Background: an optimization exercise with open tools, aiming at small area. Do not read the settings as production practice. Where RTL was checked, it was by simulation tests only, not by an equivalence proof against the original. The series may have gaps, and a smaller design here may also do less where the tests do not look. The RTL of runs 13 and 14 was laid out without a check of its function. No driver is modelled on the clock port, so clocking that relies on it looks cheaper here than on a real chip.

==> run_1/floorplan.png <==
Scale: 3 px per µm. Pins as bars on the die edge. Tap cells in gray.
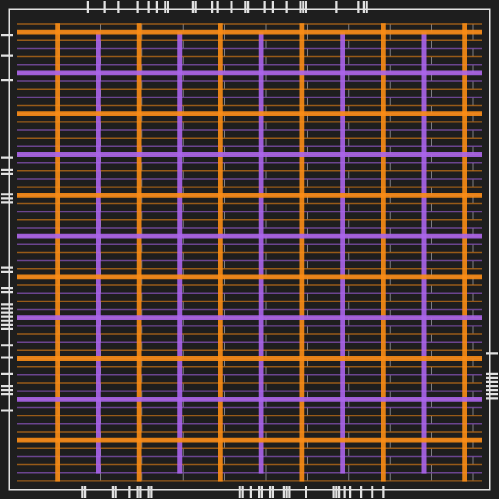
==> run_1/congestion_map.png <==
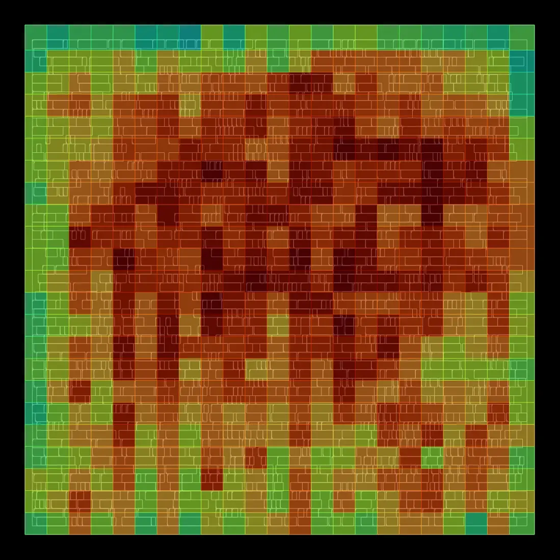
==> run_1/closeup.png <==
Region (107, 107) to (132, 132) µm. Cells in gray, sequential cells in the stronger gray; small squares are vias.
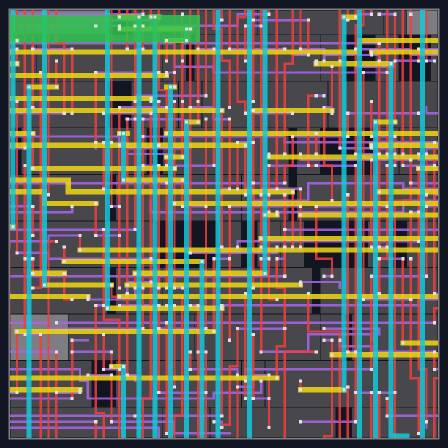
==> run_1/clock_nets.png <==
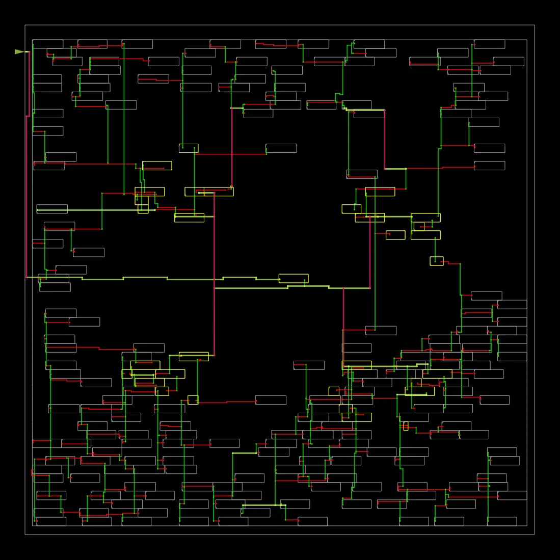
==> design.v <==
module bldc_fa (input a, input b, input c, output s, output co);
  assign s = a ^ b ^ c;
  assign co = (a & b) | (a & c) | (b & c);
endmodule
module bldc_esc #(parameter DATA_WIDTH = 16, parameter debounce = 3)(
  input clk,
  input reset,
  input pwm_en,
  input encoder_a,
  input encoder_b,
  input [DATA_WIDTH-1:0] pwm_period,
  input [DATA_WIDTH-1:0] period_reference,
  input [DATA_WIDTH-1:0] Kp_ext,
  input [DATA_WIDTH-1:0] Ki_ext,
  input [DATA_WIDTH-1:0] Kd_ext,
  input override_internal_pid,
  output reg motor_positive,
  output reg motor_negative
);
  reg motor_pwm;
  reg [15:0] pwm_counter;
  reg [15:0] pwm_duty_cycle;
  reg [1:0] encoder_state;
  reg [1:0] prev_encoder_state;
  reg [1:0] pwm_direction;
  reg [7:0] period_speed;
  reg [7:0] speed_ctr;
  reg [15:0] Kp_n;
  reg [15:0] Ki_n;
  reg [15:0] Kd_n;
  reg [15:0] error_n;
  reg [11:0] integral_n;
  reg [15:0] derivative_n;
  reg [15:0] pid_output;
  reg pid_msb_late;
  reg [15:0] previous_error;
  reg [2:0] encoder_a_shift_reg;
  reg encoder_a_reg;
  reg [2:0] encoder_b_shift_reg;
  reg encoder_b_reg;
  wire p0 = ~error_n[0] & ~Kp_n[0];
  wire p2 = ~error_n[0] & ~Kp_n[1];
  wire p4 = ~error_n[0] & ~Kp_n[2];
  wire p6 = ~error_n[0] & ~Kp_n[3];
  wire p8 = ~error_n[0] & ~Kp_n[4];
  wire p10 = ~error_n[0] & ~Kp_n[5];
  wire p12 = ~error_n[0] & ~Kp_n[6];
  wire p14 = ~error_n[0] & ~Kp_n[7];
  wire p16 = ~error_n[0] & ~Kp_n[8];
  wire p18 = ~error_n[0] & ~Kp_n[9];
  wire p20 = ~error_n[0] & ~Kp_n[10];
  wire p22 = ~error_n[0] & ~Kp_n[11];
  wire p24 = ~error_n[0] & ~Kp_n[12];
  wire p26 = ~error_n[0] & ~Kp_n[13];
  wire p28 = ~error_n[0] & ~Kp_n[14];
  wire p30 = ~error_n[0] & ~Kp_n[15];
  wire p32 = ~error_n[1] & ~Kp_n[0];
  wire p34 = ~error_n[1] & ~Kp_n[1];
  wire p36 = ~error_n[1] & ~Kp_n[2];
  wire p38 = ~error_n[1] & ~Kp_n[3];
  wire p40 = ~error_n[1] & ~Kp_n[4];
  wire p42 = ~error_n[1] & ~Kp_n[5];
  wire p44 = ~error_n[1] & ~Kp_n[6];
  wire p46 = ~error_n[1] & ~Kp_n[7];
  wire p48 = ~error_n[1] & ~Kp_n[8];
  wire p50 = ~error_n[1] & ~Kp_n[9];
  wire p52 = ~error_n[1] & ~Kp_n[10];
  wire p54 = ~error_n[1] & ~Kp_n[11];
  wire p56 = ~error_n[1] & ~Kp_n[12];
  wire p58 = ~error_n[1] & ~Kp_n[13];
  wire p60 = ~error_n[1] & ~Kp_n[14];
  wire p62 = ~error_n[2] & ~Kp_n[0];
  wire p64 = ~error_n[2] & ~Kp_n[1];
  wire p66 = ~error_n[2] & ~Kp_n[2];
  wire p68 = ~error_n[2] & ~Kp_n[3];
  wire p70 = ~error_n[2] & ~Kp_n[4];
  wire p72 = ~error_n[2] & ~Kp_n[5];
  wire p74 = ~error_n[2] & ~Kp_n[6];
  wire p76 = ~error_n[2] & ~Kp_n[7];
  wire p78 = ~error_n[2] & ~Kp_n[8];
  wire p80 = ~error_n[2] & ~Kp_n[9];
  wire p82 = ~error_n[2] & ~Kp_n[10];
  wire p84 = ~error_n[2] & ~Kp_n[11];
  wire p86 = ~error_n[2] & ~Kp_n[12];
  wire p88 = ~error_n[2] & ~Kp_n[13];
  wire p90 = ~error_n[3] & ~Kp_n[0];
  wire p92 = ~error_n[3] & ~Kp_n[1];
  wire p94 = ~error_n[3] & ~Kp_n[2];
  wire p96 = ~error_n[3] & ~Kp_n[3];
  wire p98 = ~error_n[3] & ~Kp_n[4];
  wire p100 = ~error_n[3] & ~Kp_n[5];
  wire p102 = ~error_n[3] & ~Kp_n[6];
  wire p104 = ~error_n[3] & ~Kp_n[7];
  wire p106 = ~error_n[3] & ~Kp_n[8];
  wire p108 = ~error_n[3] & ~Kp_n[9];
  wire p110 = ~error_n[3] & ~Kp_n[10];
  wire p112 = ~error_n[3] & ~Kp_n[11];
  wire p114 = ~error_n[3] & ~Kp_n[12];
  wire p116 = ~error_n[4] & ~Kp_n[0];
  wire p118 = ~error_n[4] & ~Kp_n[1];
  wire p120 = ~error_n[4] & ~Kp_n[2];
  wire p122 = ~error_n[4] & ~Kp_n[3];
  wire p124 = ~error_n[4] & ~Kp_n[4];
  wire p126 = ~error_n[4] & ~Kp_n[5];
  wire p128 = ~error_n[4] & ~Kp_n[6];
  wire p130 = ~error_n[4] & ~Kp_n[7];
  wire p132 = ~error_n[4] & ~Kp_n[8];
  wire p134 = ~error_n[4] & ~Kp_n[9];
  wire p136 = ~error_n[4] & ~Kp_n[10];
  wire p138 = ~error_n[4] & ~Kp_n[11];
  wire p140 = ~error_n[5] & ~Kp_n[0];
  wire p142 = ~error_n[5] & ~Kp_n[1];
  wire p144 = ~error_n[5] & ~Kp_n[2];
  wire p146 = ~error_n[5] & ~Kp_n[3];
  wire p148 = ~error_n[5] & ~Kp_n[4];
  wire p150 = ~error_n[5] & ~Kp_n[5];
  wire p152 = ~error_n[5] & ~Kp_n[6];
  wire p154 = ~error_n[5] & ~Kp_n[7];
  wire p156 = ~error_n[5] & ~Kp_n[8];
  wire p158 = ~error_n[5] & ~Kp_n[9];
  wire p160 = ~error_n[5] & ~Kp_n[10];
  wire p162 = ~error_n[6] & ~Kp_n[0];
  wire p164 = ~error_n[6] & ~Kp_n[1];
  wire p166 = ~error_n[6] & ~Kp_n[2];
  wire p168 = ~error_n[6] & ~Kp_n[3];
  wire p170 = ~error_n[6] & ~Kp_n[4];
  wire p172 = ~error_n[6] & ~Kp_n[5];
  wire p174 = ~error_n[6] & ~Kp_n[6];
  wire p176 = ~error_n[6] & ~Kp_n[7];
  wire p178 = ~error_n[6] & ~Kp_n[8];
  wire p180 = ~error_n[6] & ~Kp_n[9];
  wire p182 = ~error_n[7] & ~Kp_n[0];
  wire p184 = ~error_n[7] & ~Kp_n[1];
  wire p186 = ~error_n[7] & ~Kp_n[2];
  wire p188 = ~error_n[7] & ~Kp_n[3];
  wire p190 = ~error_n[7] & ~Kp_n[4];
  wire p192 = ~error_n[7] & ~Kp_n[5];
  wire p194 = ~error_n[7] & ~Kp_n[6];
  wire p196 = ~error_n[7] & ~Kp_n[7];
  wire p198 = ~error_n[7] & ~Kp_n[8];
  wire p200 = ~error_n[8] & ~Kp_n[0];
  wire p202 = ~error_n[8] & ~Kp_n[1];
  wire p204 = ~error_n[8] & ~Kp_n[2];
  wire p206 = ~error_n[8] & ~Kp_n[3];
  wire p208 = ~error_n[8] & ~Kp_n[4];
  wire p210 = ~error_n[8] & ~Kp_n[5];
  wire p212 = ~error_n[8] & ~Kp_n[6];
  wire p214 = ~error_n[8] & ~Kp_n[7];
  wire p216 = ~error_n[9] & ~Kp_n[0];
  wire p218 = ~error_n[9] & ~Kp_n[1];
  wire p220 = ~error_n[9] & ~Kp_n[2];
  wire p222 = ~error_n[9] & ~Kp_n[3];
  wire p224 = ~error_n[9] & ~Kp_n[4];
  wire p226 = ~error_n[9] & ~Kp_n[5];
  wire p228 = ~error_n[9] & ~Kp_n[6];
  wire p230 = ~error_n[10] & ~Kp_n[0];
  wire p232 = ~error_n[10] & ~Kp_n[1];
  wire p234 = ~error_n[10] & ~Kp_n[2];
  wire p236 = ~error_n[10] & ~Kp_n[3];
  wire p238 = ~error_n[10] & ~Kp_n[4];
  wire p240 = ~error_n[10] & ~Kp_n[5];
  wire p242 = ~error_n[11] & ~Kp_n[0];
  wire p244 = ~error_n[11] & ~Kp_n[1];
  wire p246 = ~error_n[11] & ~Kp_n[2];
  wire p248 = ~error_n[11] & ~Kp_n[3];
  wire p250 = ~error_n[11] & ~Kp_n[4];
  wire p252 = ~error_n[12] & ~Kp_n[0];
  wire p254 = ~error_n[12] & ~Kp_n[1];
  wire p256 = ~error_n[12] & ~Kp_n[2];
  wire p258 = ~error_n[12] & ~Kp_n[3];
  wire p260 = ~error_n[13] & ~Kp_n[0];
  wire p262 = ~error_n[13] & ~Kp_n[1];
  wire p264 = ~error_n[13] & ~Kp_n[2];
  wire p266 = ~error_n[14] & ~Kp_n[0];
  wire p268 = ~error_n[14] & ~Kp_n[1];
  wire p270 = ~error_n[15] & ~Kp_n[0];
  wire p272 = ~derivative_n[0] & ~Kd_n[0];
  wire p274 = ~derivative_n[0] & ~Kd_n[1];
  wire p276 = ~derivative_n[0] & ~Kd_n[2];
  wire p278 = ~derivative_n[0] & ~Kd_n[3];
  wire p280 = ~derivative_n[0] & ~Kd_n[4];
  wire p282 = ~derivative_n[0] & ~Kd_n[5];
  wire p284 = ~derivative_n[0] & ~Kd_n[6];
  wire p286 = ~derivative_n[0] & ~Kd_n[7];
  wire p288 = ~derivative_n[0] & ~Kd_n[8];
  wire p290 = ~derivative_n[0] & ~Kd_n[9];
  wire p292 = ~derivative_n[0] & ~Kd_n[10];
  wire p294 = ~derivative_n[0] & ~Kd_n[11];
  wire p296 = ~derivative_n[0] & ~Kd_n[12];
  wire p298 = ~derivative_n[0] & ~Kd_n[13];
  wire p300 = ~derivative_n[0] & ~Kd_n[14];
  wire p302 = ~derivative_n[0] & ~Kd_n[15];
  wire p304 = ~derivative_n[1] & ~Kd_n[0];
  wire p306 = ~derivative_n[1] & ~Kd_n[1];
  wire p308 = ~derivative_n[1] & ~Kd_n[2];
  wire p310 = ~derivative_n[1] & ~Kd_n[3];
  wire p312 = ~derivative_n[1] & ~Kd_n[4];
  wire p314 = ~derivative_n[1] & ~Kd_n[5];
  wire p316 = ~derivative_n[1] & ~Kd_n[6];
  wire p318 = ~derivative_n[1] & ~Kd_n[7];
  wire p320 = ~derivative_n[1] & ~Kd_n[8];
  wire p322 = ~derivative_n[1] & ~Kd_n[9];
  wire p324 = ~derivative_n[1] & ~Kd_n[10];
  wire p326 = ~derivative_n[1] & ~Kd_n[11];
  wire p328 = ~derivative_n[1] & ~Kd_n[12];
  wire p330 = ~derivative_n[1] & ~Kd_n[13];
  wire p332 = ~derivative_n[1] & ~Kd_n[14];
  wire p334 = ~derivative_n[2] & ~Kd_n[0];
  wire p336 = ~derivative_n[2] & ~Kd_n[1];
  wire p338 = ~derivative_n[2] & ~Kd_n[2];
  wire p340 = ~derivative_n[2] & ~Kd_n[3];
  wire p342 = ~derivative_n[2] & ~Kd_n[4];
  wire p344 = ~derivative_n[2] & ~Kd_n[5];
  wire p346 = ~derivative_n[2] & ~Kd_n[6];
  wire p348 = ~derivative_n[2] & ~Kd_n[7];
  wire p350 = ~derivative_n[2] & ~Kd_n[8];
  wire p352 = ~derivative_n[2] & ~Kd_n[9];
  wire p354 = ~derivative_n[2] & ~Kd_n[10];
  wire p356 = ~derivative_n[2] & ~Kd_n[11];
  wire p358 = ~derivative_n[2] & ~Kd_n[12];
  wire p360 = ~derivative_n[2] & ~Kd_n[13];
  wire p362 = ~derivative_n[3] & ~Kd_n[0];
  wire p364 = ~derivative_n[3] & ~Kd_n[1];
  wire p366 = ~derivative_n[3] & ~Kd_n[2];
  wire p368 = ~derivative_n[3] & ~Kd_n[3];
  wire p370 = ~derivative_n[3] & ~Kd_n[4];
  wire p372 = ~derivative_n[3] & ~Kd_n[5];
  wire p374 = ~derivative_n[3] & ~Kd_n[6];
  wire p376 = ~derivative_n[3] & ~Kd_n[7];
  wire p378 = ~derivative_n[3] & ~Kd_n[8];
  wire p380 = ~derivative_n[3] & ~Kd_n[9];
  wire p382 = ~derivative_n[3] & ~Kd_n[10];
  wire p384 = ~derivative_n[3] & ~Kd_n[11];
  wire p386 = ~derivative_n[3] & ~Kd_n[12];
  wire p388 = ~derivative_n[4] & ~Kd_n[0];
  wire p390 = ~derivative_n[4] & ~Kd_n[1];
  wire p392 = ~derivative_n[4] & ~Kd_n[2];
  wire p394 = ~derivative_n[4] & ~Kd_n[3];
  wire p396 = ~derivative_n[4] & ~Kd_n[4];
  wire p398 = ~derivative_n[4] & ~Kd_n[5];
  wire p400 = ~derivative_n[4] & ~Kd_n[6];
  wire p402 = ~derivative_n[4] & ~Kd_n[7];
  wire p404 = ~derivative_n[4] & ~Kd_n[8];
  wire p406 = ~derivative_n[4] & ~Kd_n[9];
  wire p408 = ~derivative_n[4] & ~Kd_n[10];
  wire p410 = ~derivative_n[4] & ~Kd_n[11];
  wire p412 = ~derivative_n[5] & ~Kd_n[0];
  wire p414 = ~derivative_n[5] & ~Kd_n[1];
  wire p416 = ~derivative_n[5] & ~Kd_n[2];
  wire p418 = ~derivative_n[5] & ~Kd_n[3];
  wire p420 = ~derivative_n[5] & ~Kd_n[4];
  wire p422 = ~derivative_n[5] & ~Kd_n[5];
  wire p424 = ~derivative_n[5] & ~Kd_n[6];
  wire p426 = ~derivative_n[5] & ~Kd_n[7];
  wire p428 = ~derivative_n[5] & ~Kd_n[8];
  wire p430 = ~derivative_n[5] & ~Kd_n[9];
  wire p432 = ~derivative_n[5] & ~Kd_n[10];
  wire p434 = ~derivative_n[6] & ~Kd_n[0];
  wire p436 = ~derivative_n[6] & ~Kd_n[1];
  wire p438 = ~derivative_n[6] & ~Kd_n[2];
  wire p440 = ~derivative_n[6] & ~Kd_n[3];
  wire p442 = ~derivative_n[6] & ~Kd_n[4];
  wire p444 = ~derivative_n[6] & ~Kd_n[5];
  wire p446 = ~derivative_n[6] & ~Kd_n[6];
  wire p448 = ~derivative_n[6] & ~Kd_n[7];
  wire p450 = ~derivative_n[6] & ~Kd_n[8];
  wire p452 = ~derivative_n[6] & ~Kd_n[9];
  wire p454 = ~derivative_n[7] & ~Kd_n[0];
  wire p456 = ~derivative_n[7] & ~Kd_n[1];
  wire p458 = ~derivative_n[7] & ~Kd_n[2];
  wire p460 = ~derivative_n[7] & ~Kd_n[3];
  wire p462 = ~derivative_n[7] & ~Kd_n[4];
  wire p464 = ~derivative_n[7] & ~Kd_n[5];
  wire p466 = ~derivative_n[7] & ~Kd_n[6];
  wire p468 = ~derivative_n[7] & ~Kd_n[7];
  wire p470 = ~derivative_n[7] & ~Kd_n[8];
  wire p472 = ~derivative_n[8] & ~Kd_n[0];
  wire p474 = ~derivative_n[8] & ~Kd_n[1];
  wire p476 = ~derivative_n[8] & ~Kd_n[2];
  wire p478 = ~derivative_n[8] & ~Kd_n[3];
  wire p480 = ~derivative_n[8] & ~Kd_n[4];
  wire p482 = ~derivative_n[8] & ~Kd_n[5];
  wire p484 = ~derivative_n[8] & ~Kd_n[6];
  wire p486 = ~derivative_n[8] & ~Kd_n[7];
  wire p488 = ~derivative_n[9] & ~Kd_n[0];
  wire p490 = ~derivative_n[9] & ~Kd_n[1];
  wire p492 = ~derivative_n[9] & ~Kd_n[2];
  wire p494 = ~derivative_n[9] & ~Kd_n[3];
  wire p496 = ~derivative_n[9] & ~Kd_n[4];
  wire p498 = ~derivative_n[9] & ~Kd_n[5];
  wire p500 = ~derivative_n[9] & ~Kd_n[6];
  wire p502 = ~derivative_n[10] & ~Kd_n[0];
  wire p504 = ~derivative_n[10] & ~Kd_n[1];
  wire p506 = ~derivative_n[10] & ~Kd_n[2];
  wire p508 = ~derivative_n[10] & ~Kd_n[3];
  wire p510 = ~derivative_n[10] & ~Kd_n[4];
  wire p512 = ~derivative_n[10] & ~Kd_n[5];
  wire p514 = ~derivative_n[11] & ~Kd_n[0];
  wire p516 = ~derivative_n[11] & ~Kd_n[1];
  wire p518 = ~derivative_n[11] & ~Kd_n[2];
  wire p520 = ~derivative_n[11] & ~Kd_n[3];
  wire p522 = ~derivative_n[11] & ~Kd_n[4];
  wire p524 = ~derivative_n[12] & ~Kd_n[0];
  wire p526 = ~derivative_n[12] & ~Kd_n[1];
  wire p528 = ~derivative_n[12] & ~Kd_n[2];
  wire p530 = ~derivative_n[12] & ~Kd_n[3];
  wire p532 = ~derivative_n[13] & ~Kd_n[0];
  wire p534 = ~derivative_n[13] & ~Kd_n[1];
  wire p536 = ~derivative_n[13] & ~Kd_n[2];
  wire p538 = ~derivative_n[14] & ~Kd_n[0];
  wire p540 = ~derivative_n[14] & ~Kd_n[1];
  wire p542 = ~derivative_n[15] & ~Kd_n[0];
  wire p544 = ~integral_n[0] & ~Ki_n[0];
  wire p546 = ~integral_n[0] & ~Ki_n[1];
  wire p548 = ~integral_n[0] & ~Ki_n[2];
  wire p550 = ~integral_n[0] & ~Ki_n[3];
  wire p552 = ~integral_n[0] & ~Ki_n[4];
  wire p554 = ~integral_n[0] & ~Ki_n[5];
  wire p556 = ~integral_n[0] & ~Ki_n[6];
  wire p558 = ~integral_n[0] & ~Ki_n[7];
  wire p560 = ~integral_n[0] & ~Ki_n[8];
  wire p562 = ~integral_n[0] & ~Ki_n[9];
  wire p564 = ~integral_n[0] & ~Ki_n[10];
  wire p566 = ~integral_n[0] & ~Ki_n[11];
  wire p568 = ~integral_n[0] & ~Ki_n[12];
  wire p570 = ~integral_n[0] & ~Ki_n[13];
  wire p572 = ~integral_n[0] & ~Ki_n[14];
  wire p574 = ~integral_n[0] & ~Ki_n[15];
  wire p576 = ~integral_n[1] & ~Ki_n[0];
  wire p578 = ~integral_n[1] & ~Ki_n[1];
  wire p580 = ~integral_n[1] & ~Ki_n[2];
  wire p582 = ~integral_n[1] & ~Ki_n[3];
  wire p584 = ~integral_n[1] & ~Ki_n[4];
  wire p586 = ~integral_n[1] & ~Ki_n[5];
  wire p588 = ~integral_n[1] & ~Ki_n[6];
  wire p590 = ~integral_n[1] & ~Ki_n[7];
  wire p592 = ~integral_n[1] & ~Ki_n[8];
  wire p594 = ~integral_n[1] & ~Ki_n[9];
  wire p596 = ~integral_n[1] & ~Ki_n[10];
  wire p598 = ~integral_n[1] & ~Ki_n[11];
  wire p600 = ~integral_n[1] & ~Ki_n[12];
  wire p602 = ~integral_n[1] & ~Ki_n[13];
  wire p604 = ~integral_n[1] & ~Ki_n[14];
  wire p606 = ~integral_n[2] & ~Ki_n[0];
  wire p608 = ~integral_n[2] & ~Ki_n[1];
  wire p610 = ~integral_n[2] & ~Ki_n[2];
  wire p612 = ~integral_n[2] & ~Ki_n[3];
  wire p614 = ~integral_n[2] & ~Ki_n[4];
  wire p616 = ~integral_n[2] & ~Ki_n[5];
  wire p618 = ~integral_n[2] & ~Ki_n[6];
  wire p620 = ~integral_n[2] & ~Ki_n[7];
  wire p622 = ~integral_n[2] & ~Ki_n[8];
  wire p624 = ~integral_n[2] & ~Ki_n[9];
  wire p626 = ~integral_n[2] & ~Ki_n[10];
  wire p628 = ~integral_n[2] & ~Ki_n[11];
  wire p630 = ~integral_n[2] & ~Ki_n[12];
  wire p632 = ~integral_n[2] & ~Ki_n[13];
  wire p634 = ~integral_n[3] & ~Ki_n[0];
  wire p636 = ~integral_n[3] & ~Ki_n[1];
  wire p638 = ~integral_n[3] & ~Ki_n[2];
  wire p640 = ~integral_n[3] & ~Ki_n[3];
  wire p642 = ~integral_n[3] & ~Ki_n[4];
  wire p644 = ~integral_n[3] & ~Ki_n[5];
  wire p646 = ~integral_n[3] & ~Ki_n[6];
  wire p648 = ~integral_n[3] & ~Ki_n[7];
  wire p650 = ~integral_n[3] & ~Ki_n[8];
  wire p652 = ~integral_n[3] & ~Ki_n[9];
  wire p654 = ~integral_n[3] & ~Ki_n[10];
  wire p656 = ~integral_n[3] & ~Ki_n[11];
  wire p658 = ~integral_n[3] & ~Ki_n[12];
  wire p660 = ~integral_n[4] & ~Ki_n[0];
  wire p662 = ~integral_n[4] & ~Ki_n[1];
  wire p664 = ~integral_n[4] & ~Ki_n[2];
  wire p666 = ~integral_n[4] & ~Ki_n[3];
  wire p668 = ~integral_n[4] & ~Ki_n[4];
  wire p670 = ~integral_n[4] & ~Ki_n[5];
  wire p672 = ~integral_n[4] & ~Ki_n[6];
  wire p674 = ~integral_n[4] & ~Ki_n[7];
  wire p676 = ~integral_n[4] & ~Ki_n[8];
  wire p678 = ~integral_n[4] & ~Ki_n[9];
  wire p680 = ~integral_n[4] & ~Ki_n[10];
  wire p682 = ~integral_n[4] & ~Ki_n[11];
  wire p684 = ~integral_n[5] & ~Ki_n[0];
  wire p686 = ~integral_n[5] & ~Ki_n[1];
  wire p688 = ~integral_n[5] & ~Ki_n[2];
  wire p690 = ~integral_n[5] & ~Ki_n[3];
  wire p692 = ~integral_n[5] & ~Ki_n[4];
  wire p694 = ~integral_n[5] & ~Ki_n[5];
  wire p696 = ~integral_n[5] & ~Ki_n[6];
  wire p698 = ~integral_n[5] & ~Ki_n[7];
  wire p700 = ~integral_n[5] & ~Ki_n[8];
  wire p702 = ~integral_n[5] & ~Ki_n[9];
  wire p704 = ~integral_n[5] & ~Ki_n[10];
  wire p706 = ~integral_n[6] & ~Ki_n[0];
  wire p708 = ~integral_n[6] & ~Ki_n[1];
  wire p710 = ~integral_n[6] & ~Ki_n[2];
  wire p712 = ~integral_n[6] & ~Ki_n[3];
  wire p714 = ~integral_n[6] & ~Ki_n[4];
  wire p716 = ~integral_n[6] & ~Ki_n[5];
  wire p718 = ~integral_n[6] & ~Ki_n[6];
  wire p720 = ~integral_n[6] & ~Ki_n[7];
  wire p722 = ~integral_n[6] & ~Ki_n[8];
  wire p724 = ~integral_n[6] & ~Ki_n[9];
  wire p726 = ~integral_n[7] & ~Ki_n[0];
  wire p728 = ~integral_n[7] & ~Ki_n[1];
  wire p730 = ~integral_n[7] & ~Ki_n[2];
  wire p732 = ~integral_n[7] & ~Ki_n[3];
  wire p734 = ~integral_n[7] & ~Ki_n[4];
  wire p736 = ~integral_n[7] & ~Ki_n[5];
  wire p738 = ~integral_n[7] & ~Ki_n[6];
  wire p740 = ~integral_n[7] & ~Ki_n[7];
  wire p742 = ~integral_n[7] & ~Ki_n[8];
  wire p744 = ~integral_n[8] & ~Ki_n[0];
  wire p746 = ~integral_n[8] & ~Ki_n[1];
  wire p748 = ~integral_n[8] & ~Ki_n[2];
  wire p750 = ~integral_n[8] & ~Ki_n[3];
  wire p752 = ~integral_n[8] & ~Ki_n[4];
  wire p754 = ~integral_n[8] & ~Ki_n[5];
  wire p756 = ~integral_n[8] & ~Ki_n[6];
  wire p758 = ~integral_n[8] & ~Ki_n[7];
  wire p760 = ~integral_n[9] & ~Ki_n[0];
  wire p762 = ~integral_n[9] & ~Ki_n[1];
  wire p764 = ~integral_n[9] & ~Ki_n[2];
  wire p766 = ~integral_n[9] & ~Ki_n[3];
  wire p768 = ~integral_n[9] & ~Ki_n[4];
  wire p770 = ~integral_n[9] & ~Ki_n[5];
  wire p772 = ~integral_n[9] & ~Ki_n[6];
  wire p774 = ~integral_n[10] & ~Ki_n[0];
  wire p776 = ~integral_n[10] & ~Ki_n[1];
  wire p778 = ~integral_n[10] & ~Ki_n[2];
  wire p780 = ~integral_n[10] & ~Ki_n[3];
  wire p782 = ~integral_n[10] & ~Ki_n[4];
  wire p784 = ~integral_n[10] & ~Ki_n[5];
  wire p786 = ~(~integral_n[11] & ~Ki_n[0]);
  wire p788 = ~(~integral_n[11] & ~Ki_n[1]);
  wire p790 = ~(~integral_n[11] & ~Ki_n[2]);
  wire p792 = ~(~integral_n[11] & ~Ki_n[3]);
  wire p794 = ~(~integral_n[11] & ~Ki_n[4]);
  wire p797 = ~period_reference[0] ^ period_speed[0];
  wire p798 = ~period_reference[0] & period_speed[0];
  wire p799, p100799;
  bldc_fa u799 (.a(~period_reference[1]), .b(period_speed[1]), .c(p798), .s(p799), .co(p100799));
  wire p800, p100800;
  bldc_fa u800 (.a(~period_reference[2]), .b(period_speed[2]), .c(p100799), .s(p800), .co(p100800));
  wire p801, p100801;
  bldc_fa u801 (.a(~period_reference[3]), .b(period_speed[3]), .c(p100800), .s(p801), .co(p100801));
  wire p802, p100802;
  bldc_fa u802 (.a(~period_reference[4]), .b(period_speed[4]), .c(p100801), .s(p802), .co(p100802));
  wire p803, p100803;
  bldc_fa u803 (.a(~period_reference[5]), .b(period_speed[5]), .c(p100802), .s(p803), .co(p100803));
  wire p804, p100804;
  bldc_fa u804 (.a(~period_reference[6]), .b(period_speed[6]), .c(p100803), .s(p804), .co(p100804));
  wire p805, p100805;
  bldc_fa u805 (.a(~period_reference[7]), .b(period_speed[7]), .c(p100804), .s(p805), .co(p100805));
  wire p806 = ~period_reference[8] ^ p100805;
  wire p807 = ~period_reference[8] & p100805;
  wire p808 = ~period_reference[9] ^ p807;
  wire p809 = ~period_reference[9] & p807;
  wire p810 = ~period_reference[10] ^ p809;
  wire p811 = ~period_reference[10] & p809;
  wire p812 = ~period_reference[11] ^ p811;
  wire p813 = ~period_reference[11] & p811;
  wire p814 = ~period_reference[12] ^ p813;
  wire p815 = ~period_reference[12] & p813;
  wire p816 = ~period_reference[13] ^ p815;
  wire p817 = ~period_reference[13] & p815;
  wire p818 = ~period_reference[14] ^ p817;
  wire p819 = ~period_reference[14] & p817;
  wire p820 = ~period_reference[15] ^ p819;
  wire p821 = ~period_reference[15] & p819;
  wire [16:0] err_sum = {p821, p820, p818, p816, p814, p812, p810, p808, p806, p805, p804, p803, p802, p801, p800, p799, p797};
  wire p822 = error_n[0] ^ previous_error[0];
  wire p823 = error_n[0] & previous_error[0];
  wire p824, p100824;
  bldc_fa u824 (.a(error_n[1]), .b(previous_error[1]), .c(p823), .s(p824), .co(p100824));
  wire p825, p100825;
  bldc_fa u825 (.a(error_n[2]), .b(previous_error[2]), .c(p100824), .s(p825), .co(p100825));
  wire p826, p100826;
  bldc_fa u826 (.a(error_n[3]), .b(previous_error[3]), .c(p100825), .s(p826), .co(p100826));
  wire p827, p100827;
  bldc_fa u827 (.a(error_n[4]), .b(previous_error[4]), .c(p100826), .s(p827), .co(p100827));
  wire p828, p100828;
  bldc_fa u828 (.a(error_n[5]), .b(previous_error[5]), .c(p100827), .s(p828), .co(p100828));
  wire p829, p100829;
  bldc_fa u829 (.a(error_n[6]), .b(previous_error[6]), .c(p100828), .s(p829), .co(p100829));
  wire p830, p100830;
  bldc_fa u830 (.a(error_n[7]), .b(previous_error[7]), .c(p100829), .s(p830), .co(p100830));
  wire p831, p100831;
  bldc_fa u831 (.a(error_n[8]), .b(previous_error[8]), .c(p100830), .s(p831), .co(p100831));
  wire p832, p100832;
  bldc_fa u832 (.a(error_n[9]), .b(previous_error[9]), .c(p100831), .s(p832), .co(p100832));
  wire p833, p100833;
  bldc_fa u833 (.a(error_n[10]), .b(previous_error[10]), .c(p100832), .s(p833), .co(p100833));
  wire p834, p100834;
  bldc_fa u834 (.a(error_n[11]), .b(previous_error[11]), .c(p100833), .s(p834), .co(p100834));
  wire p835, p100835;
  bldc_fa u835 (.a(error_n[12]), .b(previous_error[12]), .c(p100834), .s(p835), .co(p100835));
  wire p836, p100836;
  bldc_fa u836 (.a(error_n[13]), .b(previous_error[13]), .c(p100835), .s(p836), .co(p100836));
  wire p837, p100837;
  bldc_fa u837 (.a(error_n[14]), .b(previous_error[14]), .c(p100836), .s(p837), .co(p100837));
  wire p838, p100838;
  bldc_fa u838 (.a(error_n[15]), .b(previous_error[15]), .c(p100837), .s(p838), .co(p100838));
  wire [16:0] der_sum = {p100838, p838, p837, p836, p835, p834, p833, p832, p831, p830, p829, p828, p827, p826, p825, p824, p822};
  wire p839 = ~(integral_n[0] ^ error_n[0]);
  wire p840 = integral_n[0] | error_n[0];
  wire p841, p100841;
  bldc_fa u841 (.a(integral_n[1]), .b(error_n[1]), .c(p840), .s(p841), .co(p100841));
  wire p842, p100842;
  bldc_fa u842 (.a(integral_n[2]), .b(error_n[2]), .c(p100841), .s(p842), .co(p100842));
  wire p843, p100843;
  bldc_fa u843 (.a(integral_n[3]), .b(error_n[3]), .c(p100842), .s(p843), .co(p100843));
  wire p844, p100844;
  bldc_fa u844 (.a(integral_n[4]), .b(error_n[4]), .c(p100843), .s(p844), .co(p100844));
  wire p845, p100845;
  bldc_fa u845 (.a(integral_n[5]), .b(error_n[5]), .c(p100844), .s(p845), .co(p100845));
  wire p846, p100846;
  bldc_fa u846 (.a(integral_n[6]), .b(error_n[6]), .c(p100845), .s(p846), .co(p100846));
  wire p847, p100847;
  bldc_fa u847 (.a(integral_n[7]), .b(error_n[7]), .c(p100846), .s(p847), .co(p100847));
  wire p848, p100848;
  bldc_fa u848 (.a(integral_n[8]), .b(error_n[8]), .c(p100847), .s(p848), .co(p100848));
  wire p849, p100849;
  bldc_fa u849 (.a(integral_n[9]), .b(error_n[9]), .c(p100848), .s(p849), .co(p100849));
  wire p850, p100850;
  bldc_fa u850 (.a(integral_n[10]), .b(error_n[10]), .c(p100849), .s(p850), .co(p100850));
  wire [11:0] int_lo11 = {p100850, p850, p849, p848, p847, p846, p845, p844, p843, p842, p841, p839};
  wire p851, p100851;
  bldc_fa u851 (.a(p0), .b(p272), .c(p544), .s(p851), .co(p100851));
  wire p854, p100854;
  bldc_fa u854 (.a(p2), .b(p32), .c(p274), .s(p854), .co(p100854));
  wire p857, p100857;
  bldc_fa u857 (.a(p304), .b(p546), .c(p576), .s(p857), .co(p100857));
  wire p860, p100860;
  bldc_fa u860 (.a(p100851), .b(p854), .c(p857), .s(p860), .co(p100860));
  wire p863, p100863;
  bldc_fa u863 (.a(p4), .b(p34), .c(p62), .s(p863), .co(p100863));
  wire p866, p100866;
  bldc_fa u866 (.a(p276), .b(p306), .c(p334), .s(p866), .co(p100866));
  wire p869, p100869;
  bldc_fa u869 (.a(p548), .b(p578), .c(p606), .s(p869), .co(p100869));
  wire p872, p100872;
  bldc_fa u872 (.a(p100854), .b(p100857), .c(p863), .s(p872), .co(p100872));
  wire p875, p100875;
  bldc_fa u875 (.a(p866), .b(p869), .c(p100860), .s(p875), .co(p100875));
  wire p878 = p872 ^ p875;
  wire p879 = p872 & p875;
  wire p882, p100882;
  bldc_fa u882 (.a(p6), .b(p36), .c(p64), .s(p882), .co(p100882));
  wire p885, p100885;
  bldc_fa u885 (.a(p90), .b(p278), .c(p308), .s(p885), .co(p100885));
  wire p888, p100888;
  bldc_fa u888 (.a(p336), .b(p362), .c(p550), .s(p888), .co(p100888));
  wire p891, p100891;
  bldc_fa u891 (.a(p580), .b(p608), .c(p634), .s(p891), .co(p100891));
  wire p894, p100894;
  bldc_fa u894 (.a(p100863), .b(p100866), .c(p100869), .s(p894), .co(p100894));
  wire p897, p100897;
  bldc_fa u897 (.a(p882), .b(p885), .c(p888), .s(p897), .co(p100897));
  wire p900, p100900;
  bldc_fa u900 (.a(p891), .b(p100872), .c(p894), .s(p900), .co(p100900));
  wire p903, p100903;
  bldc_fa u903 (.a(p897), .b(p100875), .c(p900), .s(p903), .co(p100903));
  wire p906 = p879 ^ p903;
  wire p907 = p879 & p903;
  wire p910, p100910;
  bldc_fa u910 (.a(p8), .b(p38), .c(p66), .s(p910), .co(p100910));
  wire p913, p100913;
  bldc_fa u913 (.a(p92), .b(p116), .c(p280), .s(p913), .co(p100913));
  wire p916, p100916;
  bldc_fa u916 (.a(p310), .b(p338), .c(p364), .s(p916), .co(p100916));
  wire p919, p100919;
  bldc_fa u919 (.a(p388), .b(p552), .c(p582), .s(p919), .co(p100919));
  wire p922, p100922;
  bldc_fa u922 (.a(p610), .b(p636), .c(p660), .s(p922), .co(p100922));
  wire p925, p100925;
  bldc_fa u925 (.a(p100882), .b(p100885), .c(p100888), .s(p925), .co(p100925));
  wire p928, p100928;
  bldc_fa u928 (.a(p100891), .b(p910), .c(p913), .s(p928), .co(p100928));
  wire p931, p100931;
  bldc_fa u931 (.a(p916), .b(p919), .c(p922), .s(p931), .co(p100931));
  wire p934, p100934;
  bldc_fa u934 (.a(p100894), .b(p100897), .c(p925), .s(p934), .co(p100934));
  wire p937, p100937;
  bldc_fa u937 (.a(p928), .b(p931), .c(p100900), .s(p937), .co(p100937));
  wire p940, p100940;
  bldc_fa u940 (.a(p934), .b(p100903), .c(p937), .s(p940), .co(p100940));
  wire p943 = p907 ^ p940;
  wire p944 = p907 & p940;
  wire p947, p100947;
  bldc_fa u947 (.a(p10), .b(p40), .c(p68), .s(p947), .co(p100947));
  wire p950, p100950;
  bldc_fa u950 (.a(p94), .b(p118), .c(p140), .s(p950), .co(p100950));
  wire p953, p100953;
  bldc_fa u953 (.a(p282), .b(p312), .c(p340), .s(p953), .co(p100953));
  wire p956, p100956;
  bldc_fa u956 (.a(p366), .b(p390), .c(p412), .s(p956), .co(p100956));
  wire p959, p100959;
  bldc_fa u959 (.a(p554), .b(p584), .c(p612), .s(p959), .co(p100959));
  wire p962, p100962;
  bldc_fa u962 (.a(p638), .b(p662), .c(p684), .s(p962), .co(p100962));
  wire p965, p100965;
  bldc_fa u965 (.a(p100910), .b(p100913), .c(p100916), .s(p965), .co(p100965));
  wire p968, p100968;
  bldc_fa u968 (.a(p100919), .b(p100922), .c(p947), .s(p968), .co(p100968));
  wire p971, p100971;
  bldc_fa u971 (.a(p950), .b(p953), .c(p956), .s(p971), .co(p100971));
  wire p974, p100974;
  bldc_fa u974 (.a(p959), .b(p962), .c(p100925), .s(p974), .co(p100974));
  wire p977, p100977;
  bldc_fa u977 (.a(p100928), .b(p100931), .c(p965), .s(p977), .co(p100977));
  wire p980, p100980;
  bldc_fa u980 (.a(p968), .b(p971), .c(p100934), .s(p980), .co(p100980));
  wire p983, p100983;
  bldc_fa u983 (.a(p974), .b(p977), .c(p100937), .s(p983), .co(p100983));
  wire p986, p100986;
  bldc_fa u986 (.a(p980), .b(p100940), .c(p983), .s(p986), .co(p100986));
  wire p989 = p944 ^ p986;
  wire p990 = p944 & p986;
  wire p993, p100993;
  bldc_fa u993 (.a(p12), .b(p42), .c(p70), .s(p993), .co(p100993));
  wire p996, p100996;
  bldc_fa u996 (.a(p96), .b(p120), .c(p142), .s(p996), .co(p100996));
  wire p999, p100999;
  bldc_fa u999 (.a(p162), .b(p284), .c(p314), .s(p999), .co(p100999));
  wire p1002, p101002;
  bldc_fa u1002 (.a(p342), .b(p368), .c(p392), .s(p1002), .co(p101002));
  wire p1005, p101005;
  bldc_fa u1005 (.a(p414), .b(p434), .c(p556), .s(p1005), .co(p101005));
  wire p1008, p101008;
  bldc_fa u1008 (.a(p586), .b(p614), .c(p640), .s(p1008), .co(p101008));
  wire p1011, p101011;
  bldc_fa u1011 (.a(p664), .b(p686), .c(p706), .s(p1011), .co(p101011));
  wire p1014, p101014;
  bldc_fa u1014 (.a(p100947), .b(p100950), .c(p100953), .s(p1014), .co(p101014));
  wire p1017, p101017;
  bldc_fa u1017 (.a(p100956), .b(p100959), .c(p100962), .s(p1017), .co(p101017));
  wire p1020, p101020;
  bldc_fa u1020 (.a(p993), .b(p996), .c(p999), .s(p1020), .co(p101020));
  wire p1023, p101023;
  bldc_fa u1023 (.a(p1002), .b(p1005), .c(p1008), .s(p1023), .co(p101023));
  wire p1026, p101026;
  bldc_fa u1026 (.a(p1011), .b(p100965), .c(p100968), .s(p1026), .co(p101026));
  wire p1029, p101029;
  bldc_fa u1029 (.a(p100971), .b(p1014), .c(p1017), .s(p1029), .co(p101029));
  wire p1032, p101032;
  bldc_fa u1032 (.a(p1020), .b(p1023), .c(p100974), .s(p1032), .co(p101032));
  wire p1035, p101035;
  bldc_fa u1035 (.a(p100977), .b(p1026), .c(p1029), .s(p1035), .co(p101035));
  wire p1038, p101038;
  bldc_fa u1038 (.a(p100980), .b(p1032), .c(p1035), .s(p1038), .co(p101038));
  wire p1041, p101041;
  bldc_fa u1041 (.a(p100983), .b(p1038), .c(p100986), .s(p1041), .co(p101041));
  wire p1044 = p990 ^ p1041;
  wire p1045 = p990 & p1041;
  wire p1048, p101048;
  bldc_fa u1048 (.a(p14), .b(p44), .c(p72), .s(p1048), .co(p101048));
  wire p1051, p101051;
  bldc_fa u1051 (.a(p98), .b(p122), .c(p144), .s(p1051), .co(p101051));
  wire p1054, p101054;
  bldc_fa u1054 (.a(p164), .b(p182), .c(p286), .s(p1054), .co(p101054));
  wire p1057, p101057;
  bldc_fa u1057 (.a(p316), .b(p344), .c(p370), .s(p1057), .co(p101057));
  wire p1060, p101060;
  bldc_fa u1060 (.a(p394), .b(p416), .c(p436), .s(p1060), .co(p101060));
  wire p1063, p101063;
  bldc_fa u1063 (.a(p454), .b(p558), .c(p588), .s(p1063), .co(p101063));
  wire p1066, p101066;
  bldc_fa u1066 (.a(p616), .b(p642), .c(p666), .s(p1066), .co(p101066));
  wire p1069, p101069;
  bldc_fa u1069 (.a(p688), .b(p708), .c(p726), .s(p1069), .co(p101069));
  wire p1072, p101072;
  bldc_fa u1072 (.a(p100993), .b(p100996), .c(p100999), .s(p1072), .co(p101072));
  wire p1075, p101075;
  bldc_fa u1075 (.a(p101002), .b(p101005), .c(p101008), .s(p1075), .co(p101075));
  wire p1078, p101078;
  bldc_fa u1078 (.a(p101011), .b(p1048), .c(p1051), .s(p1078), .co(p101078));
  wire p1081, p101081;
  bldc_fa u1081 (.a(p1054), .b(p1057), .c(p1060), .s(p1081), .co(p101081));
  wire p1084, p101084;
  bldc_fa u1084 (.a(p1063), .b(p1066), .c(p1069), .s(p1084), .co(p101084));
  wire p1087, p101087;
  bldc_fa u1087 (.a(p101014), .b(p101017), .c(p101020), .s(p1087), .co(p101087));
  wire p1090, p101090;
  bldc_fa u1090 (.a(p101023), .b(p1072), .c(p1075), .s(p1090), .co(p101090));
  wire p1093, p101093;
  bldc_fa u1093 (.a(p1078), .b(p1081), .c(p1084), .s(p1093), .co(p101093));
  wire p1096, p101096;
  bldc_fa u1096 (.a(p101026), .b(p101029), .c(p1087), .s(p1096), .co(p101096));
  wire p1099, p101099;
  bldc_fa u1099 (.a(p1090), .b(p1093), .c(p101032), .s(p1099), .co(p101099));
  wire p1102, p101102;
  bldc_fa u1102 (.a(p101035), .b(p1096), .c(p1099), .s(p1102), .co(p101102));
  wire p1105, p101105;
  bldc_fa u1105 (.a(p101038), .b(p1102), .c(p101041), .s(p1105), .co(p101105));
  wire p1108 = p1045 ^ p1105;
  wire p1109 = p1045 & p1105;
  wire p1112, p101112;
  bldc_fa u1112 (.a(p16), .b(p46), .c(p74), .s(p1112), .co(p101112));
  wire p1115, p101115;
  bldc_fa u1115 (.a(p100), .b(p124), .c(p146), .s(p1115), .co(p101115));
  wire p1118, p101118;
  bldc_fa u1118 (.a(p166), .b(p184), .c(p200), .s(p1118), .co(p101118));
  wire p1121, p101121;
  bldc_fa u1121 (.a(p288), .b(p318), .c(p346), .s(p1121), .co(p101121));
  wire p1124, p101124;
  bldc_fa u1124 (.a(p372), .b(p396), .c(p418), .s(p1124), .co(p101124));
  wire p1127, p101127;
  bldc_fa u1127 (.a(p438), .b(p456), .c(p472), .s(p1127), .co(p101127));
  wire p1130, p101130;
  bldc_fa u1130 (.a(p560), .b(p590), .c(p618), .s(p1130), .co(p101130));
  wire p1133, p101133;
  bldc_fa u1133 (.a(p644), .b(p668), .c(p690), .s(p1133), .co(p101133));
  wire p1136, p101136;
  bldc_fa u1136 (.a(p710), .b(p728), .c(p744), .s(p1136), .co(p101136));
  wire p1139, p101139;
  bldc_fa u1139 (.a(p101048), .b(p101051), .c(p101054), .s(p1139), .co(p101139));
  wire p1142, p101142;
  bldc_fa u1142 (.a(p101057), .b(p101060), .c(p101063), .s(p1142), .co(p101142));
  wire p1145, p101145;
  bldc_fa u1145 (.a(p101066), .b(p101069), .c(p1112), .s(p1145), .co(p101145));
  wire p1148, p101148;
  bldc_fa u1148 (.a(p1115), .b(p1118), .c(p1121), .s(p1148), .co(p101148));
  wire p1151, p101151;
  bldc_fa u1151 (.a(p1124), .b(p1127), .c(p1130), .s(p1151), .co(p101151));
  wire p1154, p101154;
  bldc_fa u1154 (.a(p1133), .b(p1136), .c(p101072), .s(p1154), .co(p101154));
  wire p1157, p101157;
  bldc_fa u1157 (.a(p101075), .b(p101078), .c(p101081), .s(p1157), .co(p101157));
  wire p1160, p101160;
  bldc_fa u1160 (.a(p101084), .b(p1139), .c(p1142), .s(p1160), .co(p101160));
  wire p1163, p101163;
  bldc_fa u1163 (.a(p1145), .b(p1148), .c(p1151), .s(p1163), .co(p101163));
  wire p1166, p101166;
  bldc_fa u1166 (.a(p101087), .b(p101090), .c(p1154), .s(p1166), .co(p101166));
  wire p1169, p101169;
  bldc_fa u1169 (.a(p101093), .b(p1157), .c(p1160), .s(p1169), .co(p101169));
  wire p1172, p101172;
  bldc_fa u1172 (.a(p1163), .b(p101096), .c(p1166), .s(p1172), .co(p101172));
  wire p1175, p101175;
  bldc_fa u1175 (.a(p1169), .b(p101099), .c(p1172), .s(p1175), .co(p101175));
  wire p1178, p101178;
  bldc_fa u1178 (.a(p101102), .b(p1175), .c(p101105), .s(p1178), .co(p101178));
  wire p1181 = p1109 ^ p1178;
  wire p1182 = p1109 & p1178;
  wire p1185, p101185;
  bldc_fa u1185 (.a(p18), .b(p48), .c(p76), .s(p1185), .co(p101185));
  wire p1188, p101188;
  bldc_fa u1188 (.a(p102), .b(p126), .c(p148), .s(p1188), .co(p101188));
  wire p1191, p101191;
  bldc_fa u1191 (.a(p168), .b(p186), .c(p202), .s(p1191), .co(p101191));
  wire p1194, p101194;
  bldc_fa u1194 (.a(p216), .b(p290), .c(p320), .s(p1194), .co(p101194));
  wire p1197, p101197;
  bldc_fa u1197 (.a(p348), .b(p374), .c(p398), .s(p1197), .co(p101197));
  wire p1200, p101200;
  bldc_fa u1200 (.a(p420), .b(p440), .c(p458), .s(p1200), .co(p101200));
  wire p1203, p101203;
  bldc_fa u1203 (.a(p474), .b(p488), .c(p562), .s(p1203), .co(p101203));
  wire p1206, p101206;
  bldc_fa u1206 (.a(p592), .b(p620), .c(p646), .s(p1206), .co(p101206));
  wire p1209, p101209;
  bldc_fa u1209 (.a(p670), .b(p692), .c(p712), .s(p1209), .co(p101209));
  wire p1212, p101212;
  bldc_fa u1212 (.a(p730), .b(p746), .c(p760), .s(p1212), .co(p101212));
  wire p1215, p101215;
  bldc_fa u1215 (.a(p101112), .b(p101115), .c(p101118), .s(p1215), .co(p101215));
  wire p1218, p101218;
  bldc_fa u1218 (.a(p101121), .b(p101124), .c(p101127), .s(p1218), .co(p101218));
  wire p1221, p101221;
  bldc_fa u1221 (.a(p101130), .b(p101133), .c(p101136), .s(p1221), .co(p101221));
  wire p1224, p101224;
  bldc_fa u1224 (.a(p1185), .b(p1188), .c(p1191), .s(p1224), .co(p101224));
  wire p1227, p101227;
  bldc_fa u1227 (.a(p1194), .b(p1197), .c(p1200), .s(p1227), .co(p101227));
  wire p1230, p101230;
  bldc_fa u1230 (.a(p1203), .b(p1206), .c(p1209), .s(p1230), .co(p101230));
  wire p1233, p101233;
  bldc_fa u1233 (.a(p1212), .b(p101139), .c(p101142), .s(p1233), .co(p101233));
  wire p1236, p101236;
  bldc_fa u1236 (.a(p101145), .b(p101148), .c(p101151), .s(p1236), .co(p101236));
  wire p1239, p101239;
  bldc_fa u1239 (.a(p1215), .b(p1218), .c(p1221), .s(p1239), .co(p101239));
  wire p1242, p101242;
  bldc_fa u1242 (.a(p1224), .b(p1227), .c(p1230), .s(p1242), .co(p101242));
  wire p1245, p101245;
  bldc_fa u1245 (.a(p101154), .b(p101157), .c(p101160), .s(p1245), .co(p101245));
  wire p1248, p101248;
  bldc_fa u1248 (.a(p1233), .b(p101163), .c(p1236), .s(p1248), .co(p101248));
  wire p1251, p101251;
  bldc_fa u1251 (.a(p1239), .b(p1242), .c(p101166), .s(p1251), .co(p101251));
  wire p1254, p101254;
  bldc_fa u1254 (.a(p101169), .b(p1245), .c(p1248), .s(p1254), .co(p101254));
  wire p1257, p101257;
  bldc_fa u1257 (.a(p101172), .b(p1251), .c(p1254), .s(p1257), .co(p101257));
  wire p1260, p101260;
  bldc_fa u1260 (.a(p101175), .b(p1257), .c(p101178), .s(p1260), .co(p101260));
  wire p1263 = p1182 ^ p1260;
  wire p1264 = p1182 & p1260;
  wire p1267, p101267;
  bldc_fa u1267 (.a(p20), .b(p50), .c(p78), .s(p1267), .co(p101267));
  wire p1270, p101270;
  bldc_fa u1270 (.a(p104), .b(p128), .c(p150), .s(p1270), .co(p101270));
  wire p1273, p101273;
  bldc_fa u1273 (.a(p170), .b(p188), .c(p204), .s(p1273), .co(p101273));
  wire p1276, p101276;
  bldc_fa u1276 (.a(p218), .b(p230), .c(p292), .s(p1276), .co(p101276));
  wire p1279, p101279;
  bldc_fa u1279 (.a(p322), .b(p350), .c(p376), .s(p1279), .co(p101279));
  wire p1282, p101282;
  bldc_fa u1282 (.a(p400), .b(p422), .c(p442), .s(p1282), .co(p101282));
  wire p1285, p101285;
  bldc_fa u1285 (.a(p460), .b(p476), .c(p490), .s(p1285), .co(p101285));
  wire p1288, p101288;
  bldc_fa u1288 (.a(p502), .b(p564), .c(p594), .s(p1288), .co(p101288));
  wire p1291, p101291;
  bldc_fa u1291 (.a(p622), .b(p648), .c(p672), .s(p1291), .co(p101291));
  wire p1294, p101294;
  bldc_fa u1294 (.a(p694), .b(p714), .c(p732), .s(p1294), .co(p101294));
  wire p1297, p101297;
  bldc_fa u1297 (.a(p748), .b(p762), .c(p774), .s(p1297), .co(p101297));
  wire p1300, p101300;
  bldc_fa u1300 (.a(p101185), .b(p101188), .c(p101191), .s(p1300), .co(p101300));
  wire p1303, p101303;
  bldc_fa u1303 (.a(p101194), .b(p101197), .c(p101200), .s(p1303), .co(p101303));
  wire p1306, p101306;
  bldc_fa u1306 (.a(p101203), .b(p101206), .c(p101209), .s(p1306), .co(p101306));
  wire p1309, p101309;
  bldc_fa u1309 (.a(p101212), .b(p1267), .c(p1270), .s(p1309), .co(p101309));
  wire p1312, p101312;
  bldc_fa u1312 (.a(p1273), .b(p1276), .c(p1279), .s(p1312), .co(p101312));
  wire p1315, p101315;
  bldc_fa u1315 (.a(p1282), .b(p1285), .c(p1288), .s(p1315), .co(p101315));
  wire p1318, p101318;
  bldc_fa u1318 (.a(p1291), .b(p1294), .c(p1297), .s(p1318), .co(p101318));
  wire p1321, p101321;
  bldc_fa u1321 (.a(p101215), .b(p101218), .c(p101221), .s(p1321), .co(p101321));
  wire p1324, p101324;
  bldc_fa u1324 (.a(p101224), .b(p101227), .c(p101230), .s(p1324), .co(p101324));
  wire p1327, p101327;
  bldc_fa u1327 (.a(p1300), .b(p1303), .c(p1306), .s(p1327), .co(p101327));
  wire p1330, p101330;
  bldc_fa u1330 (.a(p1309), .b(p1312), .c(p1315), .s(p1330), .co(p101330));
  wire p1333, p101333;
  bldc_fa u1333 (.a(p1318), .b(p101233), .c(p101236), .s(p1333), .co(p101333));
  wire p1336, p101336;
  bldc_fa u1336 (.a(p101239), .b(p1321), .c(p101242), .s(p1336), .co(p101336));
  wire p1339, p101339;
  bldc_fa u1339 (.a(p1324), .b(p1327), .c(p1330), .s(p1339), .co(p101339));
  wire p1342, p101342;
  bldc_fa u1342 (.a(p101245), .b(p101248), .c(p1333), .s(p1342), .co(p101342));
  wire p1345, p101345;
  bldc_fa u1345 (.a(p1336), .b(p1339), .c(p101251), .s(p1345), .co(p101345));
  wire p1348, p101348;
  bldc_fa u1348 (.a(p101254), .b(p1342), .c(p1345), .s(p1348), .co(p101348));
  wire p1351, p101351;
  bldc_fa u1351 (.a(p101257), .b(p1348), .c(p101260), .s(p1351), .co(p101351));
  wire p1354 = p1264 ^ p1351;
  wire p1355 = p1264 & p1351;
  wire p1358 = ~(p22 ^ p52);
  wire p1359 = p22 | p52;
  wire p1362, p101362;
  bldc_fa u1362 (.a(p80), .b(p106), .c(p130), .s(p1362), .co(p101362));
  wire p1365, p101365;
  bldc_fa u1365 (.a(p152), .b(p172), .c(p190), .s(p1365), .co(p101365));
  wire p1368, p101368;
  bldc_fa u1368 (.a(p206), .b(p220), .c(p232), .s(p1368), .co(p101368));
  wire p1371, p101371;
  bldc_fa u1371 (.a(p242), .b(p294), .c(p324), .s(p1371), .co(p101371));
  wire p1374, p101374;
  bldc_fa u1374 (.a(p352), .b(p378), .c(p402), .s(p1374), .co(p101374));
  wire p1377, p101377;
  bldc_fa u1377 (.a(p424), .b(p444), .c(p462), .s(p1377), .co(p101377));
  wire p1380, p101380;
  bldc_fa u1380 (.a(p478), .b(p492), .c(p504), .s(p1380), .co(p101380));
  wire p1383, p101383;
  bldc_fa u1383 (.a(p514), .b(p566), .c(p596), .s(p1383), .co(p101383));
  wire p1386, p101386;
  bldc_fa u1386 (.a(p624), .b(p650), .c(p674), .s(p1386), .co(p101386));
  wire p1389, p101389;
  bldc_fa u1389 (.a(p696), .b(p716), .c(p734), .s(p1389), .co(p101389));
  wire p1392, p101392;
  bldc_fa u1392 (.a(p750), .b(p764), .c(p776), .s(p1392), .co(p101392));
  wire p1395, p101395;
  bldc_fa u1395 (.a(p786), .b(p101267), .c(p101270), .s(p1395), .co(p101395));
  wire p1398, p101398;
  bldc_fa u1398 (.a(p101273), .b(p101276), .c(p101279), .s(p1398), .co(p101398));
  wire p1401, p101401;
  bldc_fa u1401 (.a(p101282), .b(p101285), .c(p101288), .s(p1401), .co(p101401));
  wire p1404, p101404;
  bldc_fa u1404 (.a(p101291), .b(p101294), .c(p101297), .s(p1404), .co(p101404));
  wire p1407, p101407;
  bldc_fa u1407 (.a(p1358), .b(p1362), .c(p1365), .s(p1407), .co(p101407));
  wire p1410, p101410;
  bldc_fa u1410 (.a(p1368), .b(p1371), .c(p1374), .s(p1410), .co(p101410));
  wire p1413, p101413;
  bldc_fa u1413 (.a(p1377), .b(p1380), .c(p1383), .s(p1413), .co(p101413));
  wire p1416, p101416;
  bldc_fa u1416 (.a(p1386), .b(p1389), .c(p1392), .s(p1416), .co(p101416));
  wire p1419, p101419;
  bldc_fa u1419 (.a(p101300), .b(p101303), .c(p101306), .s(p1419), .co(p101419));
  wire p1422, p101422;
  bldc_fa u1422 (.a(p101309), .b(p101312), .c(p101315), .s(p1422), .co(p101422));
  wire p1425, p101425;
  bldc_fa u1425 (.a(p101318), .b(p1395), .c(p1398), .s(p1425), .co(p101425));
  wire p1428, p101428;
  bldc_fa u1428 (.a(p1401), .b(p1404), .c(p1407), .s(p1428), .co(p101428));
  wire p1431, p101431;
  bldc_fa u1431 (.a(p1410), .b(p1413), .c(p1416), .s(p1431), .co(p101431));
  wire p1434, p101434;
  bldc_fa u1434 (.a(p101321), .b(p101324), .c(p101327), .s(p1434), .co(p101434));
  wire p1437, p101437;
  bldc_fa u1437 (.a(p1419), .b(p101330), .c(p1422), .s(p1437), .co(p101437));
  wire p1440, p101440;
  bldc_fa u1440 (.a(p1425), .b(p1428), .c(p1431), .s(p1440), .co(p101440));
  wire p1443, p101443;
  bldc_fa u1443 (.a(p101333), .b(p101336), .c(p1434), .s(p1443), .co(p101443));
  wire p1446, p101446;
  bldc_fa u1446 (.a(p101339), .b(p1437), .c(p1440), .s(p1446), .co(p101446));
  wire p1449, p101449;
  bldc_fa u1449 (.a(p101342), .b(p1443), .c(p101345), .s(p1449), .co(p101449));
  wire p1452, p101452;
  bldc_fa u1452 (.a(p1446), .b(p101348), .c(p1449), .s(p1452), .co(p101452));
  wire p1455, p101455;
  bldc_fa u1455 (.a(p1452), .b(p101351), .c(p1355), .s(p1455), .co(p101455));
  wire p1458, p101458;
  bldc_fa u1458 (.a(p24), .b(p54), .c(p82), .s(p1458), .co(p101458));
  wire p1461, p101461;
  bldc_fa u1461 (.a(p108), .b(p132), .c(p154), .s(p1461), .co(p101461));
  wire p1464, p101464;
  bldc_fa u1464 (.a(p174), .b(p192), .c(p208), .s(p1464), .co(p101464));
  wire p1467, p101467;
  bldc_fa u1467 (.a(p222), .b(p234), .c(p244), .s(p1467), .co(p101467));
  wire p1470, p101470;
  bldc_fa u1470 (.a(p252), .b(p296), .c(p326), .s(p1470), .co(p101470));
  wire p1473, p101473;
  bldc_fa u1473 (.a(p354), .b(p380), .c(p404), .s(p1473), .co(p101473));
  wire p1476, p101476;
  bldc_fa u1476 (.a(p426), .b(p446), .c(p464), .s(p1476), .co(p101476));
  wire p1479, p101479;
  bldc_fa u1479 (.a(p480), .b(p494), .c(p506), .s(p1479), .co(p101479));
  wire p1482, p101482;
  bldc_fa u1482 (.a(p516), .b(p524), .c(p568), .s(p1482), .co(p101482));
  wire p1485, p101485;
  bldc_fa u1485 (.a(p598), .b(p626), .c(p652), .s(p1485), .co(p101485));
  wire p1488, p101488;
  bldc_fa u1488 (.a(p676), .b(p698), .c(p718), .s(p1488), .co(p101488));
  wire p1491, p101491;
  bldc_fa u1491 (.a(p736), .b(p752), .c(p766), .s(p1491), .co(p101491));
  wire p1494, p101494;
  bldc_fa u1494 (.a(p778), .b(p788), .c(p1359), .s(p1494), .co(p101494));
  wire p1497, p101497;
  bldc_fa u1497 (.a(p101362), .b(p101365), .c(p101368), .s(p1497), .co(p101497));
  wire p1500, p101500;
  bldc_fa u1500 (.a(p101371), .b(p101374), .c(p101377), .s(p1500), .co(p101500));
  wire p1503, p101503;
  bldc_fa u1503 (.a(p101380), .b(p101383), .c(p101386), .s(p1503), .co(p101503));
  wire p1506, p101506;
  bldc_fa u1506 (.a(p101389), .b(p101392), .c(p1458), .s(p1506), .co(p101506));
  wire p1509, p101509;
  bldc_fa u1509 (.a(p1461), .b(p1464), .c(p1467), .s(p1509), .co(p101509));
  wire p1512, p101512;
  bldc_fa u1512 (.a(p1470), .b(p1473), .c(p1476), .s(p1512), .co(p101512));
  wire p1515, p101515;
  bldc_fa u1515 (.a(p1479), .b(p1482), .c(p1485), .s(p1515), .co(p101515));
  wire p1518, p101518;
  bldc_fa u1518 (.a(p1488), .b(p1491), .c(p101395), .s(p1518), .co(p101518));
  wire p1521, p101521;
  bldc_fa u1521 (.a(p101398), .b(p101401), .c(p101404), .s(p1521), .co(p101521));
  wire p1524, p101524;
  bldc_fa u1524 (.a(p101407), .b(p101410), .c(p101413), .s(p1524), .co(p101524));
  wire p1527, p101527;
  bldc_fa u1527 (.a(p101416), .b(p1494), .c(p1497), .s(p1527), .co(p101527));
  wire p1530, p101530;
  bldc_fa u1530 (.a(p1500), .b(p1503), .c(p1506), .s(p1530), .co(p101530));
  wire p1533, p101533;
  bldc_fa u1533 (.a(p1509), .b(p1512), .c(p1515), .s(p1533), .co(p101533));
  wire p1536, p101536;
  bldc_fa u1536 (.a(p101419), .b(p101422), .c(p101425), .s(p1536), .co(p101536));
  wire p1539, p101539;
  bldc_fa u1539 (.a(p1518), .b(p1521), .c(p101428), .s(p1539), .co(p101539));
  wire p1542, p101542;
  bldc_fa u1542 (.a(p101431), .b(p1524), .c(p1527), .s(p1542), .co(p101542));
  wire p1545, p101545;
  bldc_fa u1545 (.a(p1530), .b(p1533), .c(p101434), .s(p1545), .co(p101545));
  wire p1548, p101548;
  bldc_fa u1548 (.a(p101437), .b(p1536), .c(p101440), .s(p1548), .co(p101548));
  wire p1551, p101551;
  bldc_fa u1551 (.a(p1539), .b(p1542), .c(p101443), .s(p1551), .co(p101551));
  wire p1554, p101554;
  bldc_fa u1554 (.a(p1545), .b(p101446), .c(p1548), .s(p1554), .co(p101554));
  wire p1557, p101557;
  bldc_fa u1557 (.a(p1551), .b(p101449), .c(p1554), .s(p1557), .co(p101557));
  wire p1560, p101560;
  bldc_fa u1560 (.a(p101452), .b(p1557), .c(p101455), .s(p1560), .co(p101560));
  wire p1563, p101563;
  bldc_fa u1563 (.a(p26), .b(p56), .c(p84), .s(p1563), .co(p101563));
  wire p1566, p101566;
  bldc_fa u1566 (.a(p110), .b(p134), .c(p156), .s(p1566), .co(p101566));
  wire p1569, p101569;
  bldc_fa u1569 (.a(p176), .b(p194), .c(p210), .s(p1569), .co(p101569));
  wire p1572, p101572;
  bldc_fa u1572 (.a(p224), .b(p236), .c(p246), .s(p1572), .co(p101572));
  wire p1575, p101575;
  bldc_fa u1575 (.a(p254), .b(p260), .c(p298), .s(p1575), .co(p101575));
  wire p1578, p101578;
  bldc_fa u1578 (.a(p328), .b(p356), .c(p382), .s(p1578), .co(p101578));
  wire p1581, p101581;
  bldc_fa u1581 (.a(p406), .b(p428), .c(p448), .s(p1581), .co(p101581));
  wire p1584, p101584;
  bldc_fa u1584 (.a(p466), .b(p482), .c(p496), .s(p1584), .co(p101584));
  wire p1587, p101587;
  bldc_fa u1587 (.a(p508), .b(p518), .c(p526), .s(p1587), .co(p101587));
  wire p1590, p101590;
  bldc_fa u1590 (.a(p532), .b(p570), .c(p600), .s(p1590), .co(p101590));
  wire p1593, p101593;
  bldc_fa u1593 (.a(p628), .b(p654), .c(p678), .s(p1593), .co(p101593));
  wire p1596, p101596;
  bldc_fa u1596 (.a(p700), .b(p720), .c(p738), .s(p1596), .co(p101596));
  wire p1599, p101599;
  bldc_fa u1599 (.a(p754), .b(p768), .c(p780), .s(p1599), .co(p101599));
  wire p1602, p101602;
  bldc_fa u1602 (.a(p790), .b(p101458), .c(p101461), .s(p1602), .co(p101602));
  wire p1605, p101605;
  bldc_fa u1605 (.a(p101464), .b(p101467), .c(p101470), .s(p1605), .co(p101605));
  wire p1608, p101608;
  bldc_fa u1608 (.a(p101473), .b(p101476), .c(p101479), .s(p1608), .co(p101608));
  wire p1611, p101611;
  bldc_fa u1611 (.a(p101482), .b(p101485), .c(p101488), .s(p1611), .co(p101611));
  wire p1614, p101614;
  bldc_fa u1614 (.a(p101491), .b(p1563), .c(p1566), .s(p1614), .co(p101614));
  wire p1617, p101617;
  bldc_fa u1617 (.a(p1569), .b(p1572), .c(p1575), .s(p1617), .co(p101617));
  wire p1620, p101620;
  bldc_fa u1620 (.a(p1578), .b(p1581), .c(p1584), .s(p1620), .co(p101620));
  wire p1623, p101623;
  bldc_fa u1623 (.a(p1587), .b(p1590), .c(p1593), .s(p1623), .co(p101623));
  wire p1626, p101626;
  bldc_fa u1626 (.a(p1596), .b(p1599), .c(p101494), .s(p1626), .co(p101626));
  wire p1629, p101629;
  bldc_fa u1629 (.a(p101497), .b(p101500), .c(p101503), .s(p1629), .co(p101629));
  wire p1632, p101632;
  bldc_fa u1632 (.a(p101506), .b(p101509), .c(p101512), .s(p1632), .co(p101632));
  wire p1635, p101635;
  bldc_fa u1635 (.a(p101515), .b(p1602), .c(p1605), .s(p1635), .co(p101635));
  wire p1638, p101638;
  bldc_fa u1638 (.a(p1608), .b(p1611), .c(p1614), .s(p1638), .co(p101638));
  wire p1641, p101641;
  bldc_fa u1641 (.a(p1617), .b(p1620), .c(p1623), .s(p1641), .co(p101641));
  wire p1644, p101644;
  bldc_fa u1644 (.a(p101518), .b(p101521), .c(p101524), .s(p1644), .co(p101644));
  wire p1647, p101647;
  bldc_fa u1647 (.a(p101527), .b(p1626), .c(p1629), .s(p1647), .co(p101647));
  wire p1650, p101650;
  bldc_fa u1650 (.a(p101530), .b(p101533), .c(p1632), .s(p1650), .co(p101650));
  wire p1653, p101653;
  bldc_fa u1653 (.a(p1635), .b(p1638), .c(p1641), .s(p1653), .co(p101653));
  wire p1656, p101656;
  bldc_fa u1656 (.a(p101536), .b(p101539), .c(p101542), .s(p1656), .co(p101656));
  wire p1659, p101659;
  bldc_fa u1659 (.a(p1644), .b(p1647), .c(p1650), .s(p1659), .co(p101659));
  wire p1662, p101662;
  bldc_fa u1662 (.a(p1653), .b(p101545), .c(p101548), .s(p1662), .co(p101662));
  wire p1665, p101665;
  bldc_fa u1665 (.a(p1656), .b(p1659), .c(p101551), .s(p1665), .co(p101665));
  wire p1668, p101668;
  bldc_fa u1668 (.a(p101554), .b(p1662), .c(p1665), .s(p1668), .co(p101668));
  wire p1671, p101671;
  bldc_fa u1671 (.a(p101557), .b(p1668), .c(p101560), .s(p1671), .co(p101671));
  wire p1674, p101674;
  bldc_fa u1674 (.a(p28), .b(p58), .c(p86), .s(p1674), .co(p101674));
  wire p1677, p101677;
  bldc_fa u1677 (.a(p112), .b(p136), .c(p158), .s(p1677), .co(p101677));
  wire p1680, p101680;
  bldc_fa u1680 (.a(p178), .b(p196), .c(p212), .s(p1680), .co(p101680));
  wire p1683, p101683;
  bldc_fa u1683 (.a(p226), .b(p238), .c(p248), .s(p1683), .co(p101683));
  wire p1686, p101686;
  bldc_fa u1686 (.a(p256), .b(p262), .c(p266), .s(p1686), .co(p101686));
  wire p1689, p101689;
  bldc_fa u1689 (.a(p300), .b(p330), .c(p358), .s(p1689), .co(p101689));
  wire p1692, p101692;
  bldc_fa u1692 (.a(p384), .b(p408), .c(p430), .s(p1692), .co(p101692));
  wire p1695, p101695;
  bldc_fa u1695 (.a(p450), .b(p468), .c(p484), .s(p1695), .co(p101695));
  wire p1698, p101698;
  bldc_fa u1698 (.a(p498), .b(p510), .c(p520), .s(p1698), .co(p101698));
  wire p1701, p101701;
  bldc_fa u1701 (.a(p528), .b(p534), .c(p538), .s(p1701), .co(p101701));
  wire p1704, p101704;
  bldc_fa u1704 (.a(p572), .b(p602), .c(p630), .s(p1704), .co(p101704));
  wire p1707, p101707;
  bldc_fa u1707 (.a(p656), .b(p680), .c(p702), .s(p1707), .co(p101707));
  wire p1710, p101710;
  bldc_fa u1710 (.a(p722), .b(p740), .c(p756), .s(p1710), .co(p101710));
  wire p1713, p101713;
  bldc_fa u1713 (.a(p770), .b(p782), .c(p792), .s(p1713), .co(p101713));
  wire p1716, p101716;
  bldc_fa u1716 (.a(p101563), .b(p101566), .c(p101569), .s(p1716), .co(p101716));
  wire p1719, p101719;
  bldc_fa u1719 (.a(p101572), .b(p101575), .c(p101578), .s(p1719), .co(p101719));
  wire p1722, p101722;
  bldc_fa u1722 (.a(p101581), .b(p101584), .c(p101587), .s(p1722), .co(p101722));
  wire p1725, p101725;
  bldc_fa u1725 (.a(p101590), .b(p101593), .c(p101596), .s(p1725), .co(p101725));
  wire p1728, p101728;
  bldc_fa u1728 (.a(p101599), .b(p1674), .c(p1677), .s(p1728), .co(p101728));
  wire p1731, p101731;
  bldc_fa u1731 (.a(p1680), .b(p1683), .c(p1686), .s(p1731), .co(p101731));
  wire p1734, p101734;
  bldc_fa u1734 (.a(p1689), .b(p1692), .c(p1695), .s(p1734), .co(p101734));
  wire p1737, p101737;
  bldc_fa u1737 (.a(p1698), .b(p1701), .c(p1704), .s(p1737), .co(p101737));
  wire p1740, p101740;
  bldc_fa u1740 (.a(p1707), .b(p1710), .c(p1713), .s(p1740), .co(p101740));
  wire p1743, p101743;
  bldc_fa u1743 (.a(p101602), .b(p101605), .c(p101608), .s(p1743), .co(p101743));
  wire p1746, p101746;
  bldc_fa u1746 (.a(p101611), .b(p101614), .c(p101617), .s(p1746), .co(p101746));
  wire p1749, p101749;
  bldc_fa u1749 (.a(p101620), .b(p101623), .c(p1716), .s(p1749), .co(p101749));
  wire p1752, p101752;
  bldc_fa u1752 (.a(p1719), .b(p1722), .c(p1725), .s(p1752), .co(p101752));
  wire p1755, p101755;
  bldc_fa u1755 (.a(p1728), .b(p1731), .c(p1734), .s(p1755), .co(p101755));
  wire p1758, p101758;
  bldc_fa u1758 (.a(p1737), .b(p1740), .c(p101626), .s(p1758), .co(p101758));
  wire p1761, p101761;
  bldc_fa u1761 (.a(p101629), .b(p101632), .c(p101635), .s(p1761), .co(p101761));
  wire p1764, p101764;
  bldc_fa u1764 (.a(p1743), .b(p101638), .c(p101641), .s(p1764), .co(p101764));
  wire p1767, p101767;
  bldc_fa u1767 (.a(p1746), .b(p1749), .c(p1752), .s(p1767), .co(p101767));
  wire p1770, p101770;
  bldc_fa u1770 (.a(p1755), .b(p101644), .c(p101647), .s(p1770), .co(p101770));
  wire p1773, p101773;
  bldc_fa u1773 (.a(p1758), .b(p101650), .c(p1761), .s(p1773), .co(p101773));
  wire p1776, p101776;
  bldc_fa u1776 (.a(p101653), .b(p1764), .c(p1767), .s(p1776), .co(p101776));
  wire p1779, p101779;
  bldc_fa u1779 (.a(p101656), .b(p1770), .c(p101659), .s(p1779), .co(p101779));
  wire p1782, p101782;
  bldc_fa u1782 (.a(p1773), .b(p1776), .c(p101662), .s(p1782), .co(p101782));
  wire p1785, p101785;
  bldc_fa u1785 (.a(p1779), .b(p101665), .c(p1782), .s(p1785), .co(p101785));
  wire p1788, p101788;
  bldc_fa u1788 (.a(p101668), .b(p1785), .c(p101671), .s(p1788), .co(p101788));
  wire p1792 = p101785 ^ p101788;
  wire p1794 = p30 ^ p60;
  wire p1796 = p88 ^ p114;
  wire p1798 = p138 ^ p160;
  wire p1800 = p180 ^ p198;
  wire p1802 = p214 ^ p228;
  wire p1804 = p240 ^ p250;
  wire p1806 = p258 ^ p264;
  wire p1808 = p268 ^ p270;
  wire p1810 = p302 ^ p332;
  wire p1812 = p360 ^ p386;
  wire p1814 = p410 ^ p432;
  wire p1816 = p452 ^ p470;
  wire p1818 = p486 ^ p500;
  wire p1820 = p512 ^ p522;
  wire p1822 = p530 ^ p536;
  wire p1824 = p540 ^ p542;
  wire p1826 = p574 ^ p604;
  wire p1828 = p632 ^ p658;
  wire p1830 = p682 ^ p704;
  wire p1832 = p724 ^ p742;
  wire p1834 = p758 ^ p772;
  wire p1836 = p784 ^ p794;
  wire p1838 = p1794 ^ p1796;
  wire p1840 = p1798 ^ p1800;
  wire p1842 = p1802 ^ p1804;
  wire p1844 = p1806 ^ p1808;
  wire p1846 = p1810 ^ p1812;
  wire p1848 = p1814 ^ p1816;
  wire p1850 = p1818 ^ p1820;
  wire p1852 = p1822 ^ p1824;
  wire p1854 = p1826 ^ p1828;
  wire p1856 = p1830 ^ p1832;
  wire p1858 = p1834 ^ p1836;
  wire p1860 = p101674 ^ p101677;
  wire p1862 = p101680 ^ p101683;
  wire p1864 = p101686 ^ p101689;
  wire p1866 = p101692 ^ p101695;
  wire p1868 = p101698 ^ p101701;
  wire p1870 = p101704 ^ p101707;
  wire p1872 = p101710 ^ p101713;
  wire p1874 = p1838 ^ p1840;
  wire p1876 = p1842 ^ p1844;
  wire p1878 = p1846 ^ p1848;
  wire p1880 = p1850 ^ p1852;
  wire p1882 = p1854 ^ p1856;
  wire p1884 = p1858 ^ p1860;
  wire p1886 = p1862 ^ p1864;
  wire p1888 = p1866 ^ p1868;
  wire p1890 = p1870 ^ p1872;
  wire p1892 = p1874 ^ p1876;
  wire p1894 = p1878 ^ p1880;
  wire p1896 = p1882 ^ p101716;
  wire p1898 = p101719 ^ p101722;
  wire p1900 = p101725 ^ p1884;
  wire p1902 = p1886 ^ p1888;
  wire p1904 = p1890 ^ p101728;
  wire p1906 = p101731 ^ p101734;
  wire p1908 = p101737 ^ p101740;
  wire p1910 = p1892 ^ p1894;
  wire p1912 = p1896 ^ p1898;
  wire p1914 = p1900 ^ p1902;
  wire p1916 = p1904 ^ p1906;
  wire p1918 = p1908 ^ p1910;
  wire p1920 = p101743 ^ p1912;
  wire p1922 = p1914 ^ p101746;
  wire p1924 = p101749 ^ p101752;
  wire p1926 = p1916 ^ p1918;
  wire p1928 = p101755 ^ p1920;
  wire p1930 = p1922 ^ p1924;
  wire p1932 = p101758 ^ p1926;
  wire p1934 = p101761 ^ p1928;
  wire p1936 = p1930 ^ p101764;
  wire p1938 = p1932 ^ p101767;
  wire p1940 = p1934 ^ p1936;
  wire p1942 = p1938 ^ p101770;
  wire p1944 = p101773 ^ p1940;
  wire p1946 = p1942 ^ p101776;
  wire p1948 = p1944 ^ p1946;
  wire p1950 = p101779 ^ p1948;
  wire p1952 = p1950 ^ p101782;
  wire pid_msb_late_next = p1792;
  wire [15:0] pid_next = {p1952, p1788, p1671, p1560, p1455, p1354, p1263, p1181, p1108, p1044, p989, p943, p906, p878, p860, p851};
  function [16:0] add16(input [15:0] a, input [15:0] b, input cin);
    integer i;
    reg c;
    begin
      c = cin;
      for (i = 0; i < 16; i = i + 1) begin
        add16[i] = a[i] ^ b[i] ^ c;
        c = (a[i] & b[i]) | (a[i] & c) | (b[i] & c);
      end
      add16[16] = c;
    end
  endfunction
  function lt16(input [15:0] a, input [15:0] b);
    integer i;
    reg c;
    begin
      c = 1'b0;
      for (i = 0; i < 16; i = i + 1)
        c = (~a[i] & b[i]) | (~a[i] & c) | (b[i] & c);
      lt16 = c;
    end
  endfunction
  function [15:0] inc16(input [15:0] a);
    integer i;
    reg c;
    begin
      c = 1'b1;
      for (i = 0; i < 16; i = i + 1) begin
        inc16[i] = a[i] ^ c;
        c = a[i] & c;
      end
    end
  endfunction
  function [7:0] inc8(input [7:0] a);
    integer i;
    reg c;
    begin
      c = 1'b1;
      for (i = 0; i < 8; i = i + 1) begin
        inc8[i] = a[i] ^ c;
        c = a[i] & c;
      end
    end
  endfunction
  wire [5:0] int_a_hi = {6{integral_n[11]}};
  wire [5:0] int_b_hi = {error_n[15], error_n[15:11]};
  wire [5:0] int_hi0 = int_a_hi + int_b_hi;
  wire [5:0] int_hi1 = int_a_hi + int_b_hi + 6'd1;
  wire [5:0] int_top = int_lo11[11] ? int_hi1 : int_hi0;
  wire int_neg = int_top[5];
  wire [15:0] int_sum = {int_top[4:0], int_lo11[10:0]};
  wire int_hi = ~int_neg & (int_sum[15:11] != 5'b00000);
  wire int_lo = int_neg & (int_sum[15:11] != 5'b11111);
  wire [11:0] int_next_n = int_hi ? 12'h7ff : int_lo ? 12'h800 : int_sum[11:0];
  wire [15:0] pid = {pid_output[15] ^ pid_msb_late, pid_output[14:0]};
  wire pid_le0 = pid[15] | (pid == 16'd0);
  wire pid_gt = lt16(pwm_period, pid);
  wire [15:0] duty_next = pid_le0 ? pwm_period : pid_gt ? 16'd1 : pid;
  wire a_stable = (encoder_a_shift_reg == 3'b000) | (encoder_a_shift_reg == 3'b111);
  wire b_stable = (encoder_b_shift_reg == 3'b000) | (encoder_b_shift_reg == 3'b111);
  always @(posedge clk or posedge reset) begin
    if (reset) begin
      integral_n <= 12'hfff;
      pwm_counter <= 16'd0;
      encoder_state <= 2'b0;
      prev_encoder_state <= 2'b0;
      pwm_direction <= 2'b00;
      motor_positive <= 1'b0;
      motor_negative <= 1'b0;
      Kp_n <= 16'hfffe;
      Ki_n <= 16'hffff;
      Kd_n <= 16'hffff;
      speed_ctr <= 8'd0;
      previous_error <= 16'd0;
      error_n <= 16'hffff;
      period_speed <= 8'd0;
      pid_output <= 16'd0;
      pid_msb_late <= 1'b0;
      derivative_n <= 16'hffff;
      pwm_duty_cycle <= 16'd0;
      motor_pwm <= 1'b0;
      encoder_a_shift_reg <= 3'b0;
      encoder_a_reg <= 1'b0;
      encoder_b_shift_reg <= 3'b0;
      encoder_b_reg <= 1'b0;
    end else begin
      encoder_a_shift_reg <= {encoder_a_shift_reg[1:0], encoder_a};
      if (a_stable) encoder_a_reg <= encoder_a_shift_reg[0];
      encoder_b_shift_reg <= {encoder_b_shift_reg[1:0], encoder_b};
      if (b_stable) encoder_b_reg <= encoder_b_shift_reg[0];
      pid_output <= pid_next;
      pid_msb_late <= pid_msb_late_next;
      pwm_duty_cycle <= duty_next;
      derivative_n <= der_sum[15:0];
      integral_n <= int_next_n;
      previous_error <= ~error_n;
      error_n <= err_sum[15:0];
      motor_pwm <= lt16(pwm_counter, pwm_duty_cycle) & pwm_en;
      if (pwm_counter == pwm_period) pwm_counter <= 16'd0;
      else pwm_counter <= inc16(pwm_counter);
      encoder_state <= {encoder_a_reg, encoder_b_reg};
      prev_encoder_state <= encoder_state;
      case ({encoder_state, prev_encoder_state})
        4'b0100, 4'b1101, 4'b1011: pwm_direction <= 2'b10;
        4'b1000, 4'b1110, 4'b0111: pwm_direction <= 2'b01;
        4'b1100, 4'b0011, 4'b1001, 4'b0110: pwm_direction <= 2'b00;
        default: pwm_direction <= pwm_direction;
      endcase
      if (!pwm_en) begin
        motor_positive <= 1'b0;
        motor_negative <= 1'b0;
      end else begin
        case (pwm_direction)
          2'b00: begin
            motor_positive <= ~period_reference[15] & motor_pwm;
            motor_negative <= period_reference[15] & motor_pwm;
          end
          2'b01: begin
            motor_positive <= 1'b0;
            motor_negative <= motor_pwm;
          end
          2'b10: begin
            motor_positive <= motor_pwm;
            motor_negative <= 1'b0;
          end
          default: begin
            motor_positive <= 1'b0;
            motor_negative <= 1'b0;
          end
        endcase
      end
      if (override_internal_pid) begin
        Kp_n <= ~Kp_ext;
        Ki_n <= ~Ki_ext;
        Kd_n <= ~Kd_ext;
      end
      if ((!prev_encoder_state[0] && encoder_a_reg) || speed_ctr == 8'hff) begin
        period_speed <= speed_ctr;
        speed_ctr <= 8'd0;
      end else begin
        speed_ctr <= inc8(speed_ctr);
      end
    end
  end
endmodule
==> run.sh <==
#!/bin/bash
# synth_recipe.tcl (not shown) runs the flow's synth.tcl, then flattens the netlist and writes it again
# the make line also repeats each setting of config.mk as NAME=value (left out here)
make -C /OpenROAD-flow-scripts/flow DESIGN_CONFIG=/design/flow/config.mk WORK_HOME=/design/flow/orfs CLKGATE_MAP_FILE= SYNTH_SCRIPT=/design/flow/synth_recipe.tcl finish
==> config.mk <==
export PLATFORM = sky130hd
export DESIGN_NAME = bldc_esc
export DESIGN_NICKNAME = bldc_esc
export VERILOG_FILES = /design/flow/design.v
export SDC_FILE = /design/flow/constraint.sdc
export NUM_CORES = 4
export LEC_CHECK = 0
export CAP_MARGIN = 20
export CORE_MARGIN = 2
export CORE_UTILIZATION = 70
export PLACE_DENSITY = 0.8
export SLEW_MARGIN = 20
export SYNTH_HIERARCHICAL = 1
==> constraint.sdc <==
create_clock -name core_clock -period 8.0 [get_ports {clk}]
set_input_delay 1.6000 -clock core_clock [delete_from_list [all_inputs] [get_ports {clk}]]
set_output_delay 1.6000 -clock core_clock [all_outputs]
set_load 0.01 [all_outputs]
==> impl_metrics.json, run 1 <==
{
  "fin_ws_ns": 0.324,
  "hold_class": "reg -> reg",
  "buffers": 124,
  "min_to": "encoder_a_shift_reg[1]",
  "path_common_cell": "fa_1",
  "drv_cap": 0,
  "cts_setup_buffers": 0,
  "slowest_delay_ns": 0.78,
  "ys_ff_latch": 190,
  "hold_depth": 0,
  "placed_area_um2": 18200,
  "synth_enable_flop_cells": 0,
  "reg2regPathDepth": 18,
  "regToRegStartpoint": "integral_n[1]",
  "htree_levels": 4,
  "antenna_found_initial": 1,
  "final_hold_viol_count": 0,
  "holdBufCountCts": 0,
  "setup_viol": 0,
  "area_delta_synth_final_pct": 10.9,
  "path_class": "reg -> reg",
  "met2_length_um": 24000,
  "mostFrequentLayoutCell": "nor2_1",
  "cts.repair.resized": 0,
  "fillerInstances": 1439,
  "gp_congestion": 1.03,
  "largestClassByArea": "multi-input gates",
  "startpoint": "integral_n[1]",
  "fin_nets": 2060,
  "r2r-end": "pid_msb_late",
  "synth_top_family_by_area": "adder cells",
  "status": "timing/DRC/antenna clean",
  "hpwl_um": 39100,
  "whs_ns": 0.378,
  "portBuffers": 87,
  "yosysUniqueCellTypes": 50,
  "utilization_pct": 79.7,
  "yosys.area_share.xor_xnor_pct": 5.42,
  "cp-end-kind": "flop",
  "synth_simple_gate_area_share_pct": 12.6,
  "inverters": 100,
  "multiInputGateArea_um2": 11400,
  "first_pass_iters": 6,
  "place_ws_ns": 0.425,
  "async_flop_share_pct": 100,
  "worstPathRequired_ns": 8.33,
  "seqCellArea_um2": 4870,
  "crit_path_cell_trace": "nor2_1, fa_1, fa_1, fa_1, fa_1, fa_1, fa_1, fa_1, fa_1, fa_1, fa_1, fa_1, ha_1, fa_1, fa_1, fa_1, fa_1, xor2_1",
  "critPathSlowestCell": "dfstp_2",
  "period_share_pct": 95.9,
  "synth_top_area_share_pct": 39.3,
  "grt_max_degree": 113,
  "path_clk_slew_ns": 0.08,
  "hp-start": "encoder_a_shift_reg[0]",
  "yosysTopAreaCell": "fa_1",
  "core_area_um2": 23600,
  "drcViolationCount": 0,
  "synth_adder_area_share_pct": 43.1,
  "drt_iter0_drc": 1344,
  "synth-compound-area-share_pct": 4.07,
  "root_buffer": "clkbuf_16",
  "tapCellCount": 319,
  "seq-cell-share_pct": 25.9,
  "grt-ovfl-total": 0,
  "die_w_um": 160,
  "arrival_ns": 8.00,
  "grt_pass1_wl_um": 80000,
  "syn_inst": 1532,
  "start_util_pct": 71.9,
  "dieHeight_um": 160,
  "place_inst": 1895
}
About floorplan.png:
VDD: shown in purple. VSS: shown in orange.
The core has 56 rows. 319 tap cells. 88 signal pins sit on the boundary.

About congestion_map.png:
GRT Overall Usage: 43.2%
Most Crowded Layer GR: met2
routing usage on met1: 51.9%
drt wl/cell: 26.9 µm

About closeup.png:
M5: shown in green. M1: shown in purple. M4: shown in cyan. M2: shown in red. M3: shown in yellow.
50 logic cells have their middle in the window. Sequential cells in the window: 1. Most frequent: fa_1 (24), nor2_1 (23). Netlist names of flops here include Kp_n (1).

About clock_nets.png:
clkbuf count: 18
CTS sink cnt: 190
number of buffers created by CTS: 17
worst skew pair latency: 0.45 ns

==> run_1/pinout.png <==
Scale: 3 px per µm. Pins as bars across the die edge, other pins in gray.
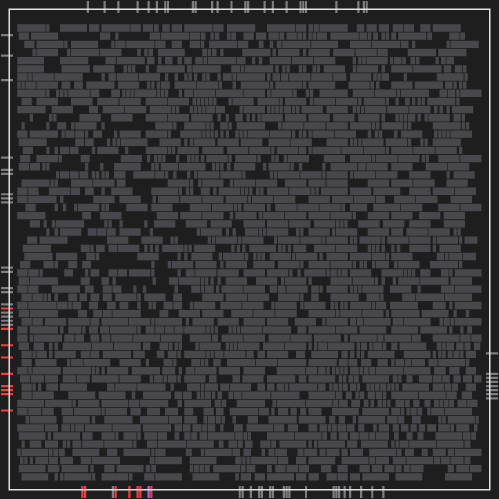

==> run 2, diff against run 1 <==
==> flow/run.sh (new file) <==
#!/bin/bash
# Layout flow: the standard flow (standard.sh, standard synthesis
# unchanged), with the input and output port buffers made from the smallest
# plain buffer, sky130_fd_sc_hd__buf_1, instead of the flow's default pick.
# Every port still gets its own buffer. The make output goes to
# orfs_make.log; each ORFS step keeps its own log under orfs/logs/.
set -euo pipefail
here=$(pwd)
bash standard.sh "BUFFER_PORTS_ARGS=-buffer_cell sky130_fd_sc_hd__buf_1" finish > "$here/orfs_make.log" 2>&1
==> standard.sh (new file) <==
#!/bin/bash
# synth_recipe.tcl (not shown) runs the flow's synth.tcl, then flattens the netlist and writes it again
# the make line also repeats each setting of config.mk as NAME=value (left out here)
make -C /OpenROAD-flow-scripts/flow DESIGN_CONFIG=/design/flow/config.mk WORK_HOME=/design/flow/orfs CLKGATE_MAP_FILE= SYNTH_SCRIPT=/design/flow/synth_recipe.tcl "${@:-finish}"
removed: run.sh
==> run_2/pinout.png <==
Scale: 3 px per µm. Pins as bars across the die edge, other pins in gray.
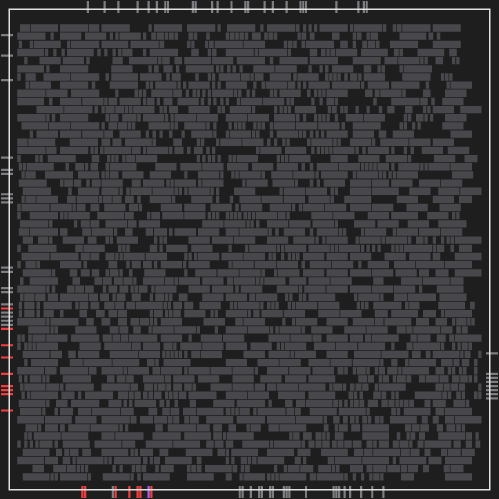
period_reference: shown in red, pins 16, direction input, edge 9 west, 7 south. encoder_b: shown in purple, pins 1, direction input, edge south.

==> run_2/clock_nets.png <==
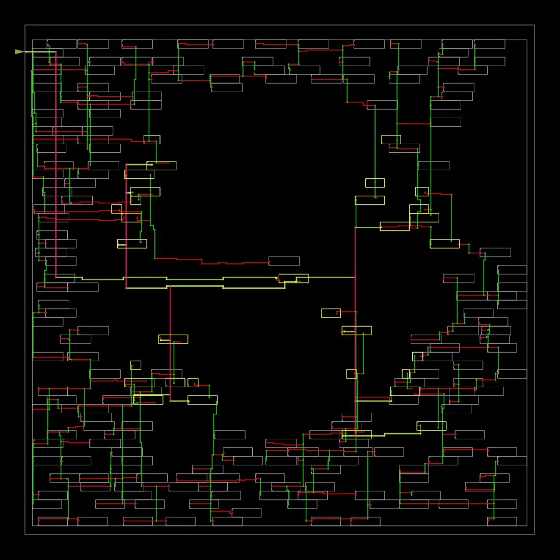
worst skew pair latency: 0.46 ns
Worst Skew: 0.0159 ns
num sequential: 190

==> run 2 against run 1 <==
Effect of this change: still clean; die area did not move; sequential share of layout area is 0.69 points higher; first-iteration DRC count grew 9.2%; clock-buffer cell count unchanged; area after synthesis stayed put; register-to-register slack improved by 0.17 ns; global-route usage shrank 2.9 points; cell area decreased by 2.6%; critical path type unchanged.
==> impl_metrics.json, run 2 <==
{
  "status": "timing/DRC/antenna clean",
  "yosys.area_share.xor_xnor_pct": 5.42,
  "mostFrequentLayoutCell": "nor2_1",
  "crit_path_cell_trace": "nor2_1, fa_1, fa_1, fa_1, fa_1, fa_1, fa_1, fa_1, fa_1, fa_1, fa_1, fa_1, ha_1, fa_1, fa_1, fa_1, fa_1, xor2_1",
  "synth_adder_area_share_pct": 43.1,
  "whs_ns": 0.387,
  "synth_enable_flop_cells": 0,
  "setup_viol": 0,
  "hp-start": "encoder_b_shift_reg[0]",
  "place_inst": 1901,
  "gp_congestion": 1.03,
  "met1_usage_pct": 50.2,
  "holdBufCountCts": 0,
  "first_pass_iters": 7,
  "final_hold_viol_count": 0,
  "grt-ovfl-total": 0,
  "async_flop_share_pct": 100,
  "cp-end-kind": "flop",
  "place_ws_ns": 0.464,
  "min_to": "encoder_b_shift_reg[1]",
  "drv_cap": 0,
  "critPathSlowestCell": "dfstp_2",
  "fillerInstances": 1550,
  "inverters": 100,
  "path_class": "reg -> reg",
  "utilization_pct": 77.6,
  "ys_ff_latch": 190,
  "cts.repair.resized": 0,
  "reg2regPathDepth": 18,
  "regToRegStartpoint": "Ki_n[1]",
  "dieHeight_um": 160,
  "grt_max_degree": 119,
  "antenna_found_initial": 0,
  "core_area_um2": 23600,
  "cts_setup_buffers": 0,
  "path_clk_slew_ns": 0.08,
  "arrival_ns": 7.84,
  "htree_levels": 4,
  "wl_per_cell_um": 25.3,
  "start_util_pct": 71.9,
  "track_usage_pct": 40.3,
  "fin_nets": 2066,
  "slowest_delay_ns": 0.70,
  "path_common_cell": "fa_1",
  "grt_pass1_wl_um": 74900,
  "numCtsBuffers": 17,
  "yosysTopAreaCell": "fa_1",
  "buffers": 130,
  "synth_top_family_by_area": "adder cells",
  "placed_area_um2": 17700,
  "drt_iter0_drc": 1467,
  "period_share_pct": 93.8,
  "hold_class": "reg -> reg",
  "worstPathRequired_ns": 8.34,
  "multiInputGateArea_um2": 11400,
  "area_delta_synth_final_pct": 8.02,
  "clock_sinks": 190,
  "root_buffer": "clkbuf_16",
  "hpwl_um": 38200
}
==> run_2/sizing.png <==
Scale: 3 px per µm.
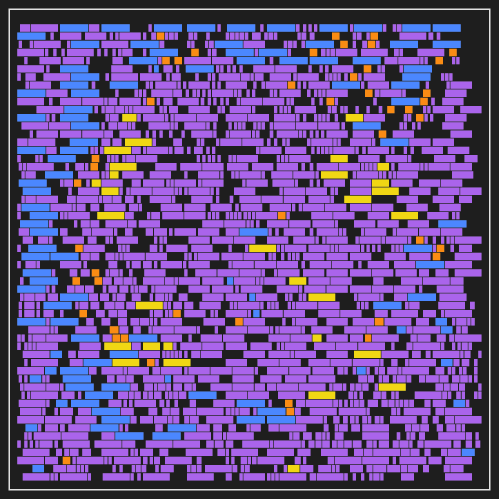
x1 and smaller: shown in purple, cells 1429, most used nor2_1. x3 and x4: shown in orange, cells 46, most used buf_4. x2: shown in blue, cells 109, most used dfstp_2. x6 and larger: shown in yellow, cells 30, most used clkbuf_16.

==> run_2/congestion_map.png <==
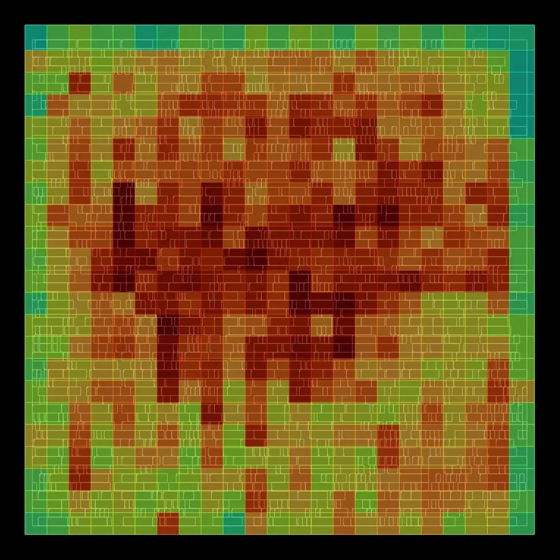

==> run 3, diff against run 2 <==
==> flow/run.sh (replaced) <==
#!/bin/bash
# Layout flow: the standard flow (standard.sh, standard synthesis
# unchanged) with two layout changes:
#  - the input and output port buffers use the smallest plain buffer,
#    sky130_fd_sc_hd__buf_1 (every port still gets its own buffer);
#  - clock tree synthesis runs with ORFS's usual arguments plus
#    -dont_use_dummy_load, so it adds no dummy load cells to balance the
#    tree's leaves.
# The make output goes to orfs_make.log; each ORFS step keeps its own log
# under orfs/logs/.
set -euo pipefail
here=$(pwd)
bash standard.sh \
  "BUFFER_PORTS_ARGS=-buffer_cell sky130_fd_sc_hd__buf_1" \
  "CTS_ARGS=-sink_clustering_enable -repair_clock_nets -dont_use_dummy_load" \
  finish > "$here/orfs_make.log" 2>&1
==> run_3/congestion_map.png <==
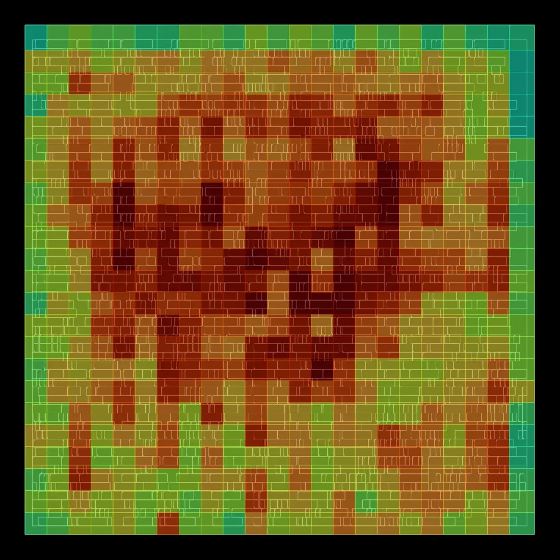
GRT Overall Usage: 39.8%
drt wl/cell: 25.3 µm
routing usage on met1: 49.9%

==> run_3/sizing.png <==
Scale: 3 px per µm.
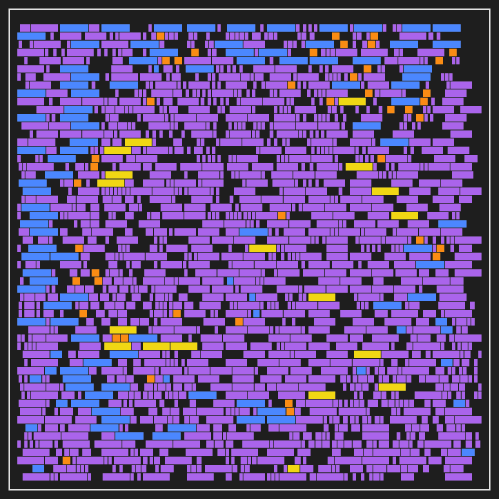
x2: shown in blue, cells 109, most used dfstp_2. x3 and x4: shown in orange, cells 43, most used buf_4. x1 and smaller: shown in purple, cells 1429, most used nor2_1. x6 and larger: shown in yellow, cells 18, most used clkbuf_16.

==> run_3/clock_nets.png <==
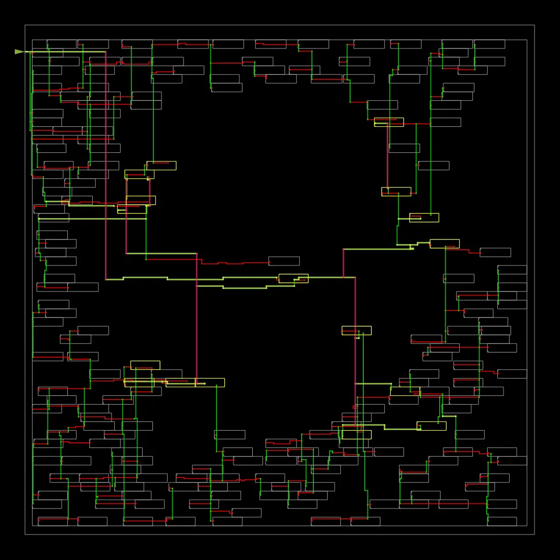
Worst Skew: 0.0378 ns
clkbuf count: 17

==> run 3 against run 2 <==
Effect of this change: cell area fell by 0.99%; setup slack improved by 0.0051 ns; largest cell class unchanged; via count fell by 0.44%; sequential share of layout area rose by 0.27 points; wire length fell by 0.86%; register-to-register slack barely moved.
==> impl_metrics.json, run 3 <==
{
  "status": "timing/DRC/antenna clean",
  "antenna_found_initial": 0,
  "critPathSlowestCell": "dfstp_2",
  "path_clk_slew_ns": 0.07,
  "syn_inst": 1532,
  "regToRegStartpoint": "Ki_n[1]",
  "crit_path_cell_trace": "nor2_1, fa_1, fa_1, fa_1, fa_1, fa_1, fa_1, fa_1, fa_1, fa_1, fa_1, fa_1, ha_1, fa_1, fa_1, fa_1, fa_1, xor2_1",
  "seq_cell_count": 190,
  "hp-start": "encoder_b_shift_reg[0]",
  "area_delta_synth_final_pct": 6.95,
  "grt_pass1_wl_um": 74000,
  "slowest_delay_ns": 0.68,
  "core_area_um2": 23600,
  "tapCellCount": 319,
  "drt_iter0_drc": 1415,
  "met2_length_um": 22400,
  "place_inst": 1901,
  "yosysUniqueCellTypes": 50,
  "seq-cell-share_pct": 26.8,
  "seqCellArea_um2": 4870,
  "start_util_pct": 71.9,
  "drv_cap": 0,
  "synth_enable_flop_cells": 0,
  "holdBufCountCts": 0,
  "ys_ff_latch": 190,
  "dieHeight_um": 160,
  "inverters": 100,
  "place_ws_ns": 0.464,
  "hold_depth": 0,
  "largestClassByArea": "multi-input gates",
  "setup_viol": 0,
  "placed_area_um2": 17700,
  "async_flop_share_pct": 100,
  "numCtsBuffers": 17,
  "grt.busiest_layer": "met2",
  "synth_top_family_by_area": "adder cells",
  "grt_max_degree": 119,
  "utilization_pct": 76.8,
  "grt-ovfl-total": 0,
  "hold_class": "reg -> reg",
  "htree_levels": 4,
  "first_pass_iters": 6,
  "fin_ws_ns": 0.499,
  "drcViolationCount": 0
}
==> run_3/closeup.png <==
Region (107, 107) to (132, 132) µm. Cells in gray, sequential cells in the stronger gray; small squares are vias.
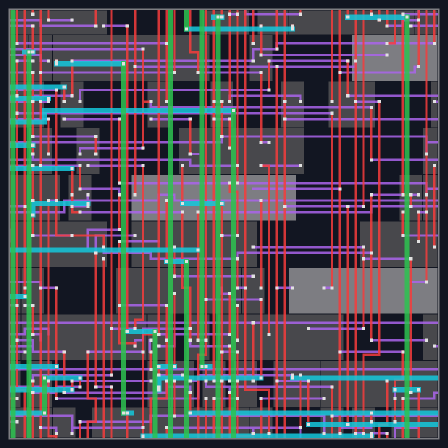

==> run 4, diff against run 3 <==
--- a/design.v
+++ b/design.v
@@ -1228,18 +1228,6 @@
   wire p1952 = p1950 ^ p101782;
   wire pid_msb_late_next = p1792;
   wire [15:0] pid_next = {p1952, p1788, p1671, p1560, p1455, p1354, p1263, p1181, p1108, p1044, p989, p943, p906, p878, p860, p851};
-  function [16:0] add16(input [15:0] a, input [15:0] b, input cin);
-    integer i;
-    reg c;
-    begin
-      c = cin;
-      for (i = 0; i < 16; i = i + 1) begin
-        add16[i] = a[i] ^ b[i] ^ c;
-        c = (a[i] & b[i]) | (a[i] & c) | (b[i] & c);
-      end
-      add16[16] = c;
-    end
-  endfunction
   function lt16(input [15:0] a, input [15:0] b);
     integer i;
     reg c;
@@ -1272,16 +1260,14 @@
       end
     end
   endfunction
-  wire [5:0] int_a_hi = {6{integral_n[11]}};
-  wire [5:0] int_b_hi = {error_n[15], error_n[15:11]};
-  wire [5:0] int_hi0 = int_a_hi + int_b_hi;
-  wire [5:0] int_hi1 = int_a_hi + int_b_hi + 6'd1;
-  wire [5:0] int_top = int_lo11[11] ? int_hi1 : int_hi0;
-  wire int_neg = int_top[5];
-  wire [15:0] int_sum = {int_top[4:0], int_lo11[10:0]};
-  wire int_hi = ~int_neg & (int_sum[15:11] != 5'b00000);
-  wire int_lo = int_neg & (int_sum[15:11] != 5'b11111);
-  wire [11:0] int_next_n = int_hi ? 12'h7ff : int_lo ? 12'h800 : int_sum[11:0];
+  wire signed [5:0] int_v = {error_n[15], error_n[15:11]};
+  wire signed [5:0] int_s = {5'd0, integral_n[11]};
+  wire int_c = int_lo11[11];
+  wire signed [5:0] int_u = int_v - int_s;
+  wire int_hi = (int_u >= 6'sd1) | ((int_u == 6'sd0) & int_c);
+  wire int_lo = (int_u <= -6'sd3) | ((int_u == -6'sd2) & ~int_c);
+  wire int_b11 = ((int_u == -6'sd1) & ~int_c) | ((int_u == -6'sd2) & int_c);
+  wire [11:0] int_next_n = int_hi ? 12'h7ff : int_lo ? 12'h800 : {int_b11, int_lo11[10:0]};
   wire [15:0] pid = {pid_output[15] ^ pid_msb_late, pid_output[14:0]};
   wire pid_le0 = pid[15] | (pid == 16'd0);
   wire pid_gt = lt16(pwm_period, pid);
==> run_4/closeup.png <==
Region (107, 107) to (132, 132) µm. Cells in gray, sequential cells in the stronger gray; small squares are vias.
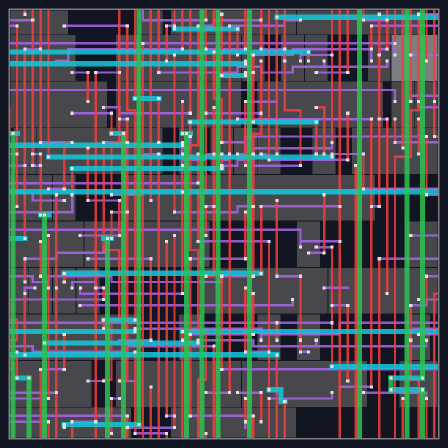
M1: shown in purple. M3: shown in cyan. M4: shown in green. M2: shown in red.
Most frequent: nor2_1 (22), fa_1 (21). 43 logic cells have their middle in the window. Sequential cells in the window: 0.

==> run_4/congestion_map.png <==
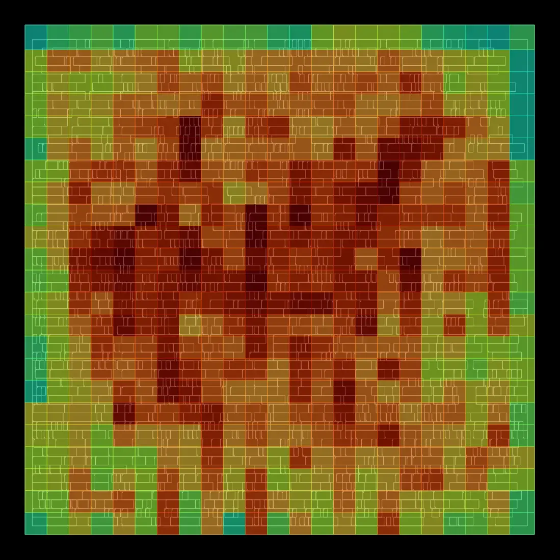
met3 Use GR: 8.54%
routing usage on met1: 51.7%
met2 usage: 64.4%
GRT Overall Usage: 40.2%
Core Util, Final: 76.5%

==> run 4 against run 3 <==
Effect of this change: fmax is 1.4% lower; non-clock buffer count decreased by 5; clock skew up 0.0064 ns; core utilization fell by 0.37 points; highest routed layer unchanged; wire length down 0.38%; die area fell by 0.19%; synthesized cell count decreased by 1.0%.
==> impl_metrics.json, run 4 <==
{
  "status": "timing/DRC/antenna clean",
  "whs_ns": 0.384,
  "holdBufCountCts": 0,
  "htree_levels": 4,
  "regToRegStartpoint": "derivative_n[1]",
  "synth-compound-area-share_pct": 3.43,
  "slowest_delay_ns": 0.68,
  "clk_latency_ns": 0.46,
  "dieHeight_um": 160,
  "wl_met3_um": 4440,
  "gp_congestion": 1.00,
  "met2_length_um": 23300,
  "cp-end-kind": "flop",
  "drv_cap": 0,
  "path_clk_slew_ns": 0.09,
  "syn-cell-area_um2": 16900,
  "grt_max_degree": 108,
  "yosysTopAreaCell": "fa_1",
  "inverters": 116,
  "path_class": "reg -> reg",
  "cts_setup_buffers": 0,
  "worst-path-buf-inv": 0,
  "hold_depth": 0,
  "arrival_ns": 7.91,
  "yosysMostFrequentCell": "nor2_1",
  "drcViolationCount": 0,
  "first_pass_iters": 6,
  "synth_adder_area_share_pct": 42.6,
  "final_hold_viol_count": 0,
  "seq_cell_count": 190,
  "synth_top_family_by_area": "adder cells",
  "async_flop_share_pct": 100,
  "wl_per_cell_um": 25.4,
  "worstPathRequired_ns": 8.31,
  "die_w_um": 160,
  "syn_inst": 1516,
  "root_buffer": "clkbuf_16",
  "numCtsBuffers": 17,
  "seq-cell-share_pct": 27.0,
  "cp.depth": 18,
  "seqCellArea_um2": 4870,
  "critPathSlowestCell": "dfstp_2",
  "yosysUniqueCellTypes": 59,
  "start_util_pct": 71.7,
  "grt.busiest_layer": "met2",
  "largestClassByArea": "multi-input gates",
  "antenna_found_initial": 0,
  "place_ws_ns": 0.418,
  "min_to": "encoder_a_shift_reg[1]",
  "cts.repair.resized": 0,
  "fillerInstances": 1612,
  "wl_met1_um": 17100,
  "startpoint": "derivative_n[1]",
  "tapCellCount": 319,
  "r2r-end": "pid_msb_late",
  "place_inst": 1882,
  "path_common_cell": "fa_1",
  "hold_class": "reg -> reg",
  "grt_pass1_wl_um": 74700,
  "crit_path_cell_trace": "nor2_1, fa_1, fa_1, fa_1, fa_1, fa_1, fa_1, fa_1, fa_1, fa_1, fa_1, fa_1, ha_1, fa_1, fa_1, fa_1, fa_1, xor2_1",
  "mostFrequentLayoutCell": "nor2_1",
  "drive_gt1_share_pct": 11.3,
  "hpwl_um": 37600,
  "synth_top_area_share_pct": 39.2,
  "period_share_pct": 95.1,
  "setup_viol": 0,
  "multiInputGateArea_um2": 11300,
  "hp-start": "encoder_a_shift_reg[0]",
  "grt-ovfl-total": 0,
  "clock_sinks": 190,
  "reg2regPathDepth": 18,
  "yosys.area_share.xor_xnor_pct": 5.22,
  "design_area_um2": 18100,
  "placed_area_um2": 17600,
  "core_area_um2": 23600,
  "area_delta_synth_final_pct": 6.65,
  "ys_ff_latch": 190,
  "clockNetworkAreaShare_pct": 2.36,
  "die_area_um2": 25500,
  "fin_ws_ns": 0.395,
  "buffers": 125,
  "portBuffers": 87,
  "synth_simple_gate_area_share_pct": 12.8,
  "fin_nets": 2042,
  "grt_pass1_vias": 13100,
  "nClkBuffers": 17,
  "synth_enable_flop_cells": 0,
  "drt_iter0_drc": 1644
}
==> run_4/clock_nets.png <==
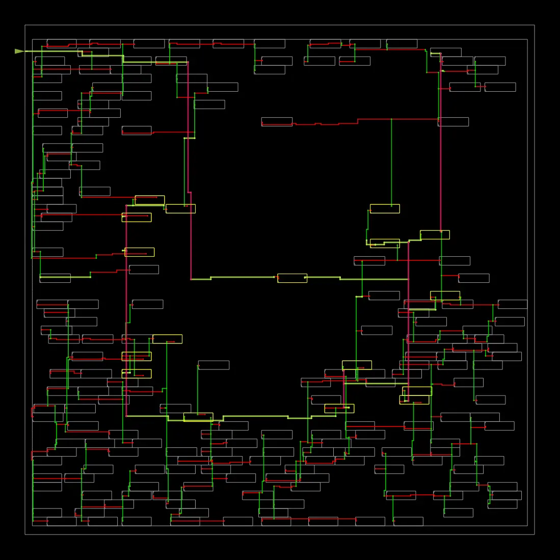
Worst Skew: 0.0442 ns

==> run_4/floorplan.png <==
Scale: 3 px per µm. Pins as bars on the die edge. Tap cells in gray.
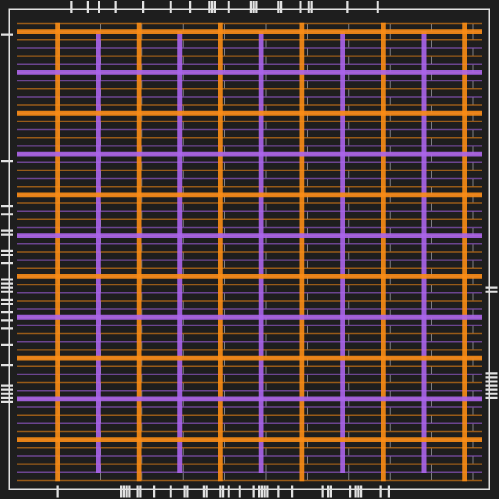

--- run 5 (changed files replaced; the others as in run 4) ---
==> design.v <==
module bldc_fa (input a, input b, input c, output s, output co);
  assign s = a ^ b ^ c;
  assign co = (a & b) | (a & c) | (b & c);
endmodule
module bldc_bone (input b1, input b0, output one_n);
  assign one_n = ~(b1 ^ b0);
endmodule
module bldc_btwo (input b2, input b1, input one_n, output two_n);
  assign two_n = ~(one_n & (b2 ^ b1));
endmodule
module bldc_bsel (input one_n, input two_n, input a1, input a0, output sel);
  assign sel = ~((one_n | a1) & (two_n | a0));
endmodule
module bldc_bselp (input one_n, input two_n, input a1, input a0, output sel);
  assign sel = (~one_n & a1) | (~two_n & a0);
endmodule
module bldc_esc #(parameter DATA_WIDTH = 16, parameter debounce = 3)(
  input clk,
  input reset,
  input pwm_en,
  input encoder_a,
  input encoder_b,
  input [DATA_WIDTH-1:0] pwm_period,
  input [DATA_WIDTH-1:0] period_reference,
  input [DATA_WIDTH-1:0] Kp_ext,
  input [DATA_WIDTH-1:0] Ki_ext,
  input [DATA_WIDTH-1:0] Kd_ext,
  input override_internal_pid,
  output reg motor_positive,
  output reg motor_negative
);
  reg motor_pwm;
  reg [15:0] pwm_counter;
  reg [15:0] pwm_duty_cycle;
  reg [1:0] encoder_state;
  reg [1:0] prev_encoder_state;
  reg [1:0] pwm_direction;
  reg [7:0] period_speed;
  reg [7:0] speed_ctr;
  reg [15:0] Kp;
  reg [15:0] Ki_n;
  reg [15:0] Kd;
  reg [15:0] error_n;
  reg [11:0] integral_n;
  reg [15:0] derivative_n;
  reg [15:0] pid_output;
  reg pid_msb_late;
  reg [15:0] previous_error;
  reg [2:0] encoder_a_shift_reg;
  reg encoder_a_reg;
  reg [2:0] encoder_b_shift_reg;
  reg encoder_b_reg;
  wire one_n0, two_n0;
  assign one_n0 = ~Kp[0];
  bldc_btwo f0 (.b2(Kp[1]), .b1(Kp[0]), .one_n(one_n0), .two_n(two_n0));
  wire q1;
  assign q1 = ~(one_n0 | error_n[0]);
  wire p2 = q1 ^ Kp[1];
  wire q4;
  bldc_bsel b4 (.one_n(one_n0), .two_n(two_n0), .a1(error_n[1]), .a0(error_n[0]), .sel(q4));
  wire p5 = q4 ^ Kp[1];
  wire q7;
  bldc_bsel b7 (.one_n(one_n0), .two_n(two_n0), .a1(error_n[2]), .a0(error_n[1]), .sel(q7));
  wire p8 = q7 ^ Kp[1];
  wire q10;
  bldc_bsel b10 (.one_n(one_n0), .two_n(two_n0), .a1(error_n[3]), .a0(error_n[2]), .sel(q10));
  wire p11 = q10 ^ Kp[1];
  wire q13;
  bldc_bsel b13 (.one_n(one_n0), .two_n(two_n0), .a1(error_n[4]), .a0(error_n[3]), .sel(q13));
  wire p14 = q13 ^ Kp[1];
  wire q16;
  bldc_bsel b16 (.one_n(one_n0), .two_n(two_n0), .a1(error_n[5]), .a0(error_n[4]), .sel(q16));
  wire p17 = q16 ^ Kp[1];
  wire q19;
  bldc_bsel b19 (.one_n(one_n0), .two_n(two_n0), .a1(error_n[6]), .a0(error_n[5]), .sel(q19));
  wire p20 = q19 ^ Kp[1];
  wire q22;
  bldc_bsel b22 (.one_n(one_n0), .two_n(two_n0), .a1(error_n[7]), .a0(error_n[6]), .sel(q22));
  wire p23 = q22 ^ Kp[1];
  wire q25;
  bldc_bsel b25 (.one_n(one_n0), .two_n(two_n0), .a1(error_n[8]), .a0(error_n[7]), .sel(q25));
  wire p26 = q25 ^ Kp[1];
  wire q28;
  bldc_bsel b28 (.one_n(one_n0), .two_n(two_n0), .a1(error_n[9]), .a0(error_n[8]), .sel(q28));
  wire p29 = q28 ^ Kp[1];
  wire q31;
  bldc_bsel b31 (.one_n(one_n0), .two_n(two_n0), .a1(error_n[10]), .a0(error_n[9]), .sel(q31));
  wire p32 = q31 ^ Kp[1];
  wire q34;
  bldc_bsel b34 (.one_n(one_n0), .two_n(two_n0), .a1(error_n[11]), .a0(error_n[10]), .sel(q34));
  wire p35 = q34 ^ Kp[1];
  wire q37;
  bldc_bsel b37 (.one_n(one_n0), .two_n(two_n0), .a1(error_n[12]), .a0(error_n[11]), .sel(q37));
  wire p38 = q37 ^ Kp[1];
  wire q40;
  bldc_bsel b40 (.one_n(one_n0), .two_n(two_n0), .a1(error_n[13]), .a0(error_n[12]), .sel(q40));
  wire p41 = q40 ^ Kp[1];
  wire q43;
  bldc_bsel b43 (.one_n(one_n0), .two_n(two_n0), .a1(error_n[14]), .a0(error_n[13]), .sel(q43));
  wire p44 = q43 ^ Kp[1];
  wire q46;
  bldc_bsel b46 (.one_n(one_n0), .two_n(two_n0), .a1(error_n[15]), .a0(error_n[14]), .sel(q46));
  wire p47 = q46 ^ Kp[1];
  wire one_n50, two_n50;
  bldc_bone e50 (.b1(Kp[2]), .b0(Kp[1]), .one_n(one_n50));
  bldc_btwo f50 (.b2(Kp[3]), .b1(Kp[2]), .one_n(one_n50), .two_n(two_n50));
  wire q51;
  assign q51 = ~(one_n50 | error_n[0]);
  wire p52 = q51 ^ Kp[3];
  wire q54;
  bldc_bsel b54 (.one_n(one_n50), .two_n(two_n50), .a1(error_n[1]), .a0(error_n[0]), .sel(q54));
  wire p55 = q54 ^ Kp[3];
  wire q57;
  bldc_bsel b57 (.one_n(one_n50), .two_n(two_n50), .a1(error_n[2]), .a0(error_n[1]), .sel(q57));
  wire p58 = q57 ^ Kp[3];
  wire q60;
  bldc_bsel b60 (.one_n(one_n50), .two_n(two_n50), .a1(error_n[3]), .a0(error_n[2]), .sel(q60));
  wire p61 = q60 ^ Kp[3];
  wire q63;
  bldc_bsel b63 (.one_n(one_n50), .two_n(two_n50), .a1(error_n[4]), .a0(error_n[3]), .sel(q63));
  wire p64 = q63 ^ Kp[3];
  wire q66;
  bldc_bsel b66 (.one_n(one_n50), .two_n(two_n50), .a1(error_n[5]), .a0(error_n[4]), .sel(q66));
  wire p67 = q66 ^ Kp[3];
  wire q69;
  bldc_bsel b69 (.one_n(one_n50), .two_n(two_n50), .a1(error_n[6]), .a0(error_n[5]), .sel(q69));
  wire p70 = q69 ^ Kp[3];
  wire q72;
  bldc_bsel b72 (.one_n(one_n50), .two_n(two_n50), .a1(error_n[7]), .a0(error_n[6]), .sel(q72));
  wire p73 = q72 ^ Kp[3];
  wire q75;
  bldc_bsel b75 (.one_n(one_n50), .two_n(two_n50), .a1(error_n[8]), .a0(error_n[7]), .sel(q75));
  wire p76 = q75 ^ Kp[3];
  wire q78;
  bldc_bsel b78 (.one_n(one_n50), .two_n(two_n50), .a1(error_n[9]), .a0(error_n[8]), .sel(q78));
  wire p79 = q78 ^ Kp[3];
  wire q81;
  bldc_bsel b81 (.one_n(one_n50), .two_n(two_n50), .a1(error_n[10]), .a0(error_n[9]), .sel(q81));
  wire p82 = q81 ^ Kp[3];
  wire q84;
  bldc_bsel b84 (.one_n(one_n50), .two_n(two_n50), .a1(error_n[11]), .a0(error_n[10]), .sel(q84));
  wire p85 = q84 ^ Kp[3];
  wire q87;
  bldc_bsel b87 (.one_n(one_n50), .two_n(two_n50), .a1(error_n[12]), .a0(error_n[11]), .sel(q87));
  wire p88 = q87 ^ Kp[3];
  wire q90;
  bldc_bsel b90 (.one_n(one_n50), .two_n(two_n50), .a1(error_n[13]), .a0(error_n[12]), .sel(q90));
  wire p91 = q90 ^ Kp[3];
  wire one_n94, two_n94;
  bldc_bone e94 (.b1(Kp[4]), .b0(Kp[3]), .one_n(one_n94));
  bldc_btwo f94 (.b2(Kp[5]), .b1(Kp[4]), .one_n(one_n94), .two_n(two_n94));
  wire q95;
  assign q95 = ~(one_n94 | error_n[0]);
  wire p96 = q95 ^ Kp[5];
  wire q98;
  bldc_bsel b98 (.one_n(one_n94), .two_n(two_n94), .a1(error_n[1]), .a0(error_n[0]), .sel(q98));
  wire p99 = q98 ^ Kp[5];
  wire q101;
  bldc_bsel b101 (.one_n(one_n94), .two_n(two_n94), .a1(error_n[2]), .a0(error_n[1]), .sel(q101));
  wire p102 = q101 ^ Kp[5];
  wire q104;
  bldc_bsel b104 (.one_n(one_n94), .two_n(two_n94), .a1(error_n[3]), .a0(error_n[2]), .sel(q104));
  wire p105 = q104 ^ Kp[5];
  wire q107;
  bldc_bsel b107 (.one_n(one_n94), .two_n(two_n94), .a1(error_n[4]), .a0(error_n[3]), .sel(q107));
  wire p108 = q107 ^ Kp[5];
  wire q110;
  bldc_bsel b110 (.one_n(one_n94), .two_n(two_n94), .a1(error_n[5]), .a0(error_n[4]), .sel(q110));
  wire p111 = q110 ^ Kp[5];
  wire q113;
  bldc_bsel b113 (.one_n(one_n94), .two_n(two_n94), .a1(error_n[6]), .a0(error_n[5]), .sel(q113));
  wire p114 = q113 ^ Kp[5];
  wire q116;
  bldc_bsel b116 (.one_n(one_n94), .two_n(two_n94), .a1(error_n[7]), .a0(error_n[6]), .sel(q116));
  wire p117 = q116 ^ Kp[5];
  wire q119;
  bldc_bsel b119 (.one_n(one_n94), .two_n(two_n94), .a1(error_n[8]), .a0(error_n[7]), .sel(q119));
  wire p120 = q119 ^ Kp[5];
  wire q122;
  bldc_bsel b122 (.one_n(one_n94), .two_n(two_n94), .a1(error_n[9]), .a0(error_n[8]), .sel(q122));
  wire p123 = q122 ^ Kp[5];
  wire q125;
  bldc_bsel b125 (.one_n(one_n94), .two_n(two_n94), .a1(error_n[10]), .a0(error_n[9]), .sel(q125));
  wire p126 = q125 ^ Kp[5];
  wire q128;
  bldc_bsel b128 (.one_n(one_n94), .two_n(two_n94), .a1(error_n[11]), .a0(error_n[10]), .sel(q128));
  wire p129 = q128 ^ Kp[5];
  wire one_n132, two_n132;
  bldc_bone e132 (.b1(Kp[6]), .b0(Kp[5]), .one_n(one_n132));
  bldc_btwo f132 (.b2(Kp[7]), .b1(Kp[6]), .one_n(one_n132), .two_n(two_n132));
  wire q133;
  assign q133 = ~(one_n132 | error_n[0]);
  wire p134 = q133 ^ Kp[7];
  wire q136;
  bldc_bsel b136 (.one_n(one_n132), .two_n(two_n132), .a1(error_n[1]), .a0(error_n[0]), .sel(q136));
  wire p137 = q136 ^ Kp[7];
  wire q139;
  bldc_bsel b139 (.one_n(one_n132), .two_n(two_n132), .a1(error_n[2]), .a0(error_n[1]), .sel(q139));
  wire p140 = q139 ^ Kp[7];
  wire q142;
  bldc_bsel b142 (.one_n(one_n132), .two_n(two_n132), .a1(error_n[3]), .a0(error_n[2]), .sel(q142));
  wire p143 = q142 ^ Kp[7];
  wire q145;
  bldc_bsel b145 (.one_n(one_n132), .two_n(two_n132), .a1(error_n[4]), .a0(error_n[3]), .sel(q145));
  wire p146 = q145 ^ Kp[7];
  wire q148;
  bldc_bsel b148 (.one_n(one_n132), .two_n(two_n132), .a1(error_n[5]), .a0(error_n[4]), .sel(q148));
  wire p149 = q148 ^ Kp[7];
  wire q151;
  bldc_bsel b151 (.one_n(one_n132), .two_n(two_n132), .a1(error_n[6]), .a0(error_n[5]), .sel(q151));
  wire p152 = q151 ^ Kp[7];
  wire q154;
  bldc_bsel b154 (.one_n(one_n132), .two_n(two_n132), .a1(error_n[7]), .a0(error_n[6]), .sel(q154));
  wire p155 = q154 ^ Kp[7];
  wire q157;
  bldc_bsel b157 (.one_n(one_n132), .two_n(two_n132), .a1(error_n[8]), .a0(error_n[7]), .sel(q157));
  wire p158 = q157 ^ Kp[7];
  wire q160;
  bldc_bsel b160 (.one_n(one_n132), .two_n(two_n132), .a1(error_n[9]), .a0(error_n[8]), .sel(q160));
  wire p161 = q160 ^ Kp[7];
  wire one_n164, two_n164;
  bldc_bone e164 (.b1(Kp[8]), .b0(Kp[7]), .one_n(one_n164));
  bldc_btwo f164 (.b2(Kp[9]), .b1(Kp[8]), .one_n(one_n164), .two_n(two_n164));
  wire q165;
  assign q165 = ~(one_n164 | error_n[0]);
  wire p166 = q165 ^ Kp[9];
  wire q168;
  bldc_bsel b168 (.one_n(one_n164), .two_n(two_n164), .a1(error_n[1]), .a0(error_n[0]), .sel(q168));
  wire p169 = q168 ^ Kp[9];
  wire q171;
  bldc_bsel b171 (.one_n(one_n164), .two_n(two_n164), .a1(error_n[2]), .a0(error_n[1]), .sel(q171));
  wire p172 = q171 ^ Kp[9];
  wire q174;
  bldc_bsel b174 (.one_n(one_n164), .two_n(two_n164), .a1(error_n[3]), .a0(error_n[2]), .sel(q174));
  wire p175 = q174 ^ Kp[9];
  wire q177;
  bldc_bsel b177 (.one_n(one_n164), .two_n(two_n164), .a1(error_n[4]), .a0(error_n[3]), .sel(q177));
  wire p178 = q177 ^ Kp[9];
  wire q180;
  bldc_bsel b180 (.one_n(one_n164), .two_n(two_n164), .a1(error_n[5]), .a0(error_n[4]), .sel(q180));
  wire p181 = q180 ^ Kp[9];
  wire q183;
  bldc_bsel b183 (.one_n(one_n164), .two_n(two_n164), .a1(error_n[6]), .a0(error_n[5]), .sel(q183));
  wire p184 = q183 ^ Kp[9];
  wire q186;
  bldc_bsel b186 (.one_n(one_n164), .two_n(two_n164), .a1(error_n[7]), .a0(error_n[6]), .sel(q186));
  wire p187 = q186 ^ Kp[9];
  wire one_n190, two_n190;
  bldc_bone e190 (.b1(Kp[10]), .b0(Kp[9]), .one_n(one_n190));
  bldc_btwo f190 (.b2(Kp[11]), .b1(Kp[10]), .one_n(one_n190), .two_n(two_n190));
  wire q191;
  assign q191 = ~(one_n190 | error_n[0]);
  wire p192 = q191 ^ Kp[11];
  wire q194;
  bldc_bsel b194 (.one_n(one_n190), .two_n(two_n190), .a1(error_n[1]), .a0(error_n[0]), .sel(q194));
  wire p195 = q194 ^ Kp[11];
  wire q197;
  bldc_bsel b197 (.one_n(one_n190), .two_n(two_n190), .a1(error_n[2]), .a0(error_n[1]), .sel(q197));
  wire p198 = q197 ^ Kp[11];
  wire q200;
  bldc_bsel b200 (.one_n(one_n190), .two_n(two_n190), .a1(error_n[3]), .a0(error_n[2]), .sel(q200));
  wire p201 = q200 ^ Kp[11];
  wire q203;
  bldc_bsel b203 (.one_n(one_n190), .two_n(two_n190), .a1(error_n[4]), .a0(error_n[3]), .sel(q203));
  wire p204 = q203 ^ Kp[11];
  wire q206;
  bldc_bsel b206 (.one_n(one_n190), .two_n(two_n190), .a1(error_n[5]), .a0(error_n[4]), .sel(q206));
  wire p207 = q206 ^ Kp[11];
  wire one_n210, two_n210;
  bldc_bone e210 (.b1(Kp[12]), .b0(Kp[11]), .one_n(one_n210));
  bldc_btwo f210 (.b2(Kp[13]), .b1(Kp[12]), .one_n(one_n210), .two_n(two_n210));
  wire q211;
  assign q211 = ~(one_n210 | error_n[0]);
  wire p212 = q211 ^ Kp[13];
  wire q214;
  bldc_bsel b214 (.one_n(one_n210), .two_n(two_n210), .a1(error_n[1]), .a0(error_n[0]), .sel(q214));
  wire p215 = q214 ^ Kp[13];
  wire q217;
  bldc_bsel b217 (.one_n(one_n210), .two_n(two_n210), .a1(error_n[2]), .a0(error_n[1]), .sel(q217));
  wire p218 = q217 ^ Kp[13];
  wire q220;
  bldc_bsel b220 (.one_n(one_n210), .two_n(two_n210), .a1(error_n[3]), .a0(error_n[2]), .sel(q220));
  wire p221 = q220 ^ Kp[13];
  wire one_n224, two_n224;
  bldc_bone e224 (.b1(Kp[14]), .b0(Kp[13]), .one_n(one_n224));
  bldc_btwo f224 (.b2(Kp[15]), .b1(Kp[14]), .one_n(one_n224), .two_n(two_n224));
  wire q225;
  assign q225 = ~(one_n224 | error_n[0]);
  wire p226 = q225 ^ Kp[15];
  wire q228;
  bldc_bsel b228 (.one_n(one_n224), .two_n(two_n224), .a1(error_n[1]), .a0(error_n[0]), .sel(q228));
  wire p229 = q228 ^ Kp[15];
  wire one_n232, two_n232;
  assign one_n232 = ~Kd[0];
  bldc_btwo f232 (.b2(Kd[1]), .b1(Kd[0]), .one_n(one_n232), .two_n(two_n232));
  wire q233;
  assign q233 = ~(one_n232 | derivative_n[0]);
  wire p234 = q233 ^ Kd[1];
  wire q236;
  bldc_bsel b236 (.one_n(one_n232), .two_n(two_n232), .a1(derivative_n[1]), .a0(derivative_n[0]), .sel(q236));
  wire p237 = q236 ^ Kd[1];
  wire q239;
  bldc_bsel b239 (.one_n(one_n232), .two_n(two_n232), .a1(derivative_n[2]), .a0(derivative_n[1]), .sel(q239));
  wire p240 = q239 ^ Kd[1];
  wire q242;
  bldc_bsel b242 (.one_n(one_n232), .two_n(two_n232), .a1(derivative_n[3]), .a0(derivative_n[2]), .sel(q242));
  wire p243 = q242 ^ Kd[1];
  wire q245;
  bldc_bsel b245 (.one_n(one_n232), .two_n(two_n232), .a1(derivative_n[4]), .a0(derivative_n[3]), .sel(q245));
  wire p246 = q245 ^ Kd[1];
  wire q248;
  bldc_bsel b248 (.one_n(one_n232), .two_n(two_n232), .a1(derivative_n[5]), .a0(derivative_n[4]), .sel(q248));
  wire p249 = q248 ^ Kd[1];
  wire q251;
  bldc_bsel b251 (.one_n(one_n232), .two_n(two_n232), .a1(derivative_n[6]), .a0(derivative_n[5]), .sel(q251));
  wire p252 = q251 ^ Kd[1];
  wire q254;
  bldc_bsel b254 (.one_n(one_n232), .two_n(two_n232), .a1(derivative_n[7]), .a0(derivative_n[6]), .sel(q254));
  wire p255 = q254 ^ Kd[1];
  wire q257;
  bldc_bsel b257 (.one_n(one_n232), .two_n(two_n232), .a1(derivative_n[8]), .a0(derivative_n[7]), .sel(q257));
  wire p258 = q257 ^ Kd[1];
  wire q260;
  bldc_bsel b260 (.one_n(one_n232), .two_n(two_n232), .a1(derivative_n[9]), .a0(derivative_n[8]), .sel(q260));
  wire p261 = q260 ^ Kd[1];
  wire q263;
  bldc_bsel b263 (.one_n(one_n232), .two_n(two_n232), .a1(derivative_n[10]), .a0(derivative_n[9]), .sel(q263));
  wire p264 = q263 ^ Kd[1];
  wire q266;
  bldc_bsel b266 (.one_n(one_n232), .two_n(two_n232), .a1(derivative_n[11]), .a0(derivative_n[10]), .sel(q266));
  wire p267 = q266 ^ Kd[1];
  wire q269;
  bldc_bsel b269 (.one_n(one_n232), .two_n(two_n232), .a1(derivative_n[12]), .a0(derivative_n[11]), .sel(q269));
  wire p270 = q269 ^ Kd[1];
  wire q272;
  bldc_bsel b272 (.one_n(one_n232), .two_n(two_n232), .a1(derivative_n[13]), .a0(derivative_n[12]), .sel(q272));
  wire p273 = q272 ^ Kd[1];
  wire q275;
  bldc_bsel b275 (.one_n(one_n232), .two_n(two_n232), .a1(derivative_n[14]), .a0(derivative_n[13]), .sel(q275));
  wire p276 = q275 ^ Kd[1];
  wire q278;
  bldc_bsel b278 (.one_n(one_n232), .two_n(two_n232), .a1(derivative_n[15]), .a0(derivative_n[14]), .sel(q278));
  wire p279 = q278 ^ Kd[1];
  wire one_n282, two_n282;
  bldc_bone e282 (.b1(Kd[2]), .b0(Kd[1]), .one_n(one_n282));
  bldc_btwo f282 (.b2(Kd[3]), .b1(Kd[2]), .one_n(one_n282), .two_n(two_n282));
  wire q283;
  assign q283 = ~(one_n282 | derivative_n[0]);
  wire p284 = q283 ^ Kd[3];
  wire q286;
  bldc_bsel b286 (.one_n(one_n282), .two_n(two_n282), .a1(derivative_n[1]), .a0(derivative_n[0]), .sel(q286));
  wire p287 = q286 ^ Kd[3];
  wire q289;
  bldc_bsel b289 (.one_n(one_n282), .two_n(two_n282), .a1(derivative_n[2]), .a0(derivative_n[1]), .sel(q289));
  wire p290 = q289 ^ Kd[3];
  wire q292;
  bldc_bsel b292 (.one_n(one_n282), .two_n(two_n282), .a1(derivative_n[3]), .a0(derivative_n[2]), .sel(q292));
  wire p293 = q292 ^ Kd[3];
  wire q295;
  bldc_bsel b295 (.one_n(one_n282), .two_n(two_n282), .a1(derivative_n[4]), .a0(derivative_n[3]), .sel(q295));
  wire p296 = q295 ^ Kd[3];
  wire q298;
  bldc_bsel b298 (.one_n(one_n282), .two_n(two_n282), .a1(derivative_n[5]), .a0(derivative_n[4]), .sel(q298));
  wire p299 = q298 ^ Kd[3];
  wire q301;
  bldc_bsel b301 (.one_n(one_n282), .two_n(two_n282), .a1(derivative_n[6]), .a0(derivative_n[5]), .sel(q301));
  wire p302 = q301 ^ Kd[3];
  wire q304;
  bldc_bsel b304 (.one_n(one_n282), .two_n(two_n282), .a1(derivative_n[7]), .a0(derivative_n[6]), .sel(q304));
  wire p305 = q304 ^ Kd[3];
  wire q307;
  bldc_bsel b307 (.one_n(one_n282), .two_n(two_n282), .a1(derivative_n[8]), .a0(derivative_n[7]), .sel(q307));
  wire p308 = q307 ^ Kd[3];
  wire q310;
  bldc_bsel b310 (.one_n(one_n282), .two_n(two_n282), .a1(derivative_n[9]), .a0(derivative_n[8]), .sel(q310));
  wire p311 = q310 ^ Kd[3];
  wire q313;
  bldc_bsel b313 (.one_n(one_n282), .two_n(two_n282), .a1(derivative_n[10]), .a0(derivative_n[9]), .sel(q313));
  wire p314 = q313 ^ Kd[3];
  wire q316;
  bldc_bsel b316 (.one_n(one_n282), .two_n(two_n282), .a1(derivative_n[11]), .a0(derivative_n[10]), .sel(q316));
  wire p317 = q316 ^ Kd[3];
  wire q319;
  bldc_bsel b319 (.one_n(one_n282), .two_n(two_n282), .a1(derivative_n[12]), .a0(derivative_n[11]), .sel(q319));
  wire p320 = q319 ^ Kd[3];
  wire q322;
  bldc_bsel b322 (.one_n(one_n282), .two_n(two_n282), .a1(derivative_n[13]), .a0(derivative_n[12]), .sel(q322));
  wire p323 = q322 ^ Kd[3];
  wire one_n326, two_n326;
  bldc_bone e326 (.b1(Kd[4]), .b0(Kd[3]), .one_n(one_n326));
  bldc_btwo f326 (.b2(Kd[5]), .b1(Kd[4]), .one_n(one_n326), .two_n(two_n326));
  wire q327;
  assign q327 = ~(one_n326 | derivative_n[0]);
  wire p328 = q327 ^ Kd[5];
  wire q330;
  bldc_bsel b330 (.one_n(one_n326), .two_n(two_n326), .a1(derivative_n[1]), .a0(derivative_n[0]), .sel(q330));
  wire p331 = q330 ^ Kd[5];
  wire q333;
  bldc_bsel b333 (.one_n(one_n326), .two_n(two_n326), .a1(derivative_n[2]), .a0(derivative_n[1]), .sel(q333));
  wire p334 = q333 ^ Kd[5];
  wire q336;
  bldc_bsel b336 (.one_n(one_n326), .two_n(two_n326), .a1(derivative_n[3]), .a0(derivative_n[2]), .sel(q336));
  wire p337 = q336 ^ Kd[5];
  wire q339;
  bldc_bsel b339 (.one_n(one_n326), .two_n(two_n326), .a1(derivative_n[4]), .a0(derivative_n[3]), .sel(q339));
  wire p340 = q339 ^ Kd[5];
  wire q342;
  bldc_bsel b342 (.one_n(one_n326), .two_n(two_n326), .a1(derivative_n[5]), .a0(derivative_n[4]), .sel(q342));
  wire p343 = q342 ^ Kd[5];
  wire q345;
  bldc_bsel b345 (.one_n(one_n326), .two_n(two_n326), .a1(derivative_n[6]), .a0(derivative_n[5]), .sel(q345));
  wire p346 = q345 ^ Kd[5];
  wire q348;
  bldc_bsel b348 (.one_n(one_n326), .two_n(two_n326), .a1(derivative_n[7]), .a0(derivative_n[6]), .sel(q348));
  wire p349 = q348 ^ Kd[5];
  wire q351;
  bldc_bsel b351 (.one_n(one_n326), .two_n(two_n326), .a1(derivative_n[8]), .a0(derivative_n[7]), .sel(q351));
  wire p352 = q351 ^ Kd[5];
  wire q354;
  bldc_bsel b354 (.one_n(one_n326), .two_n(two_n326), .a1(derivative_n[9]), .a0(derivative_n[8]), .sel(q354));
  wire p355 = q354 ^ Kd[5];
  wire q357;
  bldc_bsel b357 (.one_n(one_n326), .two_n(two_n326), .a1(derivative_n[10]), .a0(derivative_n[9]), .sel(q357));
  wire p358 = q357 ^ Kd[5];
  wire q360;
  bldc_bsel b360 (.one_n(one_n326), .two_n(two_n326), .a1(derivative_n[11]), .a0(derivative_n[10]), .sel(q360));
  wire p361 = q360 ^ Kd[5];
  wire one_n364, two_n364;
  bldc_bone e364 (.b1(Kd[6]), .b0(Kd[5]), .one_n(one_n364));
  bldc_btwo f364 (.b2(Kd[7]), .b1(Kd[6]), .one_n(one_n364), .two_n(two_n364));
  wire q365;
  assign q365 = ~(one_n364 | derivative_n[0]);
  wire p366 = q365 ^ Kd[7];
  wire q368;
  bldc_bsel b368 (.one_n(one_n364), .two_n(two_n364), .a1(derivative_n[1]), .a0(derivative_n[0]), .sel(q368));
  wire p369 = q368 ^ Kd[7];
  wire q371;
  bldc_bsel b371 (.one_n(one_n364), .two_n(two_n364), .a1(derivative_n[2]), .a0(derivative_n[1]), .sel(q371));
  wire p372 = q371 ^ Kd[7];
  wire q374;
  bldc_bsel b374 (.one_n(one_n364), .two_n(two_n364), .a1(derivative_n[3]), .a0(derivative_n[2]), .sel(q374));
  wire p375 = q374 ^ Kd[7];
  wire q377;
  bldc_bsel b377 (.one_n(one_n364), .two_n(two_n364), .a1(derivative_n[4]), .a0(derivative_n[3]), .sel(q377));
  wire p378 = q377 ^ Kd[7];
  wire q380;
  bldc_bsel b380 (.one_n(one_n364), .two_n(two_n364), .a1(derivative_n[5]), .a0(derivative_n[4]), .sel(q380));
  wire p381 = q380 ^ Kd[7];
  wire q383;
  bldc_bsel b383 (.one_n(one_n364), .two_n(two_n364), .a1(derivative_n[6]), .a0(derivative_n[5]), .sel(q383));
  wire p384 = q383 ^ Kd[7];
  wire q386;
  bldc_bsel b386 (.one_n(one_n364), .two_n(two_n364), .a1(derivative_n[7]), .a0(derivative_n[6]), .sel(q386));
  wire p387 = q386 ^ Kd[7];
  wire q389;
  bldc_bsel b389 (.one_n(one_n364), .two_n(two_n364), .a1(derivative_n[8]), .a0(derivative_n[7]), .sel(q389));
  wire p390 = q389 ^ Kd[7];
  wire q392;
  bldc_bsel b392 (.one_n(one_n364), .two_n(two_n364), .a1(derivative_n[9]), .a0(derivative_n[8]), .sel(q392));
  wire p393 = q392 ^ Kd[7];
  wire one_n396, two_n396;
  bldc_bone e396 (.b1(Kd[8]), .b0(Kd[7]), .one_n(one_n396));
  bldc_btwo f396 (.b2(Kd[9]), .b1(Kd[8]), .one_n(one_n396), .two_n(two_n396));
  wire q397;
  assign q397 = ~(one_n396 | derivative_n[0]);
  wire p398 = q397 ^ Kd[9];
  wire q400;
  bldc_bsel b400 (.one_n(one_n396), .two_n(two_n396), .a1(derivative_n[1]), .a0(derivative_n[0]), .sel(q400));
  wire p401 = q400 ^ Kd[9];
  wire q403;
  bldc_bsel b403 (.one_n(one_n396), .two_n(two_n396), .a1(derivative_n[2]), .a0(derivative_n[1]), .sel(q403));
  wire p404 = q403 ^ Kd[9];
  wire q406;
  bldc_bsel b406 (.one_n(one_n396), .two_n(two_n396), .a1(derivative_n[3]), .a0(derivative_n[2]), .sel(q406));
  wire p407 = q406 ^ Kd[9];
  wire q409;
  bldc_bsel b409 (.one_n(one_n396), .two_n(two_n396), .a1(derivative_n[4]), .a0(derivative_n[3]), .sel(q409));
  wire p410 = q409 ^ Kd[9];
  wire q412;
  bldc_bsel b412 (.one_n(one_n396), .two_n(two_n396), .a1(derivative_n[5]), .a0(derivative_n[4]), .sel(q412));
  wire p413 = q412 ^ Kd[9];
  wire q415;
  bldc_bsel b415 (.one_n(one_n396), .two_n(two_n396), .a1(derivative_n[6]), .a0(derivative_n[5]), .sel(q415));
  wire p416 = q415 ^ Kd[9];
  wire q418;
  bldc_bsel b418 (.one_n(one_n396), .two_n(two_n396), .a1(derivative_n[7]), .a0(derivative_n[6]), .sel(q418));
  wire p419 = q418 ^ Kd[9];
  wire one_n422, two_n422;
  bldc_bone e422 (.b1(Kd[10]), .b0(Kd[9]), .one_n(one_n422));
  bldc_btwo f422 (.b2(Kd[11]), .b1(Kd[10]), .one_n(one_n422), .two_n(two_n422));
  wire q423;
  assign q423 = ~(one_n422 | derivative_n[0]);
  wire p424 = q423 ^ Kd[11];
  wire q426;
  bldc_bsel b426 (.one_n(one_n422), .two_n(two_n422), .a1(derivative_n[1]), .a0(derivative_n[0]), .sel(q426));
  wire p427 = q426 ^ Kd[11];
  wire q429;
  bldc_bsel b429 (.one_n(one_n422), .two_n(two_n422), .a1(derivative_n[2]), .a0(derivative_n[1]), .sel(q429));
  wire p430 = q429 ^ Kd[11];
  wire q432;
  bldc_bsel b432 (.one_n(one_n422), .two_n(two_n422), .a1(derivative_n[3]), .a0(derivative_n[2]), .sel(q432));
  wire p433 = q432 ^ Kd[11];
  wire q435;
  bldc_bsel b435 (.one_n(one_n422), .two_n(two_n422), .a1(derivative_n[4]), .a0(derivative_n[3]), .sel(q435));
  wire p436 = q435 ^ Kd[11];
  wire q438;
  bldc_bsel b438 (.one_n(one_n422), .two_n(two_n422), .a1(derivative_n[5]), .a0(derivative_n[4]), .sel(q438));
  wire p439 = q438 ^ Kd[11];
  wire one_n442, two_n442;
  bldc_bone e442 (.b1(Kd[12]), .b0(Kd[11]), .one_n(one_n442));
  bldc_btwo f442 (.b2(Kd[13]), .b1(Kd[12]), .one_n(one_n442), .two_n(two_n442));
  wire q443;
  assign q443 = ~(one_n442 | derivative_n[0]);
  wire p444 = q443 ^ Kd[13];
  wire q446;
  bldc_bsel b446 (.one_n(one_n442), .two_n(two_n442), .a1(derivative_n[1]), .a0(derivative_n[0]), .sel(q446));
  wire p447 = q446 ^ Kd[13];
  wire q449;
  bldc_bsel b449 (.one_n(one_n442), .two_n(two_n442), .a1(derivative_n[2]), .a0(derivative_n[1]), .sel(q449));
  wire p450 = q449 ^ Kd[13];
  wire q452;
  bldc_bsel b452 (.one_n(one_n442), .two_n(two_n442), .a1(derivative_n[3]), .a0(derivative_n[2]), .sel(q452));
  wire p453 = q452 ^ Kd[13];
  wire one_n456, two_n456;
  bldc_bone e456 (.b1(Kd[14]), .b0(Kd[13]), .one_n(one_n456));
  bldc_btwo f456 (.b2(Kd[15]), .b1(Kd[14]), .one_n(one_n456), .two_n(two_n456));
  wire q457;
  assign q457 = ~(one_n456 | derivative_n[0]);
  wire p458 = q457 ^ Kd[15];
  wire q460;
  bldc_bsel b460 (.one_n(one_n456), .two_n(two_n456), .a1(derivative_n[1]), .a0(derivative_n[0]), .sel(q460));
  wire p461 = q460 ^ Kd[15];
  wire one_n464, two_n464;
  assign one_n464 = integral_n[0];
  bldc_btwo f464 (.b2(integral_n[1]), .b1(integral_n[0]), .one_n(one_n464), .two_n(two_n464));
  wire p465 = ~integral_n[1];
  wire q466;
  assign q466 = ~(one_n464 | Ki_n[0]);
  wire p467 = q466 ^ p465;
  wire q469;
  bldc_bsel b469 (.one_n(one_n464), .two_n(two_n464), .a1(Ki_n[1]), .a0(Ki_n[0]), .sel(q469));
  wire p470 = q469 ^ p465;
  wire q472;
  bldc_bsel b472 (.one_n(one_n464), .two_n(two_n464), .a1(Ki_n[2]), .a0(Ki_n[1]), .sel(q472));
  wire p473 = q472 ^ p465;
  wire q475;
  bldc_bsel b475 (.one_n(one_n464), .two_n(two_n464), .a1(Ki_n[3]), .a0(Ki_n[2]), .sel(q475));
  wire p476 = q475 ^ p465;
  wire q478;
  bldc_bsel b478 (.one_n(one_n464), .two_n(two_n464), .a1(Ki_n[4]), .a0(Ki_n[3]), .sel(q478));
  wire p479 = q478 ^ p465;
  wire q481;
  bldc_bsel b481 (.one_n(one_n464), .two_n(two_n464), .a1(Ki_n[5]), .a0(Ki_n[4]), .sel(q481));
  wire p482 = q481 ^ p465;
  wire q484;
  bldc_bsel b484 (.one_n(one_n464), .two_n(two_n464), .a1(Ki_n[6]), .a0(Ki_n[5]), .sel(q484));
  wire p485 = q484 ^ p465;
  wire q487;
  bldc_bsel b487 (.one_n(one_n464), .two_n(two_n464), .a1(Ki_n[7]), .a0(Ki_n[6]), .sel(q487));
  wire p488 = q487 ^ p465;
  wire q490;
  bldc_bsel b490 (.one_n(one_n464), .two_n(two_n464), .a1(Ki_n[8]), .a0(Ki_n[7]), .sel(q490));
  wire p491 = q490 ^ p465;
  wire q493;
  bldc_bsel b493 (.one_n(one_n464), .two_n(two_n464), .a1(Ki_n[9]), .a0(Ki_n[8]), .sel(q493));
  wire p494 = q493 ^ p465;
  wire q496;
  bldc_bsel b496 (.one_n(one_n464), .two_n(two_n464), .a1(Ki_n[10]), .a0(Ki_n[9]), .sel(q496));
  wire p497 = q496 ^ p465;
  wire q499;
  bldc_bsel b499 (.one_n(one_n464), .two_n(two_n464), .a1(Ki_n[11]), .a0(Ki_n[10]), .sel(q499));
  wire p500 = q499 ^ p465;
  wire q502;
  bldc_bsel b502 (.one_n(one_n464), .two_n(two_n464), .a1(Ki_n[12]), .a0(Ki_n[11]), .sel(q502));
  wire p503 = q502 ^ p465;
  wire q505;
  bldc_bsel b505 (.one_n(one_n464), .two_n(two_n464), .a1(Ki_n[13]), .a0(Ki_n[12]), .sel(q505));
  wire p506 = q505 ^ p465;
  wire q508;
  bldc_bsel b508 (.one_n(one_n464), .two_n(two_n464), .a1(Ki_n[14]), .a0(Ki_n[13]), .sel(q508));
  wire p509 = q508 ^ p465;
  wire q511;
  bldc_bsel b511 (.one_n(one_n464), .two_n(two_n464), .a1(Ki_n[15]), .a0(Ki_n[14]), .sel(q511));
  wire p512 = q511 ^ p465;
  wire one_n515, two_n515;
  bldc_bone e515 (.b1(integral_n[2]), .b0(integral_n[1]), .one_n(one_n515));
  bldc_btwo f515 (.b2(integral_n[3]), .b1(integral_n[2]), .one_n(one_n515), .two_n(two_n515));
  wire p516 = ~integral_n[3];
  wire q517;
  assign q517 = ~(one_n515 | Ki_n[0]);
  wire p518 = q517 ^ p516;
  wire q520;
  bldc_bsel b520 (.one_n(one_n515), .two_n(two_n515), .a1(Ki_n[1]), .a0(Ki_n[0]), .sel(q520));
  wire p521 = q520 ^ p516;
  wire q523;
  bldc_bsel b523 (.one_n(one_n515), .two_n(two_n515), .a1(Ki_n[2]), .a0(Ki_n[1]), .sel(q523));
  wire p524 = q523 ^ p516;
  wire q526;
  bldc_bsel b526 (.one_n(one_n515), .two_n(two_n515), .a1(Ki_n[3]), .a0(Ki_n[2]), .sel(q526));
  wire p527 = q526 ^ p516;
  wire q529;
  bldc_bsel b529 (.one_n(one_n515), .two_n(two_n515), .a1(Ki_n[4]), .a0(Ki_n[3]), .sel(q529));
  wire p530 = q529 ^ p516;
  wire q532;
  bldc_bsel b532 (.one_n(one_n515), .two_n(two_n515), .a1(Ki_n[5]), .a0(Ki_n[4]), .sel(q532));
  wire p533 = q532 ^ p516;
  wire q535;
  bldc_bsel b535 (.one_n(one_n515), .two_n(two_n515), .a1(Ki_n[6]), .a0(Ki_n[5]), .sel(q535));
  wire p536 = q535 ^ p516;
  wire q538;
  bldc_bsel b538 (.one_n(one_n515), .two_n(two_n515), .a1(Ki_n[7]), .a0(Ki_n[6]), .sel(q538));
  wire p539 = q538 ^ p516;
  wire q541;
  bldc_bsel b541 (.one_n(one_n515), .two_n(two_n515), .a1(Ki_n[8]), .a0(Ki_n[7]), .sel(q541));
  wire p542 = q541 ^ p516;
  wire q544;
  bldc_bsel b544 (.one_n(one_n515), .two_n(two_n515), .a1(Ki_n[9]), .a0(Ki_n[8]), .sel(q544));
  wire p545 = q544 ^ p516;
  wire q547;
  bldc_bsel b547 (.one_n(one_n515), .two_n(two_n515), .a1(Ki_n[10]), .a0(Ki_n[9]), .sel(q547));
  wire p548 = q547 ^ p516;
  wire q550;
  bldc_bsel b550 (.one_n(one_n515), .two_n(two_n515), .a1(Ki_n[11]), .a0(Ki_n[10]), .sel(q550));
  wire p551 = q550 ^ p516;
  wire q553;
  bldc_bsel b553 (.one_n(one_n515), .two_n(two_n515), .a1(Ki_n[12]), .a0(Ki_n[11]), .sel(q553));
  wire p554 = q553 ^ p516;
  wire q556;
  bldc_bsel b556 (.one_n(one_n515), .two_n(two_n515), .a1(Ki_n[13]), .a0(Ki_n[12]), .sel(q556));
  wire p557 = q556 ^ p516;
  wire one_n560, two_n560;
  bldc_bone e560 (.b1(integral_n[4]), .b0(integral_n[3]), .one_n(one_n560));
  bldc_btwo f560 (.b2(integral_n[5]), .b1(integral_n[4]), .one_n(one_n560), .two_n(two_n560));
  wire p561 = ~integral_n[5];
  wire q562;
  assign q562 = ~(one_n560 | Ki_n[0]);
  wire p563 = q562 ^ p561;
  wire q565;
  bldc_bsel b565 (.one_n(one_n560), .two_n(two_n560), .a1(Ki_n[1]), .a0(Ki_n[0]), .sel(q565));
  wire p566 = q565 ^ p561;
  wire q568;
  bldc_bsel b568 (.one_n(one_n560), .two_n(two_n560), .a1(Ki_n[2]), .a0(Ki_n[1]), .sel(q568));
  wire p569 = q568 ^ p561;
  wire q571;
  bldc_bsel b571 (.one_n(one_n560), .two_n(two_n560), .a1(Ki_n[3]), .a0(Ki_n[2]), .sel(q571));
  wire p572 = q571 ^ p561;
  wire q574;
  bldc_bsel b574 (.one_n(one_n560), .two_n(two_n560), .a1(Ki_n[4]), .a0(Ki_n[3]), .sel(q574));
  wire p575 = q574 ^ p561;
  wire q577;
  bldc_bsel b577 (.one_n(one_n560), .two_n(two_n560), .a1(Ki_n[5]), .a0(Ki_n[4]), .sel(q577));
  wire p578 = q577 ^ p561;
  wire q580;
  bldc_bsel b580 (.one_n(one_n560), .two_n(two_n560), .a1(Ki_n[6]), .a0(Ki_n[5]), .sel(q580));
  wire p581 = q580 ^ p561;
  wire q583;
  bldc_bsel b583 (.one_n(one_n560), .two_n(two_n560), .a1(Ki_n[7]), .a0(Ki_n[6]), .sel(q583));
  wire p584 = q583 ^ p561;
  wire q586;
  bldc_bsel b586 (.one_n(one_n560), .two_n(two_n560), .a1(Ki_n[8]), .a0(Ki_n[7]), .sel(q586));
  wire p587 = q586 ^ p561;
  wire q589;
  bldc_bsel b589 (.one_n(one_n560), .two_n(two_n560), .a1(Ki_n[9]), .a0(Ki_n[8]), .sel(q589));
  wire p590 = q589 ^ p561;
  wire q592;
  bldc_bsel b592 (.one_n(one_n560), .two_n(two_n560), .a1(Ki_n[10]), .a0(Ki_n[9]), .sel(q592));
  wire p593 = q592 ^ p561;
  wire q595;
  bldc_bsel b595 (.one_n(one_n560), .two_n(two_n560), .a1(Ki_n[11]), .a0(Ki_n[10]), .sel(q595));
  wire p596 = q595 ^ p561;
  wire one_n599, two_n599;
  bldc_bone e599 (.b1(integral_n[6]), .b0(integral_n[5]), .one_n(one_n599));
  bldc_btwo f599 (.b2(integral_n[7]), .b1(integral_n[6]), .one_n(one_n599), .two_n(two_n599));
  wire p600 = ~integral_n[7];
  wire q601;
  assign q601 = ~(one_n599 | Ki_n[0]);
  wire p602 = q601 ^ p600;
  wire q604;
  bldc_bsel b604 (.one_n(one_n599), .two_n(two_n599), .a1(Ki_n[1]), .a0(Ki_n[0]), .sel(q604));
  wire p605 = q604 ^ p600;
  wire q607;
  bldc_bsel b607 (.one_n(one_n599), .two_n(two_n599), .a1(Ki_n[2]), .a0(Ki_n[1]), .sel(q607));
  wire p608 = q607 ^ p600;
  wire q610;
  bldc_bsel b610 (.one_n(one_n599), .two_n(two_n599), .a1(Ki_n[3]), .a0(Ki_n[2]), .sel(q610));
  wire p611 = q610 ^ p600;
  wire q613;
  bldc_bsel b613 (.one_n(one_n599), .two_n(two_n599), .a1(Ki_n[4]), .a0(Ki_n[3]), .sel(q613));
  wire p614 = q613 ^ p600;
  wire q616;
  bldc_bsel b616 (.one_n(one_n599), .two_n(two_n599), .a1(Ki_n[5]), .a0(Ki_n[4]), .sel(q616));
  wire p617 = q616 ^ p600;
  wire q619;
  bldc_bsel b619 (.one_n(one_n599), .two_n(two_n599), .a1(Ki_n[6]), .a0(Ki_n[5]), .sel(q619));
  wire p620 = q619 ^ p600;
  wire q622;
  bldc_bsel b622 (.one_n(one_n599), .two_n(two_n599), .a1(Ki_n[7]), .a0(Ki_n[6]), .sel(q622));
  wire p623 = q622 ^ p600;
  wire q625;
  bldc_bsel b625 (.one_n(one_n599), .two_n(two_n599), .a1(Ki_n[8]), .a0(Ki_n[7]), .sel(q625));
  wire p626 = q625 ^ p600;
  wire q628;
  bldc_bsel b628 (.one_n(one_n599), .two_n(two_n599), .a1(Ki_n[9]), .a0(Ki_n[8]), .sel(q628));
  wire p629 = q628 ^ p600;
  wire one_n632, two_n632;
  bldc_bone e632 (.b1(integral_n[8]), .b0(integral_n[7]), .one_n(one_n632));
  bldc_btwo f632 (.b2(integral_n[9]), .b1(integral_n[8]), .one_n(one_n632), .two_n(two_n632));
  wire p633 = ~integral_n[9];
  wire q634;
  assign q634 = ~(one_n632 | Ki_n[0]);
  wire p635 = q634 ^ p633;
  wire q637;
  bldc_bsel b637 (.one_n(one_n632), .two_n(two_n632), .a1(Ki_n[1]), .a0(Ki_n[0]), .sel(q637));
  wire p638 = q637 ^ p633;
  wire q640;
  bldc_bsel b640 (.one_n(one_n632), .two_n(two_n632), .a1(Ki_n[2]), .a0(Ki_n[1]), .sel(q640));
  wire p641 = q640 ^ p633;
  wire q643;
  bldc_bsel b643 (.one_n(one_n632), .two_n(two_n632), .a1(Ki_n[3]), .a0(Ki_n[2]), .sel(q643));
  wire p644 = q643 ^ p633;
  wire q646;
  bldc_bsel b646 (.one_n(one_n632), .two_n(two_n632), .a1(Ki_n[4]), .a0(Ki_n[3]), .sel(q646));
  wire p647 = q646 ^ p633;
  wire q649;
  bldc_bsel b649 (.one_n(one_n632), .two_n(two_n632), .a1(Ki_n[5]), .a0(Ki_n[4]), .sel(q649));
  wire p650 = q649 ^ p633;
  wire q652;
  bldc_bsel b652 (.one_n(one_n632), .two_n(two_n632), .a1(Ki_n[6]), .a0(Ki_n[5]), .sel(q652));
  wire p653 = q652 ^ p633;
  wire q655;
  bldc_bsel b655 (.one_n(one_n632), .two_n(two_n632), .a1(Ki_n[7]), .a0(Ki_n[6]), .sel(q655));
  wire p656 = q655 ^ p633;
  wire one_n659, two_n659;
  bldc_bone e659 (.b1(integral_n[10]), .b0(integral_n[9]), .one_n(one_n659));
  bldc_btwo f659 (.b2(integral_n[11]), .b1(integral_n[10]), .one_n(one_n659), .two_n(two_n659));
  wire p660 = ~integral_n[11];
  wire q661;
  assign q661 = ~(one_n659 | Ki_n[0]);
  wire p662 = q661 ^ p660;
  wire q664;
  bldc_bsel b664 (.one_n(one_n659), .two_n(two_n659), .a1(Ki_n[1]), .a0(Ki_n[0]), .sel(q664));
  wire p665 = q664 ^ p660;
  wire q667;
  bldc_bsel b667 (.one_n(one_n659), .two_n(two_n659), .a1(Ki_n[2]), .a0(Ki_n[1]), .sel(q667));
  wire p668 = q667 ^ p660;
  wire q670;
  bldc_bsel b670 (.one_n(one_n659), .two_n(two_n659), .a1(Ki_n[3]), .a0(Ki_n[2]), .sel(q670));
  wire p671 = q670 ^ p660;
  wire q673;
  bldc_bsel b673 (.one_n(one_n659), .two_n(two_n659), .a1(Ki_n[4]), .a0(Ki_n[3]), .sel(q673));
  wire p674 = q673 ^ p660;
  wire q676;
  bldc_bsel b676 (.one_n(one_n659), .two_n(two_n659), .a1(Ki_n[5]), .a0(Ki_n[4]), .sel(q676));
  wire p677 = q676 ^ p660;
  wire p680 = ~period_reference[0] ^ period_speed[0];
  wire p681 = ~period_reference[0] & period_speed[0];
  wire p682, p100682;
  bldc_fa u682 (.a(~period_reference[1]), .b(period_speed[1]), .c(p681), .s(p682), .co(p100682));
  wire p683, p100683;
  bldc_fa u683 (.a(~period_reference[2]), .b(period_speed[2]), .c(p100682), .s(p683), .co(p100683));
  wire p684, p100684;
  bldc_fa u684 (.a(~period_reference[3]), .b(period_speed[3]), .c(p100683), .s(p684), .co(p100684));
  wire p685, p100685;
  bldc_fa u685 (.a(~period_reference[4]), .b(period_speed[4]), .c(p100684), .s(p685), .co(p100685));
  wire p686, p100686;
  bldc_fa u686 (.a(~period_reference[5]), .b(period_speed[5]), .c(p100685), .s(p686), .co(p100686));
  wire p687, p100687;
  bldc_fa u687 (.a(~period_reference[6]), .b(period_speed[6]), .c(p100686), .s(p687), .co(p100687));
  wire p688, p100688;
  bldc_fa u688 (.a(~period_reference[7]), .b(period_speed[7]), .c(p100687), .s(p688), .co(p100688));
  wire p689 = ~period_reference[8] ^ p100688;
  wire p690 = ~period_reference[8] & p100688;
  wire p691 = ~period_reference[9] ^ p690;
  wire p692 = ~period_reference[9] & p690;
  wire p693 = ~period_reference[10] ^ p692;
  wire p694 = ~period_reference[10] & p692;
  wire p695 = ~period_reference[11] ^ p694;
  wire p696 = ~period_reference[11] & p694;
  wire p697 = ~period_reference[12] ^ p696;
  wire p698 = ~period_reference[12] & p696;
  wire p699 = ~period_reference[13] ^ p698;
  wire p700 = ~period_reference[13] & p698;
  wire p701 = ~period_reference[14] ^ p700;
  wire p702 = ~period_reference[14] & p700;
  wire p703 = ~period_reference[15] ^ p702;
  wire p704 = ~period_reference[15] & p702;
  wire [16:0] err_sum = {p704, p703, p701, p699, p697, p695, p693, p691, p689, p688, p687, p686, p685, p684, p683, p682, p680};
  wire p705 = error_n[0] ^ previous_error[0];
  wire p706 = error_n[0] & previous_error[0];
  wire p707, p100707;
  bldc_fa u707 (.a(error_n[1]), .b(previous_error[1]), .c(p706), .s(p707), .co(p100707));
  wire p708, p100708;
  bldc_fa u708 (.a(error_n[2]), .b(previous_error[2]), .c(p100707), .s(p708), .co(p100708));
  wire p709, p100709;
  bldc_fa u709 (.a(error_n[3]), .b(previous_error[3]), .c(p100708), .s(p709), .co(p100709));
  wire p710, p100710;
  bldc_fa u710 (.a(error_n[4]), .b(previous_error[4]), .c(p100709), .s(p710), .co(p100710));
  wire p711, p100711;
  bldc_fa u711 (.a(error_n[5]), .b(previous_error[5]), .c(p100710), .s(p711), .co(p100711));
  wire p712, p100712;
  bldc_fa u712 (.a(error_n[6]), .b(previous_error[6]), .c(p100711), .s(p712), .co(p100712));
  wire p713, p100713;
  bldc_fa u713 (.a(error_n[7]), .b(previous_error[7]), .c(p100712), .s(p713), .co(p100713));
  wire p714, p100714;
  bldc_fa u714 (.a(error_n[8]), .b(previous_error[8]), .c(p100713), .s(p714), .co(p100714));
  wire p715, p100715;
  bldc_fa u715 (.a(error_n[9]), .b(previous_error[9]), .c(p100714), .s(p715), .co(p100715));
  wire p716, p100716;
  bldc_fa u716 (.a(error_n[10]), .b(previous_error[10]), .c(p100715), .s(p716), .co(p100716));
  wire p717, p100717;
  bldc_fa u717 (.a(error_n[11]), .b(previous_error[11]), .c(p100716), .s(p717), .co(p100717));
  wire p718, p100718;
  bldc_fa u718 (.a(error_n[12]), .b(previous_error[12]), .c(p100717), .s(p718), .co(p100718));
  wire p719, p100719;
  bldc_fa u719 (.a(error_n[13]), .b(previous_error[13]), .c(p100718), .s(p719), .co(p100719));
  wire p720, p100720;
  bldc_fa u720 (.a(error_n[14]), .b(previous_error[14]), .c(p100719), .s(p720), .co(p100720));
  wire p721, p100721;
  bldc_fa u721 (.a(error_n[15]), .b(previous_error[15]), .c(p100720), .s(p721), .co(p100721));
  wire [16:0] der_sum = {p100721, p721, p720, p719, p718, p717, p716, p715, p714, p713, p712, p711, p710, p709, p708, p707, p705};
  wire p722 = ~(integral_n[0] ^ error_n[0]);
  wire p723 = integral_n[0] | error_n[0];
  wire p724, p100724;
  bldc_fa u724 (.a(integral_n[1]), .b(error_n[1]), .c(p723), .s(p724), .co(p100724));
  wire p725, p100725;
  bldc_fa u725 (.a(integral_n[2]), .b(error_n[2]), .c(p100724), .s(p725), .co(p100725));
  wire p726, p100726;
  bldc_fa u726 (.a(integral_n[3]), .b(error_n[3]), .c(p100725), .s(p726), .co(p100726));
  wire p727, p100727;
  bldc_fa u727 (.a(integral_n[4]), .b(error_n[4]), .c(p100726), .s(p727), .co(p100727));
  wire p728, p100728;
  bldc_fa u728 (.a(integral_n[5]), .b(error_n[5]), .c(p100727), .s(p728), .co(p100728));
  wire p729, p100729;
  bldc_fa u729 (.a(integral_n[6]), .b(error_n[6]), .c(p100728), .s(p729), .co(p100729));
  wire p730, p100730;
  bldc_fa u730 (.a(integral_n[7]), .b(error_n[7]), .c(p100729), .s(p730), .co(p100730));
  wire p731, p100731;
  bldc_fa u731 (.a(integral_n[8]), .b(error_n[8]), .c(p100730), .s(p731), .co(p100731));
  wire p732, p100732;
  bldc_fa u732 (.a(integral_n[9]), .b(error_n[9]), .c(p100731), .s(p732), .co(p100732));
  wire p733, p100733;
  bldc_fa u733 (.a(integral_n[10]), .b(error_n[10]), .c(p100732), .s(p733), .co(p100733));
  wire [11:0] int_lo11 = {p100733, p733, p732, p731, p730, p729, p728, p727, p726, p725, p724, p722};
  wire p734, p100734;
  bldc_fa u734 (.a(Kp[1]), .b(Kd[1]), .c(p465), .s(p734), .co(p100734));
  wire p737, p100737;
  bldc_fa u737 (.a(p734), .b(p2), .c(p234), .s(p737), .co(p100737));
  wire p740 = p467 ^ p737;
  wire p741 = p467 & p737;
  wire p744, p100744;
  bldc_fa u744 (.a(p100734), .b(p5), .c(p237), .s(p744), .co(p100744));
  wire p747, p100747;
  bldc_fa u747 (.a(p470), .b(p100737), .c(p744), .s(p747), .co(p100747));
  wire p750 = p741 ^ p747;
  wire p751 = p741 & p747;
  wire p754, p100754;
  bldc_fa u754 (.a(Kp[3]), .b(Kd[3]), .c(p516), .s(p754), .co(p100754));
  wire p757, p100757;
  bldc_fa u757 (.a(p754), .b(p8), .c(p52), .s(p757), .co(p100757));
  wire p760, p100760;
  bldc_fa u760 (.a(p240), .b(p284), .c(p473), .s(p760), .co(p100760));
  wire p763, p100763;
  bldc_fa u763 (.a(p518), .b(p100744), .c(p757), .s(p763), .co(p100763));
  wire p766, p100766;
  bldc_fa u766 (.a(p760), .b(p100747), .c(p763), .s(p766), .co(p100766));
  wire p769 = p751 ^ p766;
  wire p770 = p751 & p766;
  wire p773, p100773;
  bldc_fa u773 (.a(p100754), .b(p11), .c(p55), .s(p773), .co(p100773));
  wire p776, p100776;
  bldc_fa u776 (.a(p243), .b(p287), .c(p476), .s(p776), .co(p100776));
  wire p779, p100779;
  bldc_fa u779 (.a(p521), .b(p100757), .c(p100760), .s(p779), .co(p100779));
  wire p782, p100782;
  bldc_fa u782 (.a(p773), .b(p776), .c(p100763), .s(p782), .co(p100782));
  wire p785, p100785;
  bldc_fa u785 (.a(p779), .b(p100766), .c(p782), .s(p785), .co(p100785));
  wire p788 = p770 ^ p785;
  wire p789 = p770 & p785;
  wire p792, p100792;
  bldc_fa u792 (.a(Kp[5]), .b(Kd[5]), .c(p561), .s(p792), .co(p100792));
  wire p795, p100795;
  bldc_fa u795 (.a(p792), .b(p14), .c(p58), .s(p795), .co(p100795));
  wire p798, p100798;
  bldc_fa u798 (.a(p96), .b(p246), .c(p290), .s(p798), .co(p100798));
  wire p801, p100801;
  bldc_fa u801 (.a(p328), .b(p479), .c(p524), .s(p801), .co(p100801));
  wire p804, p100804;
  bldc_fa u804 (.a(p563), .b(p100773), .c(p100776), .s(p804), .co(p100804));
  wire p807, p100807;
  bldc_fa u807 (.a(p795), .b(p798), .c(p801), .s(p807), .co(p100807));
  wire p810, p100810;
  bldc_fa u810 (.a(p100779), .b(p804), .c(p807), .s(p810), .co(p100810));
  wire p813, p100813;
  bldc_fa u813 (.a(p100782), .b(p810), .c(p100785), .s(p813), .co(p100813));
  wire p816 = p789 ^ p813;
  wire p817 = p789 & p813;
  wire p820, p100820;
  bldc_fa u820 (.a(p100792), .b(p17), .c(p61), .s(p820), .co(p100820));
  wire p823, p100823;
  bldc_fa u823 (.a(p99), .b(p249), .c(p293), .s(p823), .co(p100823));
  wire p826, p100826;
  bldc_fa u826 (.a(p331), .b(p482), .c(p527), .s(p826), .co(p100826));
  wire p829, p100829;
  bldc_fa u829 (.a(p566), .b(p100795), .c(p100798), .s(p829), .co(p100829));
  wire p832, p100832;
  bldc_fa u832 (.a(p100801), .b(p820), .c(p823), .s(p832), .co(p100832));
  wire p835, p100835;
  bldc_fa u835 (.a(p826), .b(p100804), .c(p100807), .s(p835), .co(p100835));
  wire p838, p100838;
  bldc_fa u838 (.a(p829), .b(p832), .c(p100810), .s(p838), .co(p100838));
  wire p841, p100841;
  bldc_fa u841 (.a(p835), .b(p838), .c(p100813), .s(p841), .co(p100841));
  wire p844 = p817 ^ p841;
  wire p845 = p817 & p841;
  wire p848, p100848;
  bldc_fa u848 (.a(Kp[7]), .b(Kd[7]), .c(p600), .s(p848), .co(p100848));
  wire p851, p100851;
  bldc_fa u851 (.a(p848), .b(p20), .c(p64), .s(p851), .co(p100851));
  wire p854, p100854;
  bldc_fa u854 (.a(p102), .b(p134), .c(p252), .s(p854), .co(p100854));
  wire p857, p100857;
  bldc_fa u857 (.a(p296), .b(p334), .c(p366), .s(p857), .co(p100857));
  wire p860, p100860;
  bldc_fa u860 (.a(p485), .b(p530), .c(p569), .s(p860), .co(p100860));
  wire p863, p100863;
  bldc_fa u863 (.a(p602), .b(p100820), .c(p100823), .s(p863), .co(p100863));
  wire p866, p100866;
  bldc_fa u866 (.a(p100826), .b(p851), .c(p854), .s(p866), .co(p100866));
  wire p869, p100869;
  bldc_fa u869 (.a(p857), .b(p860), .c(p100829), .s(p869), .co(p100869));
  wire p872, p100872;
  bldc_fa u872 (.a(p100832), .b(p863), .c(p866), .s(p872), .co(p100872));
  wire p875, p100875;
  bldc_fa u875 (.a(p100835), .b(p869), .c(p872), .s(p875), .co(p100875));
  wire p878, p100878;
  bldc_fa u878 (.a(p100838), .b(p875), .c(p100841), .s(p878), .co(p100878));
  wire p881 = p845 ^ p878;
  wire p882 = p845 & p878;
  wire p885, p100885;
  bldc_fa u885 (.a(p100848), .b(p23), .c(p67), .s(p885), .co(p100885));
  wire p888, p100888;
  bldc_fa u888 (.a(p105), .b(p137), .c(p255), .s(p888), .co(p100888));
  wire p891, p100891;
  bldc_fa u891 (.a(p299), .b(p337), .c(p369), .s(p891), .co(p100891));
  wire p894, p100894;
  bldc_fa u894 (.a(p488), .b(p533), .c(p572), .s(p894), .co(p100894));
  wire p897, p100897;
  bldc_fa u897 (.a(p605), .b(p100851), .c(p100854), .s(p897), .co(p100897));
  wire p900, p100900;
  bldc_fa u900 (.a(p100857), .b(p100860), .c(p885), .s(p900), .co(p100900));
  wire p903, p100903;
  bldc_fa u903 (.a(p888), .b(p891), .c(p894), .s(p903), .co(p100903));
  wire p906, p100906;
  bldc_fa u906 (.a(p100863), .b(p100866), .c(p897), .s(p906), .co(p100906));
  wire p909, p100909;
  bldc_fa u909 (.a(p900), .b(p903), .c(p100869), .s(p909), .co(p100909));
  wire p912, p100912;
  bldc_fa u912 (.a(p100872), .b(p906), .c(p909), .s(p912), .co(p100912));
  wire p915, p100915;
  bldc_fa u915 (.a(p100875), .b(p912), .c(p100878), .s(p915), .co(p100915));
  wire p918 = p882 ^ p915;
  wire p919 = p882 & p915;
  wire p922, p100922;
  bldc_fa u922 (.a(Kp[9]), .b(Kd[9]), .c(p633), .s(p922), .co(p100922));
  wire p925, p100925;
  bldc_fa u925 (.a(p922), .b(p26), .c(p70), .s(p925), .co(p100925));
  wire p928, p100928;
  bldc_fa u928 (.a(p108), .b(p140), .c(p166), .s(p928), .co(p100928));
  wire p931, p100931;
  bldc_fa u931 (.a(p258), .b(p302), .c(p340), .s(p931), .co(p100931));
  wire p934, p100934;
  bldc_fa u934 (.a(p372), .b(p398), .c(p491), .s(p934), .co(p100934));
  wire p937, p100937;
  bldc_fa u937 (.a(p536), .b(p575), .c(p608), .s(p937), .co(p100937));
  wire p940, p100940;
  bldc_fa u940 (.a(p635), .b(p100885), .c(p100888), .s(p940), .co(p100940));
  wire p943, p100943;
  bldc_fa u943 (.a(p100891), .b(p100894), .c(p925), .s(p943), .co(p100943));
  wire p946, p100946;
  bldc_fa u946 (.a(p928), .b(p931), .c(p934), .s(p946), .co(p100946));
  wire p949, p100949;
  bldc_fa u949 (.a(p937), .b(p100897), .c(p100900), .s(p949), .co(p100949));
  wire p952, p100952;
  bldc_fa u952 (.a(p100903), .b(p940), .c(p943), .s(p952), .co(p100952));
  wire p955, p100955;
  bldc_fa u955 (.a(p946), .b(p100906), .c(p949), .s(p955), .co(p100955));
  wire p958, p100958;
  bldc_fa u958 (.a(p952), .b(p100909), .c(p955), .s(p958), .co(p100958));
  wire p961, p100961;
  bldc_fa u961 (.a(p100912), .b(p958), .c(p100915), .s(p961), .co(p100961));
  wire p964 = p919 ^ p961;
  wire p965 = p919 & p961;
  wire p968, p100968;
  bldc_fa u968 (.a(p100922), .b(p29), .c(p73), .s(p968), .co(p100968));
  wire p971, p100971;
  bldc_fa u971 (.a(p111), .b(p143), .c(p169), .s(p971), .co(p100971));
  wire p974, p100974;
  bldc_fa u974 (.a(p261), .b(p305), .c(p343), .s(p974), .co(p100974));
  wire p977, p100977;
  bldc_fa u977 (.a(p375), .b(p401), .c(p494), .s(p977), .co(p100977));
  wire p980, p100980;
  bldc_fa u980 (.a(p539), .b(p578), .c(p611), .s(p980), .co(p100980));
  wire p983, p100983;
  bldc_fa u983 (.a(p638), .b(p100925), .c(p100928), .s(p983), .co(p100983));
  wire p986, p100986;
  bldc_fa u986 (.a(p100931), .b(p100934), .c(p100937), .s(p986), .co(p100986));
  wire p989, p100989;
  bldc_fa u989 (.a(p968), .b(p971), .c(p974), .s(p989), .co(p100989));
  wire p992, p100992;
  bldc_fa u992 (.a(p977), .b(p980), .c(p100940), .s(p992), .co(p100992));
  wire p995, p100995;
  bldc_fa u995 (.a(p100943), .b(p100946), .c(p983), .s(p995), .co(p100995));
  wire p998, p100998;
  bldc_fa u998 (.a(p986), .b(p989), .c(p100949), .s(p998), .co(p100998));
  wire p1001, p101001;
  bldc_fa u1001 (.a(p992), .b(p100952), .c(p995), .s(p1001), .co(p101001));
  wire p1004, p101004;
  bldc_fa u1004 (.a(p100955), .b(p998), .c(p1001), .s(p1004), .co(p101004));
  wire p1007, p101007;
  bldc_fa u1007 (.a(p100958), .b(p1004), .c(p100961), .s(p1007), .co(p101007));
  wire p1010 = p965 ^ p1007;
  wire p1011 = p965 & p1007;
  wire p1014, p101014;
  bldc_fa u1014 (.a(Kp[11]), .b(Kd[11]), .c(p660), .s(p1014), .co(p101014));
  wire p1017, p101017;
  bldc_fa u1017 (.a(p1014), .b(p32), .c(p76), .s(p1017), .co(p101017));
  wire p1020, p101020;
  bldc_fa u1020 (.a(p114), .b(p146), .c(p172), .s(p1020), .co(p101020));
  wire p1023, p101023;
  bldc_fa u1023 (.a(p192), .b(p264), .c(p308), .s(p1023), .co(p101023));
  wire p1026, p101026;
  bldc_fa u1026 (.a(p346), .b(p378), .c(p404), .s(p1026), .co(p101026));
  wire p1029, p101029;
  bldc_fa u1029 (.a(p424), .b(p497), .c(p542), .s(p1029), .co(p101029));
  wire p1032, p101032;
  bldc_fa u1032 (.a(p581), .b(p614), .c(p641), .s(p1032), .co(p101032));
  wire p1035, p101035;
  bldc_fa u1035 (.a(p662), .b(p100968), .c(p100971), .s(p1035), .co(p101035));
  wire p1038, p101038;
  bldc_fa u1038 (.a(p100974), .b(p100977), .c(p100980), .s(p1038), .co(p101038));
  wire p1041, p101041;
  bldc_fa u1041 (.a(p1017), .b(p1020), .c(p1023), .s(p1041), .co(p101041));
  wire p1044, p101044;
  bldc_fa u1044 (.a(p1026), .b(p1029), .c(p1032), .s(p1044), .co(p101044));
  wire p1047, p101047;
  bldc_fa u1047 (.a(p100983), .b(p100986), .c(p100989), .s(p1047), .co(p101047));
  wire p1050, p101050;
  bldc_fa u1050 (.a(p1035), .b(p1038), .c(p1041), .s(p1050), .co(p101050));
  wire p1053, p101053;
  bldc_fa u1053 (.a(p1044), .b(p100992), .c(p100995), .s(p1053), .co(p101053));
  wire p1056, p101056;
  bldc_fa u1056 (.a(p1047), .b(p1050), .c(p100998), .s(p1056), .co(p101056));
  wire p1059, p101059;
  bldc_fa u1059 (.a(p101001), .b(p1053), .c(p1056), .s(p1059), .co(p101059));
  wire p1062, p101062;
  bldc_fa u1062 (.a(p101004), .b(p1059), .c(p101007), .s(p1062), .co(p101062));
  wire p1065 = p1011 ^ p1062;
  wire p1066 = p1011 & p1062;
  wire p1069, p101069;
  bldc_fa u1069 (.a(p101014), .b(p35), .c(p79), .s(p1069), .co(p101069));
  wire p1072, p101072;
  bldc_fa u1072 (.a(p117), .b(p149), .c(p175), .s(p1072), .co(p101072));
  wire p1075, p101075;
  bldc_fa u1075 (.a(p195), .b(p267), .c(p311), .s(p1075), .co(p101075));
  wire p1078, p101078;
  bldc_fa u1078 (.a(p349), .b(p381), .c(p407), .s(p1078), .co(p101078));
  wire p1081, p101081;
  bldc_fa u1081 (.a(p427), .b(p500), .c(p545), .s(p1081), .co(p101081));
  wire p1084, p101084;
  bldc_fa u1084 (.a(p584), .b(p617), .c(p644), .s(p1084), .co(p101084));
  wire p1087, p101087;
  bldc_fa u1087 (.a(p665), .b(p101017), .c(p101020), .s(p1087), .co(p101087));
  wire p1090, p101090;
  bldc_fa u1090 (.a(p101023), .b(p101026), .c(p101029), .s(p1090), .co(p101090));
  wire p1093, p101093;
  bldc_fa u1093 (.a(p101032), .b(p1069), .c(p1072), .s(p1093), .co(p101093));
  wire p1096, p101096;
  bldc_fa u1096 (.a(p1075), .b(p1078), .c(p1081), .s(p1096), .co(p101096));
  wire p1099, p101099;
  bldc_fa u1099 (.a(p1084), .b(p101035), .c(p101038), .s(p1099), .co(p101099));
  wire p1102, p101102;
  bldc_fa u1102 (.a(p101041), .b(p101044), .c(p1087), .s(p1102), .co(p101102));
  wire p1105, p101105;
  bldc_fa u1105 (.a(p1090), .b(p1093), .c(p1096), .s(p1105), .co(p101105));
  wire p1108, p101108;
  bldc_fa u1108 (.a(p101047), .b(p1099), .c(p101050), .s(p1108), .co(p101108));
  wire p1111, p101111;
  bldc_fa u1111 (.a(p1102), .b(p1105), .c(p101053), .s(p1111), .co(p101111));
  wire p1114, p101114;
  bldc_fa u1114 (.a(p1108), .b(p101056), .c(p1111), .s(p1114), .co(p101114));
  wire p1117, p101117;
  bldc_fa u1117 (.a(p101059), .b(p1114), .c(p101062), .s(p1117), .co(p101117));
  wire p1120 = p1066 ^ p1117;
  wire p1121 = p1066 & p1117;
  wire p1124, p101124;
  bldc_fa u1124 (.a(Kp[13]), .b(Kd[13]), .c(p38), .s(p1124), .co(p101124));
  wire p1127, p101127;
  bldc_fa u1127 (.a(p82), .b(p120), .c(p152), .s(p1127), .co(p101127));
  wire p1130, p101130;
  bldc_fa u1130 (.a(p178), .b(p198), .c(p212), .s(p1130), .co(p101130));
  wire p1133, p101133;
  bldc_fa u1133 (.a(p270), .b(p314), .c(p352), .s(p1133), .co(p101133));
  wire p1136, p101136;
  bldc_fa u1136 (.a(p384), .b(p410), .c(p430), .s(p1136), .co(p101136));
  wire p1139, p101139;
  bldc_fa u1139 (.a(p444), .b(p503), .c(p548), .s(p1139), .co(p101139));
  wire p1142, p101142;
  bldc_fa u1142 (.a(p587), .b(p620), .c(p647), .s(p1142), .co(p101142));
  wire p1145, p101145;
  bldc_fa u1145 (.a(p668), .b(p101069), .c(p101072), .s(p1145), .co(p101145));
  wire p1148, p101148;
  bldc_fa u1148 (.a(p101075), .b(p101078), .c(p101081), .s(p1148), .co(p101148));
  wire p1151, p101151;
  bldc_fa u1151 (.a(p101084), .b(p1124), .c(p1127), .s(p1151), .co(p101151));
  wire p1154, p101154;
  bldc_fa u1154 (.a(p1130), .b(p1133), .c(p1136), .s(p1154), .co(p101154));
  wire p1157, p101157;
  bldc_fa u1157 (.a(p1139), .b(p1142), .c(p101087), .s(p1157), .co(p101157));
  wire p1160, p101160;
  bldc_fa u1160 (.a(p101090), .b(p101093), .c(p101096), .s(p1160), .co(p101160));
  wire p1163, p101163;
  bldc_fa u1163 (.a(p1145), .b(p1148), .c(p1151), .s(p1163), .co(p101163));
  wire p1166, p101166;
  bldc_fa u1166 (.a(p1154), .b(p101099), .c(p101102), .s(p1166), .co(p101166));
  wire p1169, p101169;
  bldc_fa u1169 (.a(p1157), .b(p101105), .c(p1160), .s(p1169), .co(p101169));
  wire p1172, p101172;
  bldc_fa u1172 (.a(p1163), .b(p101108), .c(p1166), .s(p1172), .co(p101172));
  wire p1175, p101175;
  bldc_fa u1175 (.a(p1169), .b(p101111), .c(p1172), .s(p1175), .co(p101175));
  wire p1178, p101178;
  bldc_fa u1178 (.a(p101114), .b(p1175), .c(p101117), .s(p1178), .co(p101178));
  wire p1181 = p1121 ^ p1178;
  wire p1182 = p1121 & p1178;
  wire p1185, p101185;
  bldc_fa u1185 (.a(p41), .b(p85), .c(p123), .s(p1185), .co(p101185));
  wire p1188, p101188;
  bldc_fa u1188 (.a(p155), .b(p181), .c(p201), .s(p1188), .co(p101188));
  wire p1191, p101191;
  bldc_fa u1191 (.a(p215), .b(p273), .c(p317), .s(p1191), .co(p101191));
  wire p1194, p101194;
  bldc_fa u1194 (.a(p355), .b(p387), .c(p413), .s(p1194), .co(p101194));
  wire p1197, p101197;
  bldc_fa u1197 (.a(p433), .b(p447), .c(p506), .s(p1197), .co(p101197));
  wire p1200, p101200;
  bldc_fa u1200 (.a(p551), .b(p590), .c(p623), .s(p1200), .co(p101200));
  wire p1203, p101203;
  bldc_fa u1203 (.a(p650), .b(p671), .c(p101124), .s(p1203), .co(p101203));
  wire p1206, p101206;
  bldc_fa u1206 (.a(p101127), .b(p101130), .c(p101133), .s(p1206), .co(p101206));
  wire p1209, p101209;
  bldc_fa u1209 (.a(p101136), .b(p101139), .c(p101142), .s(p1209), .co(p101209));
  wire p1212, p101212;
  bldc_fa u1212 (.a(p1185), .b(p1188), .c(p1191), .s(p1212), .co(p101212));
  wire p1215, p101215;
  bldc_fa u1215 (.a(p1194), .b(p1197), .c(p1200), .s(p1215), .co(p101215));
  wire p1218, p101218;
  bldc_fa u1218 (.a(p101145), .b(p101148), .c(p101151), .s(p1218), .co(p101218));
  wire p1221, p101221;
  bldc_fa u1221 (.a(p101154), .b(p1203), .c(p1206), .s(p1221), .co(p101221));
  wire p1224, p101224;
  bldc_fa u1224 (.a(p1209), .b(p1212), .c(p1215), .s(p1224), .co(p101224));
  wire p1227, p101227;
  bldc_fa u1227 (.a(p101157), .b(p101160), .c(p101163), .s(p1227), .co(p101227));
  wire p1230, p101230;
  bldc_fa u1230 (.a(p1218), .b(p1221), .c(p1224), .s(p1230), .co(p101230));
  wire p1233, p101233;
  bldc_fa u1233 (.a(p101166), .b(p101169), .c(p1227), .s(p1233), .co(p101233));
  wire p1236, p101236;
  bldc_fa u1236 (.a(p1230), .b(p101172), .c(p1233), .s(p1236), .co(p101236));
  wire p1239, p101239;
  bldc_fa u1239 (.a(p101175), .b(p1236), .c(p101178), .s(p1239), .co(p101239));
  wire p1242 = p1182 ^ p1239;
  wire p1243 = p1182 & p1239;
  wire p1246, p101246;
  bldc_fa u1246 (.a(Kp[15]), .b(Kd[15]), .c(p44), .s(p1246), .co(p101246));
  wire p1249, p101249;
  bldc_fa u1249 (.a(p88), .b(p126), .c(p158), .s(p1249), .co(p101249));
  wire p1252, p101252;
  bldc_fa u1252 (.a(p184), .b(p204), .c(p218), .s(p1252), .co(p101252));
  wire p1255, p101255;
  bldc_fa u1255 (.a(p226), .b(p276), .c(p320), .s(p1255), .co(p101255));
  wire p1258, p101258;
  bldc_fa u1258 (.a(p358), .b(p390), .c(p416), .s(p1258), .co(p101258));
  wire p1261, p101261;
  bldc_fa u1261 (.a(p436), .b(p450), .c(p458), .s(p1261), .co(p101261));
  wire p1264, p101264;
  bldc_fa u1264 (.a(p509), .b(p554), .c(p593), .s(p1264), .co(p101264));
  wire p1267, p101267;
  bldc_fa u1267 (.a(p626), .b(p653), .c(p674), .s(p1267), .co(p101267));
  wire p1270, p101270;
  bldc_fa u1270 (.a(p101185), .b(p101188), .c(p101191), .s(p1270), .co(p101270));
  wire p1273, p101273;
  bldc_fa u1273 (.a(p101194), .b(p101197), .c(p101200), .s(p1273), .co(p101273));
  wire p1276, p101276;
  bldc_fa u1276 (.a(p1246), .b(p1249), .c(p1252), .s(p1276), .co(p101276));
  wire p1279, p101279;
  bldc_fa u1279 (.a(p1255), .b(p1258), .c(p1261), .s(p1279), .co(p101279));
  wire p1282, p101282;
  bldc_fa u1282 (.a(p1264), .b(p1267), .c(p101203), .s(p1282), .co(p101282));
  wire p1285, p101285;
  bldc_fa u1285 (.a(p101206), .b(p101209), .c(p101212), .s(p1285), .co(p101285));
  wire p1288, p101288;
  bldc_fa u1288 (.a(p101215), .b(p1270), .c(p1273), .s(p1288), .co(p101288));
  wire p1291, p101291;
  bldc_fa u1291 (.a(p1276), .b(p1279), .c(p101218), .s(p1291), .co(p101291));
  wire p1294, p101294;
  bldc_fa u1294 (.a(p101221), .b(p1282), .c(p101224), .s(p1294), .co(p101294));
  wire p1297, p101297;
  bldc_fa u1297 (.a(p1285), .b(p1288), .c(p101227), .s(p1297), .co(p101297));
  wire p1300, p101300;
  bldc_fa u1300 (.a(p1291), .b(p101230), .c(p1294), .s(p1300), .co(p101300));
  wire p1303, p101303;
  bldc_fa u1303 (.a(p101233), .b(p1297), .c(p1300), .s(p1303), .co(p101303));
  wire p1306, p101306;
  bldc_fa u1306 (.a(p101236), .b(p1303), .c(p101239), .s(p1306), .co(p101306));
  wire p1309 = p1243 ^ p1306;
  wire p1310 = p1243 & p1306;
  wire p1314 = p101306 ^ p1310;
  wire p1316 = p47 ^ p91;
  wire p1318 = p129 ^ p161;
  wire p1320 = p187 ^ p207;
  wire p1322 = p221 ^ p229;
  wire p1324 = p279 ^ p323;
  wire p1326 = p361 ^ p393;
  wire p1328 = p419 ^ p439;
  wire p1330 = p453 ^ p461;
  wire p1332 = p512 ^ p557;
  wire p1334 = p596 ^ p629;
  wire p1336 = p656 ^ p677;
  wire p1338 = p1316 ^ p1318;
  wire p1340 = p1320 ^ p1322;
  wire p1342 = p1324 ^ p1326;
  wire p1344 = p1328 ^ p1330;
  wire p1346 = p1332 ^ p1334;
  wire p1348 = p1336 ^ p101246;
  wire p1350 = p101249 ^ p101252;
  wire p1352 = p101255 ^ p101258;
  wire p1354 = p101261 ^ p101264;
  wire p1356 = p101267 ^ p1338;
  wire p1358 = p1340 ^ p1342;
  wire p1360 = p1344 ^ p1346;
  wire p1362 = p1348 ^ p1350;
  wire p1364 = p1352 ^ p1354;
  wire p1366 = p1356 ^ p1358;
  wire p1368 = p1360 ^ p101270;
  wire p1370 = p101273 ^ p1362;
  wire p1372 = p1364 ^ p101276;
  wire p1374 = p101279 ^ p1366;
  wire p1376 = p1368 ^ p1370;
  wire p1378 = p1372 ^ p1374;
  wire p1380 = p101282 ^ p101285;
  wire p1382 = p101288 ^ p1376;
  wire p1384 = p1378 ^ p1380;
  wire p1386 = p1382 ^ p101291;
  wire p1388 = p1384 ^ p101294;
  wire p1390 = p1386 ^ p1388;
  wire p1392 = p101297 ^ p1390;
  wire p1394 = p101300 ^ p1392;
  wire p1396 = p1394 ^ p101303;
  wire pid_msb_late_next = p1314;
  wire [15:0] pid_next = {p1396, p1309, p1242, p1181, p1120, p1065, p1010, p964, p918, p881, p844, p816, p788, p769, p750, p740};
  function lt16(input [15:0] a, input [15:0] b);
    integer i;
    reg c;
    begin
      c = 1'b0;
      for (i = 0; i < 16; i = i + 1)
        c = (~a[i] & b[i]) | (~a[i] & c) | (b[i] & c);
      lt16 = c;
    end
  endfunction
  function [15:0] inc16(input [15:0] a);
    integer i;
    reg c;
    begin
      c = 1'b1;
      for (i = 0; i < 16; i = i + 1) begin
        inc16[i] = a[i] ^ c;
        c = a[i] & c;
      end
    end
  endfunction
  function [7:0] inc8(input [7:0] a);
    integer i;
    reg c;
    begin
      c = 1'b1;
      for (i = 0; i < 8; i = i + 1) begin
        inc8[i] = a[i] ^ c;
        c = a[i] & c;
      end
    end
  endfunction
  wire signed [5:0] int_v = {error_n[15], error_n[15:11]};
  wire signed [5:0] int_s = {5'd0, integral_n[11]};
  wire int_c = int_lo11[11];
  wire signed [5:0] int_u = int_v - int_s;
  wire int_hi = (int_u >= 6'sd1) | ((int_u == 6'sd0) & int_c);
  wire int_lo = (int_u <= -6'sd3) | ((int_u == -6'sd2) & ~int_c);
  wire int_b11 = ((int_u == -6'sd1) & ~int_c) | ((int_u == -6'sd2) & int_c);
  wire [11:0] int_next_n = int_hi ? 12'h7ff : int_lo ? 12'h800 : {int_b11, int_lo11[10:0]};
  wire [15:0] pid = {pid_output[15] ^ pid_msb_late, pid_output[14:0]};
  wire pid_le0 = pid[15] | (pid == 16'd0);
  wire pid_gt = lt16(pwm_period, pid);
  wire [15:0] duty_next = pid_le0 ? pwm_period : pid_gt ? 16'd1 : pid;
  wire a_stable = (encoder_a_shift_reg == 3'b000) | (encoder_a_shift_reg == 3'b111);
  wire b_stable = (encoder_b_shift_reg == 3'b000) | (encoder_b_shift_reg == 3'b111);
  always @(posedge clk or posedge reset) begin
    if (reset) begin
      integral_n <= 12'hfff;
      pwm_counter <= 16'd0;
      encoder_state <= 2'b0;
      prev_encoder_state <= 2'b0;
      pwm_direction <= 2'b00;
      motor_positive <= 1'b0;
      motor_negative <= 1'b0;
      Kp <= 16'd1;
      Ki_n <= 16'hffff;
      Kd <= 16'd0;
      speed_ctr <= 8'd0;
      previous_error <= 16'd0;
      error_n <= 16'hffff;
      period_speed <= 8'd0;
      pid_output <= 16'd0;
      pid_msb_late <= 1'b0;
      derivative_n <= 16'hffff;
      pwm_duty_cycle <= 16'd0;
      motor_pwm <= 1'b0;
      encoder_a_shift_reg <= 3'b0;
      encoder_a_reg <= 1'b0;
      encoder_b_shift_reg <= 3'b0;
      encoder_b_reg <= 1'b0;
    end else begin
      encoder_a_shift_reg <= {encoder_a_shift_reg[1:0], encoder_a};
      if (a_stable) encoder_a_reg <= encoder_a_shift_reg[0];
      encoder_b_shift_reg <= {encoder_b_shift_reg[1:0], encoder_b};
      if (b_stable) encoder_b_reg <= encoder_b_shift_reg[0];
      pid_output <= pid_next;
      pid_msb_late <= pid_msb_late_next;
      pwm_duty_cycle <= duty_next;
      derivative_n <= der_sum[15:0];
      integral_n <= int_next_n;
      previous_error <= ~error_n;
      error_n <= err_sum[15:0];
      motor_pwm <= lt16(pwm_counter, pwm_duty_cycle) & pwm_en;
      if (pwm_counter == pwm_period) pwm_counter <= 16'd0;
      else pwm_counter <= inc16(pwm_counter);
      encoder_state <= {encoder_a_reg, encoder_b_reg};
      prev_encoder_state <= encoder_state;
      case ({encoder_state, prev_encoder_state})
        4'b0100, 4'b1101, 4'b1011: pwm_direction <= 2'b10;
        4'b1000, 4'b1110, 4'b0111: pwm_direction <= 2'b01;
        4'b1100, 4'b0011, 4'b1001, 4'b0110: pwm_direction <= 2'b00;
        default: pwm_direction <= pwm_direction;
      endcase
      if (!pwm_en) begin
        motor_positive <= 1'b0;
        motor_negative <= 1'b0;
      end else begin
        case (pwm_direction)
          2'b00: begin
            motor_positive <= ~period_reference[15] & motor_pwm;
            motor_negative <= period_reference[15] & motor_pwm;
          end
          2'b01: begin
            motor_positive <= 1'b0;
            motor_negative <= motor_pwm;
          end
          2'b10: begin
            motor_positive <= motor_pwm;
            motor_negative <= 1'b0;
          end
          default: begin
            motor_positive <= 1'b0;
            motor_negative <= 1'b0;
          end
        endcase
      end
      if (override_internal_pid) begin
        Kp <= Kp_ext;
        Ki_n <= ~Ki_ext;
        Kd <= Kd_ext;
      end
      if ((!prev_encoder_state[0] && encoder_a_reg) || speed_ctr == 8'hff) begin
        period_speed <= speed_ctr;
        speed_ctr <= 8'd0;
      end else begin
        speed_ctr <= inc8(speed_ctr);
      end
    end
  end
endmodule
==> run_5/floorplan.png <==
Scale: 3 px per µm. Pins as bars on the die edge. Tap cells in gray.
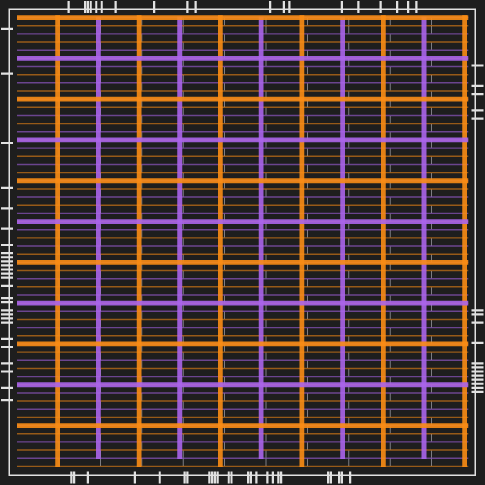
VSS: shown in orange. VDD: shown in purple.
The core has 55 rows. 11 straps on met4. 56 met1 rails follow the rows. 88 signal pins sit on the boundary. 285 tap cells.

==> run_5/pinout.png <==
Scale: 3 px per µm. Pins as bars across the die edge, other pins in gray.
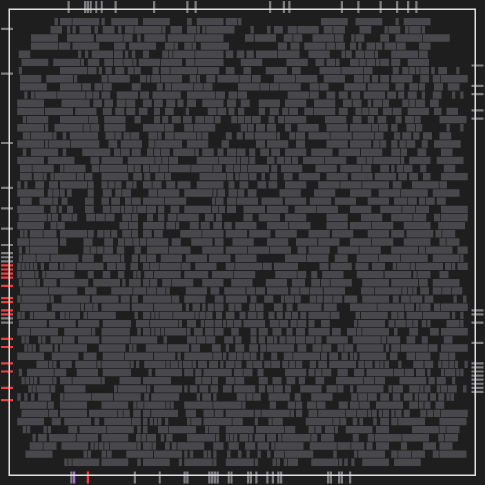
die width: 155 µm
Port Buffers: 87
die height: 155 µm

==> run 5 against run 4 <==
Effect of this change: die area down 5.8%; wire length is 13% lower; cell area decreased by 4.3%; clock-buffer cell count is the same; area after synthesis shrank 5.9%; fmax fell by 2.3%; highest routed layer unchanged.
==> impl_metrics.json, run 5 <==
{
  "gp_congestion": 0.996,
  "reg2regPathDepth": 21,
  "grt_pass1_vias": 11700,
  "worstPathRequired_ns": 8.31,
  "nClkBuffers": 17,
  "tapCellCount": 285,
  "wl_met3_um": 3470,
  "clock_sinks": 190,
  "seq_cell_count": 190,
  "whs_ns": 0.382,
  "holdBufCountCts": 0,
  "cts.repair.resized": 0,
  "seqCellArea_um2": 4830,
  "inverters": 91,
  "htree_levels": 4,
  "largestClassByArea": "multi-input gates",
  "hpwl_um": 32800,
  "r2r-end": "pid_msb_late",
  "critPathSlowestCell": "fa_1",
  "grt.busiest_layer": "met2",
  "wl_met1_um": 16500,
  "root_buffer": "clkbuf_16",
  "mostFrequentLayoutCell": "fa_1",
  "placed_area_um2": 16800,
  "fin_ws_ns": 0.213,
  "clockNetworkAreaShare_pct": 2.46,
  "yosysUniqueCellTypes": 53,
  "min_to": "encoder_a_shift_reg[1]",
  "buffers": 136,
  "synth_adder_area_share_pct": 30.0,
  "yosysMostFrequentCell": "fa_1",
  "hold_class": "reg -> reg",
  "antenna_found_initial": 0,
  "grt_pass1_wl_um": 66200,
  "ys_ff_latch": 190,
  "track_usage_pct": 36.9,
  "numCtsBuffers": 17,
  "die_area_um2": 24000,
  "area_delta_synth_final_pct": 8.48,
  "status": "timing/DRC/antenna clean",
  "syn-cell-area_um2": 15900,
  "async_flop_share_pct": 100,
  "grt-ovfl-total": 0,
  "seq-cell-share_pct": 28.0,
  "setup_viol": 0,
  "cp-end-kind": "flop",
  "hold_depth": 0,
  "synth_top_family_by_area": "adder cells",
  "first_pass_iters": 6,
  "drcViolationCount": 0,
  "path_clk_slew_ns": 0.09,
  "path_class": "reg -> reg",
  "synth_enable_flop_cells": 0,
  "drt_iter0_drc": 1319,
  "fillerInstances": 1520,
  "regToRegStartpoint": "Kp[1]",
  "synth_simple_gate_area_share_pct": 4.79,
  "cp.depth": 21,
  "period_share_pct": 97.3,
  "final_hold_viol_count": 0,
  "utilization_pct": 76.8,
  "syn_inst": 1365,
  "fin_nets": 1815,
  "design_area_um2": 17300,
  "cts_setup_buffers": 0,
  "grt_util_met3_pct": 5.97,
  "worst-path-buf-inv": 1
}
==> run_5/clock_nets.png <==
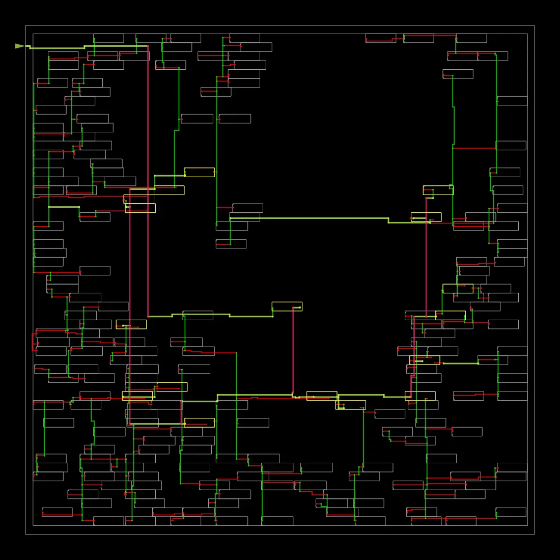
worst skew pair latency: 0.45 ns
Worst Skew: 0.0402 ns

==> run_5/closeup.png <==
Region (104, 104) to (129, 129) µm. Cells in gray, sequential cells in the stronger gray; small squares are vias.
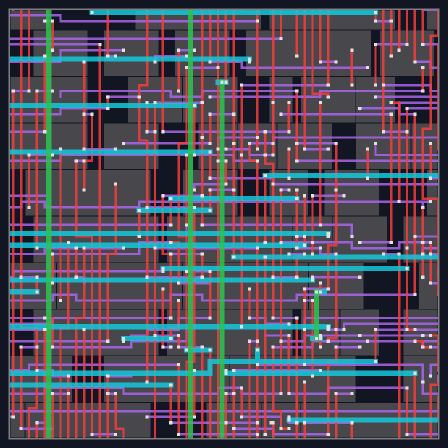

==> run 6, diff against run 5 <==
==> flow/run.sh (replaced) <==
#!/bin/bash
# Layout flow: the standard flow (standard.sh, standard synthesis
# unchanged) with these layout changes:
#  - the input and output port buffers use the smallest plain buffer,
#    sky130_fd_sc_hd__buf_1 (every port still gets its own buffer);
#  - clock tree synthesis adds no dummy loads and builds the tree from
#    clkbuf_8 under a clkbuf_16 root; after it, flow/fixclk.tcl swaps any
#    leaf buffer that drives more than 15 pins for a clkbuf_16 and
#    legalizes the placement again.
# Each tool's output goes to a log of its own in this folder (orfs_cts.log,
# fixclk.log, orfs_finish.log); each ORFS step also keeps its log under
# orfs/logs/.
set -euo pipefail
here=$(pwd)
args=("BUFFER_PORTS_ARGS=-buffer_cell sky130_fd_sc_hd__buf_1"
      "CTS_ARGS=-sink_clustering_enable -repair_clock_nets -dont_use_dummy_load -buf_list sky130_fd_sc_hd__clkbuf_8 -root_buf sky130_fd_sc_hd__clkbuf_16")
bash standard.sh "${args[@]}" cts > "$here/orfs_cts.log" 2>&1
RES="$here/orfs/results/$FLOW_PLATFORM/bldc_esc/base" openroad -no_init -exit "$here/flow/fixclk.tcl" > "$here/fixclk.log" 2>&1
bash standard.sh "${args[@]}" finish > "$here/orfs_finish.log" 2>&1
==> flow/fixclk.tcl (new file) <==
# After clock tree synthesis: a leaf clock buffer (clkbuf_8) that drives
# more than 15 pins is swapped for clkbuf_16, so that the slew at its flip-flop
# clock pins stays low; the placement is then legalized again.
set res $::env(RES)
read_db $res/4_cts.odb
set db [ord::get_db]
set block [[$db getChip] getBlock]
set m16 [$db findMaster sky130_fd_sc_hd__clkbuf_16]
set swapped 0
foreach inst [$block getInsts] {
  if {[[$inst getMaster] getName] ne "sky130_fd_sc_hd__clkbuf_8"} { continue }
  set n 0
  foreach it [$inst getITerms] {
    if {[$it isOutputSignal] && [$it getNet] ne "NULL"} {
      set n [expr {[llength [[$it getNet] getITerms]] - 1}]
    }
  }
  if {$n > 15} {
    puts "fixclk: [$inst getName] drives $n pins: clkbuf_16"
    $inst swapMaster $m16
    incr swapped
  }
}
puts "fixclk: swapped $swapped"
detailed_placement
check_placement -verbose
write_db $res/4_cts.odb
--- a/config.mk
+++ b/config.mk
@@ -8,6 +8,6 @@
 export CAP_MARGIN = 20
 export CORE_MARGIN = 2
 export CORE_UTILIZATION = 70
-export PLACE_DENSITY = 0.8
+export PLACE_DENSITY = 0.7
 export SLEW_MARGIN = 20
 export SYNTH_HIERARCHICAL = 1
==> run_6/closeup.png <==
Region (104, 104) to (129, 129) µm. Cells in gray, sequential cells in the stronger gray; small squares are vias.
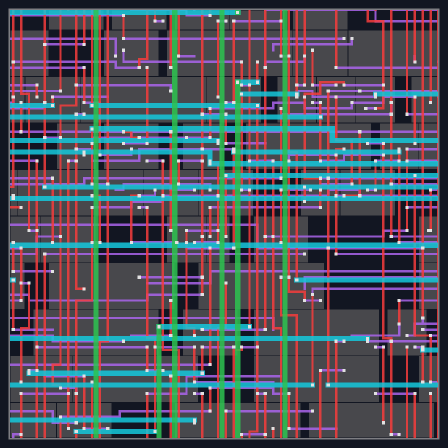
M2: shown in red. M3: shown in cyan. M1: shown in purple. M4: shown in green.
Most frequent: fa_1 (13), o22ai_1 (9), xor2_1 (8). Sequential cells in the window: 0. 36 logic cells have their middle in the window.

==> run_6/congestion_map.png <==
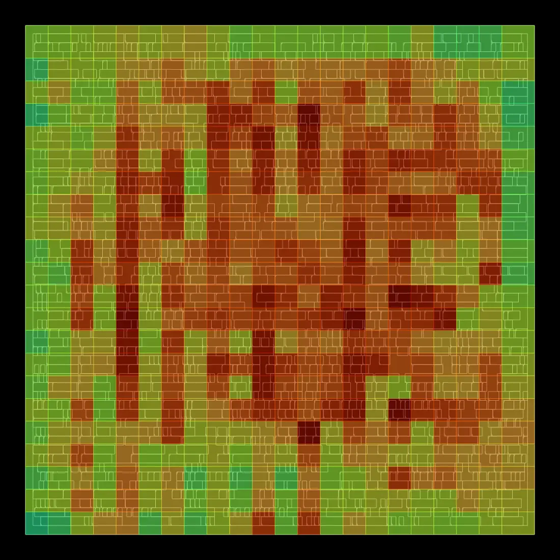
Core Util, Final: 76.6%
GRT Overall Usage: 36.9%

==> run_6/floorplan.png <==
Scale: 3 px per µm. Pins as bars on the die edge. Tap cells in gray.
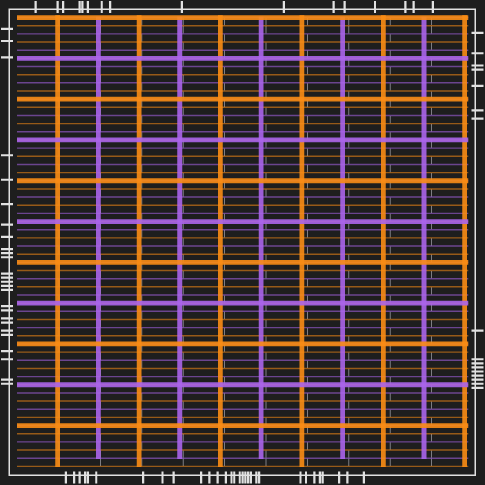
VSS: shown in orange. VDD: shown in purple.
56 met1 rails follow the rows. 88 signal pins sit on the boundary. 285 tap cells. The core has 55 rows. 11 straps on met4.

==> run 6 against run 5 <==
Effect of this change: cell area fell by 0.28%; first-iteration DRC count fell by 3.6%; sequential cell count did not move; highest routed layer unchanged; setup slack got worse by 0.055 ns; still clean on timing, DRC and antenna; sequential share of layout area rose by 0.10 points; core utilization fell by 0.22 points.
==> impl_metrics.json, run 6 <==
{
  "nClkBuffers": 17,
  "wl_met3_um": 3610,
  "synth_simple_gate_area_share_pct": 4.79,
  "startpoint": "Kp[0]",
  "yosysUniqueCellTypes": 53,
  "cts.repair.resized": 0,
  "holdBufCountCts": 0,
  "drt_iter0_drc": 1271,
  "grt_util_met3_pct": 6.30,
  "tapCellCount": 285,
  "whs_ns": 0.386,
  "htree_levels": 4,
  "core_area_um2": 22500,
  "largestClassByArea": "multi-input gates",
  "fillerInstances": 1586,
  "grt_max_degree": 114,
  "fin_ws_ns": 0.158,
  "cts_setup_buffers": 0,
  "die_w_um": 155,
  "synth_adder_area_share_pct": 30.0,
  "ys_ff_latch": 190,
  "reg2regPathDepth": 21,
  "grt.busiest_layer": "met2",
  "mostFrequentLayoutCell": "fa_1",
  "first_pass_iters": 6,
  "regToRegStartpoint": "Kp[0]",
  "path_class": "reg -> reg",
  "multiInputGateArea_um2": 10600,
  "buffers": 143,
  "finalClockSkew_ns": 0.0458,
  "syn-cell-area_um2": 15900,
  "path_clk_slew_ns": 0.10,
  "min_to": "encoder_b_shift_reg[1]",
  "numCtsBuffers": 17,
  "async_flop_share_pct": 100,
  "met1_usage_pct": 51.7,
  "arrival_ns": 8.12,
  "clk_latency_ns": 0.41,
  "yosys.area_share.xor_xnor_pct": 17.3,
  "fin_nets": 1822,
  "clock_sinks": 190,
  "place_inst": 1748,
  "placed_area_um2": 16800,
  "synth_enable_flop_cells": 0,
  "die_area_um2": 24000,
  "grtUsageMet2_pct": 57.8,
  "final_hold_viol_count": 0,
  "worstPathRequired_ns": 8.27,
  "setup_viol": 0,
  "seq_cell_count": 190,
  "period_share_pct": 98.0,
  "grt-ovfl-total": 0,
  "grt_pass1_wl_um": 65900,
  "hold_depth": 0,
  "start_util_pct": 70.8,
  "status": "timing/DRC/antenna clean",
  "inverters": 91,
  "cp-end-kind": "flop",
  "design_area_um2": 17200,
  "met2_length_um": 19500,
  "wl_met1_um": 16800,
  "synth-compound-area-share_pct": 10.7,
  "crit_path_cell_trace": "xor2_2, nand2_4, o22ai_2, xor2_1, fa_1, fa_1, fa_1, fa_2, fa_1, fa_2, fa_2, fa_1, fa_1, fa_1, fa_1, fa_1, fa_1, fa_1, fa_1, ha_1, xor2_1",
  "yosysTopAreaCell": "fa_1",
  "syn_inst": 1365,
  "yosysMostFrequentCell": "fa_1"
}
==> run_6/pinout.png <==
Scale: 3 px per µm. Pins as bars across the die edge, other pins in gray.
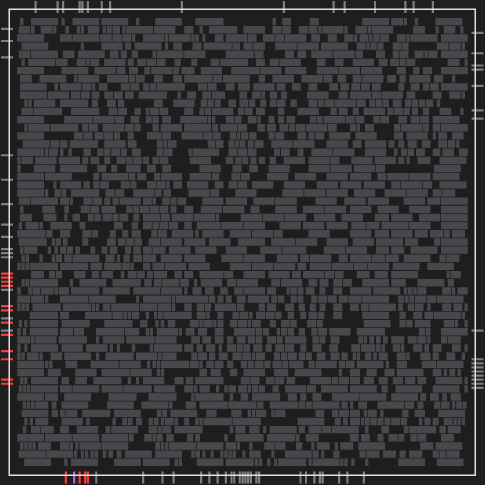

==> run 7, diff against run 6 <==
--- a/config.mk
+++ b/config.mk
@@ -8,6 +8,6 @@
 export CAP_MARGIN = 20
 export CORE_MARGIN = 2
 export CORE_UTILIZATION = 70
-export PLACE_DENSITY = 0.7
+export PLACE_DENSITY = 0.9
 export SLEW_MARGIN = 20
 export SYNTH_HIERARCHICAL = 1
==> run_7/pinout.png <==
Scale: 3 px per µm. Pins as bars across the die edge, other pins in gray.
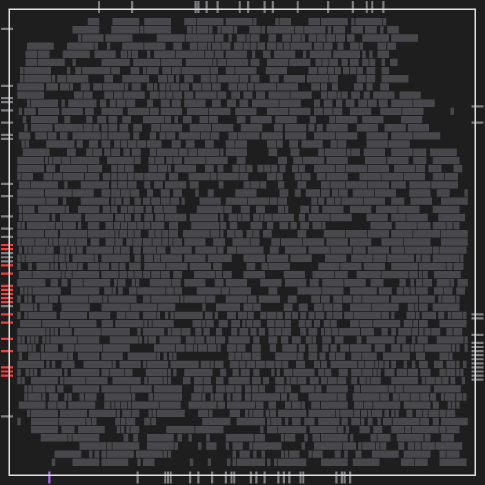
encoder_b: shown in purple, pins 1, direction input, edge south. period_reference: shown in red, pins 16, direction input, edge west.

==> run_7/clock_nets.png <==
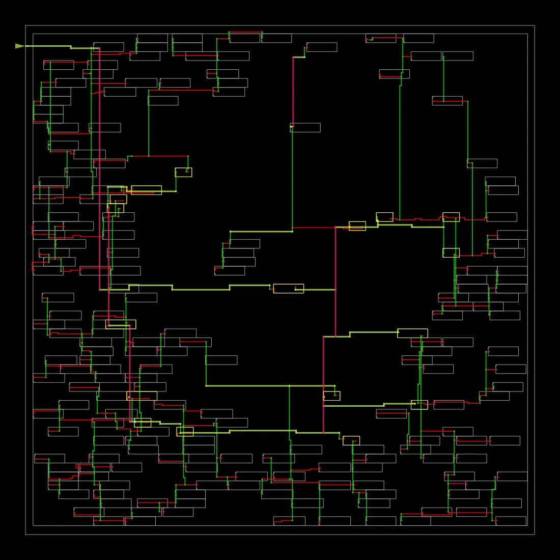
worst skew pair latency: 0.41 ns

==> run_7/congestion_map.png <==
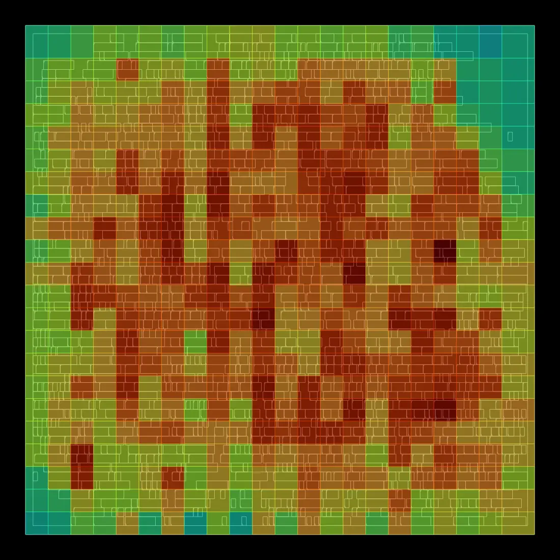
Core Util, Final: 76.5%
met3 Use GR: 6.56%
drt wl/cell: 24.0 µm
routing usage on met1: 48.7%
met2 usage: 59.1%

==> run 7 against run 6 <==
Effect of this change: wire length up 0.63%; largest cell class unchanged; still clean on timing, DRC and antenna; clock-buffer cell count unchanged; cell count unchanged; cell area hardly changed; worst hold slack got worse by 0.0047 ns.
==> impl_metrics.json, run 7 <==
{
  "numCtsBuffers": 17,
  "design_area_um2": 17200,
  "seq-cell-share_pct": 28.1,
  "nClkBuffers": 17,
  "finalClockSkew_ns": 0.0229,
  "yosys.area_share.xor_xnor_pct": 17.3,
  "syn_inst": 1365,
  "die_area_um2": 24000,
  "fin_nets": 1822,
  "inverters": 91,
  "seq_cell_count": 190,
  "drv_cap": 0,
  "synth_top_area_share_pct": 25.8,
  "path_class": "reg -> reg",
  "track_usage_pct": 36.6,
  "cp-end-kind": "flop",
  "met2_length_um": 20200,
  "setup_tns_ns": 0,
  "r2r-end": "pid_msb_late",
  "whs_ns": 0.382,
  "place_inst": 1749,
  "seqCellArea_um2": 4830,
  "startpoint": "Kp[0]",
  "synth-compound-area-share_pct": 10.7,
  "die_w_um": 155,
  "synth_simple_gate_area_share_pct": 4.79,
  "status": "timing/DRC/antenna clean",
  "area_delta_synth_final_pct": 8.15,
  "hold_depth": 0,
  "grt_max_degree": 124,
  "root_buffer": "clkbuf_16",
  "grt_pass1_vias": 11500,
  "grt-ovfl-total": 0,
  "wl_met3_um": 3540,
  "synth_ff_type": "dfrtp_1",
  "setup_viol": 0,
  "fillerInstances": 1423,
  "path_clk_slew_ns": 0.08,
  "async_flop_share_pct": 100,
  "slowest_delay_ns": 0.58,
  "reg2regPathDepth": 21,
  "period_share_pct": 98.0,
  "tapCellCount": 285,
  "fin_ws_ns": 0.161,
  "drive_gt1_share_pct": 14.0,
  "antenna_found_initial": 0,
  "wl_met1_um": 16200,
  "place_ws_ns": 0.0665,
  "yosysTopAreaCell": "fa_1",
  "critPathSlowestCell": "dfstp_2",
  "core_area_um2": 22500,
  "synth_enable_flop_cells": 0,
  "hp-start": "encoder_a_shift_reg[0]",
  "portBuffers": 87,
  "r2r_slack_ns": 0.16,
  "drt_iter0_drc": 1276,
  "yosysUniqueCellTypes": 53,
  "cp.depth": 21,
  "synth_adder_area_share_pct": 30.0,
  "worst-path-buf-inv": 1,
  "ys_ff_latch": 190,
  "hold_class": "reg -> reg",
  "start_util_pct": 70.8,
  "syn-cell-area_um2": 15900,
  "placed_area_um2": 16900,
  "synth_top_family_by_area": "adder cells",
  "holdBufCountCts": 0,
  "buffers": 143,
  "cp_top_family": "adder cells",
  "buf_share_pct": 4.39,
  "grt.busiest_layer": "met2",
  "route.antenna.remaining_nets": 0,
  "hpwl_um": 33000,
  "yosysMostFrequentCell": "fa_1",
  "htree_levels": 4,
  "cts_setup_buffers": 0,
  "largestClassByArea": "multi-input gates",
  "path_common_cell": "fa_1",
  "arrival_ns": 8.12,
  "min_to": "encoder_a_shift_reg[1]",
  "final_hold_viol_count": 0,
  "drcViolationCount": 0,
  "dieHeight_um": 155,
  "crit_path_cell_trace": "xor2_1, nand2_2, buf_6, o22ai_2, xor2_1, fa_1, fa_1, fa_1, fa_1, fa_1, fa_2, fa_1, fa_1, fa_1, fa_1, fa_1, fa_1, fa_1, fa_1, ha_1, xor2_1",
  "multiInputGateArea_um2": 10600,
  "first_pass_iters": 7,
  "regToRegStartpoint": "Kp[0]",
  "gp_congestion": 1.04,
  "grt_pass1_wl_um": 65000,
  "clock_sinks": 190,
  "mostFrequentLayoutCell": "fa_1"
}
==> run_7/sizing.png <==
Scale: 3 px per µm.
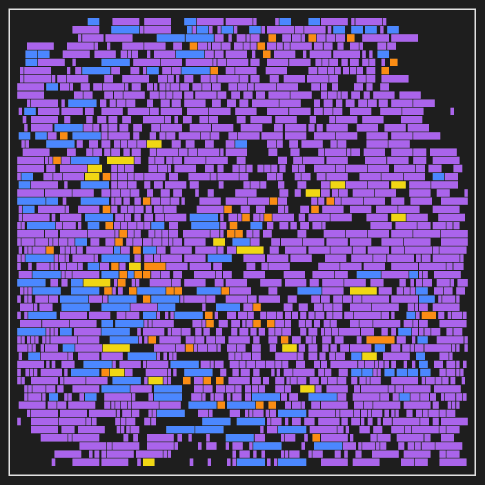

==> run 8, diff against run 7 <==
--- a/config.mk
+++ b/config.mk
@@ -8,6 +8,7 @@
 export CAP_MARGIN = 20
 export CORE_MARGIN = 2
 export CORE_UTILIZATION = 70
-export PLACE_DENSITY = 0.9
+export GPL_TIMING_DRIVEN = 0
+export PLACE_DENSITY = 0.8
 export SLEW_MARGIN = 20
 export SYNTH_HIERARCHICAL = 1
==> run_8/sizing.png <==
Scale: 3 px per µm.
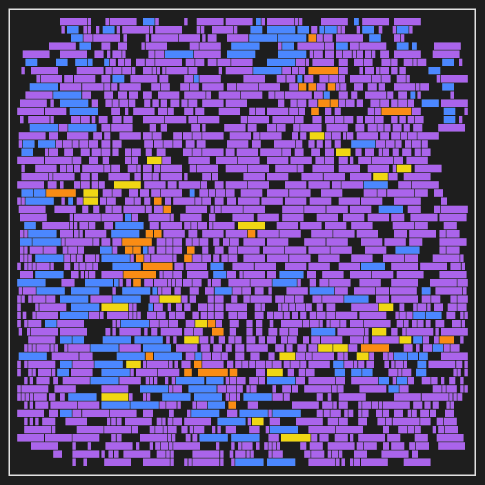
x3 and x4: shown in orange, cells 34, most used buf_4. x6 and larger: shown in yellow, cells 25, most used clkbuf_8. x2: shown in blue, cells 151, most used dfstp_2. x1 and smaller: shown in purple, cells 1272, most used fa_1.

==> run_8/closeup.png <==
Region (104, 104) to (129, 129) µm. Cells in gray, sequential cells in the stronger gray; small squares are vias.
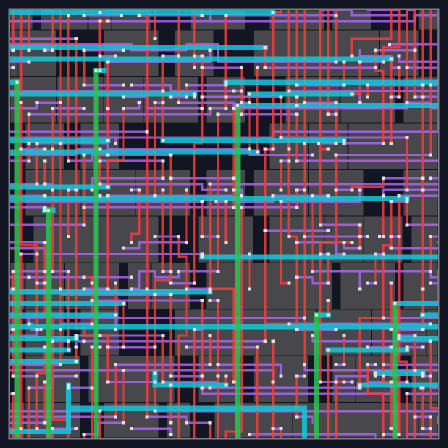
M2: shown in red. M3: shown in cyan. M1: shown in purple. M4: shown in green.
Sequential cells in the window: 0. Most frequent: o22ai_1 (20), xor2_1 (18), fa_1 (4). 54 logic cells have their middle in the window.

==> run 8 against run 7 <==
Effect of this change: non-clock buffer count stayed put; die area stayed put; setup slack better by 0.046 ns; still clean on timing, DRC and antenna; largest cell class unchanged; critical path depth is 1 lower; core utilization is 0.43 points higher.
==> impl_metrics.json, run 8 <==
{
  "inverters": 91,
  "tapCellCount": 285,
  "cts_setup_buffers": 10,
  "r2r_slack_ns": 0.21,
  "yosysMostFrequentCell": "fa_1",
  "cp-end-kind": "flop",
  "period_share_pct": 97.4,
  "holdBufCountCts": 0,
  "buffers": 143,
  "arrival_ns": 8.07,
  "htree_levels": 4,
  "fin_nets": 1822,
  "met2_length_um": 19100,
  "crit_path_cell_trace": "clkbuf_2, clkbuf_4, xor2_1, fa_1, fa_2, fa_1, fa_1, fa_1, fa_2, fa_1, fa_2, fa_1, fa_2, fa_1, fa_2, fa_2, fa_1, fa_1, ha_1, xor2_1",
  "drcViolationCount": 0,
  "hpwl_um": 31700,
  "path_clk_slew_ns": 0.09,
  "grt_pass1_vias": 11600,
  "nClkBuffers": 17,
  "area_delta_synth_final_pct": 8.76,
  "grt_pass1_wl_um": 64200,
  "place_ws_ns": -0.664,
  "syn-cell-area_um2": 15900,
  "synth-compound-area-share_pct": 10.7,
  "root_buffer": "clkbuf_16",
  "cp_top_family": "adder cells",
  "portBuffers": 86,
  "seq_cell_count": 190,
  "async_flop_share_pct": 100,
  "synth_enable_flop_cells": 0,
  "cp.depth": 20,
  "hold_depth": 0,
  "worst-path-buf-inv": 2,
  "reg2regPathDepth": 20,
  "first_pass_iters": 6,
  "antenna_found_initial": 0,
  "r2r-end": "pid_msb_late",
  "yosysTopAreaCell": "fa_1",
  "regToRegStartpoint": "Kp[3]",
  "worstPathRequired_ns": 8.27,
  "whs_ns": 0.394,
  "met1_usage_pct": 48.6,
  "synth_simple_gate_area_share_pct": 4.79,
  "design_area_um2": 17300,
  "seqCellArea_um2": 4840,
  "status": "timing/DRC/antenna clean",
  "wl_met1_um": 16100,
  "placed_area_um2": 16700,
  "ys_ff_latch": 190,
  "finalClockSkew_ns": 0.0276,
  "critPathSlowestCell": "dfrtp_2",
  "startpoint": "Kp[3]",
  "final_hold_viol_count": 0,
  "grt.busiest_layer": "met2"
}
==> run_8/congestion_map.png <==
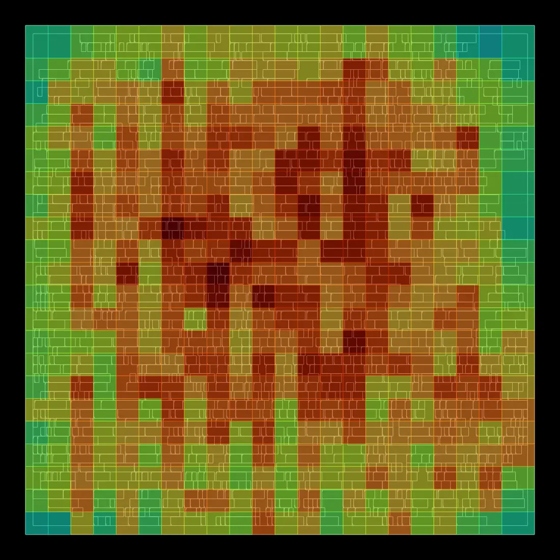
Core Util, Final: 77.0%
GRT Overall Usage: 35.7%
drt wl/cell: 23.1 µm
met3 Use GR: 7.62%

==> run_8/clock_nets.png <==
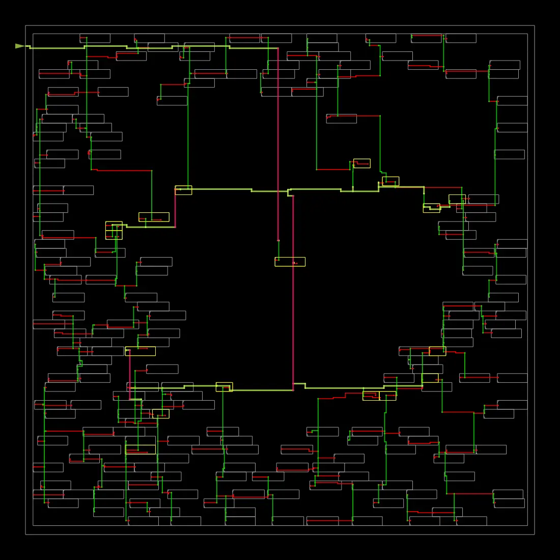

==> run 9, diff against run 8 <==
--- a/flow/run.sh
+++ b/flow/run.sh
@@ -13,6 +13,7 @@
 set -euo pipefail
 here=$(pwd)
 args=("BUFFER_PORTS_ARGS=-buffer_cell sky130_fd_sc_hd__buf_1"
+      "GPL_KEEP_OVERFLOW=0"
       "CTS_ARGS=-sink_clustering_enable -repair_clock_nets -dont_use_dummy_load -buf_list sky130_fd_sc_hd__clkbuf_8 -root_buf sky130_fd_sc_hd__clkbuf_16")
 bash standard.sh "${args[@]}" cts > "$here/orfs_cts.log" 2>&1
 RES="$here/orfs/results/$FLOW_PLATFORM/bldc_esc/base" openroad -no_init -exit "$here/flow/fixclk.tcl" > "$here/fixclk.log" 2>&1
--- a/config.mk
+++ b/config.mk
@@ -8,7 +8,6 @@
 export CAP_MARGIN = 20
 export CORE_MARGIN = 2
 export CORE_UTILIZATION = 70
-export GPL_TIMING_DRIVEN = 0
 export PLACE_DENSITY = 0.8
 export SLEW_MARGIN = 20
 export SYNTH_HIERARCHICAL = 1
==> run_9/clock_nets.png <==
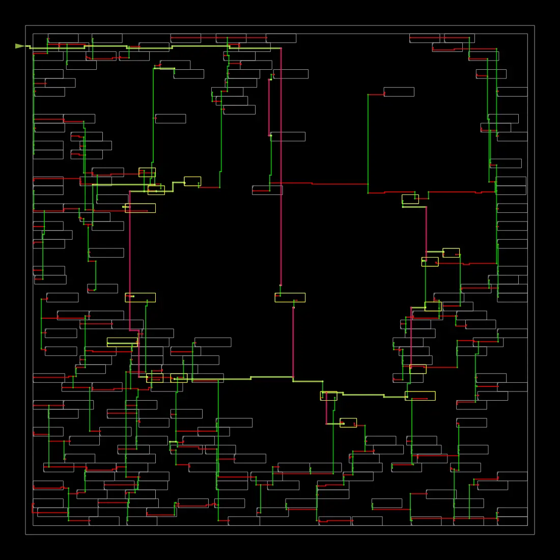
Worst Skew: 0.0532 ns
worst skew pair latency: 0.42 ns

==> run_9/congestion_map.png <==
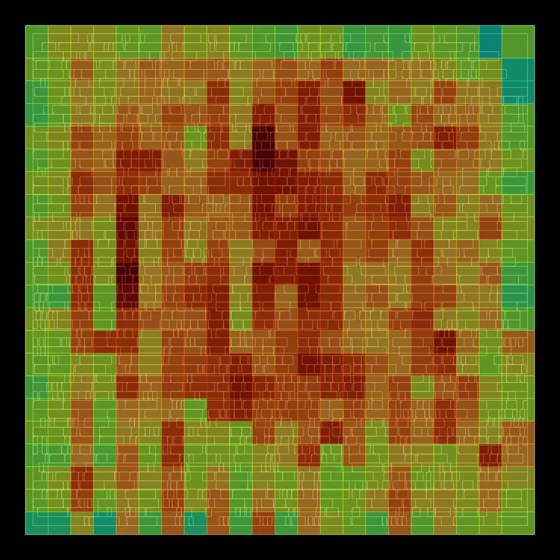
routing usage on met1: 50.7%
Core Util, Final: 77.1%
GRT Overall Usage: 36.7%
met2 usage: 57.5%
drt wl/cell: 24.1 µm

==> run_9/sizing.png <==
Scale: 3 px per µm.
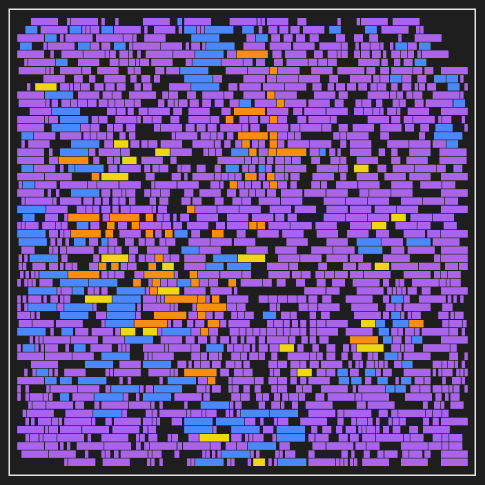
x3 and x4: shown in orange, cells 58, most used buf_4. x6 and larger: shown in yellow, cells 22, most used clkbuf_8. x1 and smaller: shown in purple, cells 1253, most used fa_1. x2: shown in blue, cells 132, most used dfstp_2.

==> run 9 against run 8 <==
Effect of this change: still clean; non-clock buffer count down 17; core utilization up 0.10 points; first-iteration DRC count up 8.0%; via count down 0.77%; sequential cell count unchanged; critical path type unchanged; highest routed layer unchanged.
==> impl_metrics.json, run 9 <==
{
  "dieHeight_um": 155,
  "async_flop_share_pct": 100,
  "place_inst": 1696,
  "num_io_pins": 88,
  "yosys.area_share.xor_xnor_pct": 17.3,
  "wl_met1_um": 16700,
  "buf_share_pct": 3.79,
  "yosysUniqueCellTypes": 53,
  "die_w_um": 155,
  "ys_ff_latch": 190,
  "cts.repair.resized": 36,
  "grt_pass1_vias": 11400,
  "grt_max_degree": 107,
  "holdBufCountCts": 0,
  "path_common_cell": "fa_1",
  "synth_top_family_by_area": "adder cells",
  "muxShareOfSynthArea_pct": 3.49,
  "crit_path_cell_trace": "clkinvlp_4, nand2_8, o22ai_2, xor2_2, fa_1, fa_1, fa_1, fa_2, fa_1, fa_1, fa_1, fa_2, fa_2, fa_1, fa_2, fa_1, fa_1, fa_1, fa_1, ha_1, xor2_1",
  "synth_adder_area_share_pct": 30.0,
  "drcViolationCount": 0,
  "grt.busiest_layer": "met2",
  "antenna_found_initial": 0,
  "regToRegStartpoint": "Kp[0]",
  "hold_depth": 0,
  "setup_tns_ns": 0,
  "arrival_ns": 8.08,
  "design_area_um2": 17300,
  "critPathSlowestCell": "dfstp_2",
  "grt_util_met3_pct": 7.43,
  "hold_class": "reg -> reg",
  "worstPathRequired_ns": 8.28,
  "root_buffer": "clkbuf_16",
  "min_to": "encoder_a_shift_reg[1]",
  "whs_ns": 0.382,
  "area_delta_synth_final_pct": 8.90,
  "wl_met3_um": 3630,
  "synth_top_area_share_pct": 25.8,
  "numCtsBuffers": 17,
  "clockNetworkAreaShare_pct": 1.67,
  "synth_enable_flop_cells": 0,
  "fin_ws_ns": 0.194,
  "drive_gt1_share_pct": 14.5,
  "hp-start": "encoder_a_shift_reg[0]",
  "crit_path_end": "pid_msb_late",
  "final_hold_viol_count": 0,
  "status": "timing/DRC/antenna clean",
  "cp_top_family": "adder cells",
  "grt_pass1_wl_um": 65300,
  "worstPathMaxFanout": 5,
  "grt-ovfl-total": 0,
  "inverters": 91,
  "route.antenna.remaining_nets": 0,
  "syn_inst": 1365,
  "path_clk_slew_ns": 0.10,
  "met2_length_um": 19800,
  "mostFrequentLayoutCell": "fa_1",
  "cts_setup_buffers": 19,
  "r2r-end": "pid_msb_late",
  "cts_buffer_depth": 2,
  "setup_viol": 0,
  "largestClassByArea": "multi-input gates",
  "clock_sinks": 190,
  "buffers": 126,
  "core_area_um2": 22500,
  "synth_ff_type": "dfrtp_1",
  "start_util_pct": 70.8,
  "gp_congestion": 0.990,
  "tapCellCount": 285,
  "fillerInstances": 1498,
  "synth_area_leaders": "fa_1 (26%), dfrtp_1 (20%), dfstp_2 (10%), xor2_1 (9.6%), xnor2_1 (7.7%)",
  "slowest_delay_ns": 0.61,
  "yosysTopAreaCell": "fa_1",
  "cp.depth": 21,
  "die_area_um2": 24000,
  "syn-cell-area_um2": 15900,
  "startpoint": "Kp[0]",
  "path_class": "reg -> reg",
  "htree_levels": 4,
  "worst-path-buf-inv": 1,
  "seq-cell-share_pct": 28.0,
  "seqCellArea_um2": 4860,
  "seq_cell_count": 190,
  "drt_iter0_drc": 1306,
  "portBuffers": 87,
  "place_ws_ns": -0.824,
  "reg2regPathDepth": 21,
  "drv_cap": 0
}
==> run_9/closeup.png <==
Region (104, 104) to (129, 129) µm. Cells in gray, sequential cells in the stronger gray; small squares are vias.
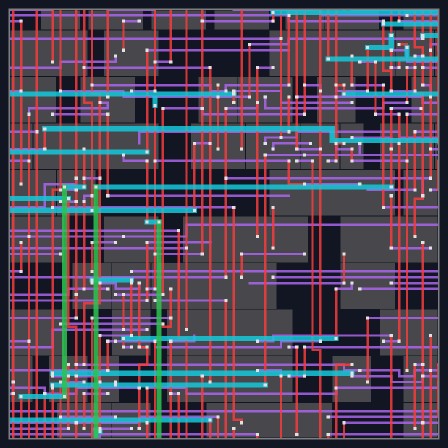

==> run 10, diff against run 9 <==
--- a/flow/run.sh
+++ b/flow/run.sh
@@ -13,7 +13,6 @@
 set -euo pipefail
 here=$(pwd)
 args=("BUFFER_PORTS_ARGS=-buffer_cell sky130_fd_sc_hd__buf_1"
-      "GPL_KEEP_OVERFLOW=0"
       "CTS_ARGS=-sink_clustering_enable -repair_clock_nets -dont_use_dummy_load -buf_list sky130_fd_sc_hd__clkbuf_8 -root_buf sky130_fd_sc_hd__clkbuf_16")
 bash standard.sh "${args[@]}" cts > "$here/orfs_cts.log" 2>&1
 RES="$here/orfs/results/$FLOW_PLATFORM/bldc_esc/base" openroad -no_init -exit "$here/flow/fixclk.tcl" > "$here/fixclk.log" 2>&1
==> run_10/closeup.png <==
Region (104, 104) to (129, 129) µm. Cells in gray, sequential cells in the stronger gray; small squares are vias.
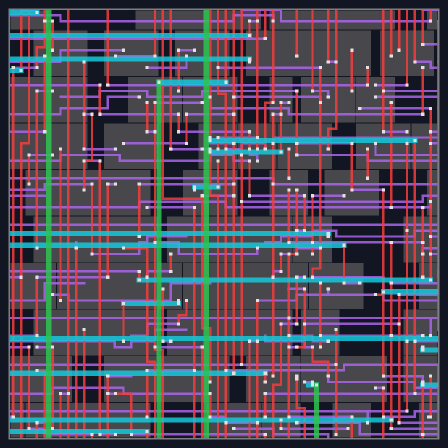

==> run_10/pinout.png <==
Scale: 3 px per µm. Pins as bars across the die edge, other pins in gray.
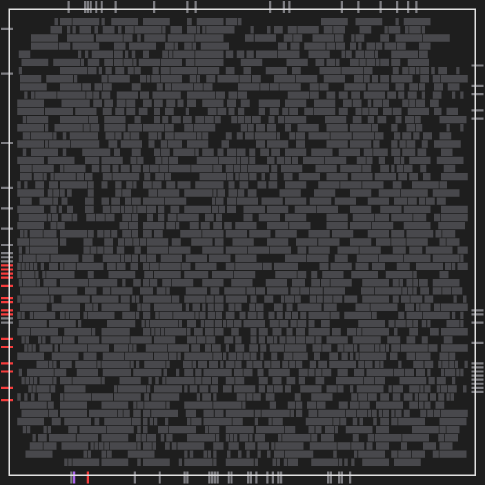

==> run 10 against run 9 <==
Effect of this change: fmax grew 0.62%; register-to-register slack improved by 0.05 ns; critical path depth did not move; clock skew decreased by 0.0079 ns; synthesized cell count unchanged; cell area shrank 1.2%; global-route usage about the same; sequential share of layout area grew 0.15 points.
==> impl_metrics.json, run 10 <==
{
  "drt_iter0_drc": 1239,
  "htree_levels": 4,
  "hold_class": "reg -> reg",
  "dieHeight_um": 155,
  "setup_viol": 0,
  "cts_buffer_depth": 2,
  "die_w_um": 155,
  "slowest_delay_ns": 0.59,
  "r2r_slack_ns": 0.24,
  "muxShareOfSynthArea_pct": 3.49,
  "grt_max_degree": 125,
  "final_hold_viol_count": 0,
  "met1_usage_pct": 50.4,
  "grt-ovfl-total": 0,
  "buffers": 138,
  "worst-path-buf-inv": 1,
  "crit_path_cell_trace": "xor2_1, nand2_1, buf_4, o22ai_1, xor2_1, fa_1, fa_1, fa_1, fa_1, fa_2, fa_2, fa_1, fa_1, fa_2, fa_1, fa_1, fa_1, fa_1, fa_1, ha_1, xor2_1",
  "async_flop_share_pct": 100,
  "seq_cell_count": 190,
  "gp_congestion": 0.996,
  "area_delta_synth_final_pct": 7.64,
  "reg2regPathDepth": 21,
  "met2_length_um": 19600,
  "buf_share_pct": 4.22,
  "grt_pass1_vias": 11700,
  "placed_area_um2": 16800,
  "period_share_pct": 97.0,
  "worstPathRequired_ns": 8.27,
  "cp.depth": 21,
  "yosysTopAreaCell": "fa_1",
  "wl_met3_um": 3370,
  "largestClassByArea": "multi-input gates",
  "drive_gt1_share_pct": 13.3,
  "route.antenna.remaining_nets": 0,
  "grt_util_met3_pct": 5.80,
  "antenna_found_initial": 0,
  "synth_adder_area_share_pct": 30.0,
  "portBuffers": 87,
  "track_usage_pct": 36.8,
  "whs_ns": 0.383,
  "drcViolationCount": 0,
  "status": "timing/DRC/antenna clean",
  "inverters": 91,
  "drv_cap": 0,
  "yosysUniqueCellTypes": 53,
  "fin_ws_ns": 0.242,
  "r2r-end": "pid_msb_late",
  "wl_per_cell_um": 23.7,
  "fillerInstances": 1552,
  "cts_setup_buffers": 0,
  "setup_tns_ns": 0,
  "regToRegStartpoint": "Kp[0]",
  "grt_pass1_wl_um": 65800,
  "path_class": "reg -> reg",
  "syn-cell-area_um2": 15900,
  "numCtsBuffers": 17,
  "synth_top_family_by_area": "adder cells",
  "synth_area_leaders": "fa_1 (26%), dfrtp_1 (20%), dfstp_2 (10%), xor2_1 (9.6%), xnor2_1 (7.7%)",
  "worstPathMaxFanout": 13,
  "path_common_cell": "fa_1",
  "utilization_pct": 76.2,
  "place_inst": 1743,
  "wl_met1_um": 16500
}
==> run_10/sizing.png <==
Scale: 3 px per µm.
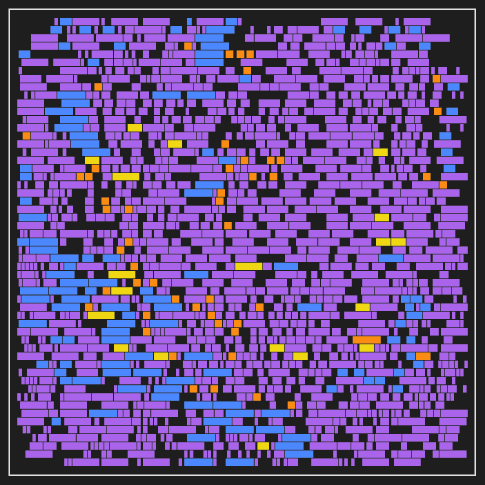
x6 and larger: shown in yellow, cells 19, most used clkbuf_8. x2: shown in blue, cells 125, most used dfstp_2. x1 and smaller: shown in purple, cells 1281, most used fa_1. x3 and x4: shown in orange, cells 52, most used buf_4.

==> run_10/clock_nets.png <==
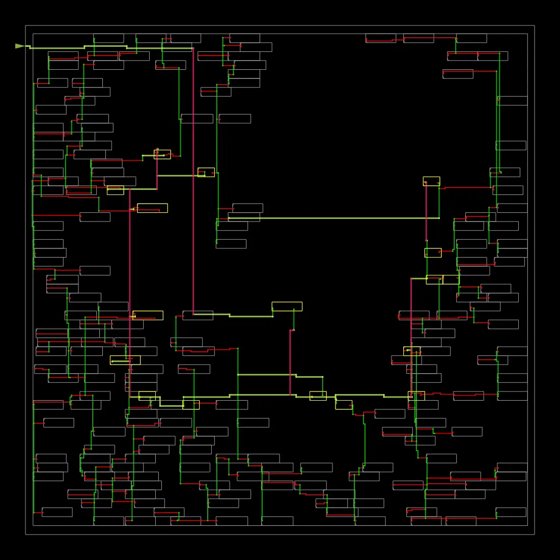

==> run 11, diff against run 10 <==
--- a/config.mk
+++ b/config.mk
@@ -7,7 +7,7 @@
 export LEC_CHECK = 0
 export CAP_MARGIN = 20
 export CORE_MARGIN = 2
-export CORE_UTILIZATION = 70
+export CORE_UTILIZATION = 60
 export PLACE_DENSITY = 0.8
 export SLEW_MARGIN = 20
 export SYNTH_HIERARCHICAL = 1
==> run_11/clock_nets.png <==
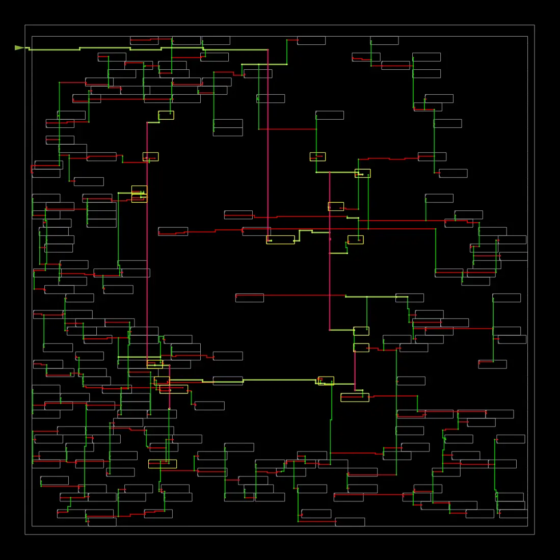
Worst Skew: 0.0299 ns
worst skew pair latency: 0.41 ns

==> run_11/closeup.png <==
Region (113, 113) to (138, 138) µm. Cells in gray, sequential cells in the stronger gray; small squares are vias.
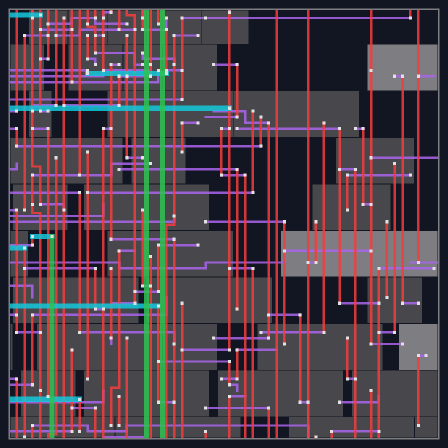
M2: shown in red. M1: shown in purple. M3: shown in cyan. M4: shown in green.
Netlist names of flops here include pid_output (1). Sequential cells in the window: 1. Most frequent: fa_1 (12), xor2_1 (9), o22ai_1 (4). 30 logic cells have their middle in the window.

==> run_11/pinout.png <==
Scale: 3 px per µm. Pins as bars across the die edge, other pins in gray.
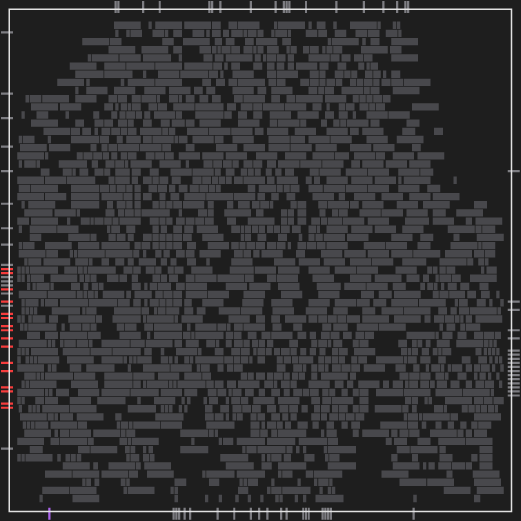
encoder_b: shown in purple, pins 1, direction input, edge south. period_reference: shown in red, pins 16, direction input, edge west.
All pins by edge: 31 west, 21 south, 19 north, 17 east.

==> run 11 against run 10 <==
Effect of this change: worst hold slack got worse by 0.025 ns; setup slack worse by 0.030 ns; first-iteration DRC count shrank 1.6%; clock-buffer cell count unchanged; still clean; critical path depth did not move; cell count grew 2.9%; critical endpoint unchanged; sequential share of layout area fell by 0.14 points; register-to-register slack worse by 0.03 ns; die area increased by 16%.
==> impl_metrics.json, run 11 <==
{
  "status": "timing/DRC/antenna clean",
  "fin_ws_ns": 0.212,
  "inverters": 91,
  "nClkBuffers": 17,
  "dieHeight_um": 167,
  "synth_ff_type": "dfrtp_1",
  "core_area_um2": 26100,
  "worstPathMaxFanout": 3,
  "worstPathRequired_ns": 8.28,
  "largestClassByArea": "multi-input gates",
  "syn_inst": 1365,
  "cts.repair.resized": 0,
  "htree_levels": 4,
  "die_area_um2": 27900,
  "cts_buffer_depth": 2,
  "hp-start": "encoder_b_shift_reg[0]",
  "seq_cell_count": 190,
  "synth-compound-area-share_pct": 10.7,
  "hold_class": "reg -> reg",
  "cts_setup_buffers": 0,
  "root_buffer": "clkbuf_16",
  "grt_max_degree": 120,
  "drcViolationCount": 0,
  "critPathSlowestCell": "dfstp_2",
  "yosys.area_share.xor_xnor_pct": 17.3,
  "area_delta_synth_final_pct": 8.15,
  "num_io_pins": 88,
  "portBuffers": 87,
  "antenna_found_initial": 0,
  "place_inst": 1796,
  "grt_util_met3_pct": 4.61,
  "route.antenna.remaining_nets": 0,
  "design_area_um2": 17200,
  "gp_congestion": 1.05,
  "arrival_ns": 8.07,
  "cp-end-kind": "flop",
  "crit_path_cell_trace": "xor2_1, nand2_1, o22ai_2, xor2_2, fa_1, fa_1, fa_1, fa_2, fa_1, fa_2, fa_1, fa_1, fa_2, fa_2, fa_1, fa_1, fa_1, fa_1, fa_1, ha_1, xor2_1",
  "drt_iter0_drc": 1219,
  "fin_nets": 1818,
  "path_class": "reg -> reg",
  "synth_top_family_by_area": "adder cells",
  "syn-cell-area_um2": 15900,
  "die_w_um": 167,
  "cp_top_family": "adder cells",
  "muxShareOfSynthArea_pct": 3.49,
  "path_clk_slew_ns": 0.09,
  "startpoint": "Kp[0]",
  "final_hold_viol_count": 0,
  "async_flop_share_pct": 100,
  "hpwl_um": 32400,
  "synth_top_area_share_pct": 25.8,
  "drive_gt1_share_pct": 13.6,
  "synth_enable_flop_cells": 0,
  "r2r_slack_ns": 0.21,
  "buf_share_pct": 4.17,
  "worst-path-buf-inv": 0,
  "tapCellCount": 335,
  "numCtsBuffers": 17,
  "yosysTopAreaCell": "fa_1",
  "wl_per_cell_um": 22.8,
  "regToRegStartpoint": "Kp[0]",
  "buffers": 139,
  "setup_tns_ns": 0,
  "synth_adder_area_share_pct": 30.0,
  "clockNetworkAreaShare_pct": 1.62,
  "slowest_delay_ns": 0.56,
  "met2_length_um": 19000,
  "ys_ff_latch": 190,
  "r2r-end": "pid_msb_late",
  "grt-ovfl-total": 0,
  "mostFrequentLayoutCell": "fa_1",
  "hold_depth": 0,
  "start_util_pct": 61.1
}
==> run_11/floorplan.png <==
Scale: 3 px per µm. Pins as bars on the die edge. Tap cells in gray.
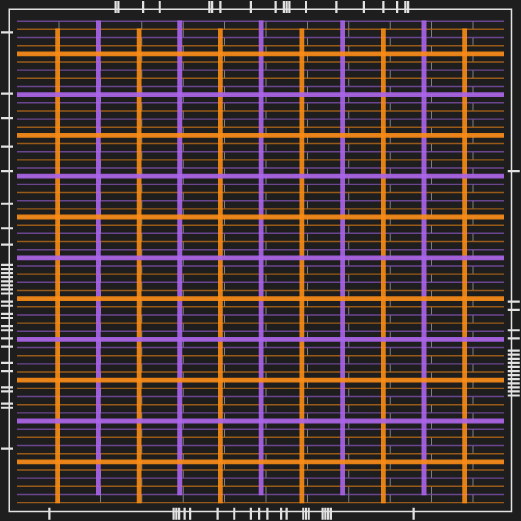

==> run 12, diff against run 11 <==
--- a/config.mk
+++ b/config.mk
@@ -7,7 +7,7 @@
 export LEC_CHECK = 0
 export CAP_MARGIN = 20
 export CORE_MARGIN = 2
-export CORE_UTILIZATION = 60
+export CORE_UTILIZATION = 75
 export PLACE_DENSITY = 0.8
 export SLEW_MARGIN = 20
 export SYNTH_HIERARCHICAL = 1
==> run_12/floorplan.png <==
Scale: 3 px per µm. Pins as bars on the die edge. Tap cells in gray.
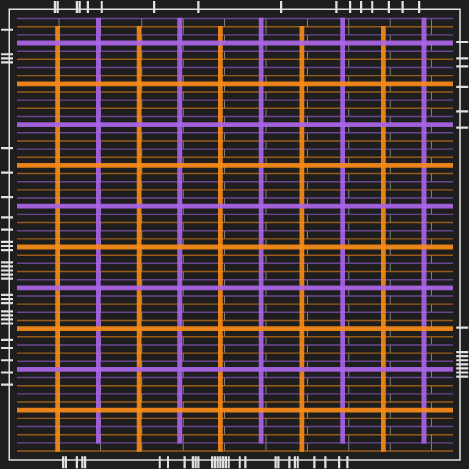
VDD: shown in purple. VSS: shown in orange.
The core has 53 rows. 88 signal pins sit on the boundary. 10 straps on met5. 275 tap cells. 54 met1 rails follow the rows.

==> run_12/clock_nets.png <==
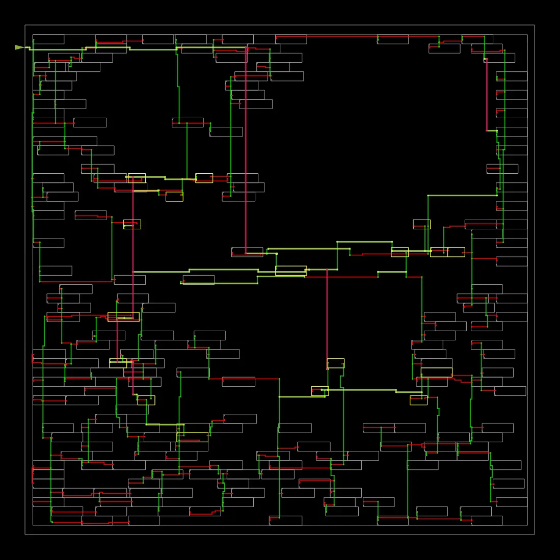
Worst Skew: 0.0432 ns
worst skew pair latency: 0.42 ns

==> run_12/congestion_map.png <==
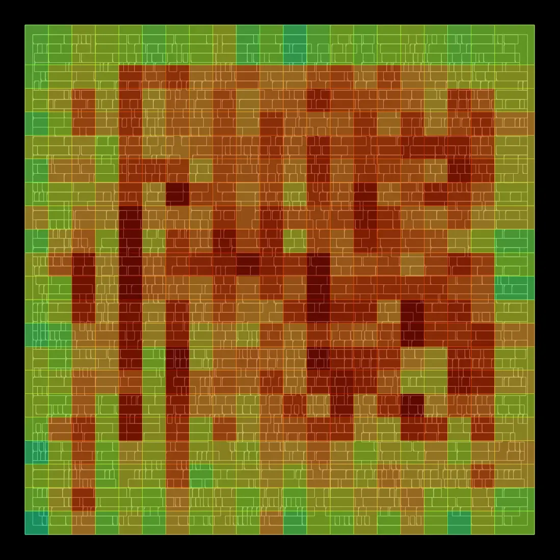
routing usage on met1: 55.8%
drt wl/cell: 24.5 µm

==> run 12 against run 11 <==
Effect of this change: still clean on timing, DRC and antenna; clock-buffer cell count stayed put; sequential share of layout area is 0.12 points higher; cell area is 0.41% lower; non-clock buffer count is 2 higher; first-iteration DRC count is 11% higher.
==> impl_metrics.json, run 12 <==
{
  "setup_tns_ns": 0,
  "cts_buffer_depth": 2,
  "cp-end-kind": "flop",
  "hpwl_um": 33700,
  "cp_top_family": "adder cells",
  "whs_ns": 0.391,
  "synth_ff_type": "dfrtp_1",
  "clock_sinks": 190,
  "synth_top_family_by_area": "adder cells",
  "synth_area_leaders": "fa_1 (26%), dfrtp_1 (20%), dfstp_2 (10%), xor2_1 (9.6%), xnor2_1 (7.7%)",
  "dieHeight_um": 150,
  "path_common_cell": "fa_1",
  "r2r-end": "pid_msb_late",
  "fin_nets": 1820,
  "inverters": 91,
  "root_buffer": "clkbuf_16",
  "numCtsBuffers": 17,
  "synth_enable_flop_cells": 0,
  "die_w_um": 150,
  "antenna_found_initial": 0,
  "fillerInstances": 1224,
  "path_clk_slew_ns": 0.10,
  "setup_viol": 0,
  "yosys.area_share.xor_xnor_pct": 17.3,
  "cts.repair.resized": 1,
  "nClkBuffers": 17,
  "area_delta_synth_final_pct": 7.71,
  "buf_share_pct": 4.27,
  "status": "timing/DRC/antenna clean",
  "drv_cap": 0,
  "grt-ovfl-total": 0,
  "tapCellCount": 275,
  "yosysMostFrequentCell": "fa_1",
  "drive_gt1_share_pct": 13.5,
  "syn_inst": 1365,
  "largestClassByArea": "multi-input gates",
  "holdBufCountCts": 0,
  "place_inst": 1738,
  "muxShareOfSynthArea_pct": 3.49,
  "design_area_um2": 17200,
  "worstPathMaxFanout": 13,
  "cp.depth": 21,
  "worst-path-buf-inv": 1,
  "synth_adder_area_share_pct": 30.0,
  "drt_iter0_drc": 1353,
  "grtUsageMet2_pct": 63.6,
  "mostFrequentLayoutCell": "fa_1",
  "placed_area_um2": 16800,
  "period_share_pct": 97.2,
  "synth_top_area_share_pct": 25.8,
  "critPathSlowestCell": "fa_1",
  "hp-start": "encoder_a_shift_reg[0]",
  "synth-compound-area-share_pct": 10.7,
  "yosysUniqueCellTypes": 53,
  "num_io_pins": 88,
  "slowest_delay_ns": 0.58,
  "min_to": "encoder_a_shift_reg[1]",
  "worstPathRequired_ns": 8.27,
  "buffers": 141,
  "arrival_ns": 8.05,
  "met2_length_um": 20100,
  "hold_class": "reg -> reg",
  "core_area_um2": 21000,
  "htree_levels": 4,
  "startpoint": "Kp[0]",
  "synth_simple_gate_area_share_pct": 4.79,
  "seqCellArea_um2": 4830,
  "grt_pass1_vias": 11800,
  "portBuffers": 87,
  "grt_util_met3_pct": 9.51,
  "regToRegStartpoint": "Kp[0]",
  "track_usage_pct": 40.6,
  "gp_congestion": 0.992,
  "async_flop_share_pct": 100,
  "yosysTopAreaCell": "fa_1",
  "multiInputGateArea_um2": 10600,
  "ys_ff_latch": 190,
  "seq_cell_count": 190,
  "utilization_pct": 81.9,
  "first_pass_iters": 5,
  "start_util_pct": 76.0,
  "die_area_um2": 22400,
  "wl_met1_um": 16800,
  "final_hold_viol_count": 0,
  "wl_met3_um": 4210
}
==> run_12/closeup.png <==
Region (100, 100) to (125, 125) µm. Cells in gray, sequential cells in the stronger gray; small squares are vias.
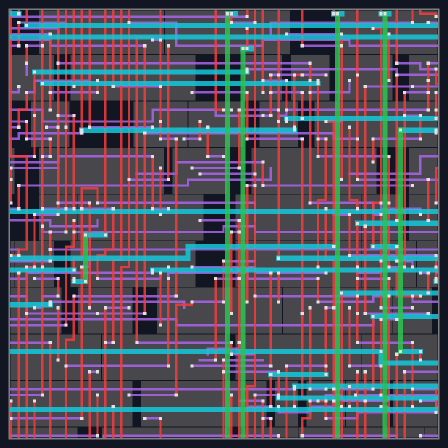

==> run 13, diff against run 12 <==
--- a/design.v
+++ b/design.v
@@ -14,6 +14,9 @@
 module bldc_bselp (input one_n, input two_n, input a1, input a0, output sel);
   assign sel = (~one_n & a1) | (~two_n & a0);
 endmodule
+module bldc_kmux (input s, input s_n, input a, input b, output y);
+  assign y = (s & a) | (s_n & b);
+endmodule
 module bldc_esc #(parameter DATA_WIDTH = 16, parameter debounce = 3)(
   input clk,
   input reset,
@@ -1305,6 +1308,15 @@
   wire pid_le0 = pid[15] | (pid == 16'd0);
   wire pid_gt = lt16(pwm_period, pid);
   wire [15:0] duty_next = pid_le0 ? pwm_period : pid_gt ? 16'd1 : pid;
+  wire ovr_n = ~override_internal_pid;
+  wire [15:0] Kp_next, Kd_next;
+  genvar gi;
+  generate
+    for (gi = 0; gi < 16; gi = gi + 1) begin : kload
+      bldc_kmux kp (.s(override_internal_pid), .s_n(ovr_n), .a(Kp_ext[gi]), .b(Kp[gi]), .y(Kp_next[gi]));
+      bldc_kmux kd (.s(override_internal_pid), .s_n(ovr_n), .a(Kd_ext[gi]), .b(Kd[gi]), .y(Kd_next[gi]));
+    end
+  endgenerate
   wire a_stable = (encoder_a_shift_reg == 3'b000) | (encoder_a_shift_reg == 3'b111);
   wire b_stable = (encoder_b_shift_reg == 3'b000) | (encoder_b_shift_reg == 3'b111);
   always @(posedge clk or posedge reset) begin
@@ -1378,11 +1390,9 @@
           end
         endcase
       end
-      if (override_internal_pid) begin
-        Kp <= Kp_ext;
-        Ki_n <= ~Ki_ext;
-        Kd <= Kd_ext;
-      end
+      Kp <= Kp_next;
+      Kd <= Kd_next;
+      if (override_internal_pid) Ki_n <= ~Ki_ext;
       if ((!prev_encoder_state[0] && encoder_a_reg) || speed_ctr == 8'hff) begin
         period_speed <= speed_ctr;
         speed_ctr <= 8'd0;
--- a/config.mk
+++ b/config.mk
@@ -7,7 +7,7 @@
 export LEC_CHECK = 0
 export CAP_MARGIN = 20
 export CORE_MARGIN = 2
-export CORE_UTILIZATION = 75
+export CORE_UTILIZATION = 70
 export PLACE_DENSITY = 0.8
 export SLEW_MARGIN = 20
 export SYNTH_HIERARCHICAL = 1
==> run_13/closeup.png <==
Region (103, 103) to (128, 128) µm. Cells in gray, sequential cells in the stronger gray; small squares are vias.
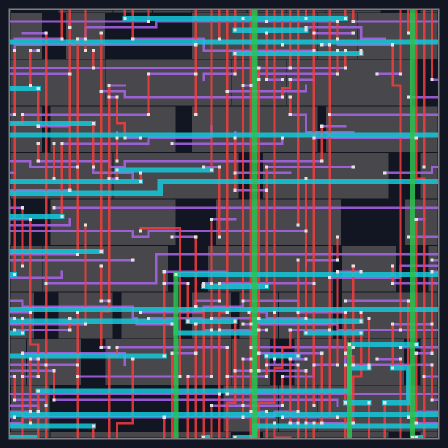
M1: shown in purple. M4: shown in green. M2: shown in red. M3: shown in cyan.
Most frequent: fa_1 (18), o22ai_1 (8), xor2_1 (7). 36 logic cells have their middle in the window. Sequential cells in the window: 0.

==> run_13/congestion_map.png <==
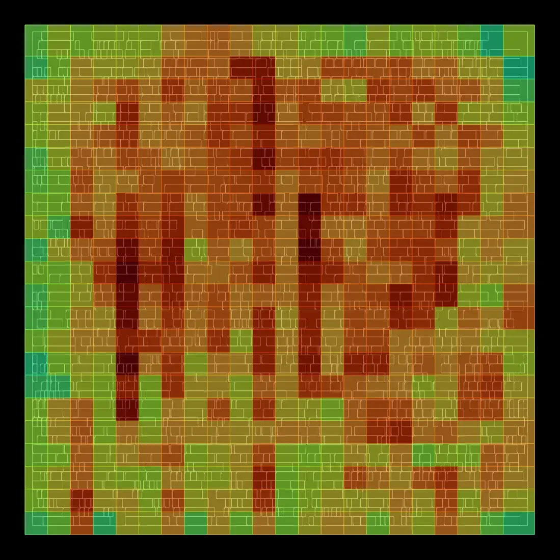
Core Util, Final: 76.5%
drt wl/cell: 25.3 µm

==> run 13 against run 12 <==
Effect of this change: cell count grew 1.5%; critical path type unchanged; worst hold slack lost 0.0088 ns; via count grew 3.5%; non-clock buffer count grew 9; sequential cell count is the same.
==> impl_metrics.json, run 13 <==
{
  "wl_met3_um": 5450,
  "die_w_um": 154,
  "gp_congestion": 1.06,
  "antenna_found_initial": 0,
  "track_usage_pct": 39.6,
  "place_ws_ns": 0.0534,
  "htree_levels": 4,
  "worstPathMaxFanout": 13,
  "seq_cell_count": 190,
  "die_area_um2": 23800,
  "min_to": "encoder_a_shift_reg[1]",
  "fillerInstances": 1560,
  "synth_area_leaders": "fa_1 (26%), dfrtp_1 (20%), dfstp_2 (10%), xor2_1 (9.6%), xnor2_1 (7.7%)",
  "finalClockSkew_ns": 0.0485,
  "fin_nets": 1837,
  "grt_pass1_wl_um": 70000,
  "mostFrequentLayoutCell": "fa_1",
  "status": "timing/DRC/antenna clean",
  "muxShareOfSynthArea_pct": 0.427,
  "area_delta_synth_final_pct": 8.44,
  "portBuffers": 87,
  "r2r-end": "pid_msb_late",
  "drv_cap": 0,
  "synth_enable_flop_cells": 0,
  "final_hold_viol_count": 0,
  "route.antenna.remaining_nets": 0,
  "num_io_pins": 88,
  "dieHeight_um": 154,
  "largestClassByArea": "multi-input gates",
  "slowest_delay_ns": 0.57,
  "worst-path-buf-inv": 1,
  "cp-end-kind": "flop",
  "hpwl_um": 35200,
  "drcViolationCount": 0,
  "clock_sinks": 190,
  "clk_latency_ns": 0.42,
  "grt.busiest_layer": "met2",
  "buffers": 150,
  "synth_adder_area_share_pct": 29.9,
  "regToRegStartpoint": "Kp[0]",
  "cts_setup_buffers": 0,
  "first_pass_iters": 6,
  "period_share_pct": 97.1,
  "buf_share_pct": 4.71,
  "start_util_pct": 70.5,
  "design_area_um2": 17200,
  "holdBufCountCts": 0,
  "cp_top_family": "adder cells",
  "startpoint": "Kp[0]",
  "grt_util_met3_pct": 10.6,
  "grt_pass1_vias": 11800,
  "yosysUniqueCellTypes": 53,
  "root_buffer": "clkbuf_16",
  "synth_simple_gate_area_share_pct": 4.21,
  "setup_viol": 0,
  "grt_max_degree": 113,
  "crit_path_end": "pid_msb_late",
  "ys_ff_latch": 190,
  "hold_depth": 0,
  "path_class": "reg -> reg",
  "cts_buffer_depth": 2,
  "path_clk_slew_ns": 0.12,
  "multiInputGateArea_um2": 10600,
  "nClkBuffers": 17,
  "async_flop_share_pct": 100,
  "place_inst": 1764,
  "met1_usage_pct": 57.0,
  "fin_ws_ns": 0.229,
  "core_area_um2": 22400
}
==> run_13/sizing.png <==
Scale: 3 px per µm.
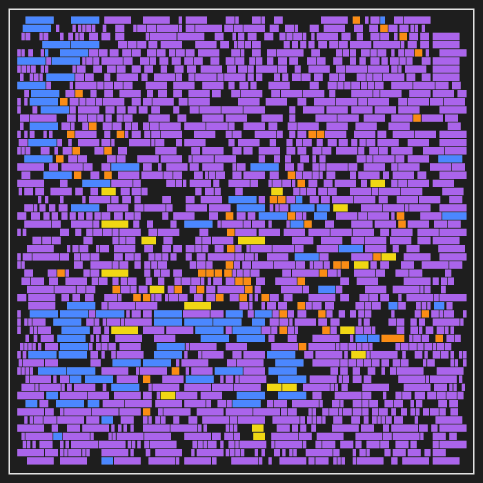
x1 and smaller: shown in purple, cells 1328, most used fa_1. x2: shown in blue, cells 87, most used dfstp_2. x6 and larger: shown in yellow, cells 20, most used clkbuf_8. x3 and x4: shown in orange, cells 62, most used buf_4.

==> run_13/pinout.png <==
Scale: 3 px per µm. Pins as bars across the die edge, other pins in gray.
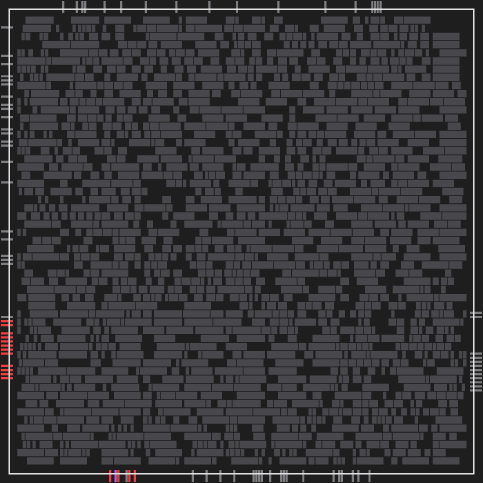

==> run 14, diff against run 13 <==
--- a/design.v
+++ b/design.v
@@ -14,9 +14,6 @@
 module bldc_bselp (input one_n, input two_n, input a1, input a0, output sel);
   assign sel = (~one_n & a1) | (~two_n & a0);
 endmodule
-module bldc_kmux (input s, input s_n, input a, input b, output y);
-  assign y = (s & a) | (s_n & b);
-endmodule
 module bldc_esc #(parameter DATA_WIDTH = 16, parameter debounce = 3)(
   input clk,
   input reset,
@@ -48,6 +45,7 @@
   reg [15:0] derivative_n;
   reg [15:0] pid_output;
   reg pid_msb_late;
+  reg pid_b14;
   reg [15:0] previous_error;
   reg [2:0] encoder_a_shift_reg;
   reg encoder_a_reg;
@@ -1218,52 +1216,50 @@
   bldc_fa u1303 (.a(p101233), .b(p1297), .c(p1300), .s(p1303), .co(p101303));
   wire p1306, p101306;
   bldc_fa u1306 (.a(p101236), .b(p1303), .c(p101239), .s(p1306), .co(p101306));
-  wire p1309 = p1243 ^ p1306;
-  wire p1310 = p1243 & p1306;
-  wire p1314 = p101306 ^ p1310;
-  wire p1316 = p47 ^ p91;
-  wire p1318 = p129 ^ p161;
-  wire p1320 = p187 ^ p207;
-  wire p1322 = p221 ^ p229;
-  wire p1324 = p279 ^ p323;
-  wire p1326 = p361 ^ p393;
-  wire p1328 = p419 ^ p439;
-  wire p1330 = p453 ^ p461;
-  wire p1332 = p512 ^ p557;
-  wire p1334 = p596 ^ p629;
-  wire p1336 = p656 ^ p677;
-  wire p1338 = p1316 ^ p1318;
-  wire p1340 = p1320 ^ p1322;
-  wire p1342 = p1324 ^ p1326;
-  wire p1344 = p1328 ^ p1330;
-  wire p1346 = p1332 ^ p1334;
-  wire p1348 = p1336 ^ p101246;
-  wire p1350 = p101249 ^ p101252;
-  wire p1352 = p101255 ^ p101258;
-  wire p1354 = p101261 ^ p101264;
-  wire p1356 = p101267 ^ p1338;
-  wire p1358 = p1340 ^ p1342;
-  wire p1360 = p1344 ^ p1346;
-  wire p1362 = p1348 ^ p1350;
-  wire p1364 = p1352 ^ p1354;
-  wire p1366 = p1356 ^ p1358;
-  wire p1368 = p1360 ^ p101270;
-  wire p1370 = p101273 ^ p1362;
-  wire p1372 = p1364 ^ p101276;
-  wire p1374 = p101279 ^ p1366;
-  wire p1376 = p1368 ^ p1370;
-  wire p1378 = p1372 ^ p1374;
-  wire p1380 = p101282 ^ p101285;
-  wire p1382 = p101288 ^ p1376;
-  wire p1384 = p1378 ^ p1380;
-  wire p1386 = p1382 ^ p101291;
-  wire p1388 = p1384 ^ p101294;
-  wire p1390 = p1386 ^ p1388;
-  wire p1392 = p101297 ^ p1390;
-  wire p1394 = p101300 ^ p1392;
-  wire p1396 = p1394 ^ p101303;
-  wire pid_msb_late_next = p1314;
-  wire [15:0] pid_next = {p1396, p1309, p1242, p1181, p1120, p1065, p1010, p964, p918, p881, p844, p816, p788, p769, p750, p740};
+  wire p1310 = p101303 ^ p101306;
+  wire p1312 = p47 ^ p91;
+  wire p1314 = p129 ^ p161;
+  wire p1316 = p187 ^ p207;
+  wire p1318 = p221 ^ p229;
+  wire p1320 = p279 ^ p323;
+  wire p1322 = p361 ^ p393;
+  wire p1324 = p419 ^ p439;
+  wire p1326 = p453 ^ p461;
+  wire p1328 = p512 ^ p557;
+  wire p1330 = p596 ^ p629;
+  wire p1332 = p656 ^ p677;
+  wire p1334 = p1312 ^ p1314;
+  wire p1336 = p1316 ^ p1318;
+  wire p1338 = p1320 ^ p1322;
+  wire p1340 = p1324 ^ p1326;
+  wire p1342 = p1328 ^ p1330;
+  wire p1344 = p1332 ^ p101246;
+  wire p1346 = p101249 ^ p101252;
+  wire p1348 = p101255 ^ p101258;
+  wire p1350 = p101261 ^ p101264;
+  wire p1352 = p101267 ^ p1334;
+  wire p1354 = p1336 ^ p1338;
+  wire p1356 = p1340 ^ p1342;
+  wire p1358 = p1344 ^ p1346;
+  wire p1360 = p1348 ^ p1350;
+  wire p1362 = p1352 ^ p1354;
+  wire p1364 = p1356 ^ p101270;
+  wire p1366 = p101273 ^ p1358;
+  wire p1368 = p1360 ^ p101276;
+  wire p1370 = p101279 ^ p1362;
+  wire p1372 = p1364 ^ p1366;
+  wire p1374 = p1368 ^ p1370;
+  wire p1376 = p101282 ^ p101285;
+  wire p1378 = p101288 ^ p1372;
+  wire p1380 = p1374 ^ p1376;
+  wire p1382 = p1378 ^ p101291;
+  wire p1384 = p1380 ^ p101294;
+  wire p1386 = p1382 ^ p1384;
+  wire p1388 = p101297 ^ p1386;
+  wire p1390 = p101300 ^ p1388;
+  wire pid_msb_late_next = p1310;
+  wire pid_b14_next = p1306;
+  wire [15:0] pid_next = {p1390, p1243, p1242, p1181, p1120, p1065, p1010, p964, p918, p881, p844, p816, p788, p769, p750, p740};
   function lt16(input [15:0] a, input [15:0] b);
     integer i;
     reg c;
@@ -1304,19 +1300,11 @@
   wire int_lo = (int_u <= -6'sd3) | ((int_u == -6'sd2) & ~int_c);
   wire int_b11 = ((int_u == -6'sd1) & ~int_c) | ((int_u == -6'sd2) & int_c);
   wire [11:0] int_next_n = int_hi ? 12'h7ff : int_lo ? 12'h800 : {int_b11, int_lo11[10:0]};
-  wire [15:0] pid = {pid_output[15] ^ pid_msb_late, pid_output[14:0]};
+  wire [15:0] pid = {pid_output[15] ^ pid_msb_late ^ (pid_output[14] & pid_b14),
+                     pid_output[14] ^ pid_b14, pid_output[13:0]};
   wire pid_le0 = pid[15] | (pid == 16'd0);
   wire pid_gt = lt16(pwm_period, pid);
   wire [15:0] duty_next = pid_le0 ? pwm_period : pid_gt ? 16'd1 : pid;
-  wire ovr_n = ~override_internal_pid;
-  wire [15:0] Kp_next, Kd_next;
-  genvar gi;
-  generate
-    for (gi = 0; gi < 16; gi = gi + 1) begin : kload
-      bldc_kmux kp (.s(override_internal_pid), .s_n(ovr_n), .a(Kp_ext[gi]), .b(Kp[gi]), .y(Kp_next[gi]));
-      bldc_kmux kd (.s(override_internal_pid), .s_n(ovr_n), .a(Kd_ext[gi]), .b(Kd[gi]), .y(Kd_next[gi]));
-    end
-  endgenerate
   wire a_stable = (encoder_a_shift_reg == 3'b000) | (encoder_a_shift_reg == 3'b111);
   wire b_stable = (encoder_b_shift_reg == 3'b000) | (encoder_b_shift_reg == 3'b111);
   always @(posedge clk or posedge reset) begin
@@ -1337,6 +1325,7 @@
       period_speed <= 8'd0;
       pid_output <= 16'd0;
       pid_msb_late <= 1'b0;
+      pid_b14 <= 1'b0;
       derivative_n <= 16'hffff;
       pwm_duty_cycle <= 16'd0;
       motor_pwm <= 1'b0;
@@ -1351,6 +1340,7 @@
       if (b_stable) encoder_b_reg <= encoder_b_shift_reg[0];
       pid_output <= pid_next;
       pid_msb_late <= pid_msb_late_next;
+      pid_b14 <= pid_b14_next;
       pwm_duty_cycle <= duty_next;
       derivative_n <= der_sum[15:0];
       integral_n <= int_next_n;
@@ -1390,9 +1380,11 @@
           end
         endcase
       end
-      Kp <= Kp_next;
-      Kd <= Kd_next;
-      if (override_internal_pid) Ki_n <= ~Ki_ext;
+      if (override_internal_pid) begin
+        Kp <= Kp_ext;
+        Ki_n <= ~Ki_ext;
+        Kd <= Kd_ext;
+      end
       if ((!prev_encoder_state[0] && encoder_a_reg) || speed_ctr == 8'hff) begin
         period_speed <= speed_ctr;
         speed_ctr <= 8'd0;
==> run_14/pinout.png <==
Scale: 3 px per µm. Pins as bars across the die edge, other pins in gray.
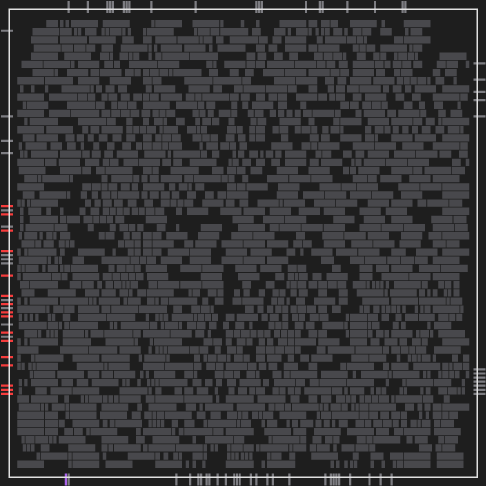
period_reference: shown in red, pins 16, direction input, edge west. encoder_b: shown in purple, pins 1, direction input, edge south.

==> run_14/sizing.png <==
Scale: 3 px per µm.
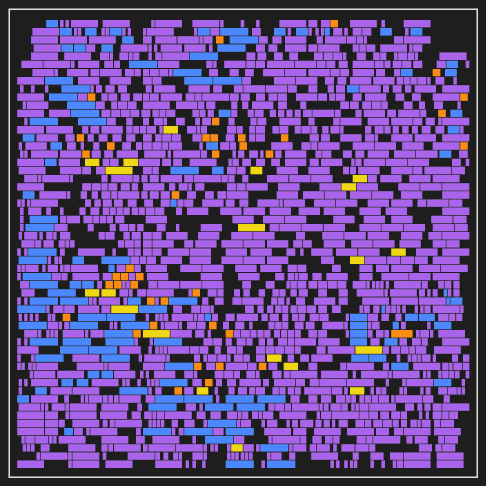
x1 and smaller: shown in purple, cells 1307, most used fa_1. x6 and larger: shown in yellow, cells 20, most used clkbuf_8. x3 and x4: shown in orange, cells 40, most used buf_4. x2: shown in blue, cells 120, most used dfstp_2.

==> run_14/congestion_map.png <==
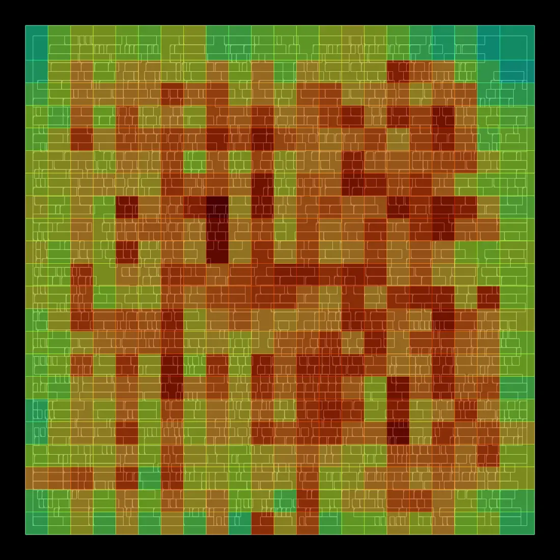
met3 Use GR: 7.63%
met2 usage: 58.0%
Core Util, Final: 76.1%
drt wl/cell: 23.8 µm
routing usage on met1: 50.3%

==> run 14 against run 13 <==
Effect of this change: still clean; setup slack improved by 0.050 ns; sequential share of layout area increased by 0.11 points; die area increased by 1.5%; clock skew decreased by 0.0072 ns; global-route usage decreased by 3.2 points; worst hold slack improved by 0.0039 ns; clock-buffer cell count unchanged; fmax increased by 0.65%; synthesized cell count increased by 1.2%; core utilization decreased by 0.37 points; critical path type unchanged; highest routed layer unchanged.
==> impl_metrics.json, run 14 <==
{
  "status": "timing/DRC/antenna clean",
  "dieHeight_um": 156,
  "worstPathMaxFanout": 3,
  "synth_ff_type": "dfrtp_1",
  "core_area_um2": 22600,
  "setup_tns_ns": 0,
  "startpoint": "Kp[0]",
  "clockNetworkAreaShare_pct": 1.69,
  "numCtsBuffers": 17,
  "cts_setup_buffers": 0,
  "period_share_pct": 96.5,
  "synth_area_leaders": "fa_1 (26%), dfrtp_1 (20%), dfstp_2 (10%), xor2_1 (9.5%), xnor2_1 (7.6%)",
  "die_area_um2": 24200,
  "r2r-end": "pid_msb_late",
  "wl_met1_um": 17000,
  "synth_adder_area_share_pct": 29.6,
  "root_buffer": "clkbuf_16",
  "crit_path_cell_trace": "xor2_1, nand2_1, o22ai_1, xor2_1, fa_1, fa_1, fa_1, fa_1, fa_1, fa_1, fa_1, fa_1, fa_1, fa_1, fa_1, fa_1, fa_1, fa_1, fa_1, xor2_1",
  "cp-end-kind": "flop",
  "syn-cell-area_um2": 16100,
  "hpwl_um": 33500,
  "route.antenna.remaining_nets": 0,
  "seq_cell_count": 191,
  "r2r_slack_ns": 0.28,
  "seq-cell-share_pct": 28.3,
  "worst-path-buf-inv": 0,
  "drcViolationCount": 0,
  "num_io_pins": 88,
  "yosysUniqueCellTypes": 54,
  "cts_buffer_depth": 2,
  "whs_ns": 0.386,
  "finalClockSkew_ns": 0.0413,
  "grt_pass1_vias": 11500,
  "final_hold_viol_count": 0,
  "synth_enable_flop_cells": 0,
  "fillerInstances": 1555,
  "ys_ff_latch": 191,
  "setup_viol": 0
}

## re-timing with driven ports
In the flow no input, the clock included, has a driving cell. The finished layouts below were timed again as built, in two steps. Step 1, drivers: a clkbuf_16 drives clk and a buf_2 each remaining input, both assumed. Step 2, shift: input delay + t, output delay - t, t = (earliest + latest rising clock arrival at the registers) / 2. This alone moves slack from input paths to output paths. Three values: ideal, step 1, step 2; two values: the first two.
| run | t, ns | slack for setup (ns) | hold WS [ns] | worst setup path after step 2 |
|---|---|---|---|---|
| run 1 | 0.489 | 0.324 / 0.324 / 0.324 | 0.378 / 0.378 / 0.378 | register to register |
| run 2 | 0.499 | 0.494 / 0.494 / 0.494 | 0.387 / 0.387 / 0.387 | register to register |
| run 3 | 0.495 | 0.499 / 0.499 / 0.499 | 0.371 / 0.371 / 0.371 | register to register |
| run 4 | 0.490 | 0.395 / 0.395 / 0.395 | 0.384 / 0.384 / 0.384 | register to register |
| run 5 | 0.482 | 0.213 / 0.213 / 0.213 | 0.382 / 0.382 / 0.382 | register to register |
| run 6 | 0.439 | 0.158 / 0.158 / 0.158 | 0.386 / 0.386 / 0.386 | register to register |
| run 7 | 0.448 | 0.161 / 0.161 / 0.161 | 0.382 / 0.382 / 0.382 | register to register |
| run 8 | 0.439 | 0.207 / 0.207 / 0.207 | 0.394 / 0.394 / 0.394 | register to register |
| run 9 | 0.441 | 0.194 / 0.194 / 0.194 | 0.382 / 0.382 / 0.382 | register to register |
| run 10 | 0.441 | 0.242 / 0.242 / 0.242 | 0.383 / 0.383 / 0.383 | register to register |
| run 11 | 0.445 | 0.212 / 0.212 / 0.212 | 0.358 / 0.358 / 0.358 | register to register |
| run 12 | 0.445 | 0.221 / 0.221 / 0.221 | 0.391 / 0.391 / 0.391 | register to register |
| run 13 | 0.448 | 0.229 / 0.229 / 0.229 | 0.382 / 0.382 / 0.382 | register to register |
| run 14 | 0.439 | 0.279 / 0.279 / 0.279 | 0.386 / 0.386 / 0.386 | register to register |
After both steps setup and hold are still met in every run listed.
